What follows belongs to an exercise in optimizing a design on an open flow for small area; a production flow would make more cautious choices. The RTL was checked by simulation tests, not by an equivalence proof against the original design. Not every run is shown, and edits may drop behaviour that the tests do not exercise. No activity file was given, so power comes from the tool's default toggle rates.

Figure 1. The metal 1 layer (run 1).
Scale: 2 px per micron. Supply wires on this layer in gray.
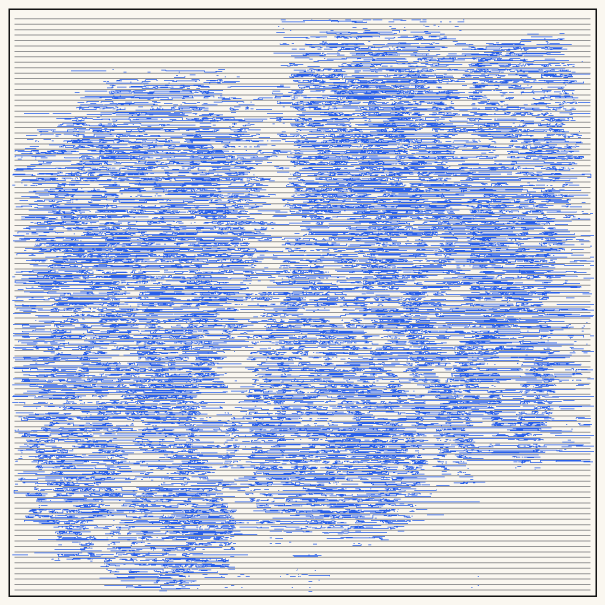
Figure 2. Metal 2 (run 1).
Scale: 1.5 px per micron.
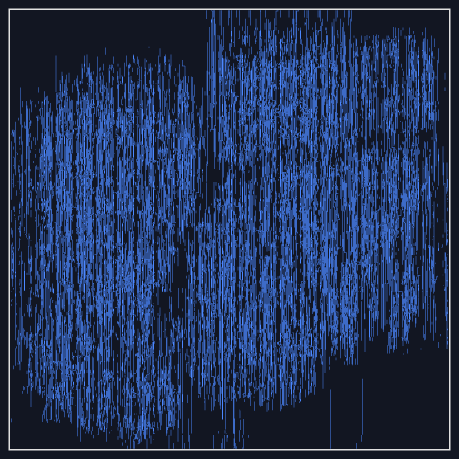
Figure 3. Met3 routing (run 1).
Scale: 1.5 px per micron. Cells faint in the background.
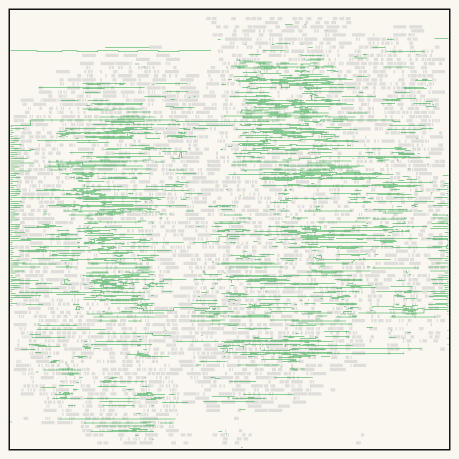
`design/flow/run.sh`:
```
#!/bin/bash
# synth_recipe.tcl (not shown) runs the flow's synth.tcl, then flattens the netlist and writes it again
# the make line also repeats each setting of config.mk as NAME=value (left out here)
make -C /OpenROAD-flow-scripts/flow DESIGN_CONFIG=/design/flow/config.mk WORK_HOME=/design/flow/orfs CLKGATE_MAP_FILE= SYNTH_SCRIPT=/design/flow/synth_recipe.tcl finish
```
`design/flow/config.mk`:
```
export PLATFORM = sky130hd
export DESIGN_NAME = slink_ll
export DESIGN_NICKNAME = slink_ll
export VERILOG_FILES = /design/flow/design.v
export SDC_FILE = /design/flow/constraint.sdc
export NUM_CORES = 4
export LEC_CHECK = 0
export CAP_MARGIN = 20
export CORE_MARGIN = 2
export CORE_UTILIZATION = 40
export SLEW_MARGIN = 20
```
`design/flow/constraint.sdc`:
```
create_clock -name core_clock -period 12.0 [get_ports {clk}]
set_input_delay 2.4000 -clock core_clock [delete_from_list [all_inputs] [get_ports {clk}]]
set_output_delay 2.4000 -clock core_clock [all_outputs]
set_load 0.01 [all_outputs]
```
`design/flow/design.v`:
```
localparam    TS1_BYTE0 = 8'h1e,
              TS1_BYTEX = 8'h55,  
              TS2_BYTE0 = 8'h2d,  
              TS2_BYTEX = 8'haa,  
              SDS_BYTE0 = 8'he1,  
              SDS_BYTEX = 8'hab;  
localparam    SNYC_B0   = 8'h00;
localparam    SNYC_B1   = 8'hff;
localparam    SH_DATA   = 2'b10;
localparam    SH_CTRL   = 2'b01;
localparam    P1_REQ_B0   = 8'hd1, 
              P2_REQ_B0   = 8'hd2,
              P3_REQ_B0   = 8'hd3,
              P_START_B0  = 8'hd8,
              PX_FILLER   = 8'h76;
localparam    ATTR_RD_B0  = 8'ha0,
              ATTR_WR_B0  = 8'ha1,
              ATTR_RSP_B0 = 8'ha3,
              ATTR_FILLER = 8'h17;
localparam    NOP_DATAID = 8'h01,
              NOP_WC0    = 8'hfe,
              NOP_WC1    = 8'hfd;
localparam    IDL_SYM    = 8'h00;
localparam    ONE_LANE       = 'd0,
              TWO_LANE       = 'd1,
              FOUR_LANE      = 'd2,
              EIGHT_LANE     = 'd3,
              SIXTEEN_LANE   = 'd4;
localparam    ATTR_ADDR       = 8'h02,
              ATTR_DATA       = 8'h03,
              ATTR_REQ        = 8'h04,
              ATTR_RSP        = 8'h05;
localparam    PX_REQ          = 8'h06,     
              PX_START        = 8'h08;     
localparam    ATTR_MAX_TXS    = 16'h0,
              ATTR_MAX_RXS    = 16'h1,
              ATTR_ACTIVE_TXS = 16'h2,
              ATTR_ACTIVE_RXS = 16'h3,
              ATTR_HARD_RESET_US  = 16'h8,
              ATTR_P1_TS1_TX  = 16'h20,
              ATTR_P1_TS1_RX  = 16'h21,
              ATTR_P1_TS2_TX  = 16'h22,
              ATTR_P1_TS2_RX  = 16'h23,
              ATTR_P2_TS1_TX  = 16'h24,
              ATTR_P2_TS1_RX  = 16'h25,
              ATTR_P2_TS2_TX  = 16'h26,
              ATTR_P2_TS2_RX  = 16'h27,
              ATTR_P3R_TS1_TX  = 16'h28,
              ATTR_P3R_TS1_RX  = 16'h29,
              ATTR_P3R_TS2_TX  = 16'h2a,
              ATTR_P3R_TS2_RX  = 16'h2b;
localparam    BIST_PAYLOAD_1010       = 4'h0,
              BIST_PAYLOAD_1100       = 4'h1,
              BIST_PAYLOAD_1111_0000  = 4'h2,
              BIST_PAYLOAD_COUNT      = 4'h8,
              BIST_PAYLOAD_PRBS9      = 4'h9,
              BIST_PAYLOAD_PRBS11     = 4'ha,
              BIST_PAYLOAD_PRBS18     = 4'hb;
module slink_crc_8_16bit_compute(
  input  wire           clk,
  input  wire           reset,
  input  wire [7:0]     data_in,
  input  wire           valid,
  input  wire           init,
  input  wire [15:0]    crc_prev,
  output wire [15:0]    crc_next,
  output reg  [15:0]    crc
);
wire  [15:0] crc_in16;
wire  [15:0] crc_in8;
reg   [15:0] crc_in8_xfix;
always @(posedge clk or posedge reset) begin
  if(reset) begin
    crc       <= 16'hffff;
  end else begin
    crc       <= init   ? 16'hffff : 
                 valid  ? crc_in8_xfix  : crc;
  end
end
assign crc_next = valid ? crc_in8_xfix  : 16'hffff;
assign crc_in8[15] = data_in[7] ^ data_in[3] ^ crc_prev[3] ^ crc_prev[7];
assign crc_in8[14] = data_in[6] ^ data_in[2] ^ crc_prev[2] ^ crc_prev[6];
assign crc_in8[13] = data_in[5] ^ data_in[1] ^ crc_prev[1] ^ crc_prev[5];
assign crc_in8[12] = data_in[4] ^ data_in[0] ^ crc_prev[0] ^ crc_prev[4];
assign crc_in8[11] = data_in[3] ^ crc_prev[3];
assign crc_in8[10] = data_in[7] ^ data_in[3] ^ crc_prev[3] ^ crc_prev[7] ^ data_in[2] ^ crc_prev[2];
assign crc_in8[ 9] = data_in[6] ^ data_in[2] ^ crc_prev[2] ^ crc_prev[6] ^ data_in[1] ^ crc_prev[1];
assign crc_in8[ 8] = data_in[5] ^ data_in[1] ^ crc_prev[1] ^ crc_prev[5] ^ data_in[0] ^ crc_prev[0];
assign crc_in8[ 7] = data_in[4] ^ data_in[0] ^ crc_prev[0] ^ crc_prev[4] ^ crc_prev[15];
assign crc_in8[ 6] = data_in[3] ^ crc_prev[3] ^ crc_prev[14];
assign crc_in8[ 5] = data_in[2] ^ crc_prev[2] ^ crc_prev[13];
assign crc_in8[ 4] = data_in[1] ^ crc_prev[1] ^ crc_prev[12];
assign crc_in8[ 3] = data_in[7] ^ data_in[3] ^ crc_prev[3] ^ crc_prev[7] ^ data_in[0] ^ crc_prev[0] ^ crc_prev[11];
assign crc_in8[ 2] = data_in[6] ^ data_in[2] ^ crc_prev[2] ^ crc_prev[6] ^ crc_prev[10];
assign crc_in8[ 1] = data_in[5] ^ data_in[1] ^ crc_prev[1] ^ crc_prev[5] ^ crc_prev[9];
assign crc_in8[ 0] = data_in[4] ^ data_in[0] ^ crc_prev[0] ^ crc_prev[4] ^ crc_prev[8];
always @(*) begin
  crc_in8_xfix  = crc_in8;
end
endmodule
module slink_ecc_syndrome(
  input  wire [23:0]      ph_in,             
  input  wire [7:0]       rx_ecc,            
  output wire [7:0]       calc_ecc,          
  output reg  [23:0]      corrected_ph,      
  output reg              corrected,         
  output reg              corrupt            
);
wire [7:0]      ecc;     
wire [7:0]      syndrome;
assign ecc[0]   = ph_in[0] ^ 
                  ph_in[1] ^ 
                  ph_in[2] ^ 
                  ph_in[4] ^ 
                  ph_in[5] ^ 
                  ph_in[7] ^ 
                  ph_in[10] ^ 
                  ph_in[11] ^ 
                  ph_in[13] ^ 
                  ph_in[16] ^ 
                  ph_in[20] ^ 
                  ph_in[21] ^ 
                  ph_in[22] ^ 
                  ph_in[23];
assign ecc[1]   = ph_in[0] ^ 
                  ph_in[1] ^ 
                  ph_in[3] ^ 
                  ph_in[4] ^ 
                  ph_in[6] ^ 
                  ph_in[8] ^ 
                  ph_in[10] ^ 
                  ph_in[12] ^ 
                  ph_in[14] ^ 
                  ph_in[17] ^ 
                  ph_in[20] ^ 
                  ph_in[21] ^ 
                  ph_in[22] ^ 
                  ph_in[23];
assign ecc[2]   = ph_in[0] ^ 
                  ph_in[2] ^ 
                  ph_in[3] ^ 
                  ph_in[5] ^ 
                  ph_in[6] ^ 
                  ph_in[9] ^ 
                  ph_in[11] ^ 
                  ph_in[12] ^ 
                  ph_in[15] ^ 
                  ph_in[18] ^ 
                  ph_in[20] ^ 
                  ph_in[21] ^ 
                  ph_in[22];
assign ecc[3]   = ph_in[1] ^ 
                  ph_in[2] ^ 
                  ph_in[3] ^ 
                  ph_in[7] ^ 
                  ph_in[8] ^ 
                  ph_in[9] ^ 
                  ph_in[13] ^ 
                  ph_in[14] ^ 
                  ph_in[15] ^ 
                  ph_in[19] ^ 
                  ph_in[20] ^ 
                  ph_in[21] ^ 
                  ph_in[23];
assign ecc[4]   = ph_in[4] ^ 
                  ph_in[5] ^ 
                  ph_in[6] ^ 
                  ph_in[7] ^ 
                  ph_in[8] ^ 
                  ph_in[9] ^ 
                  ph_in[16] ^ 
                  ph_in[17] ^ 
                  ph_in[18] ^ 
                  ph_in[19] ^ 
                  ph_in[20] ^ 
                  ph_in[22] ^ 
                  ph_in[23];
assign ecc[5]   = ph_in[10] ^ 
                  ph_in[11] ^ 
                  ph_in[12] ^ 
                  ph_in[13] ^ 
                  ph_in[14] ^ 
                  ph_in[15] ^ 
                  ph_in[16] ^ 
                  ph_in[17] ^ 
                  ph_in[18] ^ 
                  ph_in[19] ^ 
                  ph_in[21] ^ 
                  ph_in[22] ^ 
                  ph_in[23];
assign ecc[7:6] = 2'b00;
assign syndrome = ecc ^ rx_ecc;
assign calc_ecc = ecc;
always @(*) begin
  corrected = 1'b0; 
  corrupt   = 1'b0;
  case(syndrome[5:0])
    'h00 : corrected_ph = ph_in; 
    6'h07 : begin corrected_ph = {ph_in[23:1],  ~ph_in[0]              }; corrected = 1'b1; end
    6'h0B : begin corrected_ph = {ph_in[23:2],  ~ph_in[1],  ph_in[0]   }; corrected = 1'b1; end
    6'h0D : begin corrected_ph = {ph_in[23:3],  ~ph_in[2],  ph_in[1:0] }; corrected = 1'b1; end
    6'h0E : begin corrected_ph = {ph_in[23:4],  ~ph_in[3],  ph_in[2:0] }; corrected = 1'b1; end
    6'h13 : begin corrected_ph = {ph_in[23:5],  ~ph_in[4],  ph_in[3:0] }; corrected = 1'b1; end
    6'h15 : begin corrected_ph = {ph_in[23:6],  ~ph_in[5],  ph_in[4:0] }; corrected = 1'b1; end
    6'h16 : begin corrected_ph = {ph_in[23:7],  ~ph_in[6],  ph_in[5:0] }; corrected = 1'b1; end
    6'h19 : begin corrected_ph = {ph_in[23:8],  ~ph_in[7],  ph_in[6:0] }; corrected = 1'b1; end
    6'h1A : begin corrected_ph = {ph_in[23:9],  ~ph_in[8],  ph_in[7:0] }; corrected = 1'b1; end
    6'h1C : begin corrected_ph = {ph_in[23:10], ~ph_in[9],  ph_in[8:0] }; corrected = 1'b1; end
    6'h23 : begin corrected_ph = {ph_in[23:11], ~ph_in[10], ph_in[9:0] }; corrected = 1'b1; end
    6'h25 : begin corrected_ph = {ph_in[23:12], ~ph_in[11], ph_in[10:0]}; corrected = 1'b1; end
    6'h26 : begin corrected_ph = {ph_in[23:13], ~ph_in[12], ph_in[11:0]}; corrected = 1'b1; end
    6'h29 : begin corrected_ph = {ph_in[23:14], ~ph_in[13], ph_in[12:0]}; corrected = 1'b1; end
    6'h2A : begin corrected_ph = {ph_in[23:15], ~ph_in[14], ph_in[13:0]}; corrected = 1'b1; end
    6'h2C : begin corrected_ph = {ph_in[23:16], ~ph_in[15], ph_in[14:0]}; corrected = 1'b1; end
    6'h31 : begin corrected_ph = {ph_in[23:17], ~ph_in[16], ph_in[15:0]}; corrected = 1'b1; end
    6'h32 : begin corrected_ph = {ph_in[23:18], ~ph_in[17], ph_in[16:0]}; corrected = 1'b1; end
    6'h34 : begin corrected_ph = {ph_in[23:19], ~ph_in[18], ph_in[17:0]}; corrected = 1'b1; end
    6'h38 : begin corrected_ph = {ph_in[23:20], ~ph_in[19], ph_in[18:0]}; corrected = 1'b1; end
    6'h1F : begin corrected_ph = {ph_in[23:21], ~ph_in[20], ph_in[19:0]}; corrected = 1'b1; end
    6'h2F : begin corrected_ph = {ph_in[23:22], ~ph_in[21], ph_in[20:0]}; corrected = 1'b1; end
    6'h37 : begin corrected_ph = {ph_in[23],    ~ph_in[22], ph_in[21:0]}; corrected = 1'b1; end
    6'h3B : begin corrected_ph = {              ~ph_in[23], ph_in[22:0]}; corrected = 1'b1; end
    6'h01 : begin corrected_ph = ph_in; corrected = 1'b1; end
    6'h02 : begin corrected_ph = ph_in; corrected = 1'b1; end
    6'h04 : begin corrected_ph = ph_in; corrected = 1'b1; end
    6'h08 : begin corrected_ph = ph_in; corrected = 1'b1; end
    6'h10 : begin corrected_ph = ph_in; corrected = 1'b1; end
    6'h20 : begin corrected_ph = ph_in; corrected = 1'b1; end
    default : begin
      begin corrected_ph = ph_in; corrupt = 1'b1; end
    end
  endcase
end
endmodule
module slink_ll_rx_pkt_filt (
  input  wire             clk,
  input  wire             reset,
  input  wire             sop,
  input  wire [7:0]       data_id,
  input  wire [15:0]      word_count,
  input  wire             valid,
  output wire             sop_app,
  output wire             valid_app
);
localparam    TS1_BYTE0 = 8'h1e,
              TS1_BYTEX = 8'h55,  
              TS2_BYTE0 = 8'h2d,  
              TS2_BYTEX = 8'haa,  
              SDS_BYTE0 = 8'he1,  
              SDS_BYTEX = 8'hab;  
localparam    SNYC_B0   = 8'h00;
localparam    SNYC_B1   = 8'hff;
localparam    SH_DATA   = 2'b10;
localparam    SH_CTRL   = 2'b01;
localparam    P1_REQ_B0   = 8'hd1, 
              P2_REQ_B0   = 8'hd2,
              P3_REQ_B0   = 8'hd3,
              P_START_B0  = 8'hd8,
              PX_FILLER   = 8'h76;
localparam    ATTR_RD_B0  = 8'ha0,
              ATTR_WR_B0  = 8'ha1,
              ATTR_RSP_B0 = 8'ha3,
              ATTR_FILLER = 8'h17;
localparam    NOP_DATAID = 8'h01,
              NOP_WC0    = 8'hfe,
              NOP_WC1    = 8'hfd;
localparam    IDL_SYM    = 8'h00;
localparam    ONE_LANE       = 'd0,
              TWO_LANE       = 'd1,
              FOUR_LANE      = 'd2,
              EIGHT_LANE     = 'd3,
              SIXTEEN_LANE   = 'd4;
localparam    ATTR_ADDR       = 8'h02,
              ATTR_DATA       = 8'h03,
              ATTR_REQ        = 8'h04,
              ATTR_RSP        = 8'h05;
localparam    PX_REQ          = 8'h06,     
              PX_START        = 8'h08;     
localparam    ATTR_MAX_TXS    = 16'h0,
              ATTR_MAX_RXS    = 16'h1,
              ATTR_ACTIVE_TXS = 16'h2,
              ATTR_ACTIVE_RXS = 16'h3,
              ATTR_HARD_RESET_US  = 16'h8,
              ATTR_P1_TS1_TX  = 16'h20,
              ATTR_P1_TS1_RX  = 16'h21,
              ATTR_P1_TS2_TX  = 16'h22,
              ATTR_P1_TS2_RX  = 16'h23,
              ATTR_P2_TS1_TX  = 16'h24,
              ATTR_P2_TS1_RX  = 16'h25,
              ATTR_P2_TS2_TX  = 16'h26,
              ATTR_P2_TS2_RX  = 16'h27,
              ATTR_P3R_TS1_TX  = 16'h28,
              ATTR_P3R_TS1_RX  = 16'h29,
              ATTR_P3R_TS2_TX  = 16'h2a,
              ATTR_P3R_TS2_RX  = 16'h2b;
localparam    BIST_PAYLOAD_1010       = 4'h0,
              BIST_PAYLOAD_1100       = 4'h1,
              BIST_PAYLOAD_1111_0000  = 4'h2,
              BIST_PAYLOAD_COUNT      = 4'h8,
              BIST_PAYLOAD_PRBS9      = 4'h9,
              BIST_PAYLOAD_PRBS11     = 4'ha,
              BIST_PAYLOAD_PRBS18     = 4'hb;
wire  pkt_is_internal;
wire  attr_addr_pkt;
wire  attr_data_pkt;
wire  attr_req_pkt;
assign pkt_is_internal  = (data_id == NOP_DATAID)  ||
                          (data_id == IDL_SYM);
assign sop_app          = ~pkt_is_internal && sop;
assign valid_app        = ~pkt_is_internal && valid;
endmodule
module slink_ll_tx #(
  parameter     NUM_LANES             = 4,
  parameter     DATA_WIDTH            = 8,
  parameter     APP_DATA_WIDTH        = 32,          
  parameter     APP_DATA_BYTES        = APP_DATA_WIDTH >> 3,
  parameter     APP_DATA_BYTES_CLOG2  = APP_DATA_BYTES == 1 ? 1 : $clog2(APP_DATA_BYTES),  
  parameter     AUX_FIFO_ADDR_WIDTH   = 3
)(
  input  wire                                 clk,
  input  wire                                 reset,
  input  wire                                 enable,
  input  wire [7:0]                           swi_short_packet_max,
  input  wire                                 sop,
  input  wire [7:0]                           data_id,
  input  wire [15:0]                          word_count,
  input  wire [(APP_DATA_BYTES*8)-1:0]        app_data,
  input  wire                                 valid,
  output wire                                 advance,
  input  wire [1:0]                           delimeter,  
  input  wire [2:0]                           active_lanes,
  input  wire                                 sds_sent,
  input  wire                                 ll_tx_valid,
  output wire [(NUM_LANES*DATA_WIDTH)-1:0]    link_data,
  output reg                                  link_idle,
  output wire [3:0]                           ll_tx_state
);
localparam    TS1_BYTE0 = 8'h1e,
              TS1_BYTEX = 8'h55,  
              TS2_BYTE0 = 8'h2d,  
              TS2_BYTEX = 8'haa,  
              SDS_BYTE0 = 8'he1,  
              SDS_BYTEX = 8'hab;  
localparam    SNYC_B0   = 8'h00;
localparam    SNYC_B1   = 8'hff;
localparam    SH_DATA   = 2'b10;
localparam    SH_CTRL   = 2'b01;
localparam    P1_REQ_B0   = 8'hd1, 
              P2_REQ_B0   = 8'hd2,
              P3_REQ_B0   = 8'hd3,
              P_START_B0  = 8'hd8,
              PX_FILLER   = 8'h76;
localparam    ATTR_RD_B0  = 8'ha0,
              ATTR_WR_B0  = 8'ha1,
              ATTR_RSP_B0 = 8'ha3,
              ATTR_FILLER = 8'h17;
localparam    NOP_DATAID = 8'h01,
              NOP_WC0    = 8'hfe,
              NOP_WC1    = 8'hfd;
localparam    IDL_SYM    = 8'h00;
localparam    ONE_LANE       = 'd0,
              TWO_LANE       = 'd1,
              FOUR_LANE      = 'd2,
              EIGHT_LANE     = 'd3,
              SIXTEEN_LANE   = 'd4;
localparam    ATTR_ADDR       = 8'h02,
              ATTR_DATA       = 8'h03,
              ATTR_REQ        = 8'h04,
              ATTR_RSP        = 8'h05;
localparam    PX_REQ          = 8'h06,     
              PX_START        = 8'h08;     
localparam    ATTR_MAX_TXS    = 16'h0,
              ATTR_MAX_RXS    = 16'h1,
              ATTR_ACTIVE_TXS = 16'h2,
              ATTR_ACTIVE_RXS = 16'h3,
              ATTR_HARD_RESET_US  = 16'h8,
              ATTR_P1_TS1_TX  = 16'h20,
              ATTR_P1_TS1_RX  = 16'h21,
              ATTR_P1_TS2_TX  = 16'h22,
              ATTR_P1_TS2_RX  = 16'h23,
              ATTR_P2_TS1_TX  = 16'h24,
              ATTR_P2_TS1_RX  = 16'h25,
              ATTR_P2_TS2_TX  = 16'h26,
              ATTR_P2_TS2_RX  = 16'h27,
              ATTR_P3R_TS1_TX  = 16'h28,
              ATTR_P3R_TS1_RX  = 16'h29,
              ATTR_P3R_TS2_TX  = 16'h2a,
              ATTR_P3R_TS2_RX  = 16'h2b;
localparam    BIST_PAYLOAD_1010       = 4'h0,
              BIST_PAYLOAD_1100       = 4'h1,
              BIST_PAYLOAD_1111_0000  = 4'h2,
              BIST_PAYLOAD_COUNT      = 4'h8,
              BIST_PAYLOAD_PRBS9      = 4'h9,
              BIST_PAYLOAD_PRBS11     = 4'ha,
              BIST_PAYLOAD_PRBS18     = 4'hb;
localparam      WAIT_SDS      = 'd0,
                IDLE          = 'd1,
                HEADER_DI     = 'd2,
                HEADER_WC0    = 'd3,
                HEADER_WC1    = 'd4,
                HEADER_ECC    = 'd5,
                LONG_DATA     = 'd6,
                CRC0          = 'd7,
                CRC1          = 'd8,
                IDL_SYM_ST    = 'd9;
reg   [3:0]                               state, nstate;
wire  [3:0]                               nstate_idle_check;
reg   [(NUM_LANES*DATA_WIDTH)-1:0]        link_data_reg, link_data_reg_in;
reg   [15:0]                              byte_count, byte_count_in;
wire  [7:0]                               calculated_ecc;
reg   [23:0]                              packet_header_syn_in;
reg                                       advance_in;
reg   [15:0]                              word_count_reg, word_count_reg_in;
reg   [7:0]                               data_id_reg, data_id_reg_in;
wire                                      is_short_pkt;
reg                                       is_short_pkt_reg;
reg                                       is_short_pkt_reg_in;
reg                                           crc_init;
reg   [(NUM_LANES * (DATA_WIDTH/8))-1:0]      crc_valid;
wire  [((NUM_LANES * (DATA_WIDTH/8))*16)-1:0] crc_next, crc_prev, crc_reg;
reg   [(NUM_LANES * DATA_WIDTH)-1:0]          crc_input;
reg   [1:0]                               delim_count;
wire  [1:0]                               delim_count_in;
wire                                      delim_adv;
wire                                      delim_start;
localparam  APP_DATA_SAVED_SIZE = ((NUM_LANES*DATA_WIDTH) - 32) == 0 ? 1 : 32;
reg   [APP_DATA_SAVED_SIZE-1:0] app_data_saved, app_data_saved_in;
reg                             advance_prev;
always @(posedge clk or posedge reset) begin
  if(reset) begin
    state               <= WAIT_SDS;
    link_data_reg       <= {(NUM_LANES*DATA_WIDTH){1'b0}};
    byte_count          <= 16'd0;
    word_count_reg      <= 16'd0;
    data_id_reg         <= 8'd0;
    delim_count         <= 'd0;
    app_data_saved      <= {APP_DATA_SAVED_SIZE{1'b0}};
    advance_prev        <= 1'b0;
    is_short_pkt_reg    <= 1'b0;
  end else begin
    state               <= nstate;
    link_data_reg       <= link_data_reg_in;
    byte_count          <= byte_count_in;
    word_count_reg      <= word_count_reg_in;
    data_id_reg         <= data_id_reg_in;
    delim_count         <= delim_count_in;
    app_data_saved      <= app_data_saved_in;
    advance_prev        <= ~ll_tx_valid ? advance_prev : advance;  
    is_short_pkt_reg    <= is_short_pkt_reg_in;
  end
end
assign ll_tx_state        = state;
assign is_short_pkt       = data_id <= swi_short_packet_max;
assign delim_count_in     = enable ? ll_tx_valid ? (nstate == WAIT_SDS) || delim_adv ? 'd0 : delim_count + 'd1 : delim_count : 'd0;
assign delim_adv          = delim_count == delimeter;
assign nstate_idle_check  = delim_adv ? IDLE : IDL_SYM_ST;
assign delim_start        = delim_count == 'd0;
always @(*) begin
  nstate                  = state;
  link_data_reg_in        = link_data_reg;
  byte_count_in           = byte_count;
  advance_in              = 1'b0;
  word_count_reg_in       = word_count_reg;
  data_id_reg_in          = data_id_reg;
  crc_valid               = {(NUM_LANES * (DATA_WIDTH/8)){1'b0}};
  crc_init                = 1'b0;
  packet_header_syn_in    = {word_count_reg, data_id_reg};
  app_data_saved_in       = app_data_saved;
  crc_input               = {(NUM_LANES * DATA_WIDTH){1'b0}};
  link_idle               = 1'b0;
  is_short_pkt_reg_in     = is_short_pkt_reg;
  case(state)
    WAIT_SDS : begin      
      crc_init                        = 1'b1;
      packet_header_syn_in            = {NOP_WC1, NOP_WC0, NOP_DATAID};
      link_data_reg_in                = {(NUM_LANES * DATA_WIDTH){1'b0}};
      if(sds_sent) begin   
        nstate                        = IDLE;
        case(active_lanes)
          ONE_LANE : begin
            if(DATA_WIDTH==8) begin
              link_data_reg_in      = {NOP_DATAID};
              byte_count_in         = 'd1;
            end
            if(DATA_WIDTH==16) begin
              link_data_reg_in      = {NOP_WC0, NOP_DATAID};
              byte_count_in         = 'd2;
            end
          end
          TWO_LANE : begin
            if(NUM_LANES >= 2) begin
              if(DATA_WIDTH==8) begin
                link_data_reg_in      = {NOP_WC0, NOP_DATAID};
                byte_count_in         = 'd1;
              end
              if(DATA_WIDTH==16) begin
                link_data_reg_in      = {calculated_ecc, NOP_WC0, NOP_WC1, NOP_DATAID};
                byte_count_in         = 'd0;
              end
            end
          end
          FOUR_LANE : begin
            if(NUM_LANES >= 4) begin
              if(DATA_WIDTH==8) begin
                link_data_reg_in      = {calculated_ecc, NOP_WC1, NOP_WC0, NOP_DATAID};
                byte_count_in         = 'd0;
              end
              if(DATA_WIDTH==16) begin
                link_data_reg_in      = {{2{calculated_ecc}}, {2{NOP_WC1}}, {2{NOP_WC0}}, {2{NOP_DATAID}}};
                byte_count_in         = 'd0;
              end
            end
          end
          EIGHT_LANE : begin
            if(NUM_LANES >= 8) begin
              if(DATA_WIDTH==8) begin
                link_data_reg_in      = {{2{calculated_ecc, NOP_WC1, NOP_WC0, NOP_DATAID}}};
                byte_count_in         = 'd0;
              end
              if(DATA_WIDTH==16) begin
                link_data_reg_in      = {{2{calculated_ecc}}, {2{NOP_WC1}}, {2{NOP_WC0}}, {2{NOP_DATAID}},
                                                                             {2{calculated_ecc}}, {2{NOP_WC1}}, {2{NOP_WC0}}, {2{NOP_DATAID}}};
                byte_count_in         = 'd0;
              end
            end
          end                    
        endcase
      end
    end
    IDLE : begin
      crc_init                        = 1'b1;
      packet_header_syn_in            = {NOP_WC1, NOP_WC0, NOP_DATAID};
      if(ll_tx_valid) begin
        if(byte_count) begin
          case(active_lanes)
            ONE_LANE : begin
              if(DATA_WIDTH==8) begin
                case(byte_count)
                  'd1 : begin
                    link_data_reg_in = {NOP_WC0};
                    byte_count_in    = 'd2;
                  end
                  'd2 : begin
                    link_data_reg_in = {NOP_WC1};
                    byte_count_in    = 'd3;
                  end
                  'd3 : begin
                    link_data_reg_in = {calculated_ecc};
                    byte_count_in    = 'd0;
                  end
                endcase
              end
              if(DATA_WIDTH==16) begin
                case(byte_count)
                  'd2 : begin
                    link_data_reg_in = {calculated_ecc, NOP_WC1};
                    byte_count_in    = 'd0;
                  end
                endcase
              end              
            end
            TWO_LANE : begin
              if(NUM_LANES >= 2) begin
                if(DATA_WIDTH==8) begin
                  link_data_reg_in    = {calculated_ecc, NOP_WC1};
                  byte_count_in       = 'd0;
                end
              end
            end
          endcase
        end else if(sop && delim_start) begin
          data_id_reg_in                = data_id;
          word_count_reg_in             = word_count;
          crc_init                      = 1'b1;
          packet_header_syn_in          = {word_count_reg_in, data_id_reg_in};
          is_short_pkt_reg_in           = is_short_pkt;
          case(active_lanes)
            ONE_LANE : begin
              if(DATA_WIDTH==8) begin
                link_data_reg_in      = {data_id};
                byte_count_in         = 'd0;
                nstate                = HEADER_WC0;
              end
              if(DATA_WIDTH==16) begin
                link_data_reg_in      = {word_count[ 7: 0], data_id};
                byte_count_in         = 'd1;
                nstate                = HEADER_WC1;
              end
            end
            TWO_LANE : begin
              if(NUM_LANES >= 2) begin
                if(DATA_WIDTH==8) begin
                  link_data_reg_in      = {word_count[ 7: 0], data_id};
                  byte_count_in         = 'd1;
                  nstate                = HEADER_WC1;
                end
                if(DATA_WIDTH==16) begin
                  link_data_reg_in      = {calculated_ecc, word_count_reg_in[ 7: 0],   word_count_reg_in[15: 8],   data_id};
                  byte_count_in         = 'd0;
                  advance_in            = is_short_pkt;
                  nstate                = is_short_pkt ? IDLE : LONG_DATA;
                end
              end
            end
            FOUR_LANE : begin            
              if(NUM_LANES >= 4) begin
                if(DATA_WIDTH==8) begin
                  link_data_reg_in      = {calculated_ecc, word_count[15: 0],          data_id};
                  byte_count_in         = 'd0;
                  advance_in            = is_short_pkt;
                  nstate                = is_short_pkt ? IDLE : LONG_DATA;
                end
                if(DATA_WIDTH==16) begin
                  if(is_short_pkt) begin
                    link_data_reg_in    = {IDL_SYM, calculated_ecc, IDL_SYM, word_count[15: 8], IDL_SYM, word_count[ 7: 0], IDL_SYM, data_id};
                    advance_in          = 1'b1;
                    nstate              = IDLE;
                  end else begin
                    crc_init            = 1'b0;
                    byte_count_in       = 'd4;
                    advance_in          = (APP_DATA_BYTES - byte_count_in[APP_DATA_BYTES_CLOG2-1:0]) == 'd4;
                    crc_input           = {app_data[31:0], 32'h0};
                    if(byte_count_in >= word_count) begin
                      advance_in        = 1'b1;
                      case(word_count)
                        'd1 : begin
                          crc_valid         = 'h10;
                          link_data_reg_in  = {IDL_SYM,
                                                                                   calculated_ecc, 
                                                                                   crc_next  [79:72],
                                                                                   word_count[15: 8],  
                                                                                   crc_next  [71:64],  
                                                                                   word_count[ 7: 0],  
                                                                                   app_data  [ 7: 0],
                                                                                   data_id};
                          nstate            = nstate_idle_check;
                          byte_count_in     = 'd0;
                        end
                        'd2 : begin
                          crc_valid         = 'h30;
                          link_data_reg_in  = {crc_next  [95:88],
                                                                                   calculated_ecc, 
                                                                                   crc_next  [87:80],
                                                                                   word_count[15: 8],  
                                                                                   app_data  [15: 8], 
                                                                                   word_count[ 7: 0],  
                                                                                   app_data  [ 7: 0],
                                                                                   data_id};
                          nstate            = nstate_idle_check;
                          byte_count_in     = 'd0;
                        end
                        'd3 : begin
                          crc_valid         = 'h70;
                          link_data_reg_in  = {crc_next  [103:96],
                                                                                   calculated_ecc, 
                                                                                   app_data  [23:16],
                                                                                   word_count[15: 8],  
                                                                                   app_data  [15: 8], 
                                                                                   word_count[ 7: 0],  
                                                                                   app_data  [ 7: 0],
                                                                                   data_id};
                          nstate            = CRC1;
                        end
                        'd4 : begin
                          crc_valid         = 'hf0;
                          link_data_reg_in  = {app_data  [31:24],
                                                                                   calculated_ecc, 
                                                                                   app_data  [23:16],
                                                                                   word_count[15: 8],  
                                                                                   app_data  [15: 8], 
                                                                                   word_count[ 7: 0],  
                                                                                   app_data  [ 7: 0],
                                                                                   data_id};
                          nstate            = CRC0;
                        end
                      endcase
                    end else begin
                      crc_valid         = 'hf0;
                      link_data_reg_in  = {app_data  [31:24],
                                                                               calculated_ecc, 
                                                                               app_data  [23:16],
                                                                               word_count[15: 8],  
                                                                               app_data  [15: 8], 
                                                                               word_count[ 7: 0],  
                                                                               app_data  [ 7: 0],  
                                                                               data_id};
                      if(advance_in) begin
                        app_data_saved_in = app_data[APP_DATA_WIDTH-1 -: APP_DATA_SAVED_SIZE];
                      end
                      nstate            = LONG_DATA;
                    end
                  end
                end
              end
            end
            EIGHT_LANE : begin
              if(NUM_LANES >= 8) begin
                if(DATA_WIDTH==8) begin
                  if(is_short_pkt) begin
                    link_data_reg_in    = {{4{IDL_SYM}}, calculated_ecc, word_count, data_id};
                    advance_in          = 1'b1;
                    nstate              = IDLE;
                  end else begin
                    crc_init            = 1'b0;
                    byte_count_in       = 'd4;
                    advance_in          = (APP_DATA_BYTES - byte_count_in[APP_DATA_BYTES_CLOG2-1:0]) == 'd4;
                    crc_input           = {app_data[31:0], 32'h0};
                    if(word_count <= 'd4) begin
                      advance_in        = 1'b1;
                      case(word_count)
                        'd1 : begin
                          crc_valid         = 'h10;
                          link_data_reg_in  = {IDL_SYM,
                                                                                   crc_next  [79:72],
                                                                                   crc_next  [71:64],
                                                                                   app_data  [ 7: 0],
                                                                                   calculated_ecc, 
                                                                                   word_count[15: 8],  
                                                                                   word_count[ 7: 0], 
                                                                                   data_id};
                          nstate            = nstate_idle_check;
                          byte_count_in     = 'd0;
                        end
                        'd2 : begin
                          crc_valid         = 'h30;
                          link_data_reg_in  = {crc_next  [95:88],
                                                                                   crc_next  [87:80],
                                                                                   app_data  [15: 8],
                                                                                   app_data  [ 7: 0],
                                                                                   calculated_ecc, 
                                                                                   word_count[15: 8],  
                                                                                   word_count[ 7: 0], 
                                                                                   data_id};
                          nstate            = nstate_idle_check;
                          byte_count_in     = 'd0;
                        end
                        'd3 : begin
                          crc_valid         = 'h70;
                          link_data_reg_in  = {crc_next  [103:96],
                                                                                   app_data  [23:16],
                                                                                   app_data  [15: 8],
                                                                                   app_data  [ 7: 0],
                                                                                   calculated_ecc, 
                                                                                   word_count[15: 8],  
                                                                                   word_count[ 7: 0], 
                                                                                   data_id};
                          nstate            = CRC1;
                        end
                        'd4 : begin
                          crc_valid         = 'hf0;
                          link_data_reg_in  = {app_data  [31:24],
                                                                                   app_data  [23:16],
                                                                                   app_data  [15: 8],
                                                                                   app_data  [ 7: 0],
                                                                                   calculated_ecc, 
                                                                                   word_count[15: 8],  
                                                                                   word_count[ 7: 0], 
                                                                                   data_id};
                          nstate            = CRC0;
                        end
                      endcase
                    end else begin
                      crc_valid             = 'hff0;
                      link_data_reg_in      = {app_data  [31:24],
                                                                                   app_data  [23:16],
                                                                                   app_data  [15: 8],
                                                                                   app_data  [ 7: 0],
                                                                                   calculated_ecc, 
                                                                                   word_count[15: 8],  
                                                                                   word_count[ 7: 0], 
                                                                                   data_id};
                      app_data_saved_in = app_data[APP_DATA_WIDTH-1 -: APP_DATA_SAVED_SIZE];
                      nstate            = LONG_DATA;
                    end
                  end
                end
                if(DATA_WIDTH==16) begin
                  if(is_short_pkt) begin
                    link_data_reg_in    = {{5{IDL_SYM}}, calculated_ecc, IDL_SYM, word_count[15:8], IDL_SYM, word_count[7:0], IDL_SYM, data_id};
                    advance_in          = 1'b1;
                    nstate              = IDLE;
                  end else begin
                    crc_init            = 1'b0;
                    byte_count_in       = 'd12;
                    advance_in          = (APP_DATA_BYTES - byte_count_in[APP_DATA_BYTES_CLOG2-1:0]) == 'd4;
                    crc_input           = {app_data[95:0], 32'h0};
                    if(word_count <= 'd12) begin
                      advance_in        = 1'b1;
                      case(word_count) 
                        'd1 : begin
                          crc_valid         = 'h10;
                          link_data_reg_in  = {IDL_SYM,
                                                                                   IDL_SYM,
                                                                                   IDL_SYM,
                                                                                   crc_next[79:72],
                                                                                   IDL_SYM,
                                                                                   crc_next[71:64],
                                                                                   IDL_SYM,
                                                                                   app_data[ 7: 0],
                                                                                   IDL_SYM,
                                                                                   calculated_ecc, 
                                                                                   IDL_SYM,
                                                                                   word_count[15: 8],  
                                                                                   IDL_SYM,
                                                                                   word_count[ 7: 0], 
                                                                                   IDL_SYM,
                                                                                   data_id};
                          nstate            = nstate_idle_check;
                          byte_count_in     = 'd0;
                        end
                        'd2 : begin
                          crc_valid         = 'h30;
                          link_data_reg_in  = {IDL_SYM,
                                                                                   crc_next[95:88],
                                                                                   IDL_SYM,
                                                                                   crc_next[87:80],
                                                                                   IDL_SYM,
                                                                                   app_data[15: 8],
                                                                                   IDL_SYM,
                                                                                   app_data[ 7: 0],
                                                                                   IDL_SYM,
                                                                                   calculated_ecc, 
                                                                                   IDL_SYM,
                                                                                   word_count[15: 8],  
                                                                                   IDL_SYM,
                                                                                   word_count[ 7: 0], 
                                                                                   IDL_SYM,
                                                                                   data_id};
                          nstate            = nstate_idle_check;
                          byte_count_in     = 'd0;
                        end
                        'd3 : begin
                          crc_valid         = 'h70;
                          link_data_reg_in  = {IDL_SYM,
                                                                                   crc_next[103:96],
                                                                                   IDL_SYM,
                                                                                   app_data[23:16],
                                                                                   IDL_SYM,
                                                                                   app_data[15: 8],
                                                                                   IDL_SYM,
                                                                                   app_data[ 7: 0],
                                                                                   IDL_SYM,
                                                                                   calculated_ecc, 
                                                                                   IDL_SYM,
                                                                                   word_count[15: 8],  
                                                                                   IDL_SYM,
                                                                                   word_count[ 7: 0], 
                                                                                   crc_next[111:104],
                                                                                   data_id};
                          nstate            = nstate_idle_check;
                          byte_count_in     = 'd0;
                        end
                        'd4 : begin
                          crc_valid         = 'hf0;
                          link_data_reg_in  = {IDL_SYM,
                                                                                   app_data[31:24],
                                                                                   IDL_SYM,
                                                                                   app_data[23:16],
                                                                                   IDL_SYM,
                                                                                   app_data[15: 8],
                                                                                   IDL_SYM,
                                                                                   app_data[ 7: 0],
                                                                                   IDL_SYM,
                                                                                   calculated_ecc, 
                                                                                   IDL_SYM,
                                                                                   word_count[15: 8],  
                                                                                   crc_next[127:120],
                                                                                   word_count[ 7: 0], 
                                                                                   crc_next[119:112],
                                                                                   data_id};
                          nstate            = nstate_idle_check;
                          byte_count_in     = 'd0;
                        end
                        'd5 : begin
                          crc_valid         = 'h1f0;
                          link_data_reg_in  = {IDL_SYM,
                                                                                   app_data[31:24],
                                                                                   IDL_SYM,
                                                                                   app_data[23:16],
                                                                                   IDL_SYM,
                                                                                   app_data[15: 8],
                                                                                   IDL_SYM,
                                                                                   app_data[ 7: 0],
                                                                                   IDL_SYM,
                                                                                   calculated_ecc, 
                                                                                   crc_next[143:136],
                                                                                   word_count[15: 8],  
                                                                                   crc_next[135:128],
                                                                                   word_count[ 7: 0], 
                                                                                   app_data[39:32],
                                                                                   data_id};
                          nstate            = nstate_idle_check;
                          byte_count_in     = 'd0;
                        end
                        'd6 : begin
                          crc_valid         = 'h3f0;
                          link_data_reg_in  = {IDL_SYM,
                                                                                   app_data[31:24],
                                                                                   IDL_SYM,
                                                                                   app_data[23:16],
                                                                                   IDL_SYM,
                                                                                   app_data[15: 8],
                                                                                   IDL_SYM,
                                                                                   app_data[ 7: 0],
                                                                                   crc_next[159:152],
                                                                                   calculated_ecc, 
                                                                                   crc_next[151:144],
                                                                                   word_count[15: 8],  
                                                                                   app_data[47:40],
                                                                                   word_count[ 7: 0], 
                                                                                   app_data[39:32],
                                                                                   data_id};
                          nstate            = nstate_idle_check;
                          byte_count_in     = 'd0;
                        end
                        'd7 : begin
                          crc_valid         = 'h7f0;
                          link_data_reg_in  = {IDL_SYM,
                                                                                   app_data[31:24],
                                                                                   IDL_SYM,
                                                                                   app_data[23:16],
                                                                                   IDL_SYM,
                                                                                   app_data[15: 8],
                                                                                   crc_next[175:168],
                                                                                   app_data[ 7: 0],
                                                                                   crc_next[167:160],
                                                                                   calculated_ecc, 
                                                                                   app_data[55:48],
                                                                                   word_count[15: 8],  
                                                                                   app_data[47:40],
                                                                                   word_count[ 7: 0], 
                                                                                   app_data[39:32],
                                                                                   data_id};
                          nstate            = nstate_idle_check;
                          byte_count_in     = 'd0;
                        end
                        'd8 : begin
                          crc_valid         = 'hff0;
                          link_data_reg_in  = {IDL_SYM,
                                                                                   app_data[31:24],
                                                                                   IDL_SYM,
                                                                                   app_data[23:16],
                                                                                   crc_next[191:184],
                                                                                   app_data[15: 8],
                                                                                   crc_next[183:176],
                                                                                   app_data[ 7: 0],
                                                                                   app_data[63:56],
                                                                                   calculated_ecc, 
                                                                                   app_data[55:48],
                                                                                   word_count[15: 8],  
                                                                                   app_data[47:40],
                                                                                   word_count[ 7: 0], 
                                                                                   app_data[39:32],
                                                                                   data_id};
                          nstate            = nstate_idle_check;
                          byte_count_in     = 'd0;
                        end
                        'd9 : begin
                          crc_valid         = 'h1ff0;
                          link_data_reg_in  = {IDL_SYM,
                                                                                   app_data[31:24],
                                                                                   crc_next[207:200],
                                                                                   app_data[23:16],
                                                                                   crc_next[199:192],
                                                                                   app_data[15: 8],
                                                                                   app_data[71:64],
                                                                                   app_data[ 7: 0],
                                                                                   app_data[63:56],
                                                                                   calculated_ecc, 
                                                                                   app_data[55:48],
                                                                                   word_count[15: 8],  
                                                                                   app_data[47:40],
                                                                                   word_count[ 7: 0], 
                                                                                   app_data[39:32],
                                                                                   data_id};
                          nstate            = nstate_idle_check;
                          byte_count_in     = 'd0;
                        end
                        'd10 : begin
                          crc_valid         = 'h3ff0;
                          link_data_reg_in  = {crc_next[223:216],
                                                                                   app_data[31:24],
                                                                                   crc_next[215:208],
                                                                                   app_data[23:16],
                                                                                   app_data[79:72],
                                                                                   app_data[15: 8],
                                                                                   app_data[71:64],
                                                                                   app_data[ 7: 0],
                                                                                   app_data[63:56],
                                                                                   calculated_ecc, 
                                                                                   app_data[55:48],
                                                                                   word_count[15: 8],  
                                                                                   app_data[47:40],
                                                                                   word_count[ 7: 0], 
                                                                                   app_data[39:32],
                                                                                   data_id};
                          nstate            = nstate_idle_check;
                          byte_count_in     = 'd0;
                        end
                        'd11 : begin
                          crc_valid         = 'h7ff0;
                          link_data_reg_in  = {crc_next[231:224],
                                                                                   app_data[31:24],
                                                                                   app_data[87:80],
                                                                                   app_data[23:16],
                                                                                   app_data[79:72],
                                                                                   app_data[15: 8],
                                                                                   app_data[71:64],
                                                                                   app_data[ 7: 0],
                                                                                   app_data[63:56],
                                                                                   calculated_ecc, 
                                                                                   app_data[55:48],
                                                                                   word_count[15: 8],  
                                                                                   app_data[47:40],
                                                                                   word_count[ 7: 0], 
                                                                                   app_data[39:32],
                                                                                   data_id};
                          nstate            = CRC1;
                          byte_count_in     = 'd0;
                        end
                        'd12 : begin
                          crc_valid         = 'hfff0;
                          link_data_reg_in  = {app_data[95:88],
                                                                                   app_data[31:24],
                                                                                   app_data[87:80],
                                                                                   app_data[23:16],
                                                                                   app_data[79:72],
                                                                                   app_data[15: 8],
                                                                                   app_data[71:64],
                                                                                   app_data[ 7: 0],
                                                                                   app_data[63:56],
                                                                                   calculated_ecc, 
                                                                                   app_data[55:48],
                                                                                   word_count[15: 8],  
                                                                                   app_data[47:40],
                                                                                   word_count[ 7: 0], 
                                                                                   app_data[39:32],
                                                                                   data_id};
                          nstate            = CRC0;
                          byte_count_in     = 'd0;
                        end
                      endcase
                    end else begin
                      crc_valid         = 'hfff0;
                      link_data_reg_in  = {app_data[95:88],
                                                                               app_data[31:24],
                                                                               app_data[87:80],
                                                                               app_data[23:16],
                                                                               app_data[79:72],
                                                                               app_data[15: 8],
                                                                               app_data[71:64],
                                                                               app_data[ 7: 0],
                                                                               app_data[63:56],
                                                                               calculated_ecc, 
                                                                               app_data[55:48],
                                                                               word_count[15: 8],  
                                                                               app_data[47:40],
                                                                               word_count[ 7: 0], 
                                                                               app_data[39:32],
                                                                               data_id};
                      if(advance_in) begin
                        app_data_saved_in = app_data[APP_DATA_WIDTH-1 -: APP_DATA_SAVED_SIZE];
                      end
                      nstate            = LONG_DATA;
                    end
                  end
                end
              end
            end
          endcase
        end else begin
          link_idle                   = 1'b1;
          case(active_lanes)
            ONE_LANE : begin
              if(DATA_WIDTH==8) begin
                link_data_reg_in      = {NOP_DATAID};
                byte_count_in         = 'd1;
              end
              if(DATA_WIDTH==16) begin
                link_data_reg_in      = {NOP_WC0, NOP_DATAID};
                byte_count_in         = 'd2;
              end
            end
            TWO_LANE : begin
              if(NUM_LANES >= 2) begin
                if(DATA_WIDTH==8) begin
                  link_data_reg_in      = {NOP_WC0, NOP_DATAID};
                  byte_count_in         = 'd1;
                end
                if(DATA_WIDTH==16) begin
                  link_data_reg_in      = {calculated_ecc, NOP_WC0, NOP_WC1, NOP_DATAID};
                  byte_count_in         = 'd0;
                end
              end
            end    
            FOUR_LANE : begin
              if(NUM_LANES >= 4) begin
                if(DATA_WIDTH==8) begin
                  link_data_reg_in    = {calculated_ecc, NOP_WC1, NOP_WC0, NOP_DATAID};
                  byte_count_in       = 'd0;
                end
                if(DATA_WIDTH==16) begin
                  link_data_reg_in    = {{2{calculated_ecc}}, {2{NOP_WC1}}, {2{NOP_WC0}}, {2{NOP_DATAID}}};
                  byte_count_in       = 'd0;
                end
              end
            end        
            EIGHT_LANE : begin
              if(NUM_LANES >= 8) begin
                if(DATA_WIDTH==8) begin
                  link_data_reg_in      = {{2{calculated_ecc, NOP_WC1, NOP_WC0, NOP_DATAID}}};
                  byte_count_in         = 'd0;
                end
                if(DATA_WIDTH==16) begin
                  link_data_reg_in      = {{2{calculated_ecc}}, {2{NOP_WC1}}, {2{NOP_WC0}}, {2{NOP_DATAID}},
                                                                               {2{calculated_ecc}}, {2{NOP_WC1}}, {2{NOP_WC0}}, {2{NOP_DATAID}}};
                  byte_count_in         = 'd0;
                end
              end
            end
          endcase
        end
      end 
    end
    HEADER_WC0 : begin
      crc_init                  = 1'b1;
      if(ll_tx_valid) begin
        if(DATA_WIDTH==8) begin
          link_data_reg_in      = {word_count[ 7: 0]};
          nstate                = HEADER_WC1;
        end
      end
    end
    HEADER_WC1 : begin
      crc_init                  = 1'b1;
      if(ll_tx_valid) begin
        case(active_lanes)
          ONE_LANE : begin
            if(DATA_WIDTH==8) begin
              link_data_reg_in  = {word_count[15: 8]};
              nstate            = HEADER_ECC;
              advance_in        = is_short_pkt_reg;
            end
            if(DATA_WIDTH==16) begin
              link_data_reg_in  = {calculated_ecc, word_count[15: 8]};
              nstate            = is_short_pkt_reg ? IDLE : LONG_DATA;
              advance_in        = is_short_pkt_reg;
              byte_count_in     = 'd0;
            end
          end
          TWO_LANE : begin
            if(NUM_LANES >= 2) begin
              if(DATA_WIDTH==8) begin
                link_data_reg_in  = {calculated_ecc, word_count[15: 8]};
                nstate            = is_short_pkt_reg ? IDLE : LONG_DATA;
                advance_in        = is_short_pkt_reg;
                byte_count_in     = 'd0;
              end
            end
          end
        endcase
      end
    end
    HEADER_ECC : begin
      crc_init                  = 1'b1;
      if(ll_tx_valid) begin
        if(DATA_WIDTH==8) begin
          link_data_reg_in      = {calculated_ecc};
          nstate                = is_short_pkt_reg ? IDLE : (~(|word_count_reg) ? CRC0 : LONG_DATA);
          advance_in            = 1'b0;  
          byte_count_in         = 'd0;
        end
      end
    end
    LONG_DATA : begin
      if(ll_tx_valid) begin
        case(active_lanes)
          ONE_LANE : begin
            if(DATA_WIDTH==8) begin
              crc_valid         = 'd1;
              link_data_reg_in  = APP_DATA_BYTES == 1 ? {app_data[ 7: 0]} :
                                                        {app_data[(byte_count[APP_DATA_BYTES_CLOG2-1:0]*8) +: 8]};
              crc_input         = link_data_reg_in;
              byte_count_in     = byte_count + 'd1;
              advance_in        = APP_DATA_BYTES == 1 ? 1'b1 : &byte_count[APP_DATA_BYTES_CLOG2-1:0];  
              if(byte_count_in >= word_count_reg) begin
                nstate          = CRC0;
                advance_in      = 1'b1;
              end
            end
            if(DATA_WIDTH==16) begin
              crc_valid         = 'h3;
              link_data_reg_in  = {app_data[(byte_count[APP_DATA_BYTES_CLOG2-1:0]*8) +: 16]};
              crc_input         = link_data_reg_in;
              byte_count_in     = byte_count + 'd2;
              advance_in        = byte_count[APP_DATA_BYTES_CLOG2-1:0] == {{APP_DATA_BYTES_CLOG2-1{1'b1}}, 1'b0} ;
              if(byte_count_in >= word_count_reg) begin   
                advance_in      = 1'b1;
                nstate          = CRC0;
                if(word_count_reg[0]) begin  
                  link_data_reg_in  = {crc_next[ 7: 0], app_data[(byte_count[APP_DATA_BYTES_CLOG2-1:0]*8) +: 8]};
                  nstate            = CRC1;
                end
              end
            end
          end
          TWO_LANE : begin
            if(NUM_LANES >= 2) begin
              if(DATA_WIDTH==8) begin
                crc_valid         = 'h3;
                link_data_reg_in  = {app_data[(byte_count[APP_DATA_BYTES_CLOG2-1:0]*8) +: 16]};
                crc_input         = link_data_reg_in;
                byte_count_in     = byte_count + 'd2;
                advance_in        = byte_count[APP_DATA_BYTES_CLOG2-1:0] == {{APP_DATA_BYTES_CLOG2-1{1'b1}}, 1'b0} ; 
                if(byte_count_in >= word_count_reg) begin   
                  advance_in      = 1'b1;
                  nstate          = CRC0;
                  if(word_count_reg[0]) begin  
                    link_data_reg_in  = {crc_next[ 7: 0], app_data[(byte_count[APP_DATA_BYTES_CLOG2-1:0]*8) +: 8]};
                    nstate            = CRC1;
                  end
                end
              end
              if(DATA_WIDTH==16) begin
                crc_valid         = 'hf;
                link_data_reg_in  = {app_data[((byte_count[APP_DATA_BYTES_CLOG2-1:0]+3)*8) +: 8],
                                                                         app_data[((byte_count[APP_DATA_BYTES_CLOG2-1:0]+1)*8) +: 8],
                                                                         app_data[((byte_count[APP_DATA_BYTES_CLOG2-1:0]+2)*8) +: 8],
                                                                         app_data[((byte_count[APP_DATA_BYTES_CLOG2-1:0]+0)*8) +: 8]};
                crc_input         = {app_data[((byte_count[APP_DATA_BYTES_CLOG2-1:0]+3)*8) +: 8],    
                                                                         app_data[((byte_count[APP_DATA_BYTES_CLOG2-1:0]+2)*8) +: 8],
                                                                         app_data[((byte_count[APP_DATA_BYTES_CLOG2-1:0]+1)*8) +: 8],
                                                                         app_data[((byte_count[APP_DATA_BYTES_CLOG2-1:0]+0)*8) +: 8]};
                byte_count_in     = byte_count + 'd4;
                advance_in        = byte_count[APP_DATA_BYTES_CLOG2-1:0] == {{APP_DATA_BYTES_CLOG2-2{1'b1}}, 2'b00};
                if(byte_count_in >= word_count_reg) begin   
                  advance_in      = 1'b1;
                  nstate          = CRC0;
                  case(word_count_reg[1:0]) 
                    2'b00 : begin
                      link_data_reg_in  = {app_data[((byte_count[APP_DATA_BYTES_CLOG2-1:0]+3)*8) +: 8],
                                                                               app_data[((byte_count[APP_DATA_BYTES_CLOG2-1:0]+1)*8) +: 8],
                                                                               app_data[((byte_count[APP_DATA_BYTES_CLOG2-1:0]+2)*8) +: 8],
                                                                               app_data[((byte_count[APP_DATA_BYTES_CLOG2-1:0]+0)*8) +: 8]};
                      byte_count_in     = 'd0;
                      nstate            = CRC0;
                    end
                    2'b01 : begin  
                      crc_valid         = 'h1;
                      link_data_reg_in  = {IDL_SYM,
                                                                               crc_next[ 7: 0],
                                                                               crc_next[15: 8],
                                                                               app_data[((byte_count[APP_DATA_BYTES_CLOG2-1:0]+0)*8) +: 8]};
                      byte_count_in     = 'd0;
                      nstate            = nstate_idle_check;
                    end
                    2'b10 : begin  
                      crc_valid         = 'h3;
                      link_data_reg_in  = {crc_next[31:24],
                                                                               app_data[((byte_count[APP_DATA_BYTES_CLOG2-1:0]+1)*8) +: 8],
                                                                               crc_next[23:16],
                                                                               app_data[((byte_count[APP_DATA_BYTES_CLOG2-1:0]+0)*8) +: 8]};
                      byte_count_in     = 'd0;
                      nstate            = nstate_idle_check;
                    end
                    2'b11 : begin  
                      crc_valid         = 'h7;
                      link_data_reg_in  = {crc_next[39:32],
                                                                               app_data[((byte_count[APP_DATA_BYTES_CLOG2-1:0]+1)*8) +: 8],
                                                                               app_data[((byte_count[APP_DATA_BYTES_CLOG2-1:0]+2)*8) +: 8],
                                                                               app_data[((byte_count[APP_DATA_BYTES_CLOG2-1:0]+0)*8) +: 8]};
                      nstate            = CRC1;
                    end
                  endcase
                end 
              end
            end
          end
          FOUR_LANE : begin
            if(NUM_LANES >= 4) begin
              if(DATA_WIDTH==8) begin
                crc_valid         = 'hf;
                link_data_reg_in  = {app_data[(byte_count[APP_DATA_BYTES_CLOG2-1:0]*8) +: 32]};
                crc_input         = link_data_reg_in;
                byte_count_in     = byte_count + 'd4;
                advance_in        = byte_count[APP_DATA_BYTES_CLOG2-1:0] == {{APP_DATA_BYTES_CLOG2-2{1'b1}}, 2'b00};
                if(byte_count_in >= word_count_reg) begin   
                  advance_in      = 1'b1;
                  nstate          = CRC0;
                  case(word_count_reg[1:0])
                    2'b00 : begin
                      link_data_reg_in  = {app_data[(byte_count[APP_DATA_BYTES_CLOG2-1:0]*8) +: 32]};
                      byte_count_in     = 'd0;
                      nstate            = CRC0;
                    end
                    2'b01 : begin  
                      crc_valid         = 'h1;
                      link_data_reg_in  = {IDL_SYM, crc_next[15:0], app_data[(byte_count[APP_DATA_BYTES_CLOG2-1:0]*8) +: 8]};
                      byte_count_in     = 'd0;
                      nstate            = nstate_idle_check;
                    end
                    2'b10 : begin  
                      crc_valid         = 'h3;
                      link_data_reg_in  = {crc_next[31:16], app_data[(byte_count[APP_DATA_BYTES_CLOG2-1:0]*8) +: 16]};
                      byte_count_in     = 'd0;
                      nstate            = nstate_idle_check;
                    end
                    2'b11 : begin  
                      crc_valid         = 'h7;
                      link_data_reg_in  = {crc_next[39:32], app_data[(byte_count[APP_DATA_BYTES_CLOG2-1:0]*8) +: 24]};
                      nstate            = CRC1;
                    end
                  endcase
                end 
              end
              if(DATA_WIDTH==16) begin
                crc_valid         = 'hff;
                link_data_reg_in  = {(advance_prev ? app_data      [31:24] : app_data[((byte_count[APP_DATA_BYTES_CLOG2-1:0]+7)*8) +: 8]),
                                                                        (advance_prev ? app_data_saved[31:24] : app_data[((byte_count[APP_DATA_BYTES_CLOG2-1:0]+3)*8) +: 8]),
                                                                        (advance_prev ? app_data      [23:16] : app_data[((byte_count[APP_DATA_BYTES_CLOG2-1:0]+6)*8) +: 8]),
                                                                        (advance_prev ? app_data_saved[23:16] : app_data[((byte_count[APP_DATA_BYTES_CLOG2-1:0]+2)*8) +: 8]),
                                                                        (advance_prev ? app_data      [15: 8] : app_data[((byte_count[APP_DATA_BYTES_CLOG2-1:0]+5)*8) +: 8]),
                                                                        (advance_prev ? app_data_saved[15: 8] : app_data[((byte_count[APP_DATA_BYTES_CLOG2-1:0]+1)*8) +: 8]),
                                                                        (advance_prev ? app_data      [ 7: 0] : app_data[((byte_count[APP_DATA_BYTES_CLOG2-1:0]+4)*8) +: 8]),
                                                                        (advance_prev ? app_data_saved[ 7: 0] : app_data[((byte_count[APP_DATA_BYTES_CLOG2-1:0]+0)*8) +: 8])};
                crc_input         = {(advance_prev ? app_data      [31:24] : app_data[((byte_count[APP_DATA_BYTES_CLOG2-1:0]+7)*8) +: 8]),
                                                                        (advance_prev ? app_data      [23:16] : app_data[((byte_count[APP_DATA_BYTES_CLOG2-1:0]+6)*8) +: 8]),
                                                                        (advance_prev ? app_data      [15: 8] : app_data[((byte_count[APP_DATA_BYTES_CLOG2-1:0]+5)*8) +: 8]),
                                                                        (advance_prev ? app_data      [ 7: 0] : app_data[((byte_count[APP_DATA_BYTES_CLOG2-1:0]+4)*8) +: 8]),
                                                                        (advance_prev ? app_data_saved[31:24] : app_data[((byte_count[APP_DATA_BYTES_CLOG2-1:0]+3)*8) +: 8]),
                                                                        (advance_prev ? app_data_saved[23:16] : app_data[((byte_count[APP_DATA_BYTES_CLOG2-1:0]+2)*8) +: 8]),
                                                                        (advance_prev ? app_data_saved[15: 8] : app_data[((byte_count[APP_DATA_BYTES_CLOG2-1:0]+1)*8) +: 8]),
                                                                        (advance_prev ? app_data_saved[ 7: 0] : app_data[((byte_count[APP_DATA_BYTES_CLOG2-1:0]+0)*8) +: 8])};
                byte_count_in     = byte_count + 'd8;
                advance_in          = (APP_DATA_BYTES - byte_count_in[APP_DATA_BYTES_CLOG2-1:0]) == 'd4;
                if(advance_in) begin
                  app_data_saved_in = app_data[APP_DATA_WIDTH-1 -: APP_DATA_SAVED_SIZE];
                end
                if(byte_count_in >= word_count_reg) begin   
                  advance_in      = advance_prev && (word_count_reg - byte_count <= 'd4) ? 1'b0 : 1'b1;
                  case(byte_count_in - word_count_reg)     
                    'd0 : begin 
                      nstate                    = CRC0;
                    end
                    'd1 : begin
                      crc_input[63:56]          = 8'd0;
                      link_data_reg_in[63:56]   = crc_next[103:96];
                      nstate                    = CRC1;
                    end
                    'd2 : begin
                      crc_input[63:48]          = 16'd0;
                      link_data_reg_in[63:56]   = crc_next[95:88];
                      link_data_reg_in[47:40]   = crc_next[87:80];
                      byte_count_in             = 'd0;
                      nstate                    = IDLE;
                    end
                    'd3 : begin
                      crc_input[63:40]          = 24'd0;
                      link_data_reg_in[63:56]   = IDL_SYM;
                      link_data_reg_in[47:40]   = crc_next[79:72];
                      link_data_reg_in[31:24]   = crc_next[71:64];
                      byte_count_in             = 'd0;
                      nstate                    = IDLE;
                    end
                    'd4 : begin
                      crc_input[63:32]          = 32'd0;
                      link_data_reg_in[63:56]   = IDL_SYM;
                      link_data_reg_in[47:40]   = IDL_SYM;
                      link_data_reg_in[31:24]   = crc_next[63:56];
                      link_data_reg_in[15: 8]   = crc_next[55:48];
                      byte_count_in             = 'd0;
                      nstate                    = IDLE;
                    end
                    'd5 : begin
                      crc_input[63:24]          = 40'd0;
                      link_data_reg_in[63:56]   = IDL_SYM;
                      link_data_reg_in[47:40]   = IDL_SYM;
                      link_data_reg_in[31:24]   = IDL_SYM;
                      link_data_reg_in[15: 8]   = crc_next[47:40];
                      link_data_reg_in[55:48]   = crc_next[39:32];
                      byte_count_in             = 'd0;
                      nstate                    = IDLE;
                    end
                    'd6 : begin
                      crc_input[63:16]          = 48'd0;
                      link_data_reg_in[63:56]   = IDL_SYM;
                      link_data_reg_in[47:40]   = IDL_SYM;
                      link_data_reg_in[31:24]   = IDL_SYM;
                      link_data_reg_in[15: 8]   = IDL_SYM;
                      link_data_reg_in[55:48]   = crc_next[31:24];
                      link_data_reg_in[39:32]   = crc_next[23:16];
                      byte_count_in             = 'd0;
                      nstate                    = IDLE;
                    end
                    'd7 : begin
                      crc_input[63: 8]          = 56'd0;
                      link_data_reg_in[63:56]   = IDL_SYM;
                      link_data_reg_in[47:40]   = IDL_SYM;
                      link_data_reg_in[31:24]   = IDL_SYM;
                      link_data_reg_in[15: 8]   = IDL_SYM;
                      link_data_reg_in[55:48]   = IDL_SYM;
                      link_data_reg_in[39:32]   = crc_next[15: 8];
                      link_data_reg_in[23:16]   = crc_next[ 7: 0];
                      byte_count_in             = 'd0;
                      nstate                    = IDLE;
                    end
                  endcase
                end
              end
            end
          end
          EIGHT_LANE : begin
            if(NUM_LANES >= 8) begin
              if(DATA_WIDTH==8) begin
                crc_valid         = 'hff;
                link_data_reg_in  = {(advance_prev ? app_data      [31:24] : app_data[((byte_count[APP_DATA_BYTES_CLOG2-1:0]+7)*8) +: 8]),
                                                                        (advance_prev ? app_data      [23:16] : app_data[((byte_count[APP_DATA_BYTES_CLOG2-1:0]+6)*8) +: 8]),
                                                                        (advance_prev ? app_data      [15: 8] : app_data[((byte_count[APP_DATA_BYTES_CLOG2-1:0]+5)*8) +: 8]),
                                                                        (advance_prev ? app_data      [ 7: 0] : app_data[((byte_count[APP_DATA_BYTES_CLOG2-1:0]+4)*8) +: 8]),
                                                                        (advance_prev ? app_data_saved[31:24] : app_data[((byte_count[APP_DATA_BYTES_CLOG2-1:0]+3)*8) +: 8]),
                                                                        (advance_prev ? app_data_saved[23:16] : app_data[((byte_count[APP_DATA_BYTES_CLOG2-1:0]+2)*8) +: 8]),
                                                                        (advance_prev ? app_data_saved[15: 8] : app_data[((byte_count[APP_DATA_BYTES_CLOG2-1:0]+1)*8) +: 8]),
                                                                        (advance_prev ? app_data_saved[ 7: 0] : app_data[((byte_count[APP_DATA_BYTES_CLOG2-1:0]+0)*8) +: 8])};
                crc_input         = {(advance_prev ? app_data      [31:24] : app_data[((byte_count[APP_DATA_BYTES_CLOG2-1:0]+7)*8) +: 8]),
                                                                        (advance_prev ? app_data      [23:16] : app_data[((byte_count[APP_DATA_BYTES_CLOG2-1:0]+6)*8) +: 8]),
                                                                        (advance_prev ? app_data      [15: 8] : app_data[((byte_count[APP_DATA_BYTES_CLOG2-1:0]+5)*8) +: 8]),
                                                                        (advance_prev ? app_data      [ 7: 0] : app_data[((byte_count[APP_DATA_BYTES_CLOG2-1:0]+4)*8) +: 8]),
                                                                        (advance_prev ? app_data_saved[31:24] : app_data[((byte_count[APP_DATA_BYTES_CLOG2-1:0]+3)*8) +: 8]),
                                                                        (advance_prev ? app_data_saved[23:16] : app_data[((byte_count[APP_DATA_BYTES_CLOG2-1:0]+2)*8) +: 8]),
                                                                        (advance_prev ? app_data_saved[15: 8] : app_data[((byte_count[APP_DATA_BYTES_CLOG2-1:0]+1)*8) +: 8]),
                                                                        (advance_prev ? app_data_saved[ 7: 0] : app_data[((byte_count[APP_DATA_BYTES_CLOG2-1:0]+0)*8) +: 8])};
                byte_count_in     = byte_count + 'd8;
                advance_in          = (APP_DATA_BYTES - byte_count_in[APP_DATA_BYTES_CLOG2-1:0]) == 'd4;
                if(advance_in) begin
                  app_data_saved_in = app_data[APP_DATA_WIDTH-1 -: APP_DATA_SAVED_SIZE];
                end
                if(byte_count_in >= word_count_reg) begin   
                  advance_in      = advance_prev && (word_count_reg - byte_count <= 'd4) ? 1'b0 : 1'b1;
                  case(byte_count_in - word_count_reg)     
                    'd0 : begin 
                      nstate                    = CRC0;
                    end
                    'd1 : begin
                      crc_input[63:56]          = 8'd0;
                      link_data_reg_in[63:56]   = crc_next[103:96];
                      nstate                    = CRC1;
                    end
                    'd2 : begin
                      crc_input[63:48]          = 16'd0;
                      link_data_reg_in[63:56]   = crc_next[95:88];
                      link_data_reg_in[55:48]   = crc_next[87:80];
                      byte_count_in             = 'd0;
                      nstate                    = IDLE;
                    end
                    'd3 : begin
                      crc_input[63:40]          = 24'd0;
                      link_data_reg_in[63:56]   = IDL_SYM;
                      link_data_reg_in[55:48]   = crc_next[79:72];
                      link_data_reg_in[47:40]   = crc_next[71:64];
                      byte_count_in             = 'd0;
                      nstate                    = IDLE;
                    end
                    'd4 : begin
                      crc_input[63:32]          = 32'd0;
                      link_data_reg_in[63:56]   = IDL_SYM;
                      link_data_reg_in[55:48]   = IDL_SYM;
                      link_data_reg_in[47:40]   = crc_next[63:56];
                      link_data_reg_in[39:32]   = crc_next[55:48];
                      byte_count_in             = 'd0;
                      nstate                    = IDLE;
                    end
                    'd5 : begin
                      crc_input[63:24]          = 40'd0;
                      link_data_reg_in[63:56]   = IDL_SYM;
                      link_data_reg_in[55:48]   = IDL_SYM;
                      link_data_reg_in[47:40]   = IDL_SYM;
                      link_data_reg_in[39:32]   = crc_next[47:40];
                      link_data_reg_in[31:24]   = crc_next[39:32];
                      byte_count_in             = 'd0;
                      nstate                    = IDLE;
                    end
                    'd6 : begin
                      crc_input[63:16]          = 48'd0;
                      link_data_reg_in[63:56]   = IDL_SYM;
                      link_data_reg_in[55:48]   = IDL_SYM;
                      link_data_reg_in[47:40]   = IDL_SYM;
                      link_data_reg_in[39:32]   = IDL_SYM;
                      link_data_reg_in[31:24]   = crc_next[31:24];
                      link_data_reg_in[23:16]   = crc_next[23:16];
                      byte_count_in             = 'd0;
                      nstate                    = IDLE;
                    end
                    'd7 : begin
                      crc_input[63: 8]          = 56'd0;
                      link_data_reg_in[63:56]   = IDL_SYM;
                      link_data_reg_in[55:48]   = IDL_SYM;
                      link_data_reg_in[47:40]   = IDL_SYM;
                      link_data_reg_in[39:32]   = IDL_SYM;
                      link_data_reg_in[31:24]   = IDL_SYM;
                      link_data_reg_in[23:16]   = crc_next[15: 8];
                      link_data_reg_in[15: 8]   = crc_next[ 7: 0];
                      byte_count_in             = 'd0;
                      nstate                    = IDLE;
                    end
                  endcase
                end              
              end
              if(DATA_WIDTH==16) begin
                crc_valid         = 'hffff;
                link_data_reg_in  = {(advance_prev ? app_data      [95:88] : app_data[((byte_count[APP_DATA_BYTES_CLOG2-1:0]+15)*8) +: 8]),
                                                                        (advance_prev ? app_data      [31:24] : app_data[((byte_count[APP_DATA_BYTES_CLOG2-1:0]+ 7)*8) +: 8]),
                                                                        (advance_prev ? app_data      [87:80] : app_data[((byte_count[APP_DATA_BYTES_CLOG2-1:0]+14)*8) +: 8]),
                                                                        (advance_prev ? app_data      [23:16] : app_data[((byte_count[APP_DATA_BYTES_CLOG2-1:0]+ 6)*8) +: 8]),
                                                                        (advance_prev ? app_data      [79:72] : app_data[((byte_count[APP_DATA_BYTES_CLOG2-1:0]+13)*8) +: 8]),
                                                                        (advance_prev ? app_data      [15: 8] : app_data[((byte_count[APP_DATA_BYTES_CLOG2-1:0]+ 5)*8) +: 8]),
                                                                        (advance_prev ? app_data      [71:64] : app_data[((byte_count[APP_DATA_BYTES_CLOG2-1:0]+12)*8) +: 8]),
                                                                        (advance_prev ? app_data      [ 7: 0] : app_data[((byte_count[APP_DATA_BYTES_CLOG2-1:0]+ 4)*8) +: 8]),
                                                                        (advance_prev ? app_data      [63:56] : app_data[((byte_count[APP_DATA_BYTES_CLOG2-1:0]+11)*8) +: 8]),
                                                                        (advance_prev ? app_data_saved[31:24] : app_data[((byte_count[APP_DATA_BYTES_CLOG2-1:0]+ 3)*8) +: 8]),
                                                                        (advance_prev ? app_data      [55:48] : app_data[((byte_count[APP_DATA_BYTES_CLOG2-1:0]+10)*8) +: 8]),
                                                                        (advance_prev ? app_data_saved[23:16] : app_data[((byte_count[APP_DATA_BYTES_CLOG2-1:0]+ 2)*8) +: 8]),
                                                                        (advance_prev ? app_data      [47:40] : app_data[((byte_count[APP_DATA_BYTES_CLOG2-1:0]+ 9)*8) +: 8]),
                                                                        (advance_prev ? app_data_saved[15: 8] : app_data[((byte_count[APP_DATA_BYTES_CLOG2-1:0]+ 1)*8) +: 8]),
                                                                        (advance_prev ? app_data      [39:32] : app_data[((byte_count[APP_DATA_BYTES_CLOG2-1:0]+ 8)*8) +: 8]),
                                                                        (advance_prev ? app_data_saved[ 7: 0] : app_data[((byte_count[APP_DATA_BYTES_CLOG2-1:0]+ 0)*8) +: 8])};
                crc_input         = {(advance_prev ? app_data      [95:88] : app_data[((byte_count[APP_DATA_BYTES_CLOG2-1:0]+15)*8) +: 8]),
                                                                        (advance_prev ? app_data      [87:80] : app_data[((byte_count[APP_DATA_BYTES_CLOG2-1:0]+14)*8) +: 8]),
                                                                        (advance_prev ? app_data      [79:72] : app_data[((byte_count[APP_DATA_BYTES_CLOG2-1:0]+13)*8) +: 8]),
                                                                        (advance_prev ? app_data      [71:64] : app_data[((byte_count[APP_DATA_BYTES_CLOG2-1:0]+12)*8) +: 8]),
                                                                        (advance_prev ? app_data      [63:56] : app_data[((byte_count[APP_DATA_BYTES_CLOG2-1:0]+11)*8) +: 8]),
                                                                        (advance_prev ? app_data      [55:48] : app_data[((byte_count[APP_DATA_BYTES_CLOG2-1:0]+10)*8) +: 8]),
                                                                        (advance_prev ? app_data      [47:40] : app_data[((byte_count[APP_DATA_BYTES_CLOG2-1:0]+ 9)*8) +: 8]),
                                                                        (advance_prev ? app_data      [39:32] : app_data[((byte_count[APP_DATA_BYTES_CLOG2-1:0]+ 8)*8) +: 8]),
                                                                        (advance_prev ? app_data      [31:24] : app_data[((byte_count[APP_DATA_BYTES_CLOG2-1:0]+ 7)*8) +: 8]),
                                                                        (advance_prev ? app_data      [23:16] : app_data[((byte_count[APP_DATA_BYTES_CLOG2-1:0]+ 6)*8) +: 8]),
                                                                        (advance_prev ? app_data      [15: 8] : app_data[((byte_count[APP_DATA_BYTES_CLOG2-1:0]+ 5)*8) +: 8]),
                                                                        (advance_prev ? app_data      [ 7: 0] : app_data[((byte_count[APP_DATA_BYTES_CLOG2-1:0]+ 4)*8) +: 8]),
                                                                        (advance_prev ? app_data_saved[31:24] : app_data[((byte_count[APP_DATA_BYTES_CLOG2-1:0]+ 3)*8) +: 8]),
                                                                        (advance_prev ? app_data_saved[23:16] : app_data[((byte_count[APP_DATA_BYTES_CLOG2-1:0]+ 2)*8) +: 8]),
                                                                        (advance_prev ? app_data_saved[15: 8] : app_data[((byte_count[APP_DATA_BYTES_CLOG2-1:0]+ 1)*8) +: 8]),
                                                                        (advance_prev ? app_data_saved[ 7: 0] : app_data[((byte_count[APP_DATA_BYTES_CLOG2-1:0]+ 0)*8) +: 8])};
                byte_count_in     = byte_count + 'd16;
                advance_in          = (APP_DATA_BYTES - byte_count_in[APP_DATA_BYTES_CLOG2-1:0]) == 'd4;
                if(advance_in) begin
                  app_data_saved_in = app_data[APP_DATA_WIDTH-1 -: APP_DATA_SAVED_SIZE];
                end
                if(byte_count_in >= word_count_reg) begin
                  advance_in      = advance_prev && (word_count_reg - byte_count <= 'd4) ? 1'b0 : 1'b1;   
                  case(byte_count_in - word_count_reg)
                    'd0 : begin
                      nstate                    = CRC0;
                    end
                    'd1 : begin
                      crc_input[127:120]        = 8'd0;
                      link_data_reg_in[127:120] = crc_next[231:224];
                      nstate                    = CRC1;
                    end
                    'd2 : begin
                      crc_input[127:112]        = 16'd0;
                      link_data_reg_in[127:120] = crc_next[223:216];
                      link_data_reg_in[111:104] = crc_next[215:208];
                      byte_count_in             = 'd0;
                      nstate                    = IDLE;
                    end
                    'd3 : begin
                      crc_input[127:104]        = 24'd0;
                      link_data_reg_in[127:120] = IDL_SYM;
                      link_data_reg_in[111:104] = crc_next[207:200];
                      link_data_reg_in[ 95: 88] = crc_next[199:192];
                      byte_count_in             = 'd0;
                      nstate                    = IDLE;
                    end
                    'd4 : begin
                      crc_input[127: 96]        = 32'd0;
                      link_data_reg_in[127:120] = IDL_SYM;
                      link_data_reg_in[111:104] = IDL_SYM;
                      link_data_reg_in[ 95: 88] = crc_next[191:184];
                      link_data_reg_in[ 79: 72] = crc_next[183:176];
                      byte_count_in             = 'd0;
                      nstate                    = IDLE;
                    end
                    'd5 : begin
                      crc_input[127: 88]        = 40'd0;
                      link_data_reg_in[127:120] = IDL_SYM;
                      link_data_reg_in[111:104] = IDL_SYM;
                      link_data_reg_in[ 95: 88] = IDL_SYM;
                      link_data_reg_in[ 79: 72] = crc_next[175:168];
                      link_data_reg_in[ 63: 56] = crc_next[167:160];
                      byte_count_in             = 'd0;
                      nstate                    = IDLE;
                    end
                    'd6 : begin
                      crc_input[127: 80]        = 48'd0;
                      link_data_reg_in[127:120] = IDL_SYM;
                      link_data_reg_in[111:104] = IDL_SYM;
                      link_data_reg_in[ 95: 88] = IDL_SYM;
                      link_data_reg_in[ 79: 72] = IDL_SYM;
                      link_data_reg_in[ 63: 56] = crc_next[159:152];
                      link_data_reg_in[ 47: 40] = crc_next[151:144];
                      byte_count_in             = 'd0;
                      nstate                    = IDLE;
                    end
                    'd7 : begin
                      crc_input[127: 72]        = 56'd0;
                      link_data_reg_in[127:120] = IDL_SYM;
                      link_data_reg_in[111:104] = IDL_SYM;
                      link_data_reg_in[ 95: 88] = IDL_SYM;
                      link_data_reg_in[ 79: 72] = IDL_SYM;
                      link_data_reg_in[ 63: 56] = IDL_SYM;
                      link_data_reg_in[ 47: 40] = crc_next[143:136];
                      link_data_reg_in[ 31: 24] = crc_next[135:128];
                      byte_count_in             = 'd0;
                      nstate                    = IDLE;
                    end
                    'd8 : begin
                      crc_input[127: 64]        = 64'd0;
                      link_data_reg_in[127:120] = IDL_SYM;
                      link_data_reg_in[111:104] = IDL_SYM;
                      link_data_reg_in[ 95: 88] = IDL_SYM;
                      link_data_reg_in[ 79: 72] = IDL_SYM;
                      link_data_reg_in[ 63: 56] = IDL_SYM;
                      link_data_reg_in[ 47: 40] = IDL_SYM;
                      link_data_reg_in[ 31: 24] = crc_next[127:120];
                      link_data_reg_in[ 15:  8] = crc_next[119:112];
                      byte_count_in             = 'd0;
                      nstate                    = IDLE;
                    end
                    'd9 : begin
                      crc_input[127: 56]        = 72'd0;
                      link_data_reg_in[127:120] = IDL_SYM;
                      link_data_reg_in[111:104] = IDL_SYM;
                      link_data_reg_in[ 95: 88] = IDL_SYM;
                      link_data_reg_in[ 79: 72] = IDL_SYM;
                      link_data_reg_in[ 63: 56] = IDL_SYM;
                      link_data_reg_in[ 47: 40] = IDL_SYM;
                      link_data_reg_in[ 31: 24] = IDL_SYM;
                      link_data_reg_in[ 15:  8] = crc_next[111:104];
                      link_data_reg_in[119:112] = crc_next[103: 96];
                      byte_count_in             = 'd0;
                      nstate                    = IDLE;
                    end
                    'd10 : begin
                      crc_input[127: 48]        = 80'd0;
                      link_data_reg_in[127:120] = IDL_SYM;
                      link_data_reg_in[111:104] = IDL_SYM;
                      link_data_reg_in[ 95: 88] = IDL_SYM;
                      link_data_reg_in[ 79: 72] = IDL_SYM;
                      link_data_reg_in[ 63: 56] = IDL_SYM;
                      link_data_reg_in[ 47: 40] = IDL_SYM;
                      link_data_reg_in[ 31: 24] = IDL_SYM;
                      link_data_reg_in[ 15:  8] = IDL_SYM;
                      link_data_reg_in[119:112] = crc_next[ 95: 88];
                      link_data_reg_in[103: 96] = crc_next[ 87: 80];
                      byte_count_in             = 'd0;
                      nstate                    = IDLE;
                    end
                    'd11 : begin
                      crc_input[127: 40]        = 88'd0;
                      link_data_reg_in[127:120] = IDL_SYM;
                      link_data_reg_in[111:104] = IDL_SYM;
                      link_data_reg_in[ 95: 88] = IDL_SYM;
                      link_data_reg_in[ 79: 72] = IDL_SYM;
                      link_data_reg_in[ 63: 56] = IDL_SYM;
                      link_data_reg_in[ 47: 40] = IDL_SYM;
                      link_data_reg_in[ 31: 24] = IDL_SYM;
                      link_data_reg_in[ 15:  8] = IDL_SYM;
                      link_data_reg_in[119:112] = IDL_SYM;
                      link_data_reg_in[103: 96] = crc_next[ 79: 72];
                      link_data_reg_in[ 87: 80] = crc_next[ 71: 64];
                      byte_count_in             = 'd0;
                      nstate                    = IDLE;
                    end
                    'd12 : begin
                      crc_input[127: 32]        = 96'd0;
                      link_data_reg_in[127:120] = IDL_SYM;
                      link_data_reg_in[111:104] = IDL_SYM;
                      link_data_reg_in[ 95: 88] = IDL_SYM;
                      link_data_reg_in[ 79: 72] = IDL_SYM;
                      link_data_reg_in[ 63: 56] = IDL_SYM;
                      link_data_reg_in[ 47: 40] = IDL_SYM;
                      link_data_reg_in[ 31: 24] = IDL_SYM;
                      link_data_reg_in[ 15:  8] = IDL_SYM;
                      link_data_reg_in[119:112] = IDL_SYM;
                      link_data_reg_in[103: 96] = IDL_SYM;
                      link_data_reg_in[ 87: 80] = crc_next[ 63: 56];
                      link_data_reg_in[ 71: 64] = crc_next[ 55: 48];
                      byte_count_in             = 'd0;
                      nstate                    = IDLE;
                    end
                    'd13 : begin
                      crc_input[127: 24]        = 104'd0;
                      link_data_reg_in[127:120] = IDL_SYM;
                      link_data_reg_in[111:104] = IDL_SYM;
                      link_data_reg_in[ 95: 88] = IDL_SYM;
                      link_data_reg_in[ 79: 72] = IDL_SYM;
                      link_data_reg_in[ 63: 56] = IDL_SYM;
                      link_data_reg_in[ 47: 40] = IDL_SYM;
                      link_data_reg_in[ 31: 24] = IDL_SYM;
                      link_data_reg_in[ 15:  8] = IDL_SYM;
                      link_data_reg_in[119:112] = IDL_SYM;
                      link_data_reg_in[103: 96] = IDL_SYM;
                      link_data_reg_in[ 87: 80] = IDL_SYM;
                      link_data_reg_in[ 71: 64] = crc_next[ 47: 40];
                      link_data_reg_in[ 55: 48] = crc_next[ 39: 32];
                      byte_count_in             = 'd0;
                      nstate                    = IDLE;
                    end
                    'd14 : begin
                      crc_input[127: 16]        = 112'd0;
                      link_data_reg_in[127:120] = IDL_SYM;
                      link_data_reg_in[111:104] = IDL_SYM;
                      link_data_reg_in[ 95: 88] = IDL_SYM;
                      link_data_reg_in[ 79: 72] = IDL_SYM;
                      link_data_reg_in[ 63: 56] = IDL_SYM;
                      link_data_reg_in[ 47: 40] = IDL_SYM;
                      link_data_reg_in[ 31: 24] = IDL_SYM;
                      link_data_reg_in[ 15:  8] = IDL_SYM;
                      link_data_reg_in[119:112] = IDL_SYM;
                      link_data_reg_in[103: 96] = IDL_SYM;
                      link_data_reg_in[ 87: 80] = IDL_SYM;
                      link_data_reg_in[ 71: 64] = IDL_SYM;
                      link_data_reg_in[ 55: 48] = crc_next[ 31: 24];
                      link_data_reg_in[ 39: 32] = crc_next[ 23: 16];
                      byte_count_in             = 'd0;
                      nstate                    = IDLE;
                    end
                    'd15 : begin
                      crc_input[127:  8]        = 120'd0;
                      link_data_reg_in[127:120] = IDL_SYM;
                      link_data_reg_in[111:104] = IDL_SYM;
                      link_data_reg_in[ 95: 88] = IDL_SYM;
                      link_data_reg_in[ 79: 72] = IDL_SYM;
                      link_data_reg_in[ 63: 56] = IDL_SYM;
                      link_data_reg_in[ 47: 40] = IDL_SYM;
                      link_data_reg_in[ 31: 24] = IDL_SYM;
                      link_data_reg_in[ 15:  8] = IDL_SYM;
                      link_data_reg_in[119:112] = IDL_SYM;
                      link_data_reg_in[103: 96] = IDL_SYM;
                      link_data_reg_in[ 87: 80] = IDL_SYM;
                      link_data_reg_in[ 71: 64] = IDL_SYM;
                      link_data_reg_in[ 55: 48] = IDL_SYM;
                      link_data_reg_in[ 39: 32] = crc_next[ 15:  8];
                      link_data_reg_in[ 23: 16] = crc_next[  7:  0];
                      byte_count_in             = 'd0;
                      nstate                    = IDLE;
                    end
                  endcase
                end
              end
            end
          end
        endcase
      end
    end
    CRC0 : begin
      byte_count_in     = 'd0;
      if(ll_tx_valid) begin
        case(active_lanes)
          ONE_LANE : begin
            if(DATA_WIDTH==8) begin
              link_data_reg_in  = {crc_reg[7:0]};    
              nstate            = CRC1;
            end
            if(DATA_WIDTH==16) begin
              link_data_reg_in  = {crc_reg[31:16]}; 
              nstate            = nstate_idle_check;
            end
          end
          TWO_LANE : begin
            if(NUM_LANES >= 2) begin
              if(DATA_WIDTH==8) begin
                link_data_reg_in  = {crc_reg[31:16]}; 
                nstate            = nstate_idle_check;
              end
              if(DATA_WIDTH==16) begin
                link_data_reg_in  = {IDL_SYM, crc_reg[63:56], IDL_SYM, crc_reg[55:48]}; 
                nstate            = nstate_idle_check;
              end
            end
          end
          FOUR_LANE : begin
            if(NUM_LANES >= 4) begin
              if(DATA_WIDTH==8) begin
                link_data_reg_in  = {{2{IDL_SYM}}, crc_reg[63:48]}; 
                nstate            = nstate_idle_check;
              end
              if(DATA_WIDTH==16) begin
                link_data_reg_in  = {{4{IDL_SYM}}, IDL_SYM, crc_reg[127:120], IDL_SYM, crc_reg[119:112]}; 
                nstate            = nstate_idle_check;                
              end 
            end
          end
          EIGHT_LANE : begin
            if(NUM_LANES >= 8) begin
              if(DATA_WIDTH==8) begin
                link_data_reg_in  = {{6{IDL_SYM}}, crc_reg[127:112]}; 
                nstate            = nstate_idle_check;
              end
              if(DATA_WIDTH==16) begin
                link_data_reg_in  = {{13{IDL_SYM}}, crc_reg[255:248], IDL_SYM, crc_reg[247:240]}; 
                nstate            = nstate_idle_check;
              end
            end
          end
        endcase
      end
    end
    CRC1 : begin
      if(ll_tx_valid) begin
        case(active_lanes)
          ONE_LANE : begin
            if(DATA_WIDTH==8) begin
              link_data_reg_in    = {crc_reg[15:8]};  
              nstate              = nstate_idle_check;
              byte_count_in       = 'd0;
            end
            if(DATA_WIDTH==16) begin
              link_data_reg_in    = {crc_reg[15:8]};  
              nstate              = nstate_idle_check;
              byte_count_in       = 'd0;
            end
          end
          TWO_LANE : begin
            if(NUM_LANES >= 2) begin
              if(DATA_WIDTH==8) begin
                link_data_reg_in    = {crc_reg[15:8]};  
                nstate              = nstate_idle_check;
                byte_count_in       = 'd0;
              end
              if(DATA_WIDTH==16) begin
                link_data_reg_in    = {{3{IDL_SYM}}, crc_reg[47:40]};
                nstate              = nstate_idle_check;
                byte_count_in       = 'd0;
              end
            end
          end
          FOUR_LANE : begin
            if(NUM_LANES >= 4) begin
              if(DATA_WIDTH==8) begin
                link_data_reg_in    = {{3{IDL_SYM}}, crc_reg[47:40]};
                nstate              = nstate_idle_check;
                byte_count_in       = 'd0;
              end
              if(DATA_WIDTH==16) begin
                link_data_reg_in    = {{7{IDL_SYM}}, crc_reg[111:104]};
                nstate              = nstate_idle_check;
                byte_count_in       = 'd0;
              end
            end
          end
          EIGHT_LANE : begin
            if(NUM_LANES >= 8) begin
              if(DATA_WIDTH==8) begin
                link_data_reg_in    = {{7{IDL_SYM}}, crc_reg[111:104]};
                nstate              = nstate_idle_check;
                byte_count_in       = 'd0;
              end
              if(DATA_WIDTH==16) begin
                link_data_reg_in    = {{15{IDL_SYM}}, crc_reg[239:232]};
                nstate              = nstate_idle_check;
                byte_count_in       = 'd0;
              end
            end
          end
        endcase
      end
    end
    IDL_SYM_ST : begin
      if(ll_tx_valid) begin
        nstate                      = nstate_idle_check;
        link_data_reg_in            = {(NUM_LANES*(DATA_WIDTH/8)){IDL_SYM}};
      end
    end
    default : begin
      nstate              = WAIT_SDS;
    end
  endcase
  if(~enable) begin
    nstate                = WAIT_SDS;
  end
end
assign advance          = advance_in;
assign link_data        = link_data_reg;
slink_ecc_syndrome u_slink_ecc_syndrome (
  .ph_in           ( packet_header_syn_in ),     
  .rx_ecc          ( 8'd0                 ),    
  .calc_ecc        ( calculated_ecc       ),  
  .corrected_ph    (                      ),          
  .corrected       (                      ),   
  .corrupt         (                      )); 
genvar genloop;
generate
  for(genloop = 0; genloop < (NUM_LANES * (DATA_WIDTH/8)); genloop = genloop + 1) begin : crc_calc_gen
    slink_crc_8_16bit_compute u_slink_crc_8_16bit_compute (
      .clk         ( clk                                          ),  
      .reset       ( reset                                        ),  
      .data_in     ( crc_input[((genloop+1)*8)-1 : genloop*8]     ),  
      .valid       ( crc_valid[genloop]                           ),  
      .init        ( crc_init                                     ),  
      .crc_prev    ( crc_prev[((genloop+1)*16)-1 : (genloop*16)]  ),    
      .crc_next    ( crc_next[((genloop+1)*16)-1 : (genloop*16)]  ),    
      .crc         ( crc_reg [((genloop+1)*16)-1 : (genloop*16)]  )); 
    if(genloop == 0) begin
      assign crc_prev[15:0] = (state == IDLE) ? 16'hffff : crc_reg[(((DATA_WIDTH/8) << active_lanes)-1) * 16 +: 16];
    end else begin
      assign crc_prev[((genloop+1)*16)-1 : (genloop*16)] = crc_next[(genloop*16)-1 : ((genloop-1)*16)];
    end
  end
endgenerate
endmodule
module slink_ll_rx #(
  parameter     NUM_LANES             = 4,
  parameter     DATA_WIDTH            = 8,
  parameter     APP_DATA_WIDTH        = 32,          
  parameter     APP_DATA_BYTES        = APP_DATA_WIDTH >> 3,
  parameter     APP_DATA_BYTES_CLOG2  = APP_DATA_BYTES == 1 ? 1 : $clog2(APP_DATA_BYTES),
  parameter     AUX_FIFO_ADDR_WIDTH   = 3
)(
  input  wire                               clk,
  input  wire                               reset,
  input  wire                               enable,
  input  wire [7:0]                         swi_short_packet_max,
  output reg                                sop,
  output wire [7:0]                         data_id,
  output wire [15:0]                        word_count,
  output wire [(APP_DATA_BYTES*8)-1:0]      app_data,
  output reg                                valid,
  input  wire [2:0]                         active_lanes,
  input  wire [1:0]                         delimeter,
  input  wire                               swi_allow_ecc_corrected,
  input  wire                               swi_ecc_corrected_causes_reset,
  input  wire                               swi_ecc_corrupted_causes_reset,
  input  wire                               swi_crc_corrupted_causes_reset,
  input  wire                               sds_received,
  output wire                               ecc_corrected,
  output wire                               ecc_corrupted,
  output reg                                crc_corrupted,
  input  wire                               external_link_reset_condition,
  output reg                                link_reset_condition,
  input  wire [(NUM_LANES*DATA_WIDTH)-1:0]  link_data,
  input  wire                               ll_rx_valid,
  output wire [3:0]                         ll_rx_state
);
localparam    TS1_BYTE0 = 8'h1e,
              TS1_BYTEX = 8'h55,  
              TS2_BYTE0 = 8'h2d,  
              TS2_BYTEX = 8'haa,  
              SDS_BYTE0 = 8'he1,  
              SDS_BYTEX = 8'hab;  
localparam    SNYC_B0   = 8'h00;
localparam    SNYC_B1   = 8'hff;
localparam    SH_DATA   = 2'b10;
localparam    SH_CTRL   = 2'b01;
localparam    P1_REQ_B0   = 8'hd1, 
              P2_REQ_B0   = 8'hd2,
              P3_REQ_B0   = 8'hd3,
              P_START_B0  = 8'hd8,
              PX_FILLER   = 8'h76;
localparam    ATTR_RD_B0  = 8'ha0,
              ATTR_WR_B0  = 8'ha1,
              ATTR_RSP_B0 = 8'ha3,
              ATTR_FILLER = 8'h17;
localparam    NOP_DATAID = 8'h01,
              NOP_WC0    = 8'hfe,
              NOP_WC1    = 8'hfd;
localparam    IDL_SYM    = 8'h00;
localparam    ONE_LANE       = 'd0,
              TWO_LANE       = 'd1,
              FOUR_LANE      = 'd2,
              EIGHT_LANE     = 'd3,
              SIXTEEN_LANE   = 'd4;
localparam    ATTR_ADDR       = 8'h02,
              ATTR_DATA       = 8'h03,
              ATTR_REQ        = 8'h04,
              ATTR_RSP        = 8'h05;
localparam    PX_REQ          = 8'h06,     
              PX_START        = 8'h08;     
localparam    ATTR_MAX_TXS    = 16'h0,
              ATTR_MAX_RXS    = 16'h1,
              ATTR_ACTIVE_TXS = 16'h2,
              ATTR_ACTIVE_RXS = 16'h3,
              ATTR_HARD_RESET_US  = 16'h8,
              ATTR_P1_TS1_TX  = 16'h20,
              ATTR_P1_TS1_RX  = 16'h21,
              ATTR_P1_TS2_TX  = 16'h22,
              ATTR_P1_TS2_RX  = 16'h23,
              ATTR_P2_TS1_TX  = 16'h24,
              ATTR_P2_TS1_RX  = 16'h25,
              ATTR_P2_TS2_TX  = 16'h26,
              ATTR_P2_TS2_RX  = 16'h27,
              ATTR_P3R_TS1_TX  = 16'h28,
              ATTR_P3R_TS1_RX  = 16'h29,
              ATTR_P3R_TS2_TX  = 16'h2a,
              ATTR_P3R_TS2_RX  = 16'h2b;
localparam    BIST_PAYLOAD_1010       = 4'h0,
              BIST_PAYLOAD_1100       = 4'h1,
              BIST_PAYLOAD_1111_0000  = 4'h2,
              BIST_PAYLOAD_COUNT      = 4'h8,
              BIST_PAYLOAD_PRBS9      = 4'h9,
              BIST_PAYLOAD_PRBS11     = 4'ha,
              BIST_PAYLOAD_PRBS18     = 4'hb;
localparam    WAIT_SDS      = 'd0,
              IDLE          = 'd1,
              HEADER_DI     = 'd2,
              HEADER_WC0    = 'd3,
              HEADER_WC1    = 'd4,
              HEADER_ECC    = 'd5,
              LONG_DATA     = 'd6,
              CRC0          = 'd7,
              CRC1          = 'd8;
reg   [3:0]                           state, nstate;
reg   [(APP_DATA_BYTES*8)-1:0]        app_data_reg, app_data_reg_in;
reg   [15:0]                          byte_count, byte_count_in;
wire  [7:0]                           calculated_ecc;
reg   [7:0]                           data_id_reg, data_id_reg_in;
reg                                   is_short_pkt, is_short_pkt_in;
wire                                  short_pkt_check;
reg   [15:0]                          word_count_reg, word_count_reg_in;
reg   [7:0]                           rx_ecc;
reg   [23:0]                          ph_check;
wire  [23:0]                          corrected_ph;
wire                                  short_pkt_check_corrected;
wire                                  corrected;
wire                                  corrupt;
reg                                   sop_in;
reg                                   valid_in;
reg                                   sop_sent, sop_sent_in;
wire                                  sop_app;
wire                                  valid_app;
reg                                           crc_init;
reg   [(NUM_LANES * (DATA_WIDTH/8))-1:0]      crc_valid;
wire  [((NUM_LANES * (DATA_WIDTH/8))*16)-1:0] crc_next, crc_prev, crc_reg;
reg                                           crc_corr_prev, crc_corr_prev_in;
reg                                           crc_corrupted_in;
reg   [(NUM_LANES * DATA_WIDTH)-1:0]          crc_input;
wire                                  block_app_for_ecc_error;
wire                                  ecc_corrected_cond;
wire                                  link_reset_condition_in;
reg   [1:0]                           delim_count;
wire  [1:0]                           delim_count_in;
wire                                  delim_adv;
localparam  APP_DATA_SAVED_SIZE = ((NUM_LANES*DATA_WIDTH) - 32) <= 0 ? 1 : (NUM_LANES*DATA_WIDTH) - 32;
reg   [APP_DATA_SAVED_SIZE-1:0] app_data_saved, app_data_saved_in;
reg                             send_saved, send_saved_in;
reg                             send_saved_sop, send_saved_sop_in;
reg   [7:0]                     send_saved_di, send_saved_di_in;
reg   [15:0]                    send_saved_wc, send_saved_wc_in;
reg                             valid_prev;
wire                            valid_cond;
wire                            short_pkt_corrected_cond;
always @(posedge clk or posedge reset) begin
  if(reset) begin
    state               <= WAIT_SDS;
    app_data_reg        <= {(APP_DATA_BYTES*8){1'b0}};
    is_short_pkt        <= 1'b0;
    data_id_reg         <= 8'd0;
    word_count_reg      <= 16'd0;
    sop                 <= 1'b0;
    valid               <= 1'b0;
    byte_count          <= 16'd0;
    sop_sent            <= 1'b0;
    crc_corr_prev       <= 1'b0;
    crc_corrupted       <= 1'b0;
    link_reset_condition<= 1'b0;
    delim_count         <= 'd0;
    app_data_saved      <= {APP_DATA_SAVED_SIZE{1'b0}};
    send_saved          <= 1'b0;
    send_saved_sop      <= 1'b0;
    send_saved_di       <= 8'd0;
    send_saved_wc       <= 16'd0;
    valid_prev          <= 1'b0;
  end else begin
    state               <= nstate;
    app_data_reg        <= app_data_reg_in;
    is_short_pkt        <= is_short_pkt_in;
    data_id_reg         <= data_id_reg_in;
    word_count_reg      <= word_count_reg_in;
    sop                 <= sop_app;
    valid               <= valid_app;
    byte_count          <= byte_count_in;
    sop_sent            <= sop_sent_in;
    crc_corr_prev       <= crc_corr_prev_in;
    crc_corrupted       <= crc_corrupted_in;
    link_reset_condition<= link_reset_condition_in;
    delim_count         <= delim_count_in;
    app_data_saved      <= app_data_saved_in;
    send_saved          <= send_saved_in;
    send_saved_sop      <= send_saved_sop_in;
    send_saved_di       <= send_saved_di_in;
    send_saved_wc       <= send_saved_wc_in;
    valid_prev          <= ~ll_rx_valid ? valid_prev : valid_app;
  end
end
assign delim_count_in             = enable ? ll_rx_valid ? ((state == WAIT_SDS) || (delim_count == delimeter) ? 'd0 : delim_count + 'd1) : delim_count : 'd0;
assign delim_adv                  = delim_count == 'd0; 
assign ll_rx_state                = state;
assign short_pkt_check            = link_data[7:0]    <= swi_short_packet_max;
assign short_pkt_check_corrected  = corrected_ph[7:0] <= swi_short_packet_max;
assign block_app_for_ecc_error    = ecc_corrupted || (ecc_corrected && ~swi_allow_ecc_corrected);
assign ecc_corrected_cond         = ecc_corrected && swi_allow_ecc_corrected;
assign link_reset_condition_in    = (swi_ecc_corrected_causes_reset && ecc_corrected) ||
                                    (swi_ecc_corrupted_causes_reset && ecc_corrupted) ||
                                    (swi_crc_corrupted_causes_reset && crc_corrupted);
assign valid_cond                 = (state == LONG_DATA) && ((APP_DATA_BYTES - byte_count[APP_DATA_BYTES_CLOG2-1:0]) == 'd4);
assign short_pkt_corrected_cond   = short_pkt_check_corrected && ~block_app_for_ecc_error;
always @(*) begin
  nstate                = state;
  is_short_pkt_in       = is_short_pkt;
  app_data_reg_in       = app_data_reg;
  data_id_reg_in        = data_id_reg;
  word_count_reg_in     = word_count_reg;
  ph_check              = 24'd0;
  rx_ecc                = 8'd0;
  sop_in                = 1'b0;
  valid_in              = 1'b0;
  byte_count_in         = byte_count;
  sop_sent_in           = sop_sent;
  crc_init              = 1'b1;
  crc_valid             = {(NUM_LANES * (DATA_WIDTH/8)){1'b0}};
  crc_corrupted_in      = 1'b0;
  crc_corr_prev_in      = crc_corr_prev;
  app_data_saved_in     = app_data_saved;
  send_saved_in         = 1'b0;
  send_saved_sop_in     = 1'b0;
  send_saved_di_in      = send_saved_di;
  send_saved_wc_in      = send_saved_wc;
  crc_input             = {(NUM_LANES * DATA_WIDTH){1'b0}};
  case(state)
    WAIT_SDS : begin
      if(sds_received) begin
        nstate          = IDLE;
      end
    end
    IDLE : begin
      crc_corr_prev_in                = 1'b0;
      sop_sent_in                     = 1'b0;
      byte_count_in                   = 'd0;
      app_data_reg_in                 = {APP_DATA_BYTES{8'h00}};
      if(send_saved) begin
        valid_in                      = 1'b1;
        sop_in                        = send_saved_sop;
        crc_corrupted_in              = crc_corr_prev;
        case(active_lanes)
          FOUR_LANE : begin
            if(NUM_LANES >= 4) begin
              if(DATA_WIDTH==16) begin
                app_data_reg_in         = {APP_DATA_BYTES{8'h00}};
                app_data_reg_in[ 7: 0]  = app_data_saved[ 7: 0];
                app_data_reg_in[15: 8]  = app_data_saved[15: 8];
                app_data_reg_in[23:16]  = app_data_saved[23:16];
                app_data_reg_in[31:24]  = app_data_saved[31:24];
              end
            end
          end
          EIGHT_LANE : begin
            if(NUM_LANES >= 8) begin
              if(DATA_WIDTH==8) begin 
                app_data_reg_in         = {APP_DATA_BYTES{8'h00}};
                app_data_reg_in[ 7: 0]  = app_data_saved[ 7: 0];
                app_data_reg_in[15: 8]  = app_data_saved[15: 8];
                app_data_reg_in[23:16]  = app_data_saved[23:16];
                app_data_reg_in[31:24]  = app_data_saved[31:24];
              end
              if(DATA_WIDTH==16) begin
                app_data_reg_in         = {APP_DATA_BYTES{8'h00}};
                app_data_reg_in[ 7: 0]  = app_data_saved[ 7: 0];
                app_data_reg_in[15: 8]  = app_data_saved[15: 8];
                app_data_reg_in[23:16]  = app_data_saved[23:16];
                app_data_reg_in[31:24]  = app_data_saved[31:24];
                app_data_reg_in[39:32]  = app_data_saved[39:32];
                app_data_reg_in[47:40]  = app_data_saved[47:40];
                app_data_reg_in[55:48]  = app_data_saved[55:48];
                app_data_reg_in[63:56]  = app_data_saved[63:56];
                app_data_reg_in[71:64]  = app_data_saved[71:64];
                app_data_reg_in[79:72]  = app_data_saved[79:72];
                app_data_reg_in[87:80]  = app_data_saved[87:80];
                app_data_reg_in[95:88]  = app_data_saved[95:88];
              end
            end
          end
        endcase
      end
      if(delim_adv && ll_rx_valid) begin
        case(active_lanes)
          ONE_LANE : begin
            if(DATA_WIDTH==8) begin
              data_id_reg_in          = link_data[7:0];
              is_short_pkt_in         = short_pkt_check;
              nstate                  = HEADER_WC0;
            end
            if(DATA_WIDTH==16) begin
              data_id_reg_in          = link_data[7:0];
              word_count_reg_in       = {8'd0, link_data[15:8]};
              is_short_pkt_in         = short_pkt_check;
              nstate                  = HEADER_WC1;
            end
          end
          TWO_LANE : begin
            if(NUM_LANES >= 2) begin
              if(DATA_WIDTH==8) begin
                data_id_reg_in          = link_data[7:0];
                word_count_reg_in       = {8'd0, link_data[15:8]};
                is_short_pkt_in         = short_pkt_check;
                nstate                  = HEADER_WC1;
              end
              if(DATA_WIDTH==16) begin
                ph_check                = {link_data[15:8], link_data[23:16], link_data[7:0]};
                data_id_reg_in          = corrected_ph[ 7:0];
                word_count_reg_in       = corrected_ph[23:8];
                rx_ecc                  = link_data[31:24];
                is_short_pkt_in         = short_pkt_corrected_cond;
                sop_in                  = short_pkt_corrected_cond;
                valid_in                = short_pkt_corrected_cond;
                nstate                  = short_pkt_check_corrected ? IDLE : LONG_DATA;
              end
            end
          end
          FOUR_LANE : begin
            if(NUM_LANES >= 4) begin
              if(DATA_WIDTH==8) begin
                ph_check                = link_data[23:0];
                data_id_reg_in          = corrected_ph[ 7:0];
                word_count_reg_in       = corrected_ph[23:8];
                rx_ecc                  = link_data[31:24];
                is_short_pkt_in         = short_pkt_corrected_cond;
                sop_in                  = short_pkt_corrected_cond;
                valid_in                = short_pkt_corrected_cond;
                nstate                  = short_pkt_check_corrected ? IDLE : LONG_DATA;
              end
              if(DATA_WIDTH==16) begin
                ph_check                = {link_data[39:32], link_data[23:16], link_data[7:0]};
                rx_ecc                  = link_data[55:48];
                data_id_reg_in          = corrected_ph[ 7:0];
                word_count_reg_in       = corrected_ph[23:8];
                is_short_pkt_in         = short_pkt_corrected_cond;
                send_saved_di_in        = corrected_ph[ 7:0];
                send_saved_wc_in        = corrected_ph[23:8];
                if(send_saved) begin
                  send_saved_sop_in     = short_pkt_corrected_cond;
                  send_saved_in         = short_pkt_corrected_cond;
                end else begin
                  sop_in                = short_pkt_corrected_cond;
                  valid_in              = short_pkt_corrected_cond;
                end
                nstate                  = short_pkt_check_corrected ? IDLE : LONG_DATA;
                crc_input[63:32]        = {link_data[63:56],
                                           link_data[47:40],
                                           link_data[31:24],
                                           link_data[15: 8]};
                byte_count_in           = 'd4;
                if(~short_pkt_check_corrected) begin
                  crc_init              = 1'b0;
                  if(send_saved) begin
                    app_data_saved_in[ 7: 0] = link_data[15: 8];
                    app_data_saved_in[15: 8] = link_data[31:24];
                    app_data_saved_in[23:16] = link_data[47:40];
                    app_data_saved_in[31:24] = link_data[63:56];
                  end else begin
                    app_data_reg_in[ 7: 0] = link_data[15: 8];
                    app_data_reg_in[15: 8] = link_data[31:24];
                    app_data_reg_in[23:16] = link_data[47:40];
                    app_data_reg_in[31:24] = link_data[63:56];
                  end
                  case(word_count_reg_in)
                    'd1 : begin  
                      crc_valid           = 'h10;
                      if(send_saved) begin
                        send_saved_in     = 1'b1;
                        send_saved_sop_in = 1'b1;
                        crc_corr_prev_in  = crc_next[79:64] != {link_data[47:40], link_data[31:24]};
                      end else begin
                        valid_in          = 1'b1;
                        sop_in            = 1'b1;
                        crc_corrupted_in  = crc_next[79:64] != {link_data[47:40], link_data[31:24]};
                      end
                      nstate              = IDLE;
                    end
                    'd2 : begin  
                      crc_valid           = 'h30;
                      if(send_saved) begin
                        send_saved_in     = 1'b1;
                        send_saved_sop_in = 1'b1;
                        crc_corr_prev_in  = crc_next[95:80] != {link_data[63:56], link_data[47:40]};
                      end else begin
                        valid_in          = 1'b1;
                        sop_in            = 1'b1;
                        crc_corrupted_in  = crc_next[95:80] != {link_data[63:56], link_data[47:40]};
                      end
                      nstate              = IDLE;
                    end
                    'd3 : begin  
                      crc_valid           = 'h70;
                      crc_corr_prev_in    = crc_next[103:96] != link_data[63:56];
                      nstate              = CRC1;
                    end
                    'd4 : begin  
                      crc_valid           = 'hf0;
                      nstate              = CRC0;
                    end
                    default : begin
                      crc_valid         = 'hf0;
                    end
                  endcase
                end
              end
            end
          end
          EIGHT_LANE : begin
            if(NUM_LANES >= 8) begin
              if(DATA_WIDTH==8) begin
                ph_check                = link_data[23:0];
                data_id_reg_in          = corrected_ph[ 7:0];
                word_count_reg_in       = corrected_ph[23:8];
                rx_ecc                  = link_data[31:24];
                is_short_pkt_in         = short_pkt_corrected_cond;
                send_saved_di_in        = corrected_ph[ 7:0];
                send_saved_wc_in        = corrected_ph[23:8];
                if(send_saved) begin
                  send_saved_sop_in     = short_pkt_corrected_cond;
                  send_saved_in         = short_pkt_corrected_cond;
                end else begin
                  sop_in                = short_pkt_corrected_cond;
                  valid_in              = short_pkt_corrected_cond;
                end
                nstate                  = short_pkt_check_corrected ? IDLE : LONG_DATA;
                crc_input[63:32]        = {link_data[63:32]};
                byte_count_in           = 'd4;
                if(~short_pkt_check_corrected) begin
                  crc_init              = 1'b0;
                  crc_valid             = 'hf0;
                  if(send_saved) begin
                    app_data_saved_in [31: 0] = link_data[63:32];
                  end else begin
                    app_data_reg_in   [31: 0] = link_data[63:32];
                  end
                  case(word_count_reg_in)
                    'd1 : begin
                      crc_valid           = 'h10;
                      if(send_saved) begin
                        send_saved_in     = 1'b1;
                        send_saved_sop_in = 1'b1;
                        crc_corr_prev_in  = crc_next[79:64] != link_data[55:40];
                      end else begin
                        valid_in          = 1'b1;
                        sop_in            = 1'b1;
                        crc_corrupted_in  = crc_next[79:64] != link_data[55:40];
                      end
                      nstate              = IDLE;
                    end
                    'd2 : begin
                      crc_valid           = 'h30;
                      if(send_saved) begin
                        send_saved_in     = 1'b1;
                        send_saved_sop_in = 1'b1;
                        crc_corr_prev_in  = crc_next[95:80] != link_data[63:48];
                      end else begin
                        valid_in          = 1'b1;
                        sop_in            = 1'b1;
                        crc_corrupted_in  = crc_next[95:80] != link_data[63:48];
                      end
                      nstate              = IDLE;
                    end
                    'd3 : begin
                      crc_valid           = 'h70;
                      crc_corr_prev_in    = crc_next[103:96] != link_data[63:56];
                      nstate              = CRC1;
                    end
                    'd4 : begin
                      crc_valid           = 'hf0;
                      nstate              = CRC0;
                    end
                    default : begin
                      crc_valid           = 'hf0;
                    end
                  endcase
                end
              end
              if(DATA_WIDTH==16) begin
                ph_check                = {link_data[39:32], link_data[23:16], link_data[7:0]};
                rx_ecc                  = link_data[55:48];
                data_id_reg_in          = corrected_ph[ 7:0];
                word_count_reg_in       = corrected_ph[23:8];
                is_short_pkt_in         = short_pkt_corrected_cond;
                send_saved_di_in        = corrected_ph[ 7:0];
                send_saved_wc_in        = corrected_ph[23:8];
                if(send_saved) begin
                  send_saved_sop_in     = short_pkt_corrected_cond;
                  send_saved_in         = short_pkt_corrected_cond;
                end else begin
                  sop_in                = short_pkt_corrected_cond;
                  valid_in              = short_pkt_corrected_cond;
                end
                nstate                  = short_pkt_check_corrected ? IDLE : LONG_DATA;
                crc_input[127: 32]      = {link_data[127:120],
                                           link_data[111:104],
                                           link_data[ 95: 88],
                                           link_data[ 79: 72],
                                           link_data[ 63: 56],
                                           link_data[ 47: 40],
                                           link_data[ 31: 24],
                                           link_data[ 15:  8],
                                           link_data[119:112],
                                           link_data[103: 96],
                                           link_data[ 87: 80],
                                           link_data[ 71: 64]};
                byte_count_in           = 'd12;
                if(~short_pkt_check_corrected) begin
                  crc_init              = 1'b0;
                  if(send_saved) begin
                    app_data_saved_in[  7:  0]  = link_data[ 71: 64];
                    app_data_saved_in[ 15:  8]  = link_data[ 87: 80];
                    app_data_saved_in[ 23: 16]  = link_data[103: 96];
                    app_data_saved_in[ 31: 24]  = link_data[119:112];
                    app_data_saved_in[ 39: 32]  = link_data[ 15:  8];
                    app_data_saved_in[ 47: 40]  = link_data[ 31: 24];
                    app_data_saved_in[ 55: 48]  = link_data[ 47: 40];
                    app_data_saved_in[ 63: 56]  = link_data[ 63: 56];
                    app_data_saved_in[ 71: 64]  = link_data[ 79: 72];
                    app_data_saved_in[ 79: 72]  = link_data[ 95: 88];
                    app_data_saved_in[ 87: 80]  = link_data[111:104];
                    app_data_saved_in[ 95: 88]  = link_data[127:120];
                  end else begin
                    app_data_reg_in[  7:  0]    =                              link_data[ 71: 64];
                    app_data_reg_in[ 15:  8]    = (word_count_reg_in >  'd1) ? link_data[ 87: 80] : 8'd0;
                    app_data_reg_in[ 23: 16]    = (word_count_reg_in >  'd2) ? link_data[103: 96] : 8'd0;
                    app_data_reg_in[ 31: 24]    = (word_count_reg_in >  'd3) ? link_data[119:112] : 8'd0;
                    app_data_reg_in[ 39: 32]    = (word_count_reg_in >  'd4) ? link_data[ 15:  8] : 8'd0;
                    app_data_reg_in[ 47: 40]    = (word_count_reg_in >  'd5) ? link_data[ 31: 24] : 8'd0;
                    app_data_reg_in[ 55: 48]    = (word_count_reg_in >  'd6) ? link_data[ 47: 40] : 8'd0;
                    app_data_reg_in[ 63: 56]    = (word_count_reg_in >  'd7) ? link_data[ 63: 56] : 8'd0;
                    app_data_reg_in[ 71: 64]    = (word_count_reg_in >  'd8) ? link_data[ 79: 72] : 8'd0;
                    app_data_reg_in[ 79: 72]    = (word_count_reg_in >  'd9) ? link_data[ 95: 88] : 8'd0;
                    app_data_reg_in[ 87: 80]    = (word_count_reg_in >  'd0) ? link_data[111:104] : 8'd0;
                    app_data_reg_in[ 95: 88]    = (word_count_reg_in >  'd11)? link_data[127:120] : 8'd0;
                  end
                  case(word_count_reg_in) 
                    'd1 : begin
                      crc_valid                 = 'h10;
                      if(send_saved) begin
                        send_saved_in           = 1'b1;
                        send_saved_sop_in       = 1'b1;
                        crc_corr_prev_in        = crc_next[ 79: 64] != {link_data[103:96], link_data[ 87: 80]};
                      end else begin
                        valid_in                = 1'b1;
                        sop_in                  = 1'b1;
                        crc_corrupted_in        = crc_next[ 79: 64] != {link_data[103:96], link_data[ 87: 80]};
                      end
                      nstate                    = IDLE;                      
                    end
                    'd2 : begin
                      crc_valid                 = 'h30;
                      if(send_saved) begin
                        send_saved_in           = 1'b1;
                        send_saved_sop_in       = 1'b1;
                        crc_corr_prev_in        = crc_next[ 95: 80] != {link_data[119:112], link_data[103: 96]};
                      end else begin
                        valid_in                = 1'b1;
                        sop_in                  = 1'b1;
                        crc_corrupted_in        = crc_next[ 95: 80] != {link_data[119:112], link_data[103: 96]};
                      end
                      nstate                    = IDLE;                      
                    end
                    'd3 : begin
                      crc_valid                 = 'h70;
                      if(send_saved) begin
                        send_saved_in           = 1'b1;
                        send_saved_sop_in       = 1'b1;
                        crc_corr_prev_in        = crc_next[111: 96] != {link_data[ 15:  8], link_data[119:112]};
                      end else begin
                        valid_in                = 1'b1;
                        sop_in                  = 1'b1;
                        crc_corrupted_in        = crc_next[111: 96] != {link_data[ 15:  8], link_data[119:112]};
                      end
                      nstate                    = IDLE;                      
                    end
                    'd4 : begin
                      crc_valid                 = 'hf0;
                      if(send_saved) begin
                        send_saved_in           = 1'b1;
                        send_saved_sop_in       = 1'b1;
                        crc_corr_prev_in        = crc_next[127:112] != {link_data[ 31: 24], link_data[ 15:  8]};    
                      end else begin
                        valid_in                = 1'b1;
                        sop_in                  = 1'b1;
                        crc_corrupted_in        = crc_next[127:112] != {link_data[ 31: 24], link_data[ 15:  8]};                    
                      end
                      nstate                    = IDLE;                      
                    end
                    'd5 : begin
                      crc_valid                 = 'h1f0;
                      if(send_saved) begin
                        send_saved_in           = 1'b1;
                        send_saved_sop_in       = 1'b1;
                        crc_corr_prev_in        = crc_next[143:128] != {link_data[ 47: 40], link_data[ 31: 24]};                      
                      end else begin
                        valid_in                = 1'b1;
                        sop_in                  = 1'b1;
                        crc_corrupted_in        = crc_next[143:128] != {link_data[ 47: 40], link_data[ 31: 24]};
                      end
                      nstate                    = IDLE;                      
                    end
                    'd6 : begin
                      crc_valid                 = 'h3f0;
                      if(send_saved) begin
                        send_saved_in           = 1'b1;
                        send_saved_sop_in       = 1'b1;
                        crc_corr_prev_in        = crc_next[159:144] != {link_data[ 63: 56], link_data[ 47: 40]}; 
                      end else begin
                        valid_in                = 1'b1;
                        sop_in                  = 1'b1;
                        crc_corrupted_in        = crc_next[159:144] != {link_data[ 63: 56], link_data[ 47: 40]};                      
                      end                      
                      nstate                    = IDLE;                      
                    end
                    'd7 : begin
                      crc_valid                 = 'h7f0;
                      if(send_saved) begin
                        send_saved_in           = 1'b1;
                        send_saved_sop_in       = 1'b1;
                        crc_corr_prev_in        = crc_next[175:160] != {link_data[ 79: 72], link_data[ 63: 56]}; 
                      end else begin
                        valid_in                = 1'b1;
                        sop_in                  = 1'b1;
                        crc_corrupted_in        = crc_next[175:160] != {link_data[ 79: 72], link_data[ 63: 56]};
                      end
                      nstate                    = IDLE;                      
                    end
                    'd8 : begin
                      crc_valid                 = 'hff0;
                      if(send_saved) begin
                        send_saved_in           = 1'b1;
                        send_saved_sop_in       = 1'b1;
                        crc_corr_prev_in        = crc_next[191:176] != {link_data[ 95: 88], link_data[ 79: 72]};
                      end else begin
                        valid_in                = 1'b1;
                        sop_in                  = 1'b1;
                        crc_corrupted_in        = crc_next[191:176] != {link_data[ 95: 88], link_data[ 79: 72]};
                      end
                      nstate                    = IDLE;                      
                    end
                    'd9 : begin
                      crc_valid                 = 'h1ff0;
                      if(send_saved) begin
                        send_saved_in           = 1'b1;
                        send_saved_sop_in       = 1'b1;
                        crc_corr_prev_in        = crc_next[207:192] != {link_data[111:104], link_data[ 95: 88]};
                      end else begin
                        valid_in                = 1'b1;
                        sop_in                  = 1'b1;
                        crc_corrupted_in        = crc_next[207:192] != {link_data[111:104], link_data[ 95: 88]};
                      end
                      nstate                    = IDLE;                      
                    end
                    'd10 : begin
                      crc_valid                 = 'h3ff0;
                      if(send_saved) begin
                        send_saved_in           = 1'b1;
                        send_saved_sop_in       = 1'b1;
                        crc_corr_prev_in        = crc_next[223:208] != {link_data[127:120], link_data[111:104]};
                      end else begin
                        valid_in                = 1'b1;
                        sop_in                  = 1'b1;
                        crc_corrupted_in        = crc_next[223:208] != {link_data[127:120], link_data[111:104]};
                      end
                      nstate                    = IDLE;                      
                    end
                    'd11 : begin
                      crc_valid                 = 'h7ff0;
                      crc_corr_prev_in          = crc_next[231:224] != link_data[127:120];
                      nstate                    = CRC1;                      
                    end
                    'd12 : begin
                      crc_valid                 = 'hfff0;
                      nstate                    = CRC0;                      
                    end
                    default : begin
                      crc_valid                 = 'hfff0;
                      nstate                    = LONG_DATA;   
                    end
                  endcase
                end
              end
            end
          end
        endcase
      end
    end
    HEADER_WC0 : begin
      if(ll_rx_valid) begin
        case(active_lanes)
          ONE_LANE : begin
            if(DATA_WIDTH==8) begin
              word_count_reg_in       = {8'd0, link_data[7:0]};
              nstate                  = HEADER_WC1;
            end
          end
        endcase
      end
    end
    HEADER_WC1 : begin
      if(ll_rx_valid) begin
        case(active_lanes)
          ONE_LANE : begin
            if(DATA_WIDTH==8) begin
              word_count_reg_in       = {link_data[7:0], word_count_reg[7:0]};
              nstate                  = HEADER_ECC;
            end
            if(DATA_WIDTH==16) begin
              ph_check                = {link_data[7:0], word_count_reg[7:0], data_id_reg};
              rx_ecc                  = link_data[15:8];
              data_id_reg_in          = corrected_ph[7:0];
              word_count_reg_in       = corrected_ph[23:8];
              nstate                  = short_pkt_check_corrected ? IDLE : LONG_DATA;
              sop_in                  = short_pkt_corrected_cond;
              valid_in                = short_pkt_corrected_cond;
              byte_count_in           = 'd0;
            end
          end
          TWO_LANE : begin
            if(NUM_LANES >= 2) begin
              if(DATA_WIDTH==8) begin
                ph_check                = {link_data[7:0], word_count_reg[7:0], data_id_reg};
                rx_ecc                  = link_data[15:8];
                data_id_reg_in          = corrected_ph[7:0];
                word_count_reg_in       = corrected_ph[23:8];
                nstate                  = short_pkt_check_corrected ? IDLE : LONG_DATA;
                sop_in                  = short_pkt_corrected_cond;
                valid_in                = short_pkt_corrected_cond;
                byte_count_in           = 'd0;
              end
            end
          end
        endcase
      end
    end
    HEADER_ECC : begin
      if(ll_rx_valid) begin
        case(active_lanes)
          ONE_LANE : begin
            if(DATA_WIDTH==8) begin
              ph_check                = {word_count_reg, data_id_reg};
              rx_ecc                  = link_data[7:0];
              data_id_reg_in          = corrected_ph[7:0];
              word_count_reg_in       = corrected_ph[23:8];
              nstate                  = short_pkt_check_corrected ? IDLE : LONG_DATA;
              sop_in                  = short_pkt_corrected_cond;
              valid_in                = short_pkt_corrected_cond;
              byte_count_in           = 'd0;
            end
          end
        endcase
      end
    end
    LONG_DATA : begin
      crc_init                        = 1'b0;
      if(ll_rx_valid) begin
        case(active_lanes)
          ONE_LANE : begin
            if(DATA_WIDTH==8) begin
              crc_valid               = 'h1;
              if(APP_DATA_BYTES == 1) begin
                app_data_reg_in[7:0] = link_data[7:0];
              end else begin
                app_data_reg_in[(byte_count[APP_DATA_BYTES_CLOG2-1:0]*8) +: 8] = link_data[7:0];
              end
              crc_input[ 7: 0]        = link_data[7:0];
              valid_in                = APP_DATA_BYTES == 1 ? 1'b1 : &byte_count[APP_DATA_BYTES_CLOG2-1:0];
              byte_count_in           = byte_count + 'd1;
              if(byte_count_in >= word_count_reg) begin
                nstate                = CRC0;
                valid_in              = 1'b0;
              end
            end
            if(DATA_WIDTH==16) begin
              crc_valid               = 'h3;
              app_data_reg_in[(byte_count[APP_DATA_BYTES_CLOG2-1:0]*8) +: 16] = link_data[15:0];
              crc_input[15: 0]        = link_data[15:0];
              valid_in                = byte_count[APP_DATA_BYTES_CLOG2-1:0] == {{APP_DATA_BYTES_CLOG2-1{1'b1}}, 1'b0};
              byte_count_in           = byte_count + 'd2;
              if(byte_count_in >= word_count_reg) begin
                valid_in              = 1'b0;
                if(word_count_reg[0]) begin
                  nstate              = CRC1;
                  crc_corrupted_in    = link_data[15:8] != crc_next[7:0];
                end else begin
                  nstate              = CRC0;
                end
                byte_count_in         = 'd0;
              end
            end
          end
          TWO_LANE : begin
            if(NUM_LANES >= 2) begin
              if(DATA_WIDTH==8) begin
                crc_valid               = 'h3;
                app_data_reg_in[(byte_count[APP_DATA_BYTES_CLOG2-1:0]*8) +: 16] = link_data[15:0];
                crc_input[15: 0]        = link_data[15:0];
                valid_in                = byte_count[APP_DATA_BYTES_CLOG2-1:0] == {{APP_DATA_BYTES_CLOG2-1{1'b1}}, 1'b0}; 
                byte_count_in           = byte_count + 'd2;
                if(byte_count_in >= word_count_reg) begin
                  valid_in              = 1'b0;
                  if(word_count_reg[0]) begin
                    nstate              = CRC1;
                    crc_valid           = 'd1;
                    crc_corrupted_in    = link_data[15:8] != crc_next[7:0];
                  end else begin
                    nstate              = CRC0;
                  end
                  byte_count_in         = 'd0;
                end
              end
              if(DATA_WIDTH==16) begin
                crc_valid               = 'hf;
                app_data_reg_in[(byte_count[APP_DATA_BYTES_CLOG2-1:0]*8) +: 32] = {link_data[31:24],
                                                                                   link_data[15: 8],
                                                                                   link_data[23:16],
                                                                                   link_data[ 7: 0]};
                crc_input[31: 0]        = {link_data[31:24],
                                           link_data[15: 8],
                                           link_data[23:16],
                                           link_data[ 7: 0]};
                valid_in                = byte_count[APP_DATA_BYTES_CLOG2-1:0] == {{APP_DATA_BYTES_CLOG2-2{1'b1}}, 2'b00};
                byte_count_in           = byte_count + 'd4;
                if(byte_count_in >= word_count_reg) begin
                  case(word_count_reg[1:0]) 
                    2'b00 : begin    
                      nstate            = CRC0;
                      valid_in          = 1'b0;
                    end
                    2'b01 : begin    
                      crc_corrupted_in  = crc_next[15:0] != {link_data[15:8], link_data[23:16]};
                      valid_in          = 1'b1;
                      nstate            = IDLE;
                      app_data_reg_in[((byte_count[APP_DATA_BYTES_CLOG2-1:0]+1)*8) +: 8] = 8'd0;
                      app_data_reg_in[((byte_count[APP_DATA_BYTES_CLOG2-1:0]+2)*8) +: 8] = 8'd0;
                      app_data_reg_in[((byte_count[APP_DATA_BYTES_CLOG2-1:0]+3)*8) +: 8] = 8'd0;
                    end
                    2'b10 : begin    
                      crc_corrupted_in  = crc_next[31:16] != {link_data[31:24], link_data[15:8]};
                      valid_in          = 1'b1;
                      nstate            = IDLE;
                      app_data_reg_in[((byte_count[APP_DATA_BYTES_CLOG2-1:0]+2)*8) +: 8] = 8'd0;
                      app_data_reg_in[((byte_count[APP_DATA_BYTES_CLOG2-1:0]+3)*8) +: 8] = 8'd0;
                    end
                    2'b11 : begin    
                      crc_corr_prev_in  = crc_next[39:32] != link_data[31:24];
                      valid_in          = 1'b0;
                      nstate            = CRC1;
                      app_data_reg_in[((byte_count[APP_DATA_BYTES_CLOG2-1:0]+3)*8) +: 8] = 8'd0;
                    end
                  endcase 
                  byte_count_in         = 'd0;
                end
              end
            end
          end
          FOUR_LANE : begin
            if(NUM_LANES >= 4) begin
              if(DATA_WIDTH==8) begin
                crc_valid               = 'hf;
                app_data_reg_in[(byte_count[APP_DATA_BYTES_CLOG2-1:0]*8) +: 32] = link_data[31:0];
                crc_input[31: 0]        = link_data[31:0];
                valid_in                = byte_count[APP_DATA_BYTES_CLOG2-1:0] == {{APP_DATA_BYTES_CLOG2-2{1'b1}}, 2'b00};
                byte_count_in           = byte_count + 'd4;
                if(byte_count_in >= word_count_reg) begin
                  case(word_count_reg[1:0]) 
                    2'b00 : begin    
                      nstate            = CRC0;
                      valid_in          = 1'b0;
                    end
                    2'b01 : begin    
                      crc_corrupted_in  = crc_next[15:0] != link_data[23:8];
                      valid_in          = 1'b1;
                      nstate            = IDLE;
                      app_data_reg_in[(byte_count[APP_DATA_BYTES_CLOG2-1:0]*8) +: 32] = {24'd0, link_data[7:0]};
                    end
                    2'b10 : begin    
                      crc_corrupted_in  = crc_next[31:16] != link_data[31:16];
                      valid_in          = 1'b1;
                      nstate            = IDLE;
                      app_data_reg_in[(byte_count[APP_DATA_BYTES_CLOG2-1:0]*8) +: 32] = {16'd0, link_data[15:0]};
                    end
                    2'b11 : begin    
                      crc_corr_prev_in  = crc_next[39:32] != link_data[31:24];
                      valid_in          = 1'b0;
                      nstate            = CRC1;
                      app_data_reg_in[(byte_count[APP_DATA_BYTES_CLOG2-1:0]*8) +: 32] = {8'd0, link_data[23:0]};
                    end
                  endcase 
                  byte_count_in         = 'd0;
                end
              end
              if(DATA_WIDTH==16) begin
                crc_valid               = 'hff;
                byte_count_in           = byte_count + 'd8;
                crc_input[63: 0]        = {link_data[63:56],
                                           link_data[47:40],
                                           link_data[31:24],
                                           link_data[15: 8],
                                           link_data[55:48],
                                           link_data[39:32],
                                           link_data[23:16],
                                           link_data[ 7: 0]};
                valid_in                = (APP_DATA_BYTES - byte_count[APP_DATA_BYTES_CLOG2-1:0]) == 'd4;
                if(valid_prev) begin
                  app_data_reg_in        = {APP_DATA_BYTES{8'h00}};
                  app_data_reg_in[ 7: 0] = app_data_saved[ 7: 0];
                  app_data_reg_in[15: 8] = app_data_saved[15: 8];
                  app_data_reg_in[23:16] = app_data_saved[23:16];
                  app_data_reg_in[31:24] = app_data_saved[31:24];
                end 
                app_data_reg_in[((byte_count[APP_DATA_BYTES_CLOG2-1:0]+0)*8) +: 8] = link_data[ 7: 0];
                app_data_reg_in[((byte_count[APP_DATA_BYTES_CLOG2-1:0]+1)*8) +: 8] = link_data[23:16];
                app_data_reg_in[((byte_count[APP_DATA_BYTES_CLOG2-1:0]+2)*8) +: 8] = link_data[39:32];
                app_data_reg_in[((byte_count[APP_DATA_BYTES_CLOG2-1:0]+3)*8) +: 8] = link_data[55:48];
                app_data_reg_in[((byte_count[APP_DATA_BYTES_CLOG2-1:0]+4)*8) +: 8] = link_data[15: 8];  
                app_data_reg_in[((byte_count[APP_DATA_BYTES_CLOG2-1:0]+5)*8) +: 8] = link_data[31:24];
                app_data_reg_in[((byte_count[APP_DATA_BYTES_CLOG2-1:0]+6)*8) +: 8] = link_data[47:40];
                app_data_reg_in[((byte_count[APP_DATA_BYTES_CLOG2-1:0]+7)*8) +: 8] = link_data[63:56];
                if(valid_in) begin
                  app_data_saved_in[ 7: 0] = link_data[15: 8];
                  app_data_saved_in[15: 8] = link_data[31:24];
                  app_data_saved_in[23:16] = link_data[47:40];
                  app_data_saved_in[31:24] = link_data[63:56];
                end
                if(byte_count_in >= word_count_reg) begin
                  valid_in                  = 1'b1;
                  case(byte_count_in - word_count_reg)
                    'd0 : begin  
                      nstate                = CRC0;
                    end
                    'd1 : begin  
                      crc_corr_prev_in      = crc_next[103:96] != link_data[63:56];
                      nstate                = CRC1;
                    end
                    'd2 : begin
                      crc_corr_prev_in      = crc_next[95:80] != {link_data[63:56], link_data[47:40]};
                      nstate                = IDLE;
                      send_saved_in         = valid_cond;
                    end
                    'd3 : begin
                      crc_corr_prev_in      = crc_next[79:64] != {link_data[47:40], link_data[31:24]};
                      nstate                = IDLE;
                      send_saved_in         = valid_cond;
                    end
                    'd4 : begin
                      crc_corrupted_in      = crc_next[63:48] != {link_data[31:24], link_data[15: 8]};
                      nstate                = IDLE;
                    end
                    'd5 : begin
                      crc_corrupted_in      = crc_next[47:32] != {link_data[15: 8], link_data[55:48]};
                      nstate                = IDLE;
                    end
                    'd6 : begin
                      crc_corrupted_in      = crc_next[31:16] != {link_data[55:48], link_data[39:32]};
                      nstate                = IDLE;
                    end
                    'd7 : begin
                      crc_corrupted_in      = crc_next[15: 0] != {link_data[39:32], link_data[23:16]};
                      nstate                = IDLE;
                    end
                  endcase
                  byte_count_in             = 'd0;
                end
              end
            end
          end
          EIGHT_LANE : begin
            if(NUM_LANES >= 8) begin
              if(DATA_WIDTH==8) begin
                crc_valid               = 'hff;
                byte_count_in           = byte_count + 'd8;
                crc_input[63: 0]        = link_data[63: 0];
                valid_in                = (APP_DATA_BYTES - byte_count[APP_DATA_BYTES_CLOG2-1:0]) == 'd4;
                if(valid_prev) begin
                  app_data_reg_in        = {APP_DATA_BYTES{8'h00}};
                  app_data_reg_in[ 7: 0] = app_data_saved[ 7: 0];
                  app_data_reg_in[15: 8] = app_data_saved[15: 8];
                  app_data_reg_in[23:16] = app_data_saved[23:16];
                  app_data_reg_in[31:24] = app_data_saved[31:24];
                end 
                app_data_reg_in[((byte_count[APP_DATA_BYTES_CLOG2-1:0]+0)*8) +: 32] = link_data[31: 0];
                if(valid_in) begin
                  app_data_saved_in[31: 0] = link_data[63:32];
                end else begin
                  app_data_reg_in[((byte_count[APP_DATA_BYTES_CLOG2-1:0]+4)*8) +: 32] = link_data[63:32];
                end
                if(byte_count_in >= word_count_reg) begin
                  valid_in                  = 1'b1;
                  case(byte_count_in - word_count_reg)
                    'd0 : begin  
                      nstate                = CRC0;
                    end
                    'd1 : begin  
                      crc_corr_prev_in      = crc_next[103:96] != link_data[63:56];
                      nstate                = CRC1;
                    end
                    'd2 : begin
                      crc_corr_prev_in      = crc_next[95:80] != link_data[63:48];
                      nstate                = IDLE;
                      send_saved_in         = valid_cond;
                    end
                    'd3 : begin
                      crc_corr_prev_in      = crc_next[79:64] != link_data[55:40];
                      nstate                = IDLE;
                      send_saved_in         = valid_cond;
                    end
                    'd4 : begin
                      crc_corrupted_in      = crc_next[63:48] != link_data[47:32];
                      nstate                = IDLE;
                    end
                    'd5 : begin
                      crc_corrupted_in      = crc_next[47:32] != link_data[39:24];
                      nstate                = IDLE;
                    end
                    'd6 : begin
                      crc_corrupted_in      = crc_next[31:16] != link_data[31:16];
                      nstate                = IDLE;
                    end
                    'd7 : begin
                      crc_corrupted_in      = crc_next[15: 0] != link_data[23: 8];
                      nstate                = IDLE;
                    end
                  endcase
                  byte_count_in         = 'd0;
                end              
              end
              if(DATA_WIDTH==16) begin
                crc_valid               = 'hffff;
                byte_count_in           = byte_count + 'd16;
                crc_input[127:  0]      = {link_data[127:120],   
                                           link_data[111:104],   
                                           link_data[ 95: 88],   
                                           link_data[ 79: 72],   
                                           link_data[ 63: 56],   
                                           link_data[ 47: 40],   
                                           link_data[ 31: 24],   
                                           link_data[ 15:  8],   
                                           link_data[119:112],   
                                           link_data[103: 96],   
                                           link_data[ 87: 80],   
                                           link_data[ 71: 64],   
                                           link_data[ 55: 48],   
                                           link_data[ 39: 32],   
                                           link_data[ 23: 16],   
                                           link_data[  7:  0]};  
                valid_in                = (APP_DATA_BYTES - byte_count[APP_DATA_BYTES_CLOG2-1:0]) == 'd4;
                if(valid_prev) begin
                  app_data_reg_in        = {APP_DATA_BYTES{8'h00}};
                  app_data_reg_in[95: 0] = app_data_saved[95: 0];
                end
                app_data_reg_in[((byte_count[APP_DATA_BYTES_CLOG2-1:0]+ 0)*8) +: 8] = link_data[  7:  0];
                app_data_reg_in[((byte_count[APP_DATA_BYTES_CLOG2-1:0]+ 1)*8) +: 8] = link_data[ 23: 16];
                app_data_reg_in[((byte_count[APP_DATA_BYTES_CLOG2-1:0]+ 2)*8) +: 8] = link_data[ 39: 32];
                app_data_reg_in[((byte_count[APP_DATA_BYTES_CLOG2-1:0]+ 3)*8) +: 8] = link_data[ 55: 48];
                if(valid_in) begin
                  app_data_saved_in[ 7: 0]  = link_data[ 71: 64];
                  app_data_saved_in[15: 8]  = link_data[ 87: 80];
                  app_data_saved_in[23:16]  = link_data[103: 96];
                  app_data_saved_in[31:24]  = link_data[119:112];
                  app_data_saved_in[39:32]  = link_data[ 15:  8];
                  app_data_saved_in[47:40]  = link_data[ 31: 24];
                  app_data_saved_in[55:48]  = link_data[ 47: 40];
                  app_data_saved_in[63:56]  = link_data[ 63: 56];
                  app_data_saved_in[71:64]  = link_data[ 79: 72];
                  app_data_saved_in[79:72]  = link_data[ 95: 88];
                  app_data_saved_in[87:80]  = link_data[111:104];
                  app_data_saved_in[95:88]  = link_data[127:120];
                end else begin
                  app_data_reg_in[((byte_count[APP_DATA_BYTES_CLOG2-1:0]+ 4)*8) +: 8] = link_data[ 71: 64];  
                  app_data_reg_in[((byte_count[APP_DATA_BYTES_CLOG2-1:0]+ 5)*8) +: 8] = link_data[ 87: 80];
                  app_data_reg_in[((byte_count[APP_DATA_BYTES_CLOG2-1:0]+ 6)*8) +: 8] = link_data[103: 96];
                  app_data_reg_in[((byte_count[APP_DATA_BYTES_CLOG2-1:0]+ 7)*8) +: 8] = link_data[119:112];
                  app_data_reg_in[((byte_count[APP_DATA_BYTES_CLOG2-1:0]+ 8)*8) +: 8] = link_data[ 15:  8];
                  app_data_reg_in[((byte_count[APP_DATA_BYTES_CLOG2-1:0]+ 9)*8) +: 8] = link_data[ 31: 24];
                  app_data_reg_in[((byte_count[APP_DATA_BYTES_CLOG2-1:0]+10)*8) +: 8] = link_data[ 47: 40];
                  app_data_reg_in[((byte_count[APP_DATA_BYTES_CLOG2-1:0]+11)*8) +: 8] = link_data[ 63: 56];
                  app_data_reg_in[((byte_count[APP_DATA_BYTES_CLOG2-1:0]+12)*8) +: 8] = link_data[ 79: 72];
                  app_data_reg_in[((byte_count[APP_DATA_BYTES_CLOG2-1:0]+13)*8) +: 8] = link_data[ 95: 88];
                  app_data_reg_in[((byte_count[APP_DATA_BYTES_CLOG2-1:0]+14)*8) +: 8] = link_data[111:104];
                  app_data_reg_in[((byte_count[APP_DATA_BYTES_CLOG2-1:0]+15)*8) +: 8] = link_data[127:120];
                end
                if(byte_count_in >= word_count_reg) begin
                  valid_in                  = 1'b1;
                  case(byte_count_in - word_count_reg)
                    'd0 : begin
                      nstate                = CRC0;
                    end
                    'd1 : begin
                      crc_corr_prev_in      = crc_next[231:224] != link_data[127:120];
                      nstate                = CRC1;
                    end
                    'd2 : begin
                      crc_corr_prev_in      = crc_next[223:208] != {link_data[127:120], link_data[111:104]};
                      nstate                = IDLE;
                      send_saved_in         = valid_cond;
                    end
                    'd3 : begin
                      crc_corr_prev_in      = crc_next[207:192] != {link_data[111:104], link_data[ 95: 88]};
                      nstate                = IDLE;
                      send_saved_in         = valid_cond;
                    end
                    'd4 : begin
                      crc_corr_prev_in      = crc_next[191:176] != {link_data[ 95: 88], link_data[ 79: 72]};
                      nstate                = IDLE;
                      send_saved_in         = valid_cond;
                    end
                    'd5 : begin
                      crc_corr_prev_in      = crc_next[175:160] != {link_data[ 79: 72], link_data[ 63: 56]};
                      nstate                = IDLE;
                      send_saved_in         = valid_cond;
                    end
                    'd6 : begin
                      crc_corr_prev_in      = crc_next[159:144] != {link_data[ 63: 56], link_data[ 47: 40]};
                      nstate                = IDLE;
                      send_saved_in         = valid_cond;
                    end
                    'd7 : begin
                      crc_corr_prev_in      = crc_next[143:128] != {link_data[ 47: 40], link_data[ 31: 24]};
                      nstate                = IDLE;
                      send_saved_in         = valid_cond;
                    end
                    'd8 : begin
                      crc_corr_prev_in      = crc_next[127:112] != {link_data[ 31: 24], link_data[ 15:  8]};
                      nstate                = IDLE;
                      send_saved_in         = valid_cond;
                    end
                    'd9 : begin
                      crc_corr_prev_in      = crc_next[111: 96] != {link_data[ 15:  8], link_data[119:112]};
                      nstate                = IDLE;
                      send_saved_in         = valid_cond;
                    end
                    'd10 : begin
                      crc_corr_prev_in      = crc_next[ 95: 80] != {link_data[119:112], link_data[103: 96]};
                      nstate                = IDLE;
                      send_saved_in         = valid_cond;
                    end
                    'd11 : begin
                      crc_corr_prev_in      = crc_next[ 79: 64] != {link_data[103: 96], link_data[ 87: 80]};
                      nstate                = IDLE;
                      send_saved_in         = valid_cond;
                    end
                    'd12 : begin
                      crc_corrupted_in      = crc_next[ 63: 48] != {link_data[ 87: 80], link_data[ 71: 64]};
                      nstate                = IDLE;
                    end
                    'd13 : begin
                      crc_corrupted_in      = crc_next[ 47: 32] != {link_data[ 71: 64], link_data[ 55: 48]};
                      nstate                = IDLE;
                    end
                    'd14 : begin
                      crc_corrupted_in      = crc_next[ 31: 16] != {link_data[ 55: 48], link_data[ 39: 32]};
                      nstate                = IDLE;
                    end
                    'd15 : begin
                      crc_corrupted_in      = crc_next[ 15:  0] != {link_data[ 39: 32], link_data[ 23: 16]};
                      nstate                = IDLE;
                    end
                  endcase
                  byte_count_in             = 'd0;
                end
              end
            end
          end
        endcase
        sop_in                  = valid_in && ~sop_sent;
        sop_sent_in             = valid_in ? 1'b1 : sop_sent;
      end
    end
    CRC0 : begin
      crc_init                        = 1'b0;
      if(ll_rx_valid) begin
        case(active_lanes)
          ONE_LANE : begin
            if(DATA_WIDTH==8) begin
              nstate                  = CRC1;
              crc_corr_prev_in        = crc_reg[ 7: 0] != link_data[ 7: 0];
            end
            if(DATA_WIDTH==16) begin
              nstate                  = IDLE;
              crc_corrupted_in        = crc_reg[31:16] != link_data[15: 0];
              valid_in                = 1'b1;
            end
          end
          TWO_LANE : begin
            if(NUM_LANES >= 2) begin
              if(DATA_WIDTH==8) begin
                nstate                  = IDLE;
                crc_corrupted_in        = crc_reg[31:16] != link_data[15: 0];
                valid_in                = 1'b1;
              end
              if(DATA_WIDTH==16) begin
                nstate                  = IDLE;
                crc_corrupted_in        = crc_reg[63:48] != {link_data[23:16], link_data[7: 0]};
                valid_in                = 1'b1;
              end
            end
          end
          FOUR_LANE : begin
            if(NUM_LANES >= 4) begin
              if(DATA_WIDTH==8) begin
                nstate                    = IDLE;
                crc_corrupted_in          = crc_reg[63:48] != link_data[15: 0];
                valid_in                  = 1'b1;
              end
              if(DATA_WIDTH==16) begin
                nstate                    = IDLE;
                crc_corrupted_in          = crc_reg[127:112] != {link_data[23:16], link_data[7: 0]};
                valid_in                  = 1'b1;
                if(valid_prev) begin
                  app_data_reg_in         = {APP_DATA_BYTES{8'h00}};
                  app_data_reg_in[ 7: 0]  = app_data_saved[ 7: 0];
                  app_data_reg_in[15: 8]  = app_data_saved[15: 8];
                  app_data_reg_in[23:16]  = app_data_saved[23:16];
                  app_data_reg_in[31:24]  = app_data_saved[31:24];
                end
              end
            end
          end
          EIGHT_LANE : begin
            if(NUM_LANES >= 8) begin
              if(DATA_WIDTH==8) begin
                nstate                    = IDLE;
                crc_corrupted_in          = crc_reg[127:112] != link_data[15: 0];
                valid_in                  = 1'b1;
                if(valid_prev) begin
                  app_data_reg_in         = {APP_DATA_BYTES{8'h00}};
                  app_data_reg_in[ 7: 0]  = app_data_saved[ 7: 0];
                  app_data_reg_in[15: 8]  = app_data_saved[15: 8];
                  app_data_reg_in[23:16]  = app_data_saved[23:16];
                  app_data_reg_in[31:24]  = app_data_saved[31:24];
                end
              end
              if(DATA_WIDTH==16) begin
                nstate                    = IDLE;
                crc_corrupted_in          = crc_reg[255:240] != {link_data[23:16], link_data[ 7: 0]};
                valid_in                  = 1'b1;
                if(valid_prev) begin   
                  app_data_reg_in         = {APP_DATA_BYTES{8'h00}};
                  app_data_reg_in[ 7: 0]  = app_data_saved[ 7: 0];
                  app_data_reg_in[15: 8]  = app_data_saved[15: 8];
                  app_data_reg_in[23:16]  = app_data_saved[23:16];
                  app_data_reg_in[31:24]  = app_data_saved[31:24];
                  app_data_reg_in[39:32]  = app_data_saved[39:32];
                  app_data_reg_in[47:40]  = app_data_saved[47:40];
                  app_data_reg_in[55:48]  = app_data_saved[55:48];
                  app_data_reg_in[63:56]  = app_data_saved[63:56];
                  app_data_reg_in[71:64]  = app_data_saved[71:64];
                  app_data_reg_in[79:72]  = app_data_saved[79:72];
                  app_data_reg_in[87:80]  = app_data_saved[87:80];
                  app_data_reg_in[95:88]  = app_data_saved[95:88];
                end
              end
            end
          end
        endcase
        sop_in                  = valid_in && ~sop_sent;
        sop_sent_in             = valid_in ? 1'b1 : sop_sent;
      end else begin
        crc_init                = 1'b0;
      end
    end
    CRC1 : begin
      if(ll_rx_valid) begin
        case(active_lanes)
          ONE_LANE : begin
            if(DATA_WIDTH==8) begin
              nstate                  = IDLE;
              crc_corrupted_in        = (crc_reg[15: 8] != link_data[ 7: 0]) || crc_corr_prev;
              valid_in                = 1'b1;
            end
            if(DATA_WIDTH==16) begin
              nstate                  = IDLE;
              crc_corrupted_in        = (crc_reg[15: 8] != link_data[ 7: 0]) || crc_corr_prev;
              valid_in                = 1'b1;
            end
          end
          TWO_LANE : begin
            if(NUM_LANES >= 2) begin
              if(DATA_WIDTH==8) begin
                nstate                  = IDLE;
                crc_corrupted_in        = (crc_reg[15: 8] != link_data[ 7: 0]) || crc_corr_prev;
                valid_in                = 1'b1;
              end
              if(DATA_WIDTH==16) begin
                nstate                = IDLE;
                crc_corrupted_in      = (crc_reg[47:40] != link_data[ 7: 0]) || crc_corr_prev;
                valid_in              = 1'b1;
              end
            end
          end
          FOUR_LANE : begin
            if(NUM_LANES >= 4) begin
              if(DATA_WIDTH==8) begin
                nstate                = IDLE;
                crc_corrupted_in      = (crc_reg[47:40] != link_data[ 7: 0]) || crc_corr_prev;
                valid_in              = 1'b1;
              end
              if(DATA_WIDTH==16) begin
                nstate                = IDLE;
                crc_corrupted_in      = (crc_reg[111:104] != link_data[ 7: 0]) || crc_corr_prev;
                valid_in              = 1'b1;
                if(valid_prev) begin
                  app_data_reg_in         = {APP_DATA_BYTES{8'h00}};
                  app_data_reg_in[ 7: 0]  = app_data_saved[ 7: 0];
                  app_data_reg_in[15: 8]  = app_data_saved[15: 8];
                  app_data_reg_in[23:16]  = app_data_saved[23:16];
                  app_data_reg_in[31:24]  = app_data_saved[31:24];
                end
              end
            end
          end
          EIGHT_LANE : begin
            if(NUM_LANES >= 8) begin
              if(DATA_WIDTH==8) begin
                nstate                = IDLE;
                crc_corrupted_in      = (crc_reg[111:104] != link_data[ 7: 0]) || crc_corr_prev;      
                valid_in              = 1'b1;
                if(valid_prev) begin
                  app_data_reg_in         = {APP_DATA_BYTES{8'h00}};
                  app_data_reg_in[ 7: 0]  = app_data_saved[ 7: 0];
                  app_data_reg_in[15: 8]  = app_data_saved[15: 8];
                  app_data_reg_in[23:16]  = app_data_saved[23:16];
                  app_data_reg_in[31:24]  = app_data_saved[31:24];
                end
              end
              if(DATA_WIDTH==16) begin
                nstate                = IDLE;
                crc_corrupted_in      = (crc_reg[239:232] != link_data[ 7: 0]) || crc_corr_prev;
                valid_in              = 1'b1;
                if(valid_prev) begin
                  app_data_reg_in         = {APP_DATA_BYTES{8'h00}};
                  app_data_reg_in[ 7: 0]  = app_data_saved[ 7: 0];
                  app_data_reg_in[15: 8]  = app_data_saved[15: 8];
                  app_data_reg_in[23:16]  = app_data_saved[23:16];
                  app_data_reg_in[31:24]  = app_data_saved[31:24];
                  app_data_reg_in[39:32]  = app_data_saved[39:32];
                  app_data_reg_in[47:40]  = app_data_saved[47:40];
                  app_data_reg_in[55:48]  = app_data_saved[55:48];
                  app_data_reg_in[63:56]  = app_data_saved[63:56];
                  app_data_reg_in[71:64]  = app_data_saved[71:64];
                  app_data_reg_in[79:72]  = app_data_saved[79:72];
                  app_data_reg_in[87:80]  = app_data_saved[87:80];
                  app_data_reg_in[95:88]  = app_data_saved[95:88];
                end
              end
            end
          end
        endcase
        sop_in                  = valid_in && ~sop_sent;
        sop_sent_in             = valid_in ? 1'b1 : sop_sent;
      end else begin
        crc_init                = 1'b0;
      end
    end 
    default : begin
      nstate    = WAIT_SDS;
    end
  endcase
  if(link_reset_condition || external_link_reset_condition || ~enable) begin
    nstate      = WAIT_SDS;
  end
end
assign data_id        = data_id_reg;
assign word_count     = word_count_reg;
assign app_data       = app_data_reg;
wire [7:0]  data_id_sel;
wire [15:0] word_count_sel;
assign data_id_sel      = send_saved ? send_saved_di : data_id_reg_in;
assign word_count_sel   = send_saved ? send_saved_wc : word_count_reg_in;
slink_ll_rx_pkt_filt u_slink_ll_rx_pkt_filt (
  .clk                  ( clk             ),
  .reset                ( reset           ),
  .sop                  ( sop_in          ), 
  .data_id              ( data_id_sel     ),  
  .word_count           ( word_count_sel  ), 
  .valid                ( valid_in        ), 
  .sop_app              ( sop_app         ), 
  .valid_app            ( valid_app       ));
assign ecc_corrected  = active_lanes == ONE_LANE ? corrected && ((state == HEADER_ECC && DATA_WIDTH==8) || (state == HEADER_WC1 && DATA_WIDTH==16)) && (nstate != WAIT_SDS) :
                        active_lanes == TWO_LANE ? corrected && ((state == HEADER_WC1 && DATA_WIDTH==8) || (state == IDLE       && DATA_WIDTH==16)) && (nstate != WAIT_SDS) : corrected && (state == IDLE);
assign ecc_corrupted  = active_lanes == ONE_LANE ? corrupt   && ((state == HEADER_ECC && DATA_WIDTH==8) || (state == HEADER_WC1 && DATA_WIDTH==16)) && (nstate != WAIT_SDS) :
                        active_lanes == TWO_LANE ? corrupt   && ((state == HEADER_WC1 && DATA_WIDTH==8) || (state == IDLE       && DATA_WIDTH==16)) && (nstate != WAIT_SDS) : corrupt   && (state == IDLE);
slink_ecc_syndrome u_slink_ecc_syndrome (
  .ph_in           ( ph_check         ),               
  .rx_ecc          ( rx_ecc           ),              
  .calc_ecc        (                  ),              
  .corrected_ph    ( corrected_ph     ),  
  .corrected       ( corrected        ),  
  .corrupt         ( corrupt          )); 
genvar genloop;
generate
  for(genloop = 0; genloop < (NUM_LANES * (DATA_WIDTH/8)); genloop = genloop + 1) begin : crc_calc_gen
    slink_crc_8_16bit_compute u_slink_crc_8_16bit_compute (
      .clk         ( clk                                          ),  
      .reset       ( reset                                        ),  
      .data_in     ( crc_input[((genloop+1)*8)-1 : genloop*8]     ),  
      .valid       ( crc_valid[genloop]                           ),  
      .init        ( crc_init                                     ),  
      .crc_prev    ( crc_prev[((genloop+1)*16)-1 : (genloop*16)]  ),    
      .crc_next    ( crc_next[((genloop+1)*16)-1 : (genloop*16)]  ),    
      .crc         ( crc_reg [((genloop+1)*16)-1 : (genloop*16)]  )); 
    if(genloop == 0) begin
      if(DATA_WIDTH == 8) begin
        assign crc_prev[15:0] = crc_reg[((1 << active_lanes)-1) * 16 +: 16];
      end else begin
        assign crc_prev[15:0] = crc_reg[((2 << active_lanes)-1) * 16 +: 16];
      end
    end else begin
      assign crc_prev[((genloop+1)*16)-1 : (genloop*16)] = crc_next[(genloop*16)-1 : ((genloop-1)*16)];
    end
  end
endgenerate
endmodule
module slink_ll (
  input  wire         clk,
  input  wire         reset,
  input  wire         enable,
  input  wire [7:0]   swi_short_packet_max,
  input  wire [1:0]   delimeter,
  input  wire [2:0]   tx_active_lanes,
  input  wire [2:0]   rx_active_lanes,
  input  wire         swi_allow_ecc_corrected,
  input  wire         swi_ecc_corrected_causes_reset,
  input  wire         swi_ecc_corrupted_causes_reset,
  input  wire         swi_crc_corrupted_causes_reset,
  input  wire         tx_sop,
  input  wire [7:0]   tx_data_id,
  input  wire [15:0]  tx_word_count,
  input  wire [31:0]  tx_app_data,
  output wire         tx_advance,
  input  wire         tx_sds_sent,
  input  wire         tx_ll_valid,
  output wire [31:0]  tx_link_data,
  output wire         tx_link_idle,
  input  wire         rx_sds_received,
  input  wire         rx_ll_valid,
  input  wire [31:0]  rx_link_data,
  input  wire         external_link_reset_condition,
  output wire         rx_sop,
  output wire [7:0]   rx_data_id,
  output wire [15:0]  rx_word_count,
  output wire [31:0]  rx_app_data,
  output wire         rx_valid,
  output wire         rx_ecc_corrected,
  output wire         rx_ecc_corrupted,
  output wire         rx_crc_corrupted,
  output wire         link_reset_condition
);
slink_ll_tx #(
  .DATA_WIDTH         ( 8   ),
  .NUM_LANES          ( 4   ),
  .APP_DATA_WIDTH     ( 32  )
) u_slink_ll_tx (
  .clk                      ( clk                   ),
  .reset                    ( reset                 ),
  .enable                   ( enable                ),
  .swi_short_packet_max     ( swi_short_packet_max  ),
  .sop                      ( tx_sop                ),
  .data_id                  ( tx_data_id            ),
  .word_count               ( tx_word_count         ),
  .app_data                 ( tx_app_data           ),
  .valid                    ( 1'b0                  ),
  .advance                  ( tx_advance            ),
  .delimeter                ( delimeter             ),
  .active_lanes             ( tx_active_lanes       ),
  .sds_sent                 ( tx_sds_sent           ),
  .link_data                ( tx_link_data          ),
  .ll_tx_valid              ( tx_ll_valid           ),
  .link_idle                ( tx_link_idle          ),
  .ll_tx_state              (                       ));
slink_ll_rx #(
  .APP_DATA_WIDTH     ( 32  ),
  .NUM_LANES          ( 4   ),
  .DATA_WIDTH         ( 8   )
) u_slink_ll_rx (
  .clk                                ( clk                             ),
  .reset                              ( reset                           ),
  .enable                             ( enable                          ),
  .swi_short_packet_max               ( swi_short_packet_max            ),
  .sop                                ( rx_sop                          ),
  .data_id                            ( rx_data_id                      ),
  .word_count                         ( rx_word_count                   ),
  .app_data                           ( rx_app_data                     ),
  .valid                              ( rx_valid                        ),
  .active_lanes                       ( rx_active_lanes                 ),
  .delimeter                          ( delimeter                       ),
  .swi_allow_ecc_corrected            ( swi_allow_ecc_corrected         ),
  .swi_ecc_corrected_causes_reset     ( swi_ecc_corrected_causes_reset  ),
  .swi_ecc_corrupted_causes_reset     ( swi_ecc_corrupted_causes_reset  ),
  .swi_crc_corrupted_causes_reset     ( swi_crc_corrupted_causes_reset  ),
  .sds_received                       ( rx_sds_received                 ),
  .ecc_corrected                      ( rx_ecc_corrected                ),
  .ecc_corrupted                      ( rx_ecc_corrupted                ),
  .crc_corrupted                      ( rx_crc_corrupted                ),
  .external_link_reset_condition      ( external_link_reset_condition   ),
  .link_reset_condition               ( link_reset_condition            ),
  .link_data                          ( rx_link_data                    ),
  .ll_rx_valid                        ( rx_ll_valid                     ),
  .ll_rx_state                        (                                 ));
endmodule
```
==> impl_metrics.toml, run 1 <==
[synth]
synth.distinct_cells = 123
synth_edf_count = 0
syn_inst = 4366
syn_area_per_cell_sq_um = 7.64
ys.flop_type = "dfrtp_1"
synth_area_sq_um = 33300
ys_seq_area_frac = 0.223
synth_nets = 4625
ys_warn_count = 4
async_reset_ff_frac = 1.00
ys_seq_elements = 291

[sta]
hold_violations = 0
slew_viol_final = 0
slew_headroom = 0.219
clock.fmax_ghz = 0.0915
rsz0062_at_grt = "false"
fin_crit_ns = 10.93
finalSetupViolations = 0
fin_hold_ws_ns = 0.492
tns_ns = 0
fin_worst_skew_ns = 0.0634
fin_crit_sh = 0.911
worst_pin_slew_ns = 1.17
setup_ws_ns = 1.07

[clocking]
root_buffer = "clkbuf_16"
post_cts_buffers = 0
insertion_delay_ns = 0.61
clk_pin_slew_worst_paths_ns = 0.06
cts_max_path_buffers = 3
holdBufCountCts = 0
tritoncts = "done"
htreeDepth = 2
numCtsBuffers = 41
cts_resized = 0
cts_sinks = 291

[detailed_routing]
drt_iter0_markers = 4511
wl_microns = 149000
final_antenna_net_count = 0
drcViolationCount = 0
via_per_inst = 6.50
avgRoutedWirePerCell_microns = 27.1
vias = 35700
firstDrtPassIters = 9

[placed_design]
place_area_sq_um = 36300
io_buffer_count = 212
dp_hpwl_microns = 110000
gp_congestion = 1.02
pre_cts_ws_ns = 1.26

[critical_path]
worst-r2r-setup-slack_ns = 4.32
path_max_fanout = 34
r2r_start = "u_slink_ll_rx.state[1]"
crit_type = "primary input to output port"
arrival_ns = 8.53
reg2reg_to = "u_slink_ll_rx.state[2]"
required_ns = 9.60
start_kind = "primary input"
r2r_cells = 25
endpoint_kind = "output port"

[grt]
groute.usage.overall = 0.336
grt_pass1_vias = 33800
grt_overflow_total = 0
grt_start_max_net_pins = 104
antenna_found_initial = 3
grt_pass1_wl_microns = 220000

[floorplan]
core_region_area_sq_um = 82200
io_pins = 213
die_w_microns = 293
rows = 105
start_util = 0.405
die_h_microns = 293
dieArea_sq_um = 85700

[pwr]
powerDensity_nw_per_um2 = 121
clkPwrFrac = 0.304
sequentialPowerShare = 0.270
ir_worst_vdd_v = 0.000116
cellInternalPower_w = 0.00265
pwr-share-comb = 0.427
switchingPower_w = 0.00193
power.leakage_nw = 14.7
swShare = 0.421
finalPower_w = 0.00458

[finish]
fin_area_sq_um = 37900
layout-drive-gt1-share = 0.102
nFillCells = 8251
area_growth_pct = 13.6
layout.nets = 4648

[hold_path]
worstHoldStart = "u_slink_ll_tx.data_id_reg[6]"
holdPathStages = 2
min_to = "u_slink_ll_tx.data_id_reg[6]"
hold_path.class = "flop to flop"

[outcome]
outcome = "no timing/DRC/antenna violations"

[flow_run]
cap_violations = 0
## Picture notes: Figure 1
longest straight run: 161 microns
nets with wire on the layer: 4330
wire length on this layer: 57.8 mm
main direction: horizontal

## Picture notes: Figure 2
nets with wire on the layer: 3697
share of all routed wire: 44%

## Picture notes: Figure 3
main direction: horizontal
share of all routed wire: 10%

-- run 1: area by class of cell --
| cell class | instances | area [sq um] | share of cell area |
|---|---|---|---|
| inverter | 136 | 518 | 0.0137 |
| multi-input combinational | 3600 | 24100 | 0.637 |
| timing repair buffer | 319 | 2940 | 0.0775 |
| tap | 1070 | 1340 | 0.0354 |
| sequential | 291 | 7440 | 0.197 |
| antenna | 3 | 7.51 | 0.000198 |
| clock inverter | 26 | 397 | 0.0105 |
| clock buffer | 50 | 1100 | 0.0290 |
-- run 1: per-layer routing --
metal / routed length [microns] / up-vias / global-route usage
met5: 23 / - / 0
met4: 10500 / 4 / 0.203
met3: 15400 / 527 / 0.0678
met2: 65500 / 2262 / 0.529
met1: 57800 / 17000 / 0.423
li1: - / 15900 / -
-- run 1: cells by family after synthesis --
group,after synthesis,synth area share
AND/OR/NAND/NOR,1457,0.204
AO/OA/AOI/OAI,1413,0.276
buffers and inverters,475,0.0569
XOR/XNOR,432,0.133
flip-flops,291,0.223
multiplexers,156,0.0533
adder cells (fa/ha/maj),142,0.0533
-- run 1: worst max-delay path, cell delays in order --
cell             delay, ns
clkdlybuf4s50_1       1.00
nor3b_4               0.60
inv_2                 0.10
nor3_4                0.43
buf_4                 0.46
a221o_1               0.35
xor2_1                0.18
xnor3_1               0.26
xnor2_1               0.66
xnor2_1               0.39
nand3_1               0.18
nand4_1               0.16
a222oi_1              0.33
nand3_1               0.15
o31a_1                0.37
clkdlybuf4s50_1       0.49
-- run 1: cells in the mapped netlist, types with 44 or more instances --
library cell	instances	share of area
a31oi_1	55	0.010
nand2b_1	45	0.0084
inv_1	126	0.014
nand3_1	137	0.021
xnor2_1	244	0.064
nand2_1	465	0.052
ha_1	142	0.053
dfrtp_1	163	0.12
nor3_1	110	0.017
xor2_1	138	0.036
o21ai_0	388	0.058
dfstp_2	128	0.10
clkbuf_1	256	0.029
a21oi_1	312	0.047
mux2i_1	120	0.036
a211oi_1	54	0.012
o211ai_1	44	0.0099
nor2b_1	47	0.0088
a22oi_1	59	0.013
nor2_1	430	0.048
o22ai_1	80	0.015
-- run 1: how the worst max path moves through the flow --
stage | startpoint | endpoint | cells past startpoint
after floorplan | reset | u_slink_ll_rx.app_data_reg[0] | 1
after global placement | rx_active_lanes[1] | rx_ecc_corrected | 16
after detailed placement | rx_active_lanes[1] | rx_ecc_corrected | 16
after CTS | rx_active_lanes[1] | rx_ecc_corrected | 16
after global routing | rx_active_lanes[1] | rx_ecc_corrected | 16
final | rx_active_lanes[1] | rx_ecc_corrected | 16
-- run 1: stage by stage --
stage / utilization / instances
3_5_place_dp: 0.442 / 5415
2_1_floorplan: - / 4366
4_1_cts: 0.460 / 5491
5_1_grt: 0.460 / 5493
3_3_place_gp: 0.442 / 5415
6_report: 0.460 / 5495
-- run 1: power by group through the flow --
stage	Clock, W	Combinational [W]	Sequential [W]
after global placement	0	0.00188	0.00125
final	0.00139	0.00196	0.00124
after detailed placement	0	0.00189	0.00124
after floorplan	0	0.00120	0.00121
after CTS	0.00141	0.00191	0.00123
after global routing	0.00144	0.00209	0.00125
-- run 1: cell usage in the layout, fill, tap and decap left out, drive strengths merged, types with 17 or more instances in the layout --
master	Yosys	layout
nand2	467	467
a22o	17	17
buf	82	107
a21o	41	41
a31oi	55	55
clkdlybuf4s50	0	212
o21a	40	40
ha	142	142
or2	17	17
dfstp	128	128
a22oi	62	62
nor4	30	30
mux2i	124	124
a222oi	28	28
xor2	142	142
nor3	117	117
xnor2	251	251
a211oi	55	55
nor2	435	435
nand4	34	34
and2	27	27
dfrtp	163	163
clkbuf	257	50
nor2b	47	47
o31ai	27	27
nand2b	45	45
inv	132	134
a21oi	316	316
a221oi	40	40
nand3	137	137
o22ai	82	82
o211ai	45	45
mux2	19	19
xnor3	32	32
o21ai	402	402
and3	39	39
Figure 4. Met4 routing (run 1).
Scale: 2 px per micron. Supply wires on this layer in gray. Cells faint in the background.
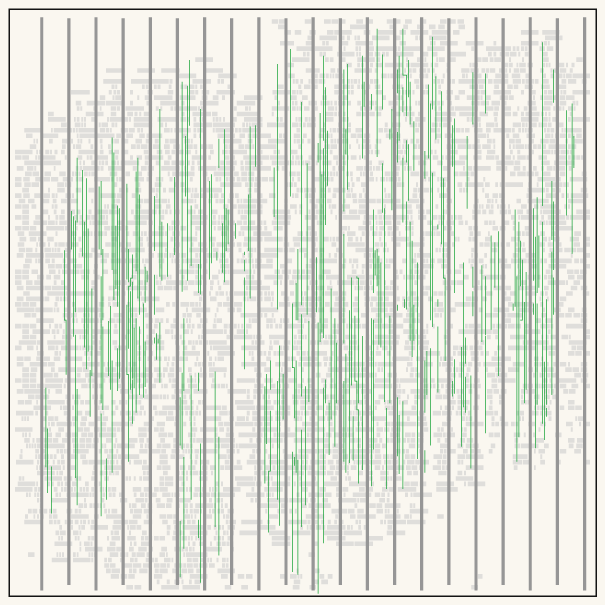

## Run 2: files that changed since run 1, shown whole
==> design/flow/design.v <==
localparam    TS1_BYTE0 = 8'h1e,
              TS1_BYTEX = 8'h55,  
              TS2_BYTE0 = 8'h2d,  
              TS2_BYTEX = 8'haa,  
              SDS_BYTE0 = 8'he1,  
              SDS_BYTEX = 8'hab;  
localparam    SNYC_B0   = 8'h00;
localparam    SNYC_B1   = 8'hff;
localparam    SH_DATA   = 2'b10;
localparam    SH_CTRL   = 2'b01;
localparam    P1_REQ_B0   = 8'hd1, 
              P2_REQ_B0   = 8'hd2,
              P3_REQ_B0   = 8'hd3,
              P_START_B0  = 8'hd8,
              PX_FILLER   = 8'h76;
localparam    ATTR_RD_B0  = 8'ha0,
              ATTR_WR_B0  = 8'ha1,
              ATTR_RSP_B0 = 8'ha3,
              ATTR_FILLER = 8'h17;
localparam    NOP_DATAID = 8'h01,
              NOP_WC0    = 8'hfe,
              NOP_WC1    = 8'hfd;
localparam    IDL_SYM    = 8'h00;
localparam    ONE_LANE       = 'd0,
              TWO_LANE       = 'd1,
              FOUR_LANE      = 'd2,
              EIGHT_LANE     = 'd3,
              SIXTEEN_LANE   = 'd4;
localparam    ATTR_ADDR       = 8'h02,
              ATTR_DATA       = 8'h03,
              ATTR_REQ        = 8'h04,
              ATTR_RSP        = 8'h05;
localparam    PX_REQ          = 8'h06,     
              PX_START        = 8'h08;     
localparam    ATTR_MAX_TXS    = 16'h0,
              ATTR_MAX_RXS    = 16'h1,
              ATTR_ACTIVE_TXS = 16'h2,
              ATTR_ACTIVE_RXS = 16'h3,
              ATTR_HARD_RESET_US  = 16'h8,
              ATTR_P1_TS1_TX  = 16'h20,
              ATTR_P1_TS1_RX  = 16'h21,
              ATTR_P1_TS2_TX  = 16'h22,
              ATTR_P1_TS2_RX  = 16'h23,
              ATTR_P2_TS1_TX  = 16'h24,
              ATTR_P2_TS1_RX  = 16'h25,
              ATTR_P2_TS2_TX  = 16'h26,
              ATTR_P2_TS2_RX  = 16'h27,
              ATTR_P3R_TS1_TX  = 16'h28,
              ATTR_P3R_TS1_RX  = 16'h29,
              ATTR_P3R_TS2_TX  = 16'h2a,
              ATTR_P3R_TS2_RX  = 16'h2b;
localparam    BIST_PAYLOAD_1010       = 4'h0,
              BIST_PAYLOAD_1100       = 4'h1,
              BIST_PAYLOAD_1111_0000  = 4'h2,
              BIST_PAYLOAD_COUNT      = 4'h8,
              BIST_PAYLOAD_PRBS9      = 4'h9,
              BIST_PAYLOAD_PRBS11     = 4'ha,
              BIST_PAYLOAD_PRBS18     = 4'hb;
module slink_crc_8_16bit_compute(
  input  wire [7:0]     data_in,
  input  wire [15:0]    crc_prev,
  output wire [15:0]    crc_next
);
wire [7:0] x = data_in ^ crc_prev[7:0];
assign crc_next[15] = x[7] ^ x[3];
assign crc_next[14] = x[6] ^ x[2];
assign crc_next[13] = x[5] ^ x[1];
assign crc_next[12] = x[4] ^ x[0];
assign crc_next[11] = x[3];
assign crc_next[10] = x[7] ^ x[3] ^ x[2];
assign crc_next[ 9] = x[6] ^ x[2] ^ x[1];
assign crc_next[ 8] = x[5] ^ x[1] ^ x[0];
assign crc_next[ 7] = x[4] ^ x[0] ^ crc_prev[15];
assign crc_next[ 6] = x[3] ^ crc_prev[14];
assign crc_next[ 5] = x[2] ^ crc_prev[13];
assign crc_next[ 4] = x[1] ^ crc_prev[12];
assign crc_next[ 3] = x[7] ^ x[3] ^ x[0] ^ crc_prev[11];
assign crc_next[ 2] = x[6] ^ x[2] ^ crc_prev[10];
assign crc_next[ 1] = x[5] ^ x[1] ^ crc_prev[9];
assign crc_next[ 0] = x[4] ^ x[0] ^ crc_prev[8];
endmodule
module slink_ecc_calc(
  input  wire [23:0]      ph_in,
  output wire [5:0]       ecc
);
assign ecc[0] = ph_in[0] ^ ph_in[1] ^ ph_in[2] ^ ph_in[4] ^ ph_in[5] ^ ph_in[7] ^ ph_in[10] ^
                ph_in[11] ^ ph_in[13] ^ ph_in[16] ^ ph_in[20] ^ ph_in[21] ^ ph_in[22] ^ ph_in[23];
assign ecc[1] = ph_in[0] ^ ph_in[1] ^ ph_in[3] ^ ph_in[4] ^ ph_in[6] ^ ph_in[8] ^ ph_in[10] ^
                ph_in[12] ^ ph_in[14] ^ ph_in[17] ^ ph_in[20] ^ ph_in[21] ^ ph_in[22] ^ ph_in[23];
assign ecc[2] = ph_in[0] ^ ph_in[2] ^ ph_in[3] ^ ph_in[5] ^ ph_in[6] ^ ph_in[9] ^ ph_in[11] ^
                ph_in[12] ^ ph_in[15] ^ ph_in[18] ^ ph_in[20] ^ ph_in[21] ^ ph_in[22];
assign ecc[3] = ph_in[1] ^ ph_in[2] ^ ph_in[3] ^ ph_in[7] ^ ph_in[8] ^ ph_in[9] ^ ph_in[13] ^
                ph_in[14] ^ ph_in[15] ^ ph_in[19] ^ ph_in[20] ^ ph_in[21] ^ ph_in[23];
assign ecc[4] = ph_in[4] ^ ph_in[5] ^ ph_in[6] ^ ph_in[7] ^ ph_in[8] ^ ph_in[9] ^ ph_in[16] ^
                ph_in[17] ^ ph_in[18] ^ ph_in[19] ^ ph_in[20] ^ ph_in[22] ^ ph_in[23];
assign ecc[5] = ph_in[10] ^ ph_in[11] ^ ph_in[12] ^ ph_in[13] ^ ph_in[14] ^ ph_in[15] ^ ph_in[16] ^
                ph_in[17] ^ ph_in[18] ^ ph_in[19] ^ ph_in[21] ^ ph_in[22] ^ ph_in[23];
endmodule
module slink_ecc_syndrome(
  input  wire [23:0]      ph_in,             
  input  wire [5:0]       rx_ecc,            
  output reg  [23:0]      corrected_ph,      
  output reg              corrected,         
  output wire             corrupt            
);
wire [5:0] ecc;
wire [5:0] syndrome;
slink_ecc_calc u_calc (.ph_in(ph_in), .ecc(ecc));
assign syndrome = ecc ^ rx_ecc;
reg [23:0] flip;
always @(*) begin
  flip = 24'd0;
  case(syndrome)
    6'h07 : flip[0]  = 1'b1;
    6'h0B : flip[1]  = 1'b1;
    6'h0D : flip[2]  = 1'b1;
    6'h0E : flip[3]  = 1'b1;
    6'h13 : flip[4]  = 1'b1;
    6'h15 : flip[5]  = 1'b1;
    6'h16 : flip[6]  = 1'b1;
    6'h19 : flip[7]  = 1'b1;
    6'h1A : flip[8]  = 1'b1;
    6'h1C : flip[9]  = 1'b1;
    6'h23 : flip[10] = 1'b1;
    6'h25 : flip[11] = 1'b1;
    6'h26 : flip[12] = 1'b1;
    6'h29 : flip[13] = 1'b1;
    6'h2A : flip[14] = 1'b1;
    6'h2C : flip[15] = 1'b1;
    6'h31 : flip[16] = 1'b1;
    6'h32 : flip[17] = 1'b1;
    6'h34 : flip[18] = 1'b1;
    6'h38 : flip[19] = 1'b1;
    6'h1F : flip[20] = 1'b1;
    6'h2F : flip[21] = 1'b1;
    6'h37 : flip[22] = 1'b1;
    6'h3B : flip[23] = 1'b1;
    default : ;
  endcase
  corrected_ph = ph_in ^ flip;
  corrected    = (|flip) || (syndrome == 6'h01) || (syndrome == 6'h02) || (syndrome == 6'h04) ||
                 (syndrome == 6'h08) || (syndrome == 6'h10) || (syndrome == 6'h20);
end
assign corrupt = (|syndrome) && ~corrected;
endmodule
module slink_ll_rx_pkt_filt (
  input  wire             sop,
  input  wire [7:0]       data_id,
  input  wire             valid,
  output wire             sop_app,
  output wire             valid_app
);
wire  pkt_is_internal = (data_id[7:1] == 7'd0);   
assign sop_app          = ~pkt_is_internal && sop;
assign valid_app        = ~pkt_is_internal && valid;
endmodule
module slink_ll_tx (
  input  wire         clk,
  input  wire         reset,
  input  wire         enable,
  input  wire [7:0]   swi_short_packet_max,
  input  wire         sop,
  input  wire [7:0]   data_id,
  input  wire [15:0]  word_count,
  input  wire [31:0]  app_data,
  output reg          advance,
  input  wire [1:0]   delimeter,
  input  wire [2:0]   active_lanes,
  input  wire         sds_sent,
  input  wire         ll_tx_valid,
  output wire [31:0]  link_data,
  output reg          link_idle
);
localparam    TS1_BYTE0 = 8'h1e,
              TS1_BYTEX = 8'h55,  
              TS2_BYTE0 = 8'h2d,  
              TS2_BYTEX = 8'haa,  
              SDS_BYTE0 = 8'he1,  
              SDS_BYTEX = 8'hab;  
localparam    SNYC_B0   = 8'h00;
localparam    SNYC_B1   = 8'hff;
localparam    SH_DATA   = 2'b10;
localparam    SH_CTRL   = 2'b01;
localparam    P1_REQ_B0   = 8'hd1, 
              P2_REQ_B0   = 8'hd2,
              P3_REQ_B0   = 8'hd3,
              P_START_B0  = 8'hd8,
              PX_FILLER   = 8'h76;
localparam    ATTR_RD_B0  = 8'ha0,
              ATTR_WR_B0  = 8'ha1,
              ATTR_RSP_B0 = 8'ha3,
              ATTR_FILLER = 8'h17;
localparam    NOP_DATAID = 8'h01,
              NOP_WC0    = 8'hfe,
              NOP_WC1    = 8'hfd;
localparam    IDL_SYM    = 8'h00;
localparam    ONE_LANE       = 'd0,
              TWO_LANE       = 'd1,
              FOUR_LANE      = 'd2,
              EIGHT_LANE     = 'd3,
              SIXTEEN_LANE   = 'd4;
localparam    ATTR_ADDR       = 8'h02,
              ATTR_DATA       = 8'h03,
              ATTR_REQ        = 8'h04,
              ATTR_RSP        = 8'h05;
localparam    PX_REQ          = 8'h06,     
              PX_START        = 8'h08;     
localparam    ATTR_MAX_TXS    = 16'h0,
              ATTR_MAX_RXS    = 16'h1,
              ATTR_ACTIVE_TXS = 16'h2,
              ATTR_ACTIVE_RXS = 16'h3,
              ATTR_HARD_RESET_US  = 16'h8,
              ATTR_P1_TS1_TX  = 16'h20,
              ATTR_P1_TS1_RX  = 16'h21,
              ATTR_P1_TS2_TX  = 16'h22,
              ATTR_P1_TS2_RX  = 16'h23,
              ATTR_P2_TS1_TX  = 16'h24,
              ATTR_P2_TS1_RX  = 16'h25,
              ATTR_P2_TS2_TX  = 16'h26,
              ATTR_P2_TS2_RX  = 16'h27,
              ATTR_P3R_TS1_TX  = 16'h28,
              ATTR_P3R_TS1_RX  = 16'h29,
              ATTR_P3R_TS2_TX  = 16'h2a,
              ATTR_P3R_TS2_RX  = 16'h2b;
localparam    BIST_PAYLOAD_1010       = 4'h0,
              BIST_PAYLOAD_1100       = 4'h1,
              BIST_PAYLOAD_1111_0000  = 4'h2,
              BIST_PAYLOAD_COUNT      = 4'h8,
              BIST_PAYLOAD_PRBS9      = 4'h9,
              BIST_PAYLOAD_PRBS11     = 4'ha,
              BIST_PAYLOAD_PRBS18     = 4'hb;
localparam      WAIT_SDS      = 4'd0,
                IDLE          = 4'd1,
                HEADER_WC0    = 4'd3,
                HEADER_WC1    = 4'd4,
                HEADER_ECC    = 4'd5,
                LONG_DATA     = 4'd6,
                CRC0          = 4'd7,
                CRC1          = 4'd8,
                IDL_SYM_ST    = 4'd9;
localparam [23:0] NOP_PH = {NOP_WC1, NOP_WC0, NOP_DATAID};
reg   [3:0]   state, nstate;
reg   [31:0]  link_data_reg, link_data_reg_in;
reg   [15:0]  byte_count, byte_count_in;
reg   [15:0]  word_count_reg;
reg   [5:0]   ecc_reg;
reg           is_short_pkt_reg;
reg   [1:0]   delim_count;
wire  [1:0]   delim_count_in;
reg   [15:0]  crc, crc_in;
reg           hdr_load;
wire lane1 = ~active_lanes[1] & ~active_lanes[0];
wire lane2 = active_lanes[0];
wire lane4 = active_lanes[1];
wire [5:0]  nop_ecc;
wire [5:0]  hdr_ecc;
slink_ecc_calc u_nop_ecc (.ph_in(NOP_PH),                  .ecc(nop_ecc));
slink_ecc_calc u_hdr_ecc (.ph_in({word_count, data_id}),   .ecc(hdr_ecc));
wire        is_short_pkt  = data_id <= swi_short_packet_max;
wire        delim_adv     = delim_count == delimeter;
wire        delim_start   = delim_count == 2'd0;
wire [3:0]  nstate_idle_check = delim_adv ? IDLE : IDL_SYM_ST;
assign delim_count_in = enable ? ll_tx_valid ? ((nstate == WAIT_SDS) || delim_adv ? 2'd0 : delim_count + 2'd1) : delim_count : 2'd0;
wire [31:0] nop_first = lane4 ? {2'b00, nop_ecc, NOP_WC1, NOP_WC0, NOP_DATAID} :
                        lane2 ? {16'd0, NOP_WC0, NOP_DATAID} : {24'd0, NOP_DATAID};
wire [7:0]  byte1 = app_data[byte_count[1:0]*8 +: 8];
wire [15:0] half2 = byte_count[1] ? app_data[31:16] : app_data[15:0];
wire [31:0] crc_data = lane4 ? app_data : lane2 ? {16'd0, half2} : {24'd0, byte1};
wire [15:0] crc_n0, crc_n1, crc_n2, crc_n3;
slink_crc_8_16bit_compute u_crc0 (.data_in(crc_data[ 7: 0]), .crc_prev(crc),    .crc_next(crc_n0));
slink_crc_8_16bit_compute u_crc1 (.data_in(crc_data[15: 8]), .crc_prev(crc_n0), .crc_next(crc_n1));
slink_crc_8_16bit_compute u_crc2 (.data_in(crc_data[23:16]), .crc_prev(crc_n1), .crc_next(crc_n2));
slink_crc_8_16bit_compute u_crc3 (.data_in(crc_data[31:24]), .crc_prev(crc_n2), .crc_next(crc_n3));
wire [15:0] byte_count_step = byte_count + (lane4 ? 16'd4 : lane2 ? 16'd2 : 16'd1);
wire        last_data       = byte_count_step >= word_count_reg;
always @(posedge clk or posedge reset) begin
  if(reset) begin
    state               <= WAIT_SDS;
    link_data_reg       <= 32'd0;
    byte_count          <= 16'd0;
    word_count_reg      <= 16'd0;
    ecc_reg             <= 6'd0;
    delim_count         <= 2'd0;
    is_short_pkt_reg    <= 1'b0;
    crc                 <= 16'hffff;
  end else begin
    state               <= nstate;
    link_data_reg       <= link_data_reg_in;
    byte_count          <= byte_count_in;
    delim_count         <= delim_count_in;
    crc                 <= crc_in;
    if(hdr_load) begin
      word_count_reg    <= word_count;
      ecc_reg           <= hdr_ecc;
      is_short_pkt_reg  <= is_short_pkt;
    end
  end
end
always @(*) begin
  nstate            = state;
  link_data_reg_in  = link_data_reg;
  byte_count_in     = byte_count;
  advance           = 1'b0;
  link_idle         = 1'b0;
  hdr_load          = 1'b0;
  crc_in            = crc;
  case(state)
    WAIT_SDS : begin
      link_data_reg_in  = 32'd0;
      if(sds_sent) begin
        nstate            = IDLE;
        link_data_reg_in  = nop_first;
        byte_count_in     = lane4 ? 16'd0 : 16'd1;
      end
    end
    IDLE : begin
      crc_in = 16'hffff;
      if(ll_tx_valid) begin
        if(|byte_count[1:0]) begin
          if(lane2) begin
            link_data_reg_in  = {16'd0, 2'b00, nop_ecc, NOP_WC1};
            byte_count_in     = 16'd0;
          end else if(lane1) begin
            link_data_reg_in  = {24'd0, (byte_count[1:0] == 2'd1) ? NOP_WC0 :
                                        (byte_count[1:0] == 2'd2) ? NOP_WC1 : {2'b00, nop_ecc}};
            byte_count_in     = {14'd0, byte_count[1:0] + 2'd1};
          end
        end else if(sop && delim_start) begin
          hdr_load = 1'b1;
          if(lane4) begin
            link_data_reg_in  = {2'b00, hdr_ecc, word_count, data_id};
            advance           = is_short_pkt;
            nstate            = is_short_pkt ? IDLE : LONG_DATA;
          end else if(lane2) begin
            link_data_reg_in  = {16'd0, word_count[7:0], data_id};
            byte_count_in     = 16'd1;
            nstate            = HEADER_WC1;
          end else begin
            link_data_reg_in  = {24'd0, data_id};
            nstate            = HEADER_WC0;
          end
        end else begin
          link_idle         = 1'b1;
          link_data_reg_in  = nop_first;
          byte_count_in     = lane4 ? 16'd0 : 16'd1;
        end
      end
    end
    HEADER_WC0 : begin
      if(ll_tx_valid) begin
        link_data_reg_in  = {24'd0, word_count[7:0]};
        nstate            = HEADER_WC1;
      end
    end
    HEADER_WC1 : begin
      if(ll_tx_valid) begin
        advance           = is_short_pkt_reg;
        if(lane2) begin
          link_data_reg_in  = {16'd0, 2'b00, ecc_reg, word_count[15:8]};
          nstate            = is_short_pkt_reg ? IDLE : LONG_DATA;
          byte_count_in     = 16'd0;
        end else begin
          link_data_reg_in  = {24'd0, word_count[15:8]};
          nstate            = HEADER_ECC;
        end
      end
    end
    HEADER_ECC : begin
      if(ll_tx_valid) begin
        link_data_reg_in  = {24'd0, 2'b00, ecc_reg};
        nstate            = is_short_pkt_reg ? IDLE : (~(|word_count_reg) ? CRC0 : LONG_DATA);
        byte_count_in     = 16'd0;
      end
    end
    LONG_DATA : begin
      if(ll_tx_valid) begin
        byte_count_in     = byte_count_step;
        if(lane4) begin
          link_data_reg_in  = app_data;
          advance           = 1'b1;
          crc_in            = crc_n3;
          if(last_data) begin
            case(word_count_reg[1:0])
              2'b00 : begin
                byte_count_in     = 16'd0;
                nstate            = CRC0;
              end
              2'b01 : begin
                link_data_reg_in  = {IDL_SYM, crc_n0, app_data[7:0]};
                byte_count_in     = 16'd0;
                nstate            = nstate_idle_check;
              end
              2'b10 : begin
                link_data_reg_in  = {crc_n1, app_data[15:0]};
                byte_count_in     = 16'd0;
                nstate            = nstate_idle_check;
              end
              2'b11 : begin
                link_data_reg_in  = {crc_n2[7:0], app_data[23:0]};
                crc_in            = crc_n2;
                nstate            = CRC1;
              end
            endcase
          end
        end else if(lane2) begin
          link_data_reg_in  = {16'd0, half2};
          advance           = byte_count[1];
          crc_in            = crc_n1;
          if(last_data) begin
            advance           = 1'b1;
            nstate            = CRC0;
            if(word_count_reg[0]) begin
              link_data_reg_in  = {16'd0, crc_n0[7:0], half2[7:0]};
              crc_in            = crc_n0;
              nstate            = CRC1;
            end
          end
        end else begin
          link_data_reg_in  = {24'd0, byte1};
          advance           = &byte_count[1:0];
          crc_in            = crc_n0;
          if(last_data) begin
            advance           = 1'b1;
            nstate            = CRC0;
          end
        end
      end
    end
    CRC0 : begin
      byte_count_in     = 16'd0;
      if(ll_tx_valid) begin
        if(lane1) begin
          link_data_reg_in  = {24'd0, crc[7:0]};
          nstate            = CRC1;
        end else begin
          link_data_reg_in  = {16'd0, crc};
          nstate            = nstate_idle_check;
        end
      end
    end
    CRC1 : begin
      if(ll_tx_valid) begin
        link_data_reg_in  = {24'd0, crc[15:8]};
        nstate            = nstate_idle_check;
        byte_count_in     = 16'd0;
      end
    end
    IDL_SYM_ST : begin
      if(ll_tx_valid) begin
        nstate            = nstate_idle_check;
        link_data_reg_in  = 32'd0;
      end
    end
    default : begin
      nstate            = WAIT_SDS;
    end
  endcase
  if(~enable) begin
    nstate            = WAIT_SDS;
  end
end
assign link_data = link_data_reg;
endmodule
module slink_ll_rx (
  input  wire         clk,
  input  wire         reset,
  input  wire         enable,
  input  wire [7:0]   swi_short_packet_max,
  output reg          sop,
  output wire [7:0]   data_id,
  output wire [15:0]  word_count,
  output wire [31:0]  app_data,
  output reg          valid,
  input  wire [2:0]   active_lanes,
  input  wire [1:0]   delimeter,
  input  wire         swi_allow_ecc_corrected,
  input  wire         swi_ecc_corrected_causes_reset,
  input  wire         swi_ecc_corrupted_causes_reset,
  input  wire         swi_crc_corrupted_causes_reset,
  input  wire         sds_received,
  output wire         ecc_corrected,
  output wire         ecc_corrupted,
  output reg          crc_corrupted,
  input  wire         external_link_reset_condition,
  output reg          link_reset_condition,
  input  wire [31:0]  link_data,
  input  wire         ll_rx_valid
);
localparam    WAIT_SDS      = 4'd0,
              IDLE          = 4'd1,
              HEADER_WC0    = 4'd3,
              HEADER_WC1    = 4'd4,
              HEADER_ECC    = 4'd5,
              LONG_DATA     = 4'd6,
              CRC0          = 4'd7,
              CRC1          = 4'd8;
reg   [3:0]   state, nstate;
reg   [31:0]  app_data_reg, app_data_reg_in;
reg   [15:0]  byte_count, byte_count_in;
reg   [7:0]   data_id_reg, data_id_reg_in;
reg   [15:0]  word_count_reg, word_count_reg_in;
reg           sop_in, valid_in;
reg           sop_sent, sop_sent_in;
reg           crc_corr_prev, crc_corr_prev_in;
reg           crc_corrupted_in;
reg   [15:0]  crc, crc_in;
reg   [1:0]   delim_count;
wire  [1:0]   delim_count_in;
wire lane1 = ~active_lanes[1] & ~active_lanes[0];
wire lane2 = active_lanes[0];
wire lane4 = active_lanes[1];
wire reset_cond = link_reset_condition || external_link_reset_condition || ~enable;
assign delim_count_in = enable ? ll_rx_valid ? ((state == WAIT_SDS) || (delim_count == delimeter) ? 2'd0 : delim_count + 2'd1) : delim_count : 2'd0;
wire   delim_adv      = delim_count == 2'd0;
wire [23:0] ph_check = lane4 ? link_data[23:0] :
                       lane2 ? {link_data[7:0], word_count_reg[7:0], data_id_reg} :
                               {word_count_reg, data_id_reg};
wire [5:0]  rx_ecc   = lane4 ? link_data[29:24] : lane2 ? link_data[13:8] : link_data[5:0];
wire [23:0] corrected_ph;
wire        corrected;
wire        corrupt;
slink_ecc_syndrome u_slink_ecc_syndrome (
  .ph_in           ( ph_check         ),
  .rx_ecc          ( rx_ecc           ),
  .corrected_ph    ( corrected_ph     ),
  .corrected       ( corrected        ),
  .corrupt         ( corrupt          ));
wire ecc_check = ll_rx_valid && (lane4 ? (state == IDLE) && delim_adv :
                                 lane2 ? (state == HEADER_WC1) && ~reset_cond :
                                         (state == HEADER_ECC) && ~reset_cond);
assign ecc_corrected = corrected && ecc_check;
assign ecc_corrupted = corrupt   && ecc_check;
wire block_app_for_ecc_error    = ecc_corrupted || (ecc_corrected && ~swi_allow_ecc_corrected);
wire short_pkt_check_corrected  = corrected_ph[7:0] <= swi_short_packet_max;
wire short_pkt_corrected_cond   = short_pkt_check_corrected && ~block_app_for_ecc_error;
wire link_reset_condition_in    = (swi_ecc_corrected_causes_reset && ecc_corrected) ||
                                  (swi_ecc_corrupted_causes_reset && ecc_corrupted) ||
                                  (swi_crc_corrupted_causes_reset && crc_corrupted);
wire [15:0] crc_n0, crc_n1, crc_n2, crc_n3;
slink_crc_8_16bit_compute u_crc0 (.data_in(link_data[ 7: 0]), .crc_prev(crc),    .crc_next(crc_n0));
slink_crc_8_16bit_compute u_crc1 (.data_in(link_data[15: 8]), .crc_prev(crc_n0), .crc_next(crc_n1));
slink_crc_8_16bit_compute u_crc2 (.data_in(link_data[23:16]), .crc_prev(crc_n1), .crc_next(crc_n2));
slink_crc_8_16bit_compute u_crc3 (.data_in(link_data[31:24]), .crc_prev(crc_n2), .crc_next(crc_n3));
wire [15:0] byte_count_step = byte_count + (lane4 ? 16'd4 : lane2 ? 16'd2 : 16'd1);
wire        last_data       = byte_count_step >= word_count_reg;
wire sop_app;
wire valid_app;
always @(posedge clk or posedge reset) begin
  if(reset) begin
    state               <= WAIT_SDS;
    app_data_reg        <= 32'd0;
    data_id_reg         <= 8'd0;
    word_count_reg      <= 16'd0;
    sop                 <= 1'b0;
    valid               <= 1'b0;
    byte_count          <= 16'd0;
    sop_sent            <= 1'b0;
    crc_corr_prev       <= 1'b0;
    crc_corrupted       <= 1'b0;
    link_reset_condition<= 1'b0;
    delim_count         <= 2'd0;
    crc                 <= 16'hffff;
  end else begin
    state               <= nstate;
    app_data_reg        <= app_data_reg_in;
    data_id_reg         <= data_id_reg_in;
    word_count_reg      <= word_count_reg_in;
    sop                 <= sop_app;
    valid               <= valid_app;
    byte_count          <= byte_count_in;
    sop_sent            <= sop_sent_in;
    crc_corr_prev       <= crc_corr_prev_in;
    crc_corrupted       <= crc_corrupted_in;
    link_reset_condition<= link_reset_condition_in;
    delim_count         <= delim_count_in;
    crc                 <= crc_in;
  end
end
always @(*) begin
  nstate                = state;
  app_data_reg_in       = app_data_reg;
  data_id_reg_in        = data_id_reg;
  word_count_reg_in     = word_count_reg;
  sop_in                = 1'b0;
  valid_in              = 1'b0;
  byte_count_in         = byte_count;
  sop_sent_in           = sop_sent;
  crc_in                = crc;
  crc_corrupted_in      = 1'b0;
  crc_corr_prev_in      = crc_corr_prev;
  case(state)
    WAIT_SDS : begin
      if(sds_received) begin
        nstate          = IDLE;
      end
    end
    IDLE : begin
      crc_corr_prev_in  = 1'b0;
      sop_sent_in       = 1'b0;
      byte_count_in     = 16'd0;
      app_data_reg_in   = 32'd0;
      crc_in            = 16'hffff;
      if(delim_adv && ll_rx_valid) begin
        if(lane4) begin
          data_id_reg_in    = corrected_ph[ 7:0];
          word_count_reg_in = corrected_ph[23:8];
          sop_in            = short_pkt_corrected_cond;
          valid_in          = short_pkt_corrected_cond;
          nstate            = short_pkt_check_corrected ? IDLE : LONG_DATA;
        end else if(lane2) begin
          data_id_reg_in    = link_data[7:0];
          word_count_reg_in = {8'd0, link_data[15:8]};
          nstate            = HEADER_WC1;
        end else begin
          data_id_reg_in    = link_data[7:0];
          nstate            = HEADER_WC0;
        end
      end
    end
    HEADER_WC0 : begin
      if(ll_rx_valid) begin
        word_count_reg_in = {8'd0, link_data[7:0]};
        nstate            = HEADER_WC1;
      end
    end
    HEADER_WC1 : begin
      if(ll_rx_valid) begin
        if(lane2) begin
          data_id_reg_in    = corrected_ph[7:0];
          word_count_reg_in = corrected_ph[23:8];
          nstate            = short_pkt_check_corrected ? IDLE : LONG_DATA;
          sop_in            = short_pkt_corrected_cond;
          valid_in          = short_pkt_corrected_cond;
          byte_count_in     = 16'd0;
        end else begin
          word_count_reg_in = {link_data[7:0], word_count_reg[7:0]};
          nstate            = HEADER_ECC;
        end
      end
    end
    HEADER_ECC : begin
      if(ll_rx_valid) begin
        data_id_reg_in    = corrected_ph[7:0];
        word_count_reg_in = corrected_ph[23:8];
        nstate            = short_pkt_check_corrected ? IDLE : LONG_DATA;
        sop_in            = short_pkt_corrected_cond;
        valid_in          = short_pkt_corrected_cond;
        byte_count_in     = 16'd0;
      end
    end
    LONG_DATA : begin
      if(ll_rx_valid) begin
        byte_count_in       = byte_count_step;
        if(lane4) begin
          app_data_reg_in   = link_data;
          valid_in          = 1'b1;
          crc_in            = crc_n3;
          if(last_data) begin
            byte_count_in   = 16'd0;
            case(word_count_reg[1:0])
              2'b00 : begin
                nstate            = CRC0;
                valid_in          = 1'b0;
              end
              2'b01 : begin
                crc_corrupted_in  = crc_n0 != link_data[23:8];
                nstate            = IDLE;
                app_data_reg_in   = {24'd0, link_data[7:0]};
              end
              2'b10 : begin
                crc_corrupted_in  = crc_n1 != link_data[31:16];
                nstate            = IDLE;
                app_data_reg_in   = {16'd0, link_data[15:0]};
              end
              2'b11 : begin
                crc_corr_prev_in  = crc_n2[7:0] != link_data[31:24];
                valid_in          = 1'b0;
                nstate            = CRC1;
                crc_in            = crc_n2;
                app_data_reg_in   = {8'd0, link_data[23:0]};
              end
            endcase
          end
        end else if(lane2) begin
          if(byte_count[1]) app_data_reg_in[31:16] = link_data[15:0];
          else              app_data_reg_in[15: 0] = link_data[15:0];
          valid_in          = byte_count[1];
          crc_in            = crc_n1;
          if(last_data) begin
            valid_in        = 1'b0;
            byte_count_in   = 16'd0;
            if(word_count_reg[0]) begin
              nstate            = CRC1;
              crc_in            = crc_n0;
              crc_corrupted_in  = link_data[15:8] != crc_n0[7:0];
            end else begin
              nstate            = CRC0;
            end
          end
        end else begin
          app_data_reg_in[byte_count[1:0]*8 +: 8] = link_data[7:0];
          valid_in          = &byte_count[1:0];
          crc_in            = crc_n0;
          if(last_data) begin
            nstate          = CRC0;
            valid_in        = 1'b0;
          end
        end
        sop_in          = valid_in && ~sop_sent;
        sop_sent_in     = valid_in || sop_sent;
      end
    end
    CRC0 : begin
      if(ll_rx_valid) begin
        if(lane1) begin
          nstate            = CRC1;
          crc_corr_prev_in  = crc[7:0] != link_data[7:0];
        end else begin
          nstate            = IDLE;
          crc_corrupted_in  = crc != link_data[15:0];
          valid_in          = 1'b1;
        end
        sop_in          = valid_in && ~sop_sent;
        sop_sent_in     = valid_in || sop_sent;
      end
    end
    CRC1 : begin
      if(ll_rx_valid) begin
        nstate            = IDLE;
        crc_corrupted_in  = (crc[15:8] != link_data[7:0]) || crc_corr_prev;
        valid_in          = 1'b1;
        sop_in            = ~sop_sent;
        sop_sent_in       = 1'b1;
      end
    end
    default : begin
      nstate    = WAIT_SDS;
    end
  endcase
  if(reset_cond) begin
    nstate      = WAIT_SDS;
  end
end
slink_ll_rx_pkt_filt u_slink_ll_rx_pkt_filt (
  .sop                  ( sop_in          ),
  .data_id              ( data_id_reg_in  ),
  .valid                ( valid_in        ),
  .sop_app              ( sop_app         ),
  .valid_app            ( valid_app       ));
assign data_id        = data_id_reg;
assign word_count     = word_count_reg;
assign app_data       = app_data_reg;
endmodule
module slink_ll (
  input  wire         clk,
  input  wire         reset,
  input  wire         enable,
  input  wire [7:0]   swi_short_packet_max,
  input  wire [1:0]   delimeter,
  input  wire [2:0]   tx_active_lanes,
  input  wire [2:0]   rx_active_lanes,
  input  wire         swi_allow_ecc_corrected,
  input  wire         swi_ecc_corrected_causes_reset,
  input  wire         swi_ecc_corrupted_causes_reset,
  input  wire         swi_crc_corrupted_causes_reset,
  input  wire         tx_sop,
  input  wire [7:0]   tx_data_id,
  input  wire [15:0]  tx_word_count,
  input  wire [31:0]  tx_app_data,
  output wire         tx_advance,
  input  wire         tx_sds_sent,
  input  wire         tx_ll_valid,
  output wire [31:0]  tx_link_data,
  output wire         tx_link_idle,
  input  wire         rx_sds_received,
  input  wire         rx_ll_valid,
  input  wire [31:0]  rx_link_data,
  input  wire         external_link_reset_condition,
  output wire         rx_sop,
  output wire [7:0]   rx_data_id,
  output wire [15:0]  rx_word_count,
  output wire [31:0]  rx_app_data,
  output wire         rx_valid,
  output wire         rx_ecc_corrected,
  output wire         rx_ecc_corrupted,
  output wire         rx_crc_corrupted,
  output wire         link_reset_condition
);
slink_ll_tx u_slink_ll_tx (
  .clk                      ( clk                   ),
  .reset                    ( reset                 ),
  .enable                   ( enable                ),
  .swi_short_packet_max     ( swi_short_packet_max  ),
  .sop                      ( tx_sop                ),
  .data_id                  ( tx_data_id            ),
  .word_count               ( tx_word_count         ),
  .app_data                 ( tx_app_data           ),
  .advance                  ( tx_advance            ),
  .delimeter                ( delimeter             ),
  .active_lanes             ( tx_active_lanes       ),
  .sds_sent                 ( tx_sds_sent           ),
  .link_data                ( tx_link_data          ),
  .ll_tx_valid              ( tx_ll_valid           ),
  .link_idle                ( tx_link_idle          ));
slink_ll_rx u_slink_ll_rx (
  .clk                                ( clk                             ),
  .reset                              ( reset                           ),
  .enable                             ( enable                          ),
  .swi_short_packet_max               ( swi_short_packet_max            ),
  .sop                                ( rx_sop                          ),
  .data_id                            ( rx_data_id                      ),
  .word_count                         ( rx_word_count                   ),
  .app_data                           ( rx_app_data                     ),
  .valid                              ( rx_valid                        ),
  .active_lanes                       ( rx_active_lanes                 ),
  .delimeter                          ( delimeter                       ),
  .swi_allow_ecc_corrected            ( swi_allow_ecc_corrected         ),
  .swi_ecc_corrected_causes_reset     ( swi_ecc_corrected_causes_reset  ),
  .swi_ecc_corrupted_causes_reset     ( swi_ecc_corrupted_causes_reset  ),
  .swi_crc_corrupted_causes_reset     ( swi_crc_corrupted_causes_reset  ),
  .sds_received                       ( rx_sds_received                 ),
  .ecc_corrected                      ( rx_ecc_corrected                ),
  .ecc_corrupted                      ( rx_ecc_corrupted                ),
  .crc_corrupted                      ( rx_crc_corrupted                ),
  .external_link_reset_condition      ( external_link_reset_condition   ),
  .link_reset_condition               ( link_reset_condition            ),
  .link_data                          ( rx_link_data                    ),
  .ll_rx_valid                        ( rx_ll_valid                     ));
endmodule
Figure 5. Met4 routing (run 2).
Scale: 3 px per micron. Supply wires on this layer in gray. Cells faint in the background.
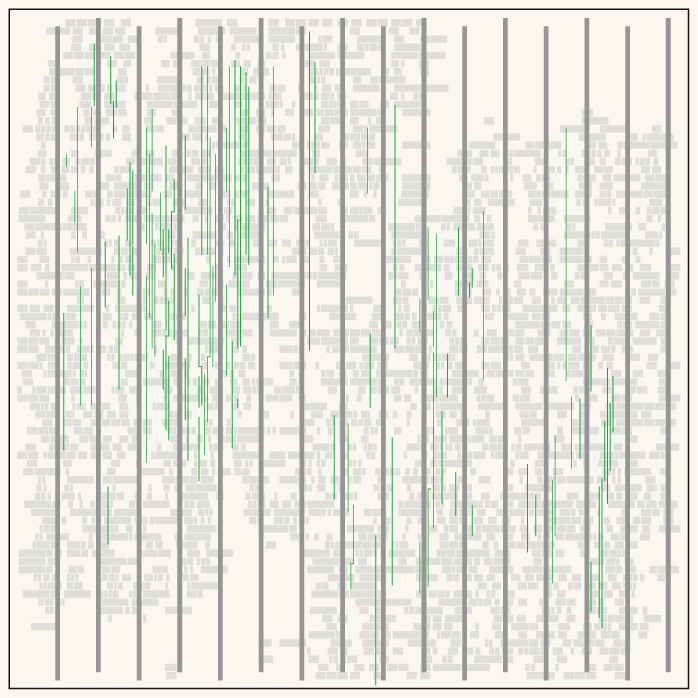
wire length on this layer: 3390 microns
longest straight run: 106 microns
share of all routed wire: 4.3%
main direction: vertical
nets with wire on the layer: 80

Figure 6. The metal 1 layer (run 2).
Scale: 3 px per micron. Supply wires on this layer in gray.
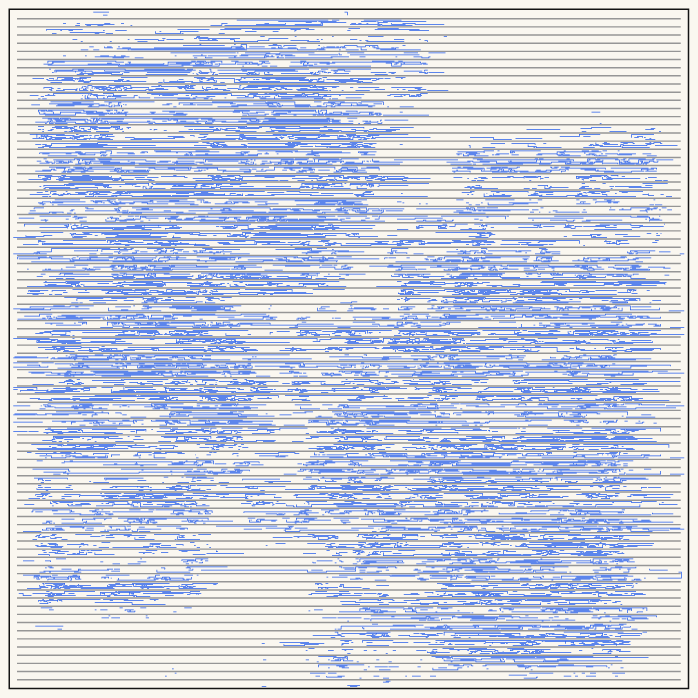
share of all routed wire: 42%
longest straight run: 78.4 microns
wire length on this layer: 32.9 mm

==> run 2 against run 1 <==
- final cell count is 43% lower
- first-iteration DRC count is 49% lower
- core utilization is 1.3 points higher
- routed wire length is 47% lower
- sequential power is 23% lower
- combinational power is 130% higher
- critical path depth is 6 higher
- global-route usage is 2.9 points lower
- register-to-register slack better by 1.8 ns
- clock power is 55% lower
- setup slack better by 0.58 ns
- total power is 33% higher
- largest power group unchanged
==> impl_metrics.toml, run 2 <==
[floorplan]
dieArea_sq_um = 51100
start_util = 0.404
io_pins = 213
die_h_microns = 226
die_w_microns = 226

[clocking]
numCtsBuffers = 17
clk_pin_slew_worst_paths_ns = 0.08
holdBufCountCts = 0
tritoncts = "done"
cts_max_path_buffers = 2
htreeDepth = 4
root_buffer = "clkbuf_16"
cts_sinks = 193
cts_resized = 0
insertion_delay_ns = 0.52
post_cts_buffers = 0

[finish]
final_cell_mix = "239 x xnor2_1, 215 x nand2_1, 208 x clkdlybuf4s50_1, 161 x dfrtp_1, 155 x nor2_1"
multi_input_area_sq_um = 14000
layout.nets = 2646
layout-drive-gt1-share = 0.0766
layout_commonest_cell = "xnor2_1"
seq_area_sq_um = 4870
antennaDiodeCount = 0
area_growth_pct = 17.1

[critical_path]
arrival_ns = 7.95
endpoint_kind = "output port"
crit_chain = "clkdlybuf4s50_1, nand2_1, inv_1, ha_1, a21o_1, a21oi_1, nor2_1, nand2_1, nor2_1, nand4_1, xnor2_1, ha_1, a21o_1, a21o_1, a21oi_1, o21ai_0, a21oi_1, buf_4, o2111ai_1, o2111ai_1, a21boi_0, clkdlybuf4s50_1"
crit_buf_inv = 4
required_ns = 9.60
path_max_fanout = 21
start_kind = "primary input"
crit_type = "primary input to output port"
crit_slowest_cell = "clkdlybuf4s50_1"
path_delay_family = "buffers and inverters"
slowest_delay_ns = 0.74

[sta]
finalSetupViolations = 0
setup_ws_ns = 1.65
rsz0062_at_grt = "false"
worst_pin_slew_ns = 1.18
fin_crit_sh = 0.863
tns_ns = 0
slew_headroom = 0.208
fin_worst_skew_ns = 0.0125
hold_violations = 0
fin_crit_ns = 10.35
slew_viol_final = 0
clock.fmax_ghz = 0.0966

[synth]
yosys.area.top_type = "dfrtp_1"
synth.distinct_cells = 80
synth_nets = 2520
yosysMostFrequentCell = "xnor2_1"
synth_top_cells_by_count = "239 x xnor2_1, 215 x nand2_1, 161 x dfrtp_1"
syn_area_per_cell_sq_um = 8.47
synth_area_sq_um = 19700
ys_seq_area_frac = 0.247
syn_inst = 2327
ys_warn_count = 3
synth_edf_count = 0
yosysTopAreaCellShare = 0.204
ys_seq_elements = 193
async_reset_ff_frac = 1.00
ys.flop_type = "dfrtp_1"

[detailed_routing]
wl_microns = 78300
drt_iter0_markers = 2282
avgRoutedWirePerCell_microns = 25.0
final_antenna_net_count = 0
firstDrtPassIters = 7
drcViolationCount = 0
via_per_inst = 6.15
vias = 19200

[placed_design]
gp_congestion = 1.02
io_buffer_count = 210
dp_hpwl_microns = 58800
pre_cts_ws_ns = 1.79

[pwr]
ir_worst_vdd_v = 0.000290
powerDensity_nw_per_um2 = 263
power.leakage_nw = 9.77

[outcome]
outcome = "no timing/DRC/antenna violations"

[grt]
grt_pass1_wl_microns = 117000
antenna_found_initial = 1
grt_pass1_vias = 18600
grt_start_max_net_pins = 130
groute.usage.overall = 0.306
grt_overflow_total = 0

[hold_path]
hold_path.class = "flop to flop"

[flow_run]
cap_violations = 0
Figure 7. Metal 2 (run 2).
Scale: 2 px per micron.
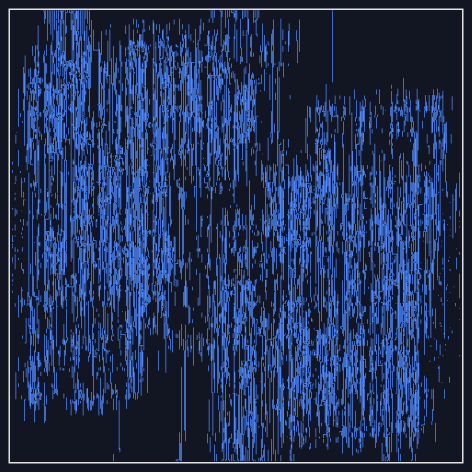
longest straight run: 89.4 microns
share of all routed wire: 44%
nets with wire on the layer: 2204
main direction: vertical
wire length on this layer: 34.5 mm

Figure 8. Cell outlines without signal wires (run 2).
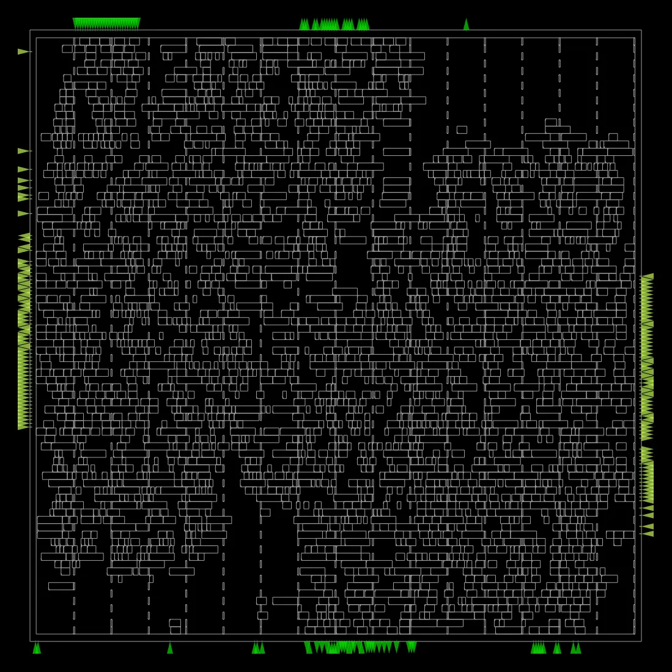
FILL cells: 4821
core area: 48700 sq um
layout sequential cell count: 193

==> run 2: changes by cell type after synthesis, sizes merged, moves of 68 or more <==
| cell | previous run | this run |
|---|---|---|
| nand2 | 467 | 215 |
| clkbuf | 257 | 114 |
| o21ai | 402 | 159 |
| dfstp | 128 | 32 |
| nor2 | 435 | 155 |
| ha | 142 | 74 |
| a21oi | 316 | 103 |
| nand3 | 137 | 54 |
==> run 2: stage by stage <==
stage	instances	power (W)	util	cell area, sq um	hold slack (ns)
after detailed placement	3097	0.00535	0.460	22400	0.479
after floorplan	2327	0.00415	-	19700	0.450
final	3130	0.00608	0.473	23100	0.493
after global routing	3130	0.00646	0.473	23100	0.517
after CTS	3129	0.00601	0.473	23000	0.497
after global placement	3097	0.00532	0.460	22400	0.471
==> run 2: where the power goes <==
part           switching (W)  total (W)  internal, W  leakage (nW)
Combinational        0.00260    0.00450      0.00190          7.03
Clock               0.000327   0.000627     0.000299         0.292
Sequential          0.000189   0.000954     0.000765          2.45
Total                0.00312    0.00608      0.00296          9.77
==> run 2: routing by layer <==
| metal | share of wire | GRT usage |
|---|---|---|
| met3 | 0.097 | 0.0695 |
| met1 | 0.42 | 0.412 |
| met5 | 0.00013 | 0 |
| met2 | 0.44 | 0.466 |
| met4 | 0.043 | 0.142 |
==> run 2: logic make-up (layout without fill, tap and decap cells) <==
group	after synthesis	in the layout	synth area share
multiplexers	126	126	0.0667
adder cells (fa/ha/maj)	76	76	0.0490
XOR/XNOR	434	434	0.223
AO/OA/AOI/OAI	613	613	0.211
flip-flops	193	193	0.247
AND/OR/NAND/NOR	661	661	0.160
buffers and inverters	224	363	0.0435
==> run 2: cell type report <==
class                           count  share of cell area
Sequential cell                   193               0.211
Clock inverter                     15             0.00813
Timing Repair Buffer              249               0.104
Multi-Input combinational cell   1910               0.608
Inverter                           82              0.0137
Clock buffer                       17              0.0184
Tap cell                          664              0.0360
==> run 2: path summary, 6_finish.rpt <==
path / startpoint / endpoint / slack, ns / cells after the start
min in group asynchronous: reset / u_slink_ll_tx.byte_count[5] / 2.25 / 2
worst max-delay path: tx_active_lanes[0] / tx_advance / 1.65 / 22
worst max register to register: u_slink_ll_tx.byte_count[1] / u_slink_ll_tx.crc[13] / 6.14 / 12
max in group asynchronous: reset / u_slink_ll_tx.link_data_reg[26] / 8.06 / 4
worst min-delay path: u_slink_ll_tx.link_data_reg[4] / u_slink_ll_tx.link_data_reg[4] / 0.49 / 2
worst min register to register: u_slink_ll_tx.link_data_reg[4] / u_slink_ll_tx.link_data_reg[4] / 0.49 / 2
==> run 2: worst min-delay path: stages (launching register included) <==
cell,delay (ns)
dfrtp_1,0.35
nand2_1,0.05
o21ai_0,0.06
Figure 9. Met3 routing (run 2).
Scale: 2 px per micron. Cells faint in the background.
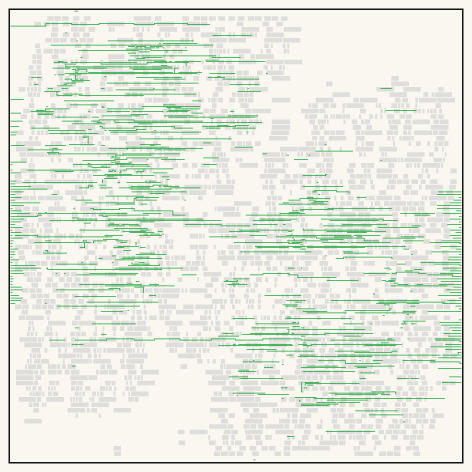

==> run 3: too many edits to list; what changed since run 2 <==
design/flow/design.v: 829 -> 1052 lines; modules unchanged: 5
  slink_ll_tx: edited, 307 -> 368 lines
  slink_ll_rx: edited, 290 -> 400 lines
==> module slink_ll_tx as of run 3 <==
module slink_ll_tx (
  input  wire         clk,
  input  wire         reset,
  input  wire         enable,
  input  wire [7:0]   swi_short_packet_max,
  input  wire         sop,
  input  wire [7:0]   data_id,
  input  wire [15:0]  word_count,
  input  wire [31:0]  app_data,
  output reg          advance,
  input  wire [1:0]   delimeter,
  input  wire [2:0]   active_lanes,
  input  wire         sds_sent,
  input  wire         ll_tx_valid,
  output wire [31:0]  link_data,
  output reg          link_idle
);
localparam    TS1_BYTE0 = 8'h1e,
              TS1_BYTEX = 8'h55,  
              TS2_BYTE0 = 8'h2d,  
              TS2_BYTEX = 8'haa,  
              SDS_BYTE0 = 8'he1,  
              SDS_BYTEX = 8'hab;  
localparam    SNYC_B0   = 8'h00;
localparam    SNYC_B1   = 8'hff;
localparam    SH_DATA   = 2'b10;
localparam    SH_CTRL   = 2'b01;
localparam    P1_REQ_B0   = 8'hd1, 
              P2_REQ_B0   = 8'hd2,
              P3_REQ_B0   = 8'hd3,
              P_START_B0  = 8'hd8,
              PX_FILLER   = 8'h76;
localparam    ATTR_RD_B0  = 8'ha0,
              ATTR_WR_B0  = 8'ha1,
              ATTR_RSP_B0 = 8'ha3,
              ATTR_FILLER = 8'h17;
localparam    NOP_DATAID = 8'h01,
              NOP_WC0    = 8'hfe,
              NOP_WC1    = 8'hfd;
localparam    IDL_SYM    = 8'h00;
localparam    ONE_LANE       = 'd0,
              TWO_LANE       = 'd1,
              FOUR_LANE      = 'd2,
              EIGHT_LANE     = 'd3,
              SIXTEEN_LANE   = 'd4;
localparam    ATTR_ADDR       = 8'h02,
              ATTR_DATA       = 8'h03,
              ATTR_REQ        = 8'h04,
              ATTR_RSP        = 8'h05;
localparam    PX_REQ          = 8'h06,     
              PX_START        = 8'h08;     
localparam    ATTR_MAX_TXS    = 16'h0,
              ATTR_MAX_RXS    = 16'h1,
              ATTR_ACTIVE_TXS = 16'h2,
              ATTR_ACTIVE_RXS = 16'h3,
              ATTR_HARD_RESET_US  = 16'h8,
              ATTR_P1_TS1_TX  = 16'h20,
              ATTR_P1_TS1_RX  = 16'h21,
              ATTR_P1_TS2_TX  = 16'h22,
              ATTR_P1_TS2_RX  = 16'h23,
              ATTR_P2_TS1_TX  = 16'h24,
              ATTR_P2_TS1_RX  = 16'h25,
              ATTR_P2_TS2_TX  = 16'h26,
              ATTR_P2_TS2_RX  = 16'h27,
              ATTR_P3R_TS1_TX  = 16'h28,
              ATTR_P3R_TS1_RX  = 16'h29,
              ATTR_P3R_TS2_TX  = 16'h2a,
              ATTR_P3R_TS2_RX  = 16'h2b;
localparam    BIST_PAYLOAD_1010       = 4'h0,
              BIST_PAYLOAD_1100       = 4'h1,
              BIST_PAYLOAD_1111_0000  = 4'h2,
              BIST_PAYLOAD_COUNT      = 4'h8,
              BIST_PAYLOAD_PRBS9      = 4'h9,
              BIST_PAYLOAD_PRBS11     = 4'ha,
              BIST_PAYLOAD_PRBS18     = 4'hb;
function [15:0] slink_add16;
  input [15:0] a;
  input [15:0] b;
  integer i;
  reg c;
  begin
    c = 1'b0;
    for(i = 0; i < 16; i = i + 1) begin
      slink_add16[i] = a[i] ^ b[i] ^ c;
      c = (a[i] & b[i]) | (c & (a[i] ^ b[i]));
    end
  end
endfunction
function [15:0] slink_sub16;
  input [15:0] a;
  input [15:0] b;
  integer i;
  reg br;
  begin
    br = 1'b0;
    for(i = 0; i < 16; i = i + 1) begin
      slink_sub16[i] = a[i] ^ b[i] ^ br;
      br = (~a[i] & b[i]) | (br & ~(a[i] ^ b[i]));
    end
  end
endfunction
function slink_ge16;
  input [15:0] a;
  input [15:0] b;
  integer i;
  reg br;
  begin
    br = 1'b0;
    for(i = 0; i < 16; i = i + 1) begin
      br = (~a[i] & b[i]) | (br & ~(a[i] ^ b[i]));
    end
    slink_ge16 = ~br;
  end
endfunction
function slink_le8;
  input [7:0] a;
  input [7:0] b;
  integer i;
  reg br;
  begin
    br = 1'b0;
    for(i = 0; i < 8; i = i + 1) begin
      br = (~b[i] & a[i]) | (br & ~(a[i] ^ b[i]));
    end
    slink_le8 = ~br;
  end
endfunction
localparam      WAIT_SDS      = 4'd0,
                IDLE          = 4'd1,
                HEADER_WC0    = 4'd3,
                HEADER_WC1    = 4'd4,
                HEADER_ECC    = 4'd5,
                LONG_DATA     = 4'd6,
                CRC0          = 4'd7,
                CRC1          = 4'd8,
                IDL_SYM_ST    = 4'd9;
localparam [23:0] NOP_PH = {NOP_WC1, NOP_WC0, NOP_DATAID};
reg   [3:0]   state, nstate;
reg   [31:0]  link_data_reg, link_data_reg_in;
reg   [1:0]   byte_count, byte_count_in;
reg   [15:0]  remaining, remaining_in;
reg           never;
reg   [5:0]   ecc_reg;
reg           is_short_pkt_reg;
reg   [1:0]   delim_count;
wire  [1:0]   delim_count_in;
reg   [15:0]  crc, crc_in;
reg           hdr_load;
wire lane1 = ~active_lanes[1] & ~active_lanes[0];
wire lane2 = active_lanes[0];
wire lane4 = active_lanes[1];
wire [5:0]  nop_ecc;
wire [5:0]  hdr_ecc;
slink_ecc_calc u_nop_ecc (.ph_in(NOP_PH),                  .ecc(nop_ecc));
slink_ecc_calc u_hdr_ecc (.ph_in({word_count, data_id}),   .ecc(hdr_ecc));
wire        is_short_pkt  = slink_le8(data_id, swi_short_packet_max);
wire        delim_adv     = delim_count == delimeter;
wire        delim_start   = delim_count == 2'd0;
wire [3:0]  nstate_idle_check = delim_adv ? IDLE : IDL_SYM_ST;
assign delim_count_in = enable ? ll_tx_valid ? ((nstate == WAIT_SDS) || delim_adv ? 2'd0 : {delim_count[1] ^ delim_count[0], ~delim_count[0]}) : delim_count : 2'd0;
wire [31:0] nop_first = lane4 ? {2'b00, nop_ecc, NOP_WC1, NOP_WC0, NOP_DATAID} :
                        lane2 ? {16'd0, NOP_WC0, NOP_DATAID} : {24'd0, NOP_DATAID};
wire [7:0]  byte1 = byte_count[1] ? (byte_count[0] ? app_data[31:24] : app_data[23:16]) :
                                   (byte_count[0] ? app_data[15: 8] : app_data[ 7: 0]);
wire [15:0] half2 = byte_count[1] ? app_data[31:16] : app_data[15:0];
wire [31:0] crc_data = lane4 ? app_data : lane2 ? {16'd0, half2} : {24'd0, byte1};
wire [15:0] crc_n0, crc_n1, crc_n2, crc_n3;
slink_crc_8_16bit_compute u_crc0 (.data_in(crc_data[ 7: 0]), .crc_prev(crc),    .crc_next(crc_n0));
slink_crc_8_16bit_compute u_crc1 (.data_in(crc_data[15: 8]), .crc_prev(crc_n0), .crc_next(crc_n1));
slink_crc_8_16bit_compute u_crc2 (.data_in(crc_data[23:16]), .crc_prev(crc_n1), .crc_next(crc_n2));
slink_crc_8_16bit_compute u_crc3 (.data_in(crc_data[31:24]), .crc_prev(crc_n2), .crc_next(crc_n3));
wire [15:0] step      = {13'd0, lane4, lane2, lane1};
wire        rem_hi0   = ~(|remaining[15:3]);
wire        last_data = ~never && rem_hi0 &&
                        (lane4 ? ~(remaining[2] & (remaining[1] | remaining[0])) :
                         lane2 ? ~remaining[2] & ~(remaining[1] & remaining[0]) :
                                 ~remaining[2] & ~remaining[1]);
wire        never_in  = (&word_count[15:2]) && (lane4 ? (word_count[1] | word_count[0]) : lane2 && (word_count[1] & word_count[0]));
always @(posedge clk or posedge reset) begin
  if(reset) begin
    state               <= WAIT_SDS;
    link_data_reg       <= 32'd0;
    delim_count         <= 2'd0;
  end else begin
    state               <= nstate;
    link_data_reg       <= link_data_reg_in;
    delim_count         <= delim_count_in;
  end
end
always @(posedge clk) begin
  byte_count          <= byte_count_in;
  remaining           <= remaining_in;
  crc                 <= crc_in;
  if(hdr_load) begin
    never             <= never_in;
    ecc_reg           <= hdr_ecc;
    is_short_pkt_reg  <= is_short_pkt;
  end
end
always @(*) begin
  nstate            = state;
  link_data_reg_in  = link_data_reg;
  byte_count_in     = byte_count;
  remaining_in      = remaining;
  advance           = 1'b0;
  link_idle         = 1'b0;
  hdr_load          = 1'b0;
  crc_in            = crc;
  case(state)
    WAIT_SDS : begin
      link_data_reg_in  = 32'd0;
      if(sds_sent) begin
        nstate            = IDLE;
        link_data_reg_in  = nop_first;
        byte_count_in     = lane4 ? 2'd0 : 2'd1;
      end
    end
    IDLE : begin
      crc_in = 16'hffff;
      if(ll_tx_valid) begin
        if(|byte_count[1:0]) begin
          if(lane2) begin
            link_data_reg_in  = {16'd0, 2'b00, nop_ecc, NOP_WC1};
            byte_count_in     = 2'd0;
          end else if(lane1) begin
            link_data_reg_in  = {24'd0, (byte_count[1:0] == 2'd1) ? NOP_WC0 :
                                        (byte_count[1:0] == 2'd2) ? NOP_WC1 : {2'b00, nop_ecc}};
            byte_count_in     = {byte_count[1] ^ byte_count[0], ~byte_count[0]};
          end
        end else if(sop && delim_start) begin
          hdr_load = 1'b1;
          remaining_in = word_count;
          if(lane4) begin
            link_data_reg_in  = {2'b00, hdr_ecc, word_count, data_id};
            advance           = is_short_pkt;
            nstate            = is_short_pkt ? IDLE : LONG_DATA;
          end else if(lane2) begin
            link_data_reg_in  = {16'd0, word_count[7:0], data_id};
            byte_count_in     = 2'd1;
            nstate            = HEADER_WC1;
          end else begin
            link_data_reg_in  = {24'd0, data_id};
            nstate            = HEADER_WC0;
          end
        end else begin
          link_idle         = 1'b1;
          link_data_reg_in  = nop_first;
          byte_count_in     = lane4 ? 2'd0 : 2'd1;
        end
      end
    end
    HEADER_WC0 : begin
      if(ll_tx_valid) begin
        link_data_reg_in  = {24'd0, word_count[7:0]};
        nstate            = HEADER_WC1;
      end
    end
    HEADER_WC1 : begin
      if(ll_tx_valid) begin
        advance           = is_short_pkt_reg;
        if(lane2) begin
          link_data_reg_in  = {16'd0, 2'b00, ecc_reg, word_count[15:8]};
          nstate            = is_short_pkt_reg ? IDLE : LONG_DATA;
          byte_count_in     = 2'd0;
        end else begin
          link_data_reg_in  = {24'd0, word_count[15:8]};
          nstate            = HEADER_ECC;
        end
      end
    end
    HEADER_ECC : begin
      if(ll_tx_valid) begin
        link_data_reg_in  = {24'd0, 2'b00, ecc_reg};
        nstate            = is_short_pkt_reg ? IDLE : (~(|remaining) ? CRC0 : LONG_DATA);
        byte_count_in     = 2'd0;
      end
    end
    LONG_DATA : begin
      if(ll_tx_valid) begin
        byte_count_in     = lane4 ? byte_count : lane2 ? {~byte_count[1], byte_count[0]} :
                                                         {byte_count[1] ^ byte_count[0], ~byte_count[0]};
        remaining_in      = slink_sub16(remaining, step);
        if(lane4) begin
          link_data_reg_in  = app_data;
          advance           = 1'b1;
          crc_in            = crc_n3;
          if(last_data) begin
            case(remaining[1:0])
              2'b00 : begin
                byte_count_in     = 2'd0;
                nstate            = CRC0;
              end
              2'b01 : begin
                link_data_reg_in  = {IDL_SYM, crc_n0, app_data[7:0]};
                byte_count_in     = 2'd0;
                nstate            = nstate_idle_check;
              end
              2'b10 : begin
                link_data_reg_in  = {crc_n1, app_data[15:0]};
                byte_count_in     = 2'd0;
                nstate            = nstate_idle_check;
              end
              2'b11 : begin
                link_data_reg_in  = {crc_n2[7:0], app_data[23:0]};
                crc_in            = crc_n2;
                nstate            = CRC1;
              end
            endcase
          end
        end else if(lane2) begin
          link_data_reg_in  = {16'd0, half2};
          advance           = byte_count[1];
          crc_in            = crc_n1;
          if(last_data) begin
            advance           = 1'b1;
            nstate            = CRC0;
            if(remaining[0]) begin
              link_data_reg_in  = {16'd0, crc_n0[7:0], half2[7:0]};
              crc_in            = crc_n0;
              nstate            = CRC1;
            end
          end
        end else begin
          link_data_reg_in  = {24'd0, byte1};
          advance           = &byte_count[1:0];
          crc_in            = crc_n0;
          if(last_data) begin
            advance           = 1'b1;
            nstate            = CRC0;
          end
        end
      end
    end
    CRC0 : begin
      byte_count_in     = 2'd0;
      if(ll_tx_valid) begin
        if(lane1) begin
          link_data_reg_in  = {24'd0, crc[7:0]};
          nstate            = CRC1;
        end else begin
          link_data_reg_in  = {16'd0, crc};
          nstate            = nstate_idle_check;
        end
      end
    end
    CRC1 : begin
      if(ll_tx_valid) begin
        link_data_reg_in  = {24'd0, crc[15:8]};
        nstate            = nstate_idle_check;
        byte_count_in     = 2'd0;
      end
    end
    IDL_SYM_ST : begin
      if(ll_tx_valid) begin
        nstate            = nstate_idle_check;
        link_data_reg_in  = 32'd0;
      end
    end
    default : begin
      nstate            = WAIT_SDS;
    end
  endcase
  if(~enable) begin
    nstate            = WAIT_SDS;
  end
end
assign link_data = link_data_reg;
endmodule
==> design/flow/flow/run.sh (new file) <==
#!/bin/bash
# Standard layout, except: the combinational logic of the standard synthesis
# is re-mapped for area (registers untouched), the port buffers are buf_1,
# and the clock tree uses clkbuf_8 without dummy loads.
set -euo pipefail
W=$(pwd)
R=$W/orfs/results/$FLOW_PLATFORM/slink_ll/base
YOSYS=$FLOW_HOME/../tools/install/yosys/bin/yosys
bash standard.sh synth > log_1_standard_synth.txt 2>&1
cp $R/1_2_yosys.v $W/std_1_2_yosys.v
RS_LIB=$FLOW_HOME/platforms/$FLOW_PLATFORM/lib/sky130_fd_sc_hd__tt_025C_1v80.lib \
RS_IN=$W/std_1_2_yosys.v RS_OUT=$W/resynth.v RS_ABC=$W/flow/area.abc \
RS_STAT_IN=$W/stat_std.txt RS_STAT_OUT=$W/stat_resynth.txt \
  $YOSYS -c $W/flow/resynth.tcl > log_2_resynth.txt 2>&1
cp $W/resynth.v $R/1_2_yosys.v
bash standard.sh "BUFFER_PORTS_ARGS=-buffer_cell sky130_fd_sc_hd__buf_1" \
  "CTS_ARGS=-sink_clustering_enable -repair_clock_nets -buf_list sky130_fd_sc_hd__clkbuf_8 -sink_clustering_size 16 -dont_use_dummy_load" \
  finish > log_3_standard_finish.txt 2>&1
==> design/flow/flow/area.abc (new file) <==
strash
dc2
balance -l
resub -K 6 -l
rewrite -l
resub -K 6 -N 2 -l
refactor -l
resub -K 8 -l
balance -l
resub -K 8 -N 2 -l
rewrite -l
resub -K 10 -l
rewrite -z -l
resub -K 10 -N 2 -l
balance -l
resub -K 12 -l
refactor -z -l
resub -K 12 -N 2 -l
rewrite -z -l
balance -l
dc2
balance -l
resub -K 6 -l
rewrite -l
resub -K 6 -N 2 -l
refactor -l
resub -K 8 -l
balance -l
resub -K 8 -N 2 -l
rewrite -l
resub -K 10 -l
rewrite -z -l
resub -K 10 -N 2 -l
balance -l
resub -K 12 -l
refactor -z -l
resub -K 12 -N 2 -l
rewrite -z -l
balance -l
&get -n
&dch -f
&nf -p -R 1000
&put
==> design/flow/flow/resynth.tcl (new file) <==
# Re-map the combinational logic of the standard synthesis netlist for area.
# Every flip-flop instance is kept as it is (same name, same cell type); only
# the gates between them are re-optimized and re-mapped.
yosys -import
set lib     $::env(RS_LIB)
set in_v    $::env(RS_IN)
set out_v   $::env(RS_OUT)
set script  $::env(RS_ABC)

read_verilog $in_v
read_liberty -ignore_miss_func $lib
hierarchy -top slink_ll
# registers (and anything sequential) stay as black-box instances
blackbox sky130_fd_sc_hd__df* sky130_fd_sc_hd__edf* sky130_fd_sc_hd__sdf* sky130_fd_sc_hd__dl*
flatten
# the gates are inlined now: every library cell becomes a black box again
blackbox sky130_fd_sc_hd__*
opt_clean -purge
tee -o $::env(RS_STAT_IN) stat -liberty $lib
abc -liberty $lib -dont_use sky130_fd_sc_hd__lpflow_* -dont_use sky130_fd_sc_hd__probe* -script $script
setundef -zero
splitnets
opt_clean -purge
hilomap -singleton -hicell sky130_fd_sc_hd__conb_1 HI -locell sky130_fd_sc_hd__conb_1 LO
insbuf -buf sky130_fd_sc_hd__buf_4 A X
opt_clean -purge
tee -o $::env(RS_STAT_OUT) stat -liberty $lib
write_verilog -noattr -nohex -nodec $out_v
# the written netlist must read back cleanly against the library
design -reset
read_liberty -lib $lib
read_verilog $out_v
hierarchy -check -top slink_ll
check -assert -mapped
==> design/flow/standard.sh (new file) <==
#!/bin/bash
# synth_recipe.tcl (not shown) runs the flow's synth.tcl, then flattens the netlist and writes it again
# the make line also repeats each setting of config.mk as NAME=value (left out here)
make -C /OpenROAD-flow-scripts/flow DESIGN_CONFIG=/design/flow/config.mk WORK_HOME=/design/flow/orfs CLKGATE_MAP_FILE= SYNTH_SCRIPT=/design/flow/synth_recipe.tcl "${@:-finish}"
--- a/design/flow/config.mk
+++ b/design/flow/config.mk
@@ -8,4 +8,4 @@
 export CAP_MARGIN = 20
 export CORE_MARGIN = 2
-export CORE_UTILIZATION = 40
+export CORE_UTILIZATION = 50
 export SLEW_MARGIN = 20
removed: design/flow/run.sh
Figure 10. Met3 routing (run 3).
Scale: 2 px per micron. Cells faint in the background.
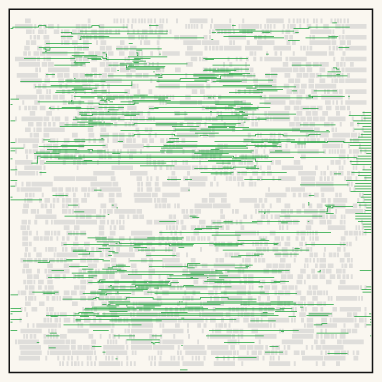
wire length on this layer: 7740 microns
share of all routed wire: 13%

Figure 11. Metal 2 (run 3).
Scale: 2 px per micron.
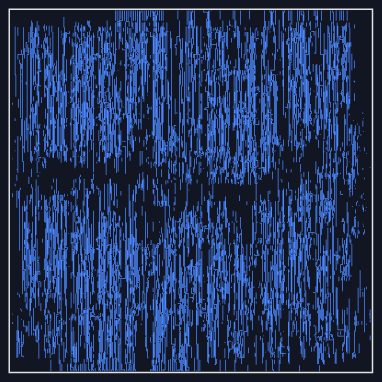
share of all routed wire: 41%
wire length on this layer: 24.9 mm
main direction: vertical

==> run 3 against run 2 <==
- still clean
- routed wire length down 23%
- sequential power down 19%
- sequential share of layout area up 8.8 points
- critical path depth down 7
- core utilization up 8.1 points
- clock skew up 0.020 ns
- clock power down 45%
- synthesized cell count down 19%
- fmax up 13%
- largest cell class unchanged
==> impl_metrics.toml, run 3 <==
[synth]
syn_area_per_cell_sq_um = 8.35
syn_inst = 1874
ys_warn_count = 3
synth_area_sq_um = 15600
synth_nets = 1991

[detailed_routing]
final_antenna_net_count = 0
avgRoutedWirePerCell_microns = 24.3
vias = 15700
wl_microns = 60200
firstDrtPassIters = 6
drcViolationCount = 0
via_per_inst = 6.35

[floorplan]
dieArea_sq_um = 32700
start_util = 0.510
io_pins = 213
die_h_microns = 181
core_region_area_sq_um = 30700
die_w_microns = 181

[sta]
fin_worst_skew_ns = 0.0326
worst_pin_slew_ns = 1.10
fin_hold_ws_ns = 0.489
fin_crit_ns = 9.20
finalSetupViolations = 0
slew_viol_final = 0
setup_ws_ns = 2.80
tns_ns = 0
rsz0062_at_grt = "false"
fin_crit_sh = 0.766
hold_violations = 0
clock.fmax_ghz = 0.109
slew_headroom = 0.258

[pwr]
power.leakage_nw = 5.69
powerDensity_nw_per_um2 = 198
ir_worst_vdd_v = 0.000212

[clocking]
cts_max_path_buffers = 2
insertion_delay_ns = 0.52
root_buffer = "clkbuf_8"
htreeDepth = 4
tritoncts = "done"
post_cts_buffers = 0
numCtsBuffers = 17
clk_pin_slew_worst_paths_ns = 0.08
holdBufCountCts = 0

[finish]
layout-drive-gt1-share = 0.0269
final_cell_mix = "246 x xnor2_1, 214 x nand2_1, 208 x buf_1, 202 x nor2_1, 185 x o21ai_0"
layout.nets = 2197
fin_area_sq_um = 17000
nFillCells = 2980
seq_area_sq_um = 5090
area_growth_pct = 8.73
layout_commonest_cell = "xnor2_1"
multi_input_area_sq_um = 10000
antennaDiodeCount = 0

[grt]
grt_pass1_vias = 14400
grt_start_max_net_pins = 56
grt_overflow_total = 0
grt_pass1_wl_microns = 89900
antenna_found_initial = 1
groute.usage.overall = 0.362

[critical_path]
crit_slowest_cell = "o21ai_0"
arrival_ns = 6.80
path_max_fanout = 55
crit_chain = "clkbuf_4, buf_4, mux2i_1, xor2_1, xnor2_1, xor2_1, clkinv_1, o21ai_0, nor2b_1, nor2b_1, nor3_1, o21ai_0, o41ai_1, and3_1, buf_1"
crit_type = "primary input to output port"
slowest_delay_ns = 0.57
endpoint_kind = "output port"
start_kind = "primary input"
required_ns = 9.60

[placed_design]
dp_hpwl_microns = 45800
pre_cts_ws_ns = 2.92
io_buffer_count = 210
place_area_sq_um = 16800
gp_congestion = 1.02

[hold_path]
hold_path.class = "flop to flop"

[flow_run]
cap_violations = 0

[outcome]
outcome = "no timing/DRC/antenna violations"
Figure 12. Cell outlines without signal wires (run 3).
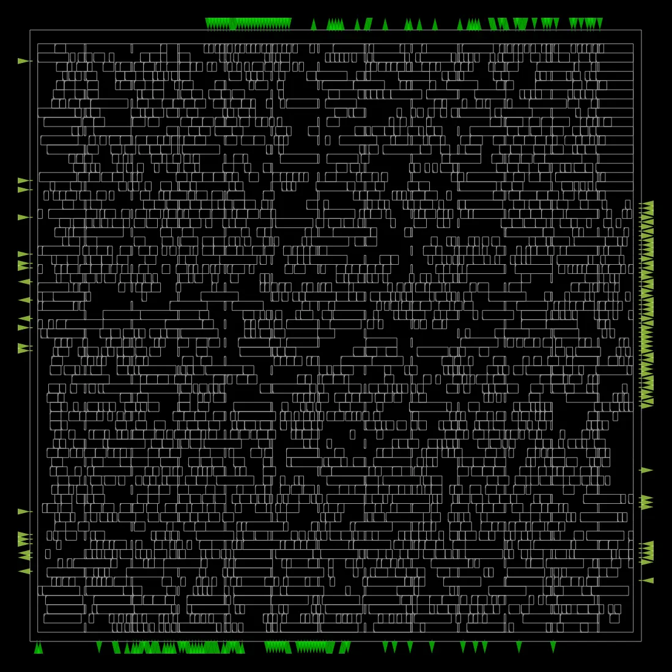
row count: 64
fraction of area in registers: 0.299

Figure 13. Met4 routing (run 3).
Scale: 4 px per micron. Supply wires on this layer in gray. Cells faint in the background.
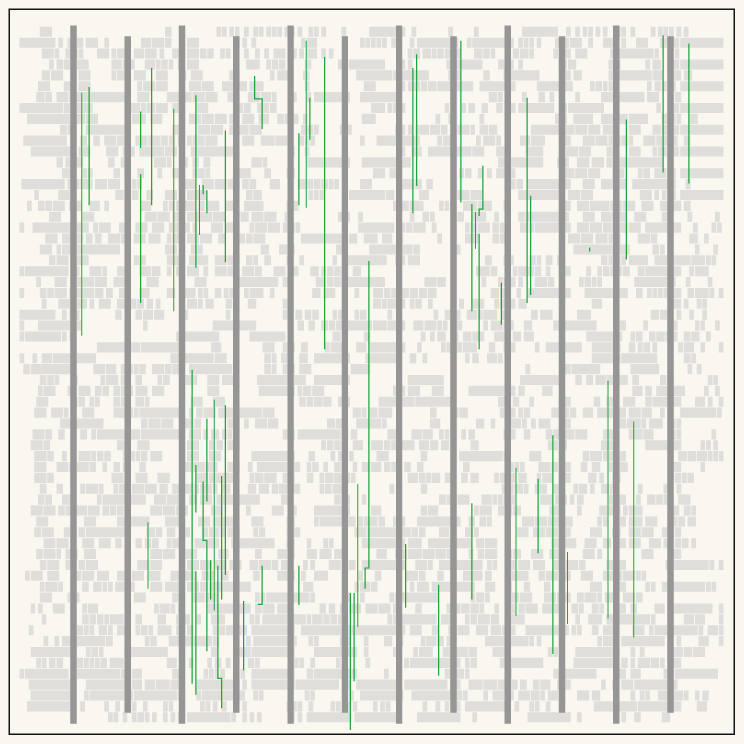
main direction: vertical
wire length on this layer: 1730 microns

run 3: changes by cell type in the layout (fill, tap and decap cells not counted), moves of 31 or more:
cell             previous run  this run
mux2i_1                    83        29
o21ai_0                   154       185
dfstp_2                    32         0
buf_1                       0       208
nor2_1                    155       202
inv_1                      78         0
mux2_2                     43         0
ha_1                       74         0
dfrtp_1                   161        48
clkdlybuf4s50_1           208         0
clkinv_1                    2        38
a21oi_1                   103       146
edfxtp_1                    0       125
run 3: final cells by class:
class                   instances  share of cell area
repair buffers                243              0.0612
flip-flops and latches        180               0.299
well taps                     396              0.0291
multi-input cells            1599               0.588
inverters                      39             0.00860
clock buffers                  17              0.0138
run 3: per-layer routing:
metal  vias up  share of wire  GRT usage  routed length (microns)
met5         -        0.00022          0                       13
li1       7186              -          -                        -
met1      7471           0.43      0.525                    25900
met3       130           0.13      0.118                     7740
met2       927           0.41      0.512                    24900
met4         2          0.029      0.105                     1730
run 3: final timing paths:
| check | start | end | slack [ns] | cells after the start |
|---|---|---|---|---|
| max | rx_active_lanes[1] | rx_ecc_corrupted | 2.80 | 15 |
| min | u_slink_ll_tx.link_data_reg[30] | u_slink_ll_tx.link_data_reg[30] | 0.49 | 2 |
| max reg2reg | u_slink_ll_tx.byte_count[0] | u_slink_ll_tx.crc[2] | 6.14 | 16 |
| min reg2reg | u_slink_ll_tx.link_data_reg[30] | u_slink_ll_tx.link_data_reg[30] | 0.49 | 2 |
| max in group asynchronous | reset | u_slink_ll_rx.crc_corrupted | 9.44 | 3 |
| min in group asynchronous | reset | u_slink_ll_tx.link_data_reg[25] | 2.05 | 3 |
run 3: worst max-delay path, delay by kind of cell:
family | cells | cell delay (ns)
muxes | 1 | 0.54
buffers and inverters | 4 | 1.32
AOI/OAI and AO/OA | 3 | 0.77
xor gates and xnor gates | 3 | 0.92
and+or+nand+nor | 4 | 0.81
run 3: power breakdown:
group          internal [W]  leakage (nW)  switching, W
sequential         0.000722          1.77     0.0000508
combinational      0.000837          3.80       0.00142
clock              0.000125         0.122      0.000219
run 3: per-stage QoR:
stage               utilization  std cells
floorplan                     -       1874
CTS                       0.555       2474
global placement          0.547       2457
global route              0.555       2474
detailed placement        0.547       2457
finish                    0.555       2474
Figure 14. The metal 1 layer (run 3).
Scale: 4 px per micron. Supply wires on this layer in gray.
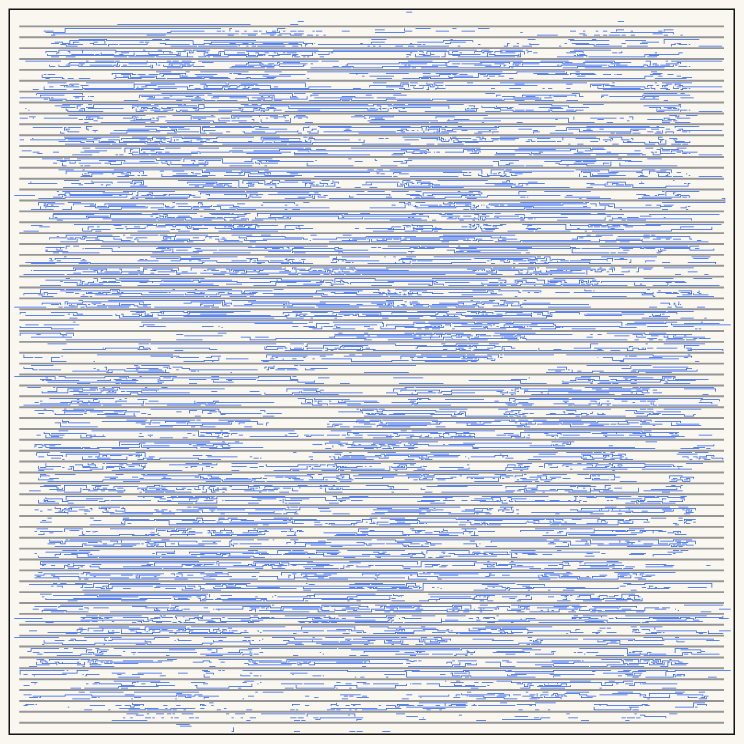

==> inputs of run 4 (changes only) <==
--- a/design/flow/design.v
+++ b/design/flow/design.v
@@ -829,3 +829,3 @@
           data_id_reg_in    = link_data[7:0];
-          word_count_reg_in = {8'd0, link_data[15:8]};
+          word_count_reg_in[7:0] = link_data[15:8];    
           nstate            = HEADER_WC1;
@@ -839,3 +839,3 @@
       if(ll_rx_valid) begin
-        word_count_reg_in = {8'd0, link_data[7:0]};
+        word_count_reg_in[7:0] = link_data[7:0];       
         nstate            = HEADER_WC1;
@@ -883,3 +883,3 @@
               2'b01 : begin
-                crc_corrupted_in  = crc_n0 != link_data[23:8];
+                crc_corrupted_in  = |crc_n2;
                 nstate            = IDLE;
@@ -888,3 +888,3 @@
               2'b10 : begin
-                crc_corrupted_in  = crc_n1 != link_data[31:16];
+                crc_corrupted_in  = |crc_n3;
                 nstate            = IDLE;
@@ -893,3 +893,3 @@
               2'b11 : begin
-                crc_corr_prev_in  = crc_n2[7:0] != link_data[31:24];
+                crc_corr_prev_in  = |crc_n3[15:8];
                 valid_in          = 1'b0;
@@ -912,3 +912,3 @@
               crc_in            = crc_n0;
-              crc_corrupted_in  = link_data[15:8] != crc_n0[7:0];
+              crc_corrupted_in  = |crc_n1[15:8];
             end else begin
@@ -939,6 +939,6 @@
           nstate            = CRC1;
-          crc_corr_prev_in  = crc[7:0] != link_data[7:0];
+          crc_corr_prev_in  = |crc_n0[15:8];
         end else begin
           nstate            = IDLE;
-          crc_corrupted_in  = crc != link_data[15:0];
+          crc_corrupted_in  = |crc_n1;
           valid_in          = 1'b1;
==> design/flow/flow/area.abc (replaced) <==
strash
 &get -n
 &deepsyn -T 60
 &put
 &get -n
 &dch -f
 &nf -p -R 1000 -F 8 -A 4 -C 32
 &put
--- a/design/flow/config.mk
+++ b/design/flow/config.mk
@@ -10,2 +10,3 @@
 export CORE_UTILIZATION = 50
+export GPL_TIMING_DRIVEN = 0
 export SLEW_MARGIN = 20
Figure 15. The metal 1 layer (run 4).
Scale: 4 px per micron. Supply wires on this layer in gray.
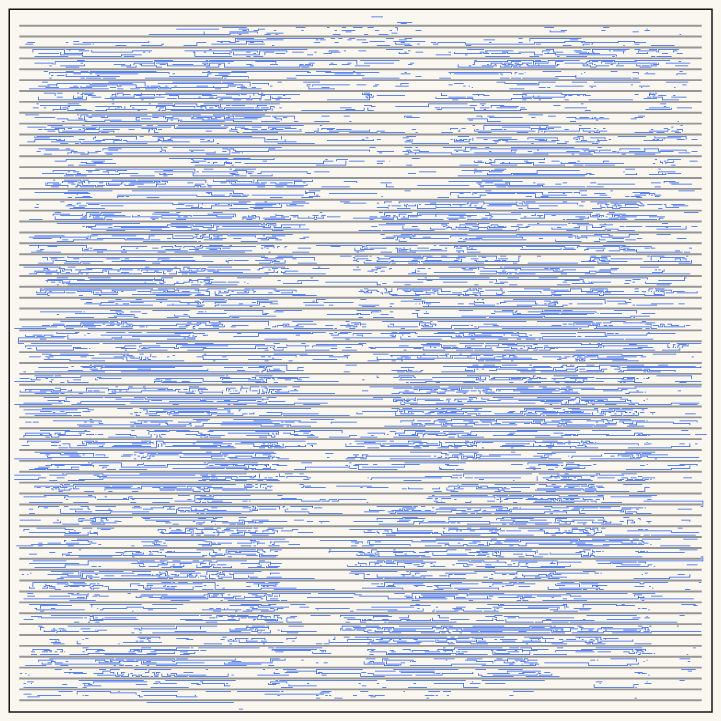
longest straight run: 52.0 microns
nets with wire on the layer: 1809

Figure 16. Met4 routing (run 4).
Scale: 4 px per micron. Supply wires on this layer in gray. Cells faint in the background.
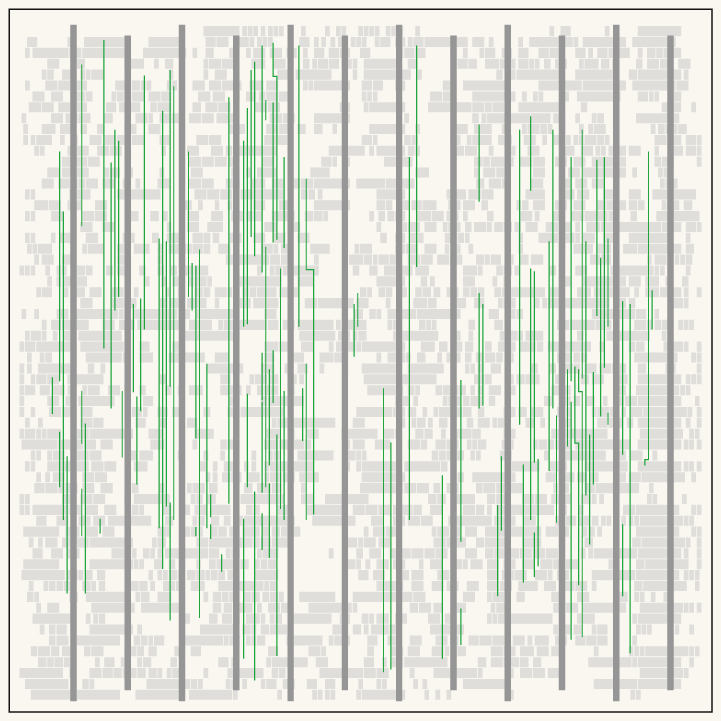
nets with wire on the layer: 87
longest straight run: 114 microns

Figure 17. Metal 2 (run 4).
Scale: 3 px per micron.
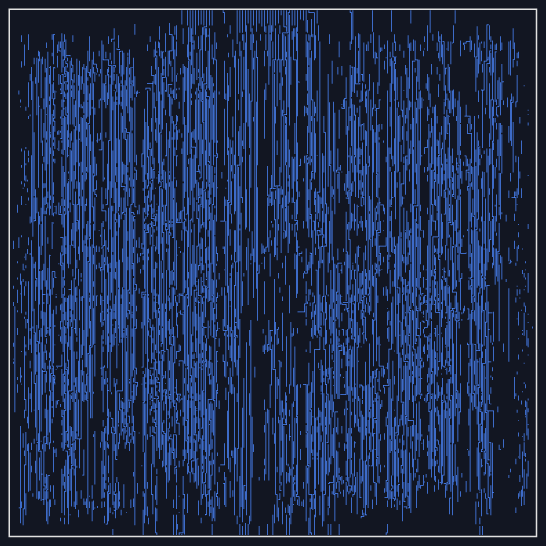
wire length on this layer: 26.3 mm
main direction: vertical
nets with wire on the layer: 1728
share of all routed wire: 46%

Figure 18. Met3 routing (run 4).
Scale: 3 px per micron. Cells faint in the background.
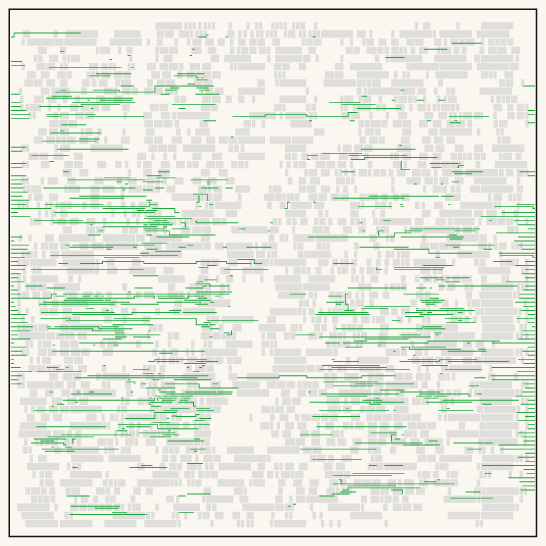
wire length on this layer: 5160 microns
nets with wire on the layer: 399
main direction: horizontal
share of all routed wire: 9.0%

==> run 4 against run 3 <==
- clock skew increased by 0.0086 ns
- fmax shrank 7.7%
- via count shrank 7.1%
- critical path type is now primary input to flop
- critical endpoint is now u_slink_ll_tx.crc[10]
- highest routed layer is now met4
==> impl_metrics.toml, run 4 <==
[outcome]
outcome = "no timing/DRC/antenna violations"

[sta]
setup_ws_ns = 2.04
tns_ns = 0
worst_pin_slew_ns = 1.24
finalSetupViolations = 0
fin_crit_ns = 9.96
slew_headroom = 0.175
slew_viol_final = 0
rsz0062_at_grt = "false"
hold_violations = 0
fin_crit_sh = 0.830
fin_worst_skew_ns = 0.0412
clock.fmax_ghz = 0.100

[clocking]
holdBufCountCts = 0
insertion_delay_ns = 0.50
post_cts_buffers = 0
cts_resized = 0
clk_pin_slew_worst_paths_ns = 0.09
cts_sinks = 180
numCtsBuffers = 17
tritoncts = "done"
cts_max_path_buffers = 2
htreeDepth = 4
root_buffer = "clkbuf_8"

[finish]
layout-drive-gt1-share = 0.0470
layout_commonest_cell = "xnor2_1"
final_cell_mix = "256 x xnor2_1, 209 x buf_1, 187 x nor2_1, 172 x nand2_1"
seq_area_sq_um = 5090
layout.nets = 2012
multi_input_area_sq_um = 9080
antennaDiodeCount = 0
nFillCells = 2745
area_growth_pct = 11.2
final_util = 0.567

[synth]
syn_inst = 1658
ys_warn_count = 3
synth_nets = 1775
synth_area_sq_um = 14700
syn_area_per_cell_sq_um = 8.85

[floorplan]
die_w_microns = 175
io_pins = 213
die_h_microns = 175
core_region_area_sq_um = 28800
dieArea_sq_um = 30700
rows = 62
start_util = 0.510

[critical_path]
start_kind = "primary input"
required_ns = 12.21
arrival_ns = 10.17
endpoint_kind = "flop"
path_max_fanout = 20
crit_type = "primary input to flop"

[detailed_routing]
wl_microns = 57500
vias = 14600
drcViolationCount = 0
via_per_inst = 6.42
avgRoutedWirePerCell_microns = 25.2
firstDrtPassIters = 9
drt_iter0_markers = 1871
final_antenna_net_count = 0

[grt]
groute.usage.overall = 0.371
grt_start_max_net_pins = 42
grt_pass1_wl_microns = 85200
grt_overflow_total = 0
antenna_found_initial = 0
grt_pass1_vias = 14000

[pwr]
power.leakage_nw = 5.51
ir_worst_vdd_v = 0.000145
powerDensity_nw_per_um2 = 188

[placed_design]
io_buffer_count = 210
gp_congestion = 1.03
pre_cts_ws_ns = 1.89
dp_hpwl_microns = 44800

[hold_path]
hold_path.class = "flop to flop"

[flow_run]
cap_violations = 0
## run 4: cell count changes in the layout (fill, tap and decap cells not counted), moves of 11 or more
cell,previous run,this run
a211oi_1,4,16
a21oi_1,146,75
a31oi_1,33,16
buf_4,33,59
clkinv_1,38,27
nand2_1,214,172
nand3_1,30,19
nor2_1,202,187
nor2b_1,27,13
o21ai_0,185,123
o22ai_1,22,34
xor2_1,142,125
## run 4: power breakdown
part	switching (W)	leakage, nW	internal (W)
Combinational	0.00120	3.64	0.000727
Clock	0.000216	0.122	0.000126
Sequential	0.0000628	1.75	0.000740
## run 4: stage by stage
step | hold WS [ns] | total power, W | cells | cell area [sq um]
after floorplan | 0.438 | 0.00222 | 1658 | 14700
after global placement | 0.449 | 0.00269 | 2252 | 15900
after detailed placement | 0.470 | 0.00270 | 2260 | 16100
after CTS | 0.468 | 0.00304 | 2277 | 16300
after global routing | 0.500 | 0.00325 | 2277 | 16300
final | 0.471 | 0.00307 | 2277 | 16300
## run 4: area by class of cell
type	count	area share
Buffer	56	0.0258
Multi-Input combinational cell	1394	0.557
Clock buffer	17	0.0143
Tap cell	384	0.0295
Sequential cell	180	0.312
Timing Repair Buffer	218	0.0549
Inverter	28	0.00652
## run 4: critical path, cell delays in order
cell and delay, ns:
buf_1 0.88, clkinv_1 0.73, nand2_1 0.71, mux2i_1 0.35, a211oi_1 0.81, xnor2_1 0.30, xnor2_1 0.78, xor2_1 0.35
xnor2_1 0.24, xnor2_1 0.85, xnor2_1 0.25, xnor2_1 0.63, xor2_1 0.20, xnor2_1 0.41, xnor2_1 0.16, o21ai_0 0.09
## run 4: final timing paths
path	depth (start not counted)	endpoint	slack [ns]	start
min in group asynchronous	2	u_slink_ll_tx.link_data_reg[30]	1.83	reset
min reg2reg	1	u_slink_ll_rx.sop	0.47	u_slink_ll_rx.sop_sent
max	16	u_slink_ll_tx.crc[10]	2.04	tx_active_lanes[1]
max in group asynchronous	3	u_slink_ll_rx.crc_corrupted	9.67	reset
max reg2reg	14	u_slink_ll_tx.crc[10]	5.19	u_slink_ll_tx.byte_count[1]
min	1	u_slink_ll_rx.sop	0.47	u_slink_ll_rx.sop_sent
## run 4: metal layers
metal  up-vias  part of all wire  GRT usage
li1       6490                 -          -
met1      6923              0.38      0.466
met2       961              0.46      0.597
met3       234             0.090     0.0545
met4         0             0.073      0.241
met5         -                 0          0
Figure 19. Cell outlines without signal wires (run 4).
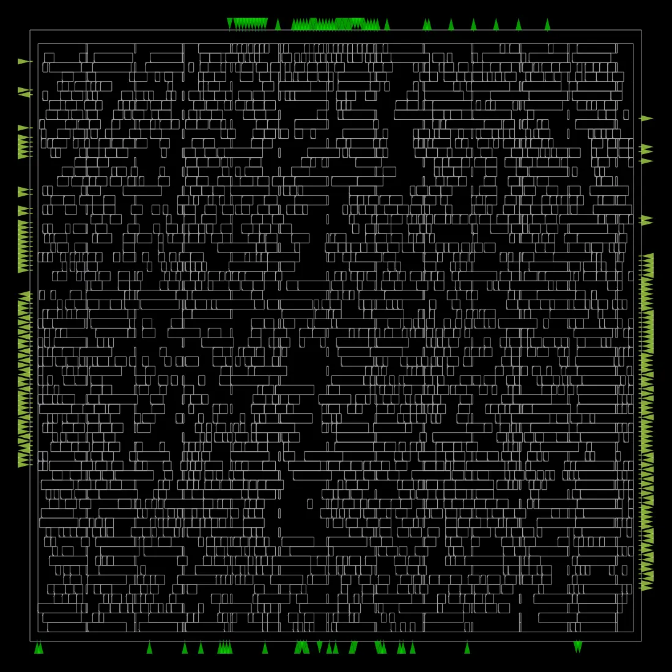

==> inputs of run 5 (changes only) <==
--- a/design/flow/config.mk
+++ b/design/flow/config.mk
@@ -9,3 +9,3 @@
 export CORE_MARGIN = 2
-export CORE_UTILIZATION = 50
+export CORE_UTILIZATION = 60
 export GPL_TIMING_DRIVEN = 0
Figure 20. Cell outlines without signal wires (run 5).
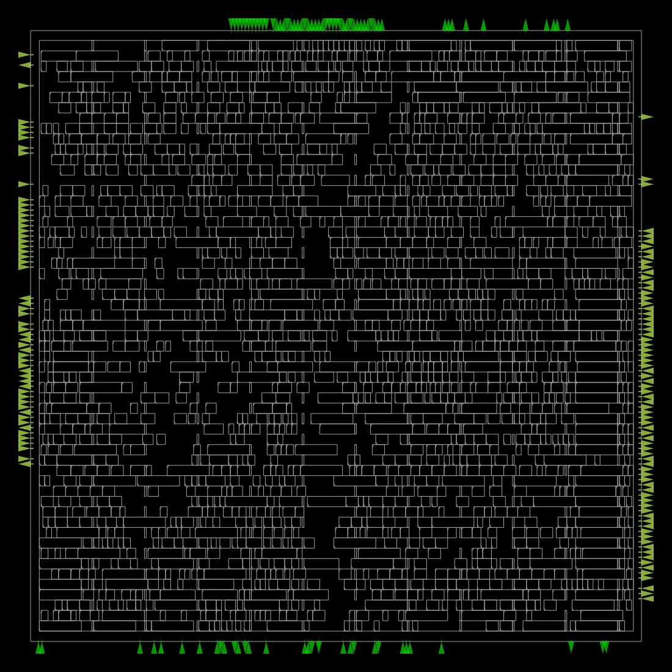
FILL cells: 2045
row count: 57
Tap Cells: 324
Non-Filler Instances: 2216
core area: 24200 sq um

Figure 21. Metal 2 (run 5).
Scale: 3 px per micron.
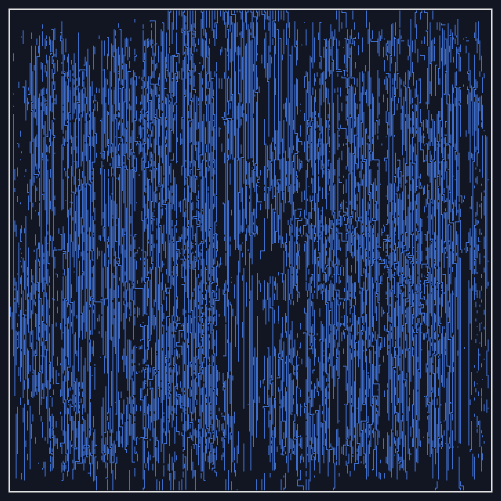
longest straight run: 80.6 microns
wire length on this layer: 26.0 mm
share of all routed wire: 46%

Figure 22. Met4 routing (run 5).
Scale: 4 px per micron. Supply wires on this layer in gray. Cells faint in the background.
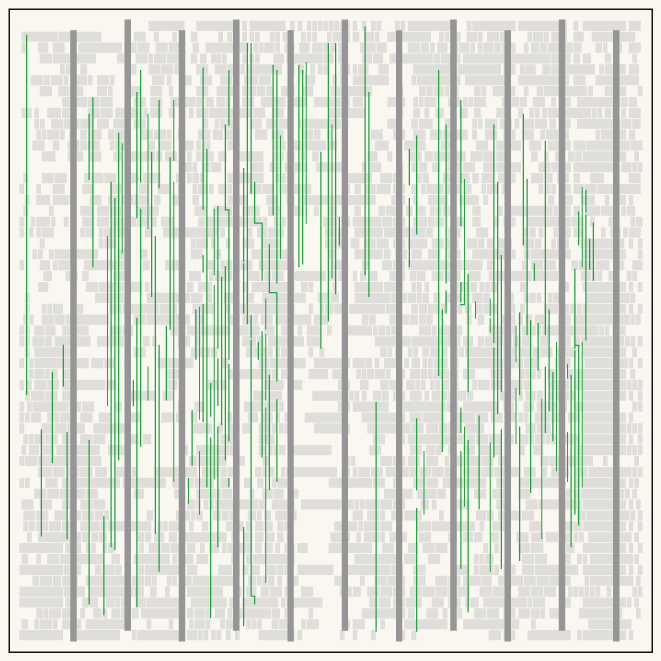
nets with wire on the layer: 118
share of all routed wire: 7.6%
wire length on this layer: 4320 microns

Figure 23. Met3 routing (run 5).
Scale: 3 px per micron. Cells faint in the background.
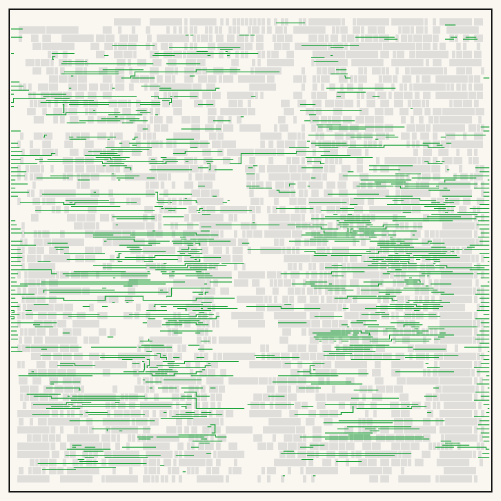
main direction: horizontal
longest straight run: 71.3 microns

==> run 5 against run 4 <==
- combinational power up 2%
- routed wire length down 1.3%
- synthesized cell count unchanged
- clock skew up 0.015 ns
- global-route usage up 6.2 points
- total power up 1.1%
- fmax down 0.22%
- setup slack worse by 0.022 ns
- largest power group unchanged
==> impl_metrics.toml, run 5 <==
[detailed_routing]
wl_met2_microns = 26000
final_antenna_net_count = 0
firstDrtPassIters = 9
vias = 15100
drt_iter0_markers = 2538
via_per_inst = 6.80
avgRoutedWirePerCell_microns = 25.6

[finish]
layout_commonest_cell = "xnor2_1"
area_growth_pct = 10.7
antennaDiodeCount = 0
layout.nets = 2011
layout-drive-gt1-share = 0.0465
final_cell_mix = "256 x xnor2_1, 208 x buf_1, 187 x nor2_1, 172 x nand2_1"

[clocking]
htreeDepth = 4
numCtsBuffers = 17
cts_sinks = 180
root_buffer = "clkbuf_8"
post_cts_buffers = 0
cts_max_path_buffers = 2

[synth]
syn_inst = 1658
syn_area_per_cell_sq_um = 8.85

[sta]
hold_violations = 0
worst_pin_slew_ns = 1.23
finalSetupViolations = 0
fin_crit_ns = 9.98
fin_crit_sh = 0.832
slew_headroom = 0.177
fin_worst_skew_ns = 0.0563
rsz0062_at_grt = "false"
clock.fmax_ghz = 0.100

[pwr]
sequentialPowerShare = 0.259
ir_worst_vdd_v = 0.000386
cellInternalPower_w = 0.00159
pwr-share-comb = 0.632
power.leakage_nw = 5.51

[critical_path]
crit_slowest_cell = "o31ai_1"
required_ns = 9.60
crit_top_cell = "xnor2_1"
endpoint_kind = "output port"
slowest_delay_ns = 0.77
crit_start = "rx_active_lanes[1]"
crit_chain = "buf_2, clkinv_1, nand2_1, o22ai_1, nor2_1, xor2_1, xnor2_1, xnor2_1, xnor2_1, o31ai_1, mux2i_1, nor3b_1, buf_1"
path_max_fanout = 27

[grt]
grt_pass1_wl_microns = 84500
groute.usage.overall = 0.433
grt_overflow_total = 0
antenna_found_initial = 1

[floorplan]
die_h_microns = 160
io_pins = 213

[hold_path]
hold_path.class = "flop to flop"

[placed_design]
gp_congestion = 1.02
io_buffer_count = 210
dp_hpwl_microns = 43300

[outcome]
outcome = "no timing/DRC/antenna violations"
run 5: cell count changes in the layout (fill, tap and decap cells not counted), sizes merged:
cell | before | now
clkbuf | 17 | 18
buf | 274 | 272
run 5: path summary, 6_finish.rpt:
kind	slack (ns)	cells after the start	end
worst max-delay path	2.02	13	rx_ecc_corrupted
worst min-delay path	0.47	1	u_slink_ll_rx.sop
worst max register to register	5.47	22	u_slink_ll_rx.crc[12]
worst min register to register	0.47	1	u_slink_ll_rx.sop
max in group asynchronous	9.63	3	u_slink_ll_rx.state[3]
min in group asynchronous	1.83	2	u_slink_ll_tx.link_data_reg[14]
run 5: worst max-delay path: cells and delay by family:
| kind | cells | cell delay, ns |
|---|---|---|
| xor+xnor | 4 | 1.00 |
| buf+inv | 3 | 1.29 |
| compound gates | 2 | 1.04 |
| simple gates | 3 | 1.56 |
| mux | 1 | 0.27 |
run 5: layer usage:
layer / up-vias / GRT usage
li1: 6485 / -
met1: 7032 / 0.528
met2: 1245 / 0.704
met3: 300 / 0.0901
met4: 0 / 0.274
met5: - / 0
run 5: final cells by class:
| cell class | instances | area [sq um] |
|---|---|---|
| plain buffers | 56 | 420 |
| clock buffers | 17 | 234 |
| fillers | 2045 | 7940 |
| inverters | 28 | 106 |
| multi-input cells | 1394 | 9080 |
| flip-flops and latches | 180 | 5090 |
| well taps | 324 | 405 |
| repair buffers | 217 | 897 |
run 5: power groups by stage:
stage | registers (W) | clock network (W) | logic [W]
after detailed placement | 0.000814 | 0 | 0.00189
after floorplan | 0.000794 | 0 | 0.00142
after global placement | 0.000812 | 0 | 0.00188
after global routing | 0.000807 | 0.000354 | 0.00210
final | 0.000803 | 0.000338 | 0.00196
after CTS | 0.000800 | 0.000333 | 0.00191
run 5: through the flow:
step | cells | total power [W] | area (sq um) | worst slack, ns | util
after floorplan | 1658 | 0.00222 | 14700 | 4.43 | -
after global placement | 2192 | 0.00270 | 15900 | 0.401 | 0.656
after detailed placement | 2199 | 0.00271 | 16000 | 2.28 | 0.662
after CTS | 2216 | 0.00304 | 16200 | 2.37 | 0.671
after global routing | 2216 | 0.00326 | 16200 | 1.86 | 0.671
final | 2216 | 0.00310 | 16200 | 2.02 | 0.671
Figure 24. The metal 1 layer (run 5).
Scale: 4 px per micron. Supply wires on this layer in gray.
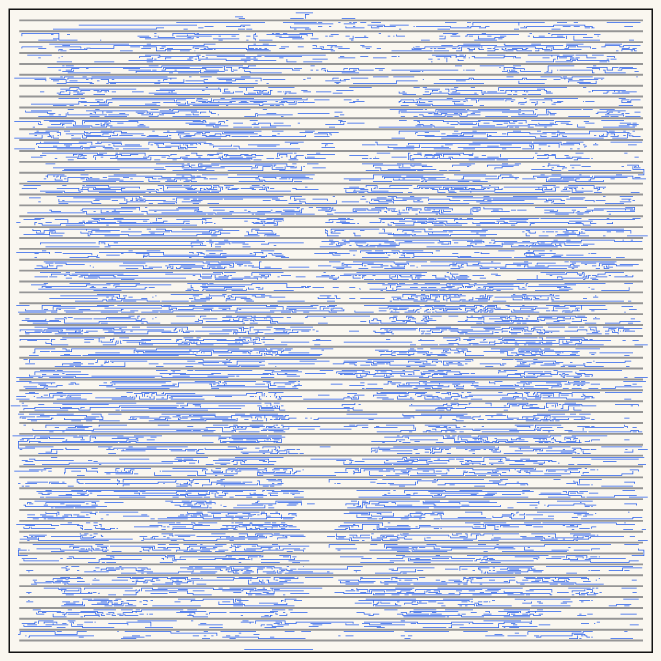

==> inputs of run 6 (changes only) <==
--- a/design/flow/config.mk
+++ b/design/flow/config.mk
@@ -10,3 +10,2 @@
 export CORE_UTILIZATION = 60
-export GPL_TIMING_DRIVEN = 0
 export SLEW_MARGIN = 20
Figure 25. The metal 1 layer (run 6).
Scale: 4 px per micron. Supply wires on this layer in gray.
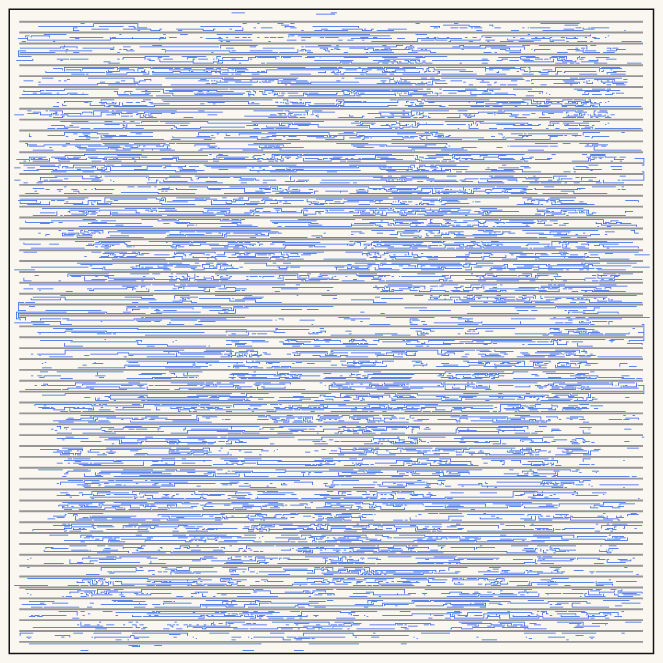
nets with wire on the layer: 1823
wire length on this layer: 21.2 mm
longest straight run: 58.0 microns
share of all routed wire: 38%
main direction: horizontal

Figure 26. Met3 routing (run 6).
Scale: 3 px per micron. Cells faint in the background.
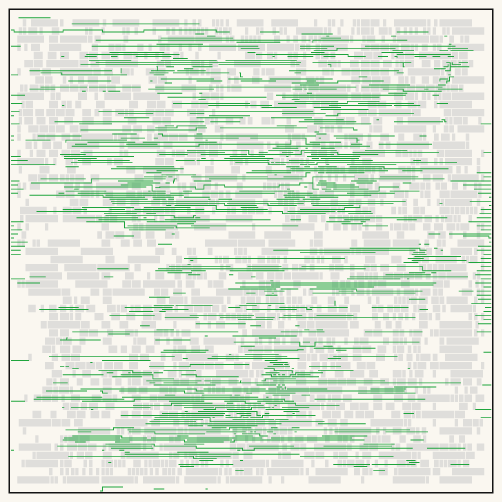
main direction: horizontal
wire length on this layer: 9050 microns
nets with wire on the layer: 431
longest straight run: 98.0 microns
share of all routed wire: 16%

==> run 6 against run 5 <==
- combinational power up 9%
- still clean
- total power up 5.5%
- core utilization down 1.3 points
- critical path type is now primary input to flop
==> impl_metrics.toml, run 6 <==
[critical_path]
arrival_ns = 9.27
required_ns = 12.31
r2r_start = "u_slink_ll_tx.byte_count[1]"
worst-r2r-setup-slack_ns = 5.41
reg2reg_to = "u_slink_ll_tx.crc[8]"
r2r_cells = 14
endpoint_kind = "flop"
start_kind = "primary input"
crit_type = "primary input to flop"
path_max_fanout = 63

[grt]
grt_overflow_total = 0
groute.usage.overall = 0.415
grt_pass1_wl_microns = 81500
grt_pass1_vias = 13700
grt_start_max_net_pins = 64
antenna_found_initial = 3

[outcome]
outcome = "no timing/DRC/antenna violations"

[pwr]
p_comb_w = 0.00213
cellInternalPower_w = 0.00164
power_leader = "combinational logic"
power.leakage_nw = 5.30
clk-power_w = 0.000339
clkPwrFrac = 0.103
switchingPower_w = 0.00163
ir_worst_vdd_v = 0.000296
swShare = 0.499
powerDensity_nw_per_um2 = 206
sequentialPowerShare = 0.246
p_seq_w = 0.000805
pwr-share-comb = 0.651

[sta]
fin_crit_sh = 0.747
clock.fmax_ghz = 0.112
fin_worst_skew_ns = 0.0400
hold_violations = 0
slew_viol_final = 0
rsz0062_at_grt = "false"
worst_pin_slew_ns = 1.12
fin_crit_ns = 8.96
tns_ns = 0
slew_headroom = 0.245
finalSetupViolations = 0

[hold_path]
min_to = "u_slink_ll_rx.sop"
hold_path.class = "flop to flop"
holdPathStages = 1
worstHoldStart = "u_slink_ll_rx.sop_sent"

[clocking]
clk_pin_slew_worst_paths_ns = 0.08
tritoncts = "done"
cts_sinks = 180
cts_resized = 0
insertion_delay_ns = 0.49
numCtsBuffers = 17
holdBufCountCts = 0
htreeDepth = 4
root_buffer = "clkbuf_8"
post_cts_buffers = 0
cts_max_path_buffers = 2

[detailed_routing]
drcViolationCount = 0
vias = 15000
final_antenna_net_count = 0
drt_iter0_markers = 2708
firstDrtPassIters = 9
wl_microns = 55400
via_per_inst = 6.84
avgRoutedWirePerCell_microns = 25.3

[floorplan]
die_w_microns = 161
die_h_microns = 161
core_region_area_sq_um = 24200
start_util = 0.609
dieArea_sq_um = 25800
rows = 57
io_pins = 213

[finish]
area_growth_pct = 8.02
layout_commonest_cell = "xnor2_1"
fin_area_sq_um = 15900
layout.nets = 1983
layout-drive-gt1-share = 0.0225
final_cell_mix = "231 x xnor2_1, 209 x buf_1, 197 x nor2_1, 158 x nand2_1, 142 x xor2_1"

[flow_run]
cap_violations = 0

[placed_design]
io_buffer_count = 210
place_area_sq_um = 15700
dp_hpwl_microns = 41700
gp_congestion = 0.999

[synth]
ys_warn_count = 3
synth_area_sq_um = 14700
syn_inst = 1672
synth_nets = 1789
syn_area_per_cell_sq_um = 8.81
Figure 27. Met4 routing (run 6).
Scale: 4 px per micron. Supply wires on this layer in gray. Cells faint in the background.
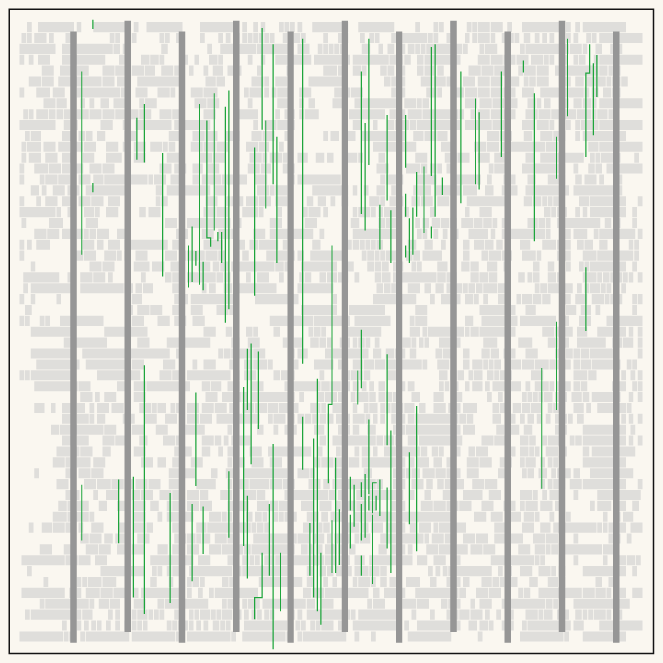
share of all routed wire: 3.9%
longest straight run: 80.9 microns

Figure 28. Cell outlines without signal wires (run 6).
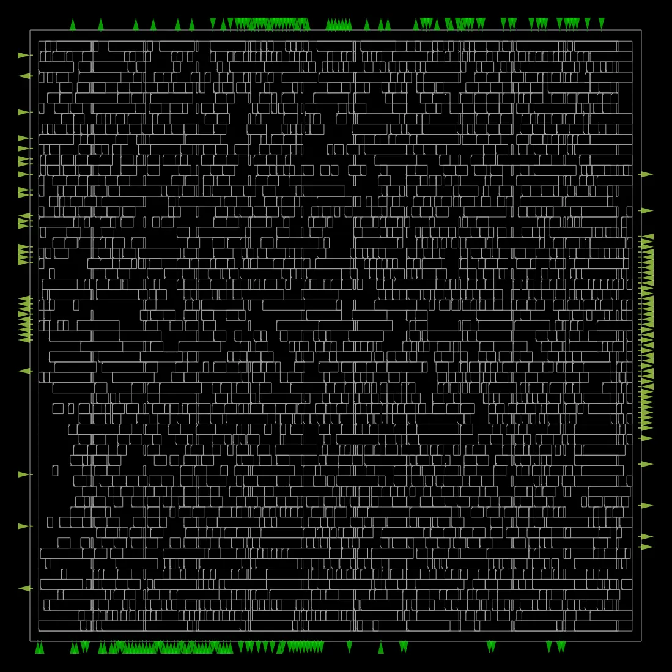
layout sequential cell count: 180
FILL cells: 2135
fin util: 0.658
Non-Filler Instances: 2190

==> run 6: changes by cell type in the layout (fill, tap and decap cells not counted), sizes merged, moves of 7 or more <==
cell    previous run  this run
mux2i             22        29
a221o             13         4
o21ai            123       111
a22oi             35        43
xnor2            256       231
clkinv            28        38
nand2            172       158
nor2             188       197
xor2             125       142
nor2b             14        22
buf              272       230
==> run 6: layout make-up <==
type	count	area, sq um
Clock buffer	17	234
Multi-Input combinational cell	1398	9080
Inverter	38	144
Antenna cell	2	5.00
Timing Repair Buffer	231	947
Sequential cell	180	5090
Tap cell	324	405
Fill cell	2135	8270
==> run 6: how the worst max path moves through the flow <==
stage | start | endpoint | slack, ns | depth (start not counted)
3_5_place_dp | rx_active_lanes[1] | u_slink_ll_rx.app_data_reg[22] | 2.78 | 22
6_report | rx_active_lanes[1] | u_slink_ll_rx.app_data_reg[17] | 3.04 | 23
2_1_floorplan | rx_active_lanes[0] | rx_ecc_corrected | 4.61 | 13
3_3_place_gp | rx_active_lanes[1] | u_slink_ll_rx.app_data_reg[20] | 2.87 | 22
5_1_grt | rx_active_lanes[1] | u_slink_ll_rx.app_data_reg[17] | 2.54 | 23
4_1_cts | rx_active_lanes[1] | u_slink_ll_rx.app_data_reg[22] | 3.26 | 22
==> run 6: critical path, cell delays in order <==
cell and delay [ns]:
clkbuf_2 0.08, buf_4 0.57, clkinv_1 0.65, o21a_1 0.33, a31oi_1 0.25, a32o_1 0.28, nand4_1 0.20, nor2b_1 0.30
nand3_1 0.18, nor2b_1 0.25, nand3_1 0.17, nor2b_1 0.24, a21o_1 0.15, nand2_1 0.07, a22oi_1 0.14, a21oi_1 0.09
maj3_1 0.55, nor2b_1 0.36, and2_0 0.44, nand3_1 0.64, o21ai_0 0.67, nand2_1 0.11, o21ai_0 0.12
==> run 6: per-stage QoR <==
step / total power [W] / util / hold slack [ns] / std cells / setup slack, ns
final: 0.00328 / 0.658 / 0.463 / 2190 / 3.04
after global routing: 0.00343 / 0.658 / 0.514 / 2189 / 2.54
after CTS: 0.00320 / 0.658 / 0.473 / 2188 / 3.26
after detailed placement: 0.00286 / 0.648 / 0.463 / 2171 / 2.78
after global placement: 0.00285 / 0.648 / 0.448 / 2171 / 2.87
after floorplan: 0.00240 / - / 0.437 / 1672 / 4.61
==> run 6: layer usage <==
| metal | vias to the layer above | track usage | part of all wire | routed length [microns] |
|---|---|---|---|---|
| met3 | 216 | 0.142 | 0.16 | 9050 |
| met4 | 4 | 0.144 | 0.039 | 2140 |
| met5 | - | 0 | 0.00025 | 14 |
| li1 | 6480 | - | - | - |
| met2 | 1253 | 0.588 | 0.41 | 23000 |
| met1 | 7017 | 0.590 | 0.38 | 21200 |

==> separate check: timing with driven ports <==
Ports are ideal in the flow. The routed layouts listed here were re-timed in OpenROAD. Step 1 sets driving cells, clkbuf_16 on the clock port and buf_2 on the other inputs (assumed; they add their load-dependent delay and slew). Step 2, shift: input delay + t, output delay - t, t = (earliest + latest rising clock arrival at the registers) / 2. This alone moves slack from input paths to output paths. Three values: ideal, step 1, step 2; two values: the first two.
| run | t (ns) | slack for setup (ns) | worst setup path at the end | worst register clock-pin slew, ns | worst data-port slew with drivers (ns) |
|---|---|---|---|---|---|
| run 1 | 0.645 | 1.066 / 0.969 / 0.969 | input to output | 0.07 / 0.07 | 0.16 |
| run 2 | 0.573 | 1.650 / 1.627 / 1.627 | input to output | 0.09 / 0.09 | 0.07 |
| run 3 | 0.555 | 2.804 / 2.767 / 2.767 | input to output | 0.11 / 0.11 | 0.08 |
| run 4 | 0.530 | 2.040 / 2.058 / 1.528 | input to register | 0.12 / 0.12 | 0.06 |
| run 5 | 0.506 | 2.019 / 1.996 / 1.996 | input to output | 0.12 / 0.12 | 0.07 |
| run 6 | 0.520 | 3.042 / 3.063 / 2.543 | input to register | 0.12 / 0.12 | 0.07 |
After both steps every run listed still meets setup and hold. The setup slack of run 4, which loses most, moves by +0.018 ns with the drivers and by -0.512 ns with both steps.
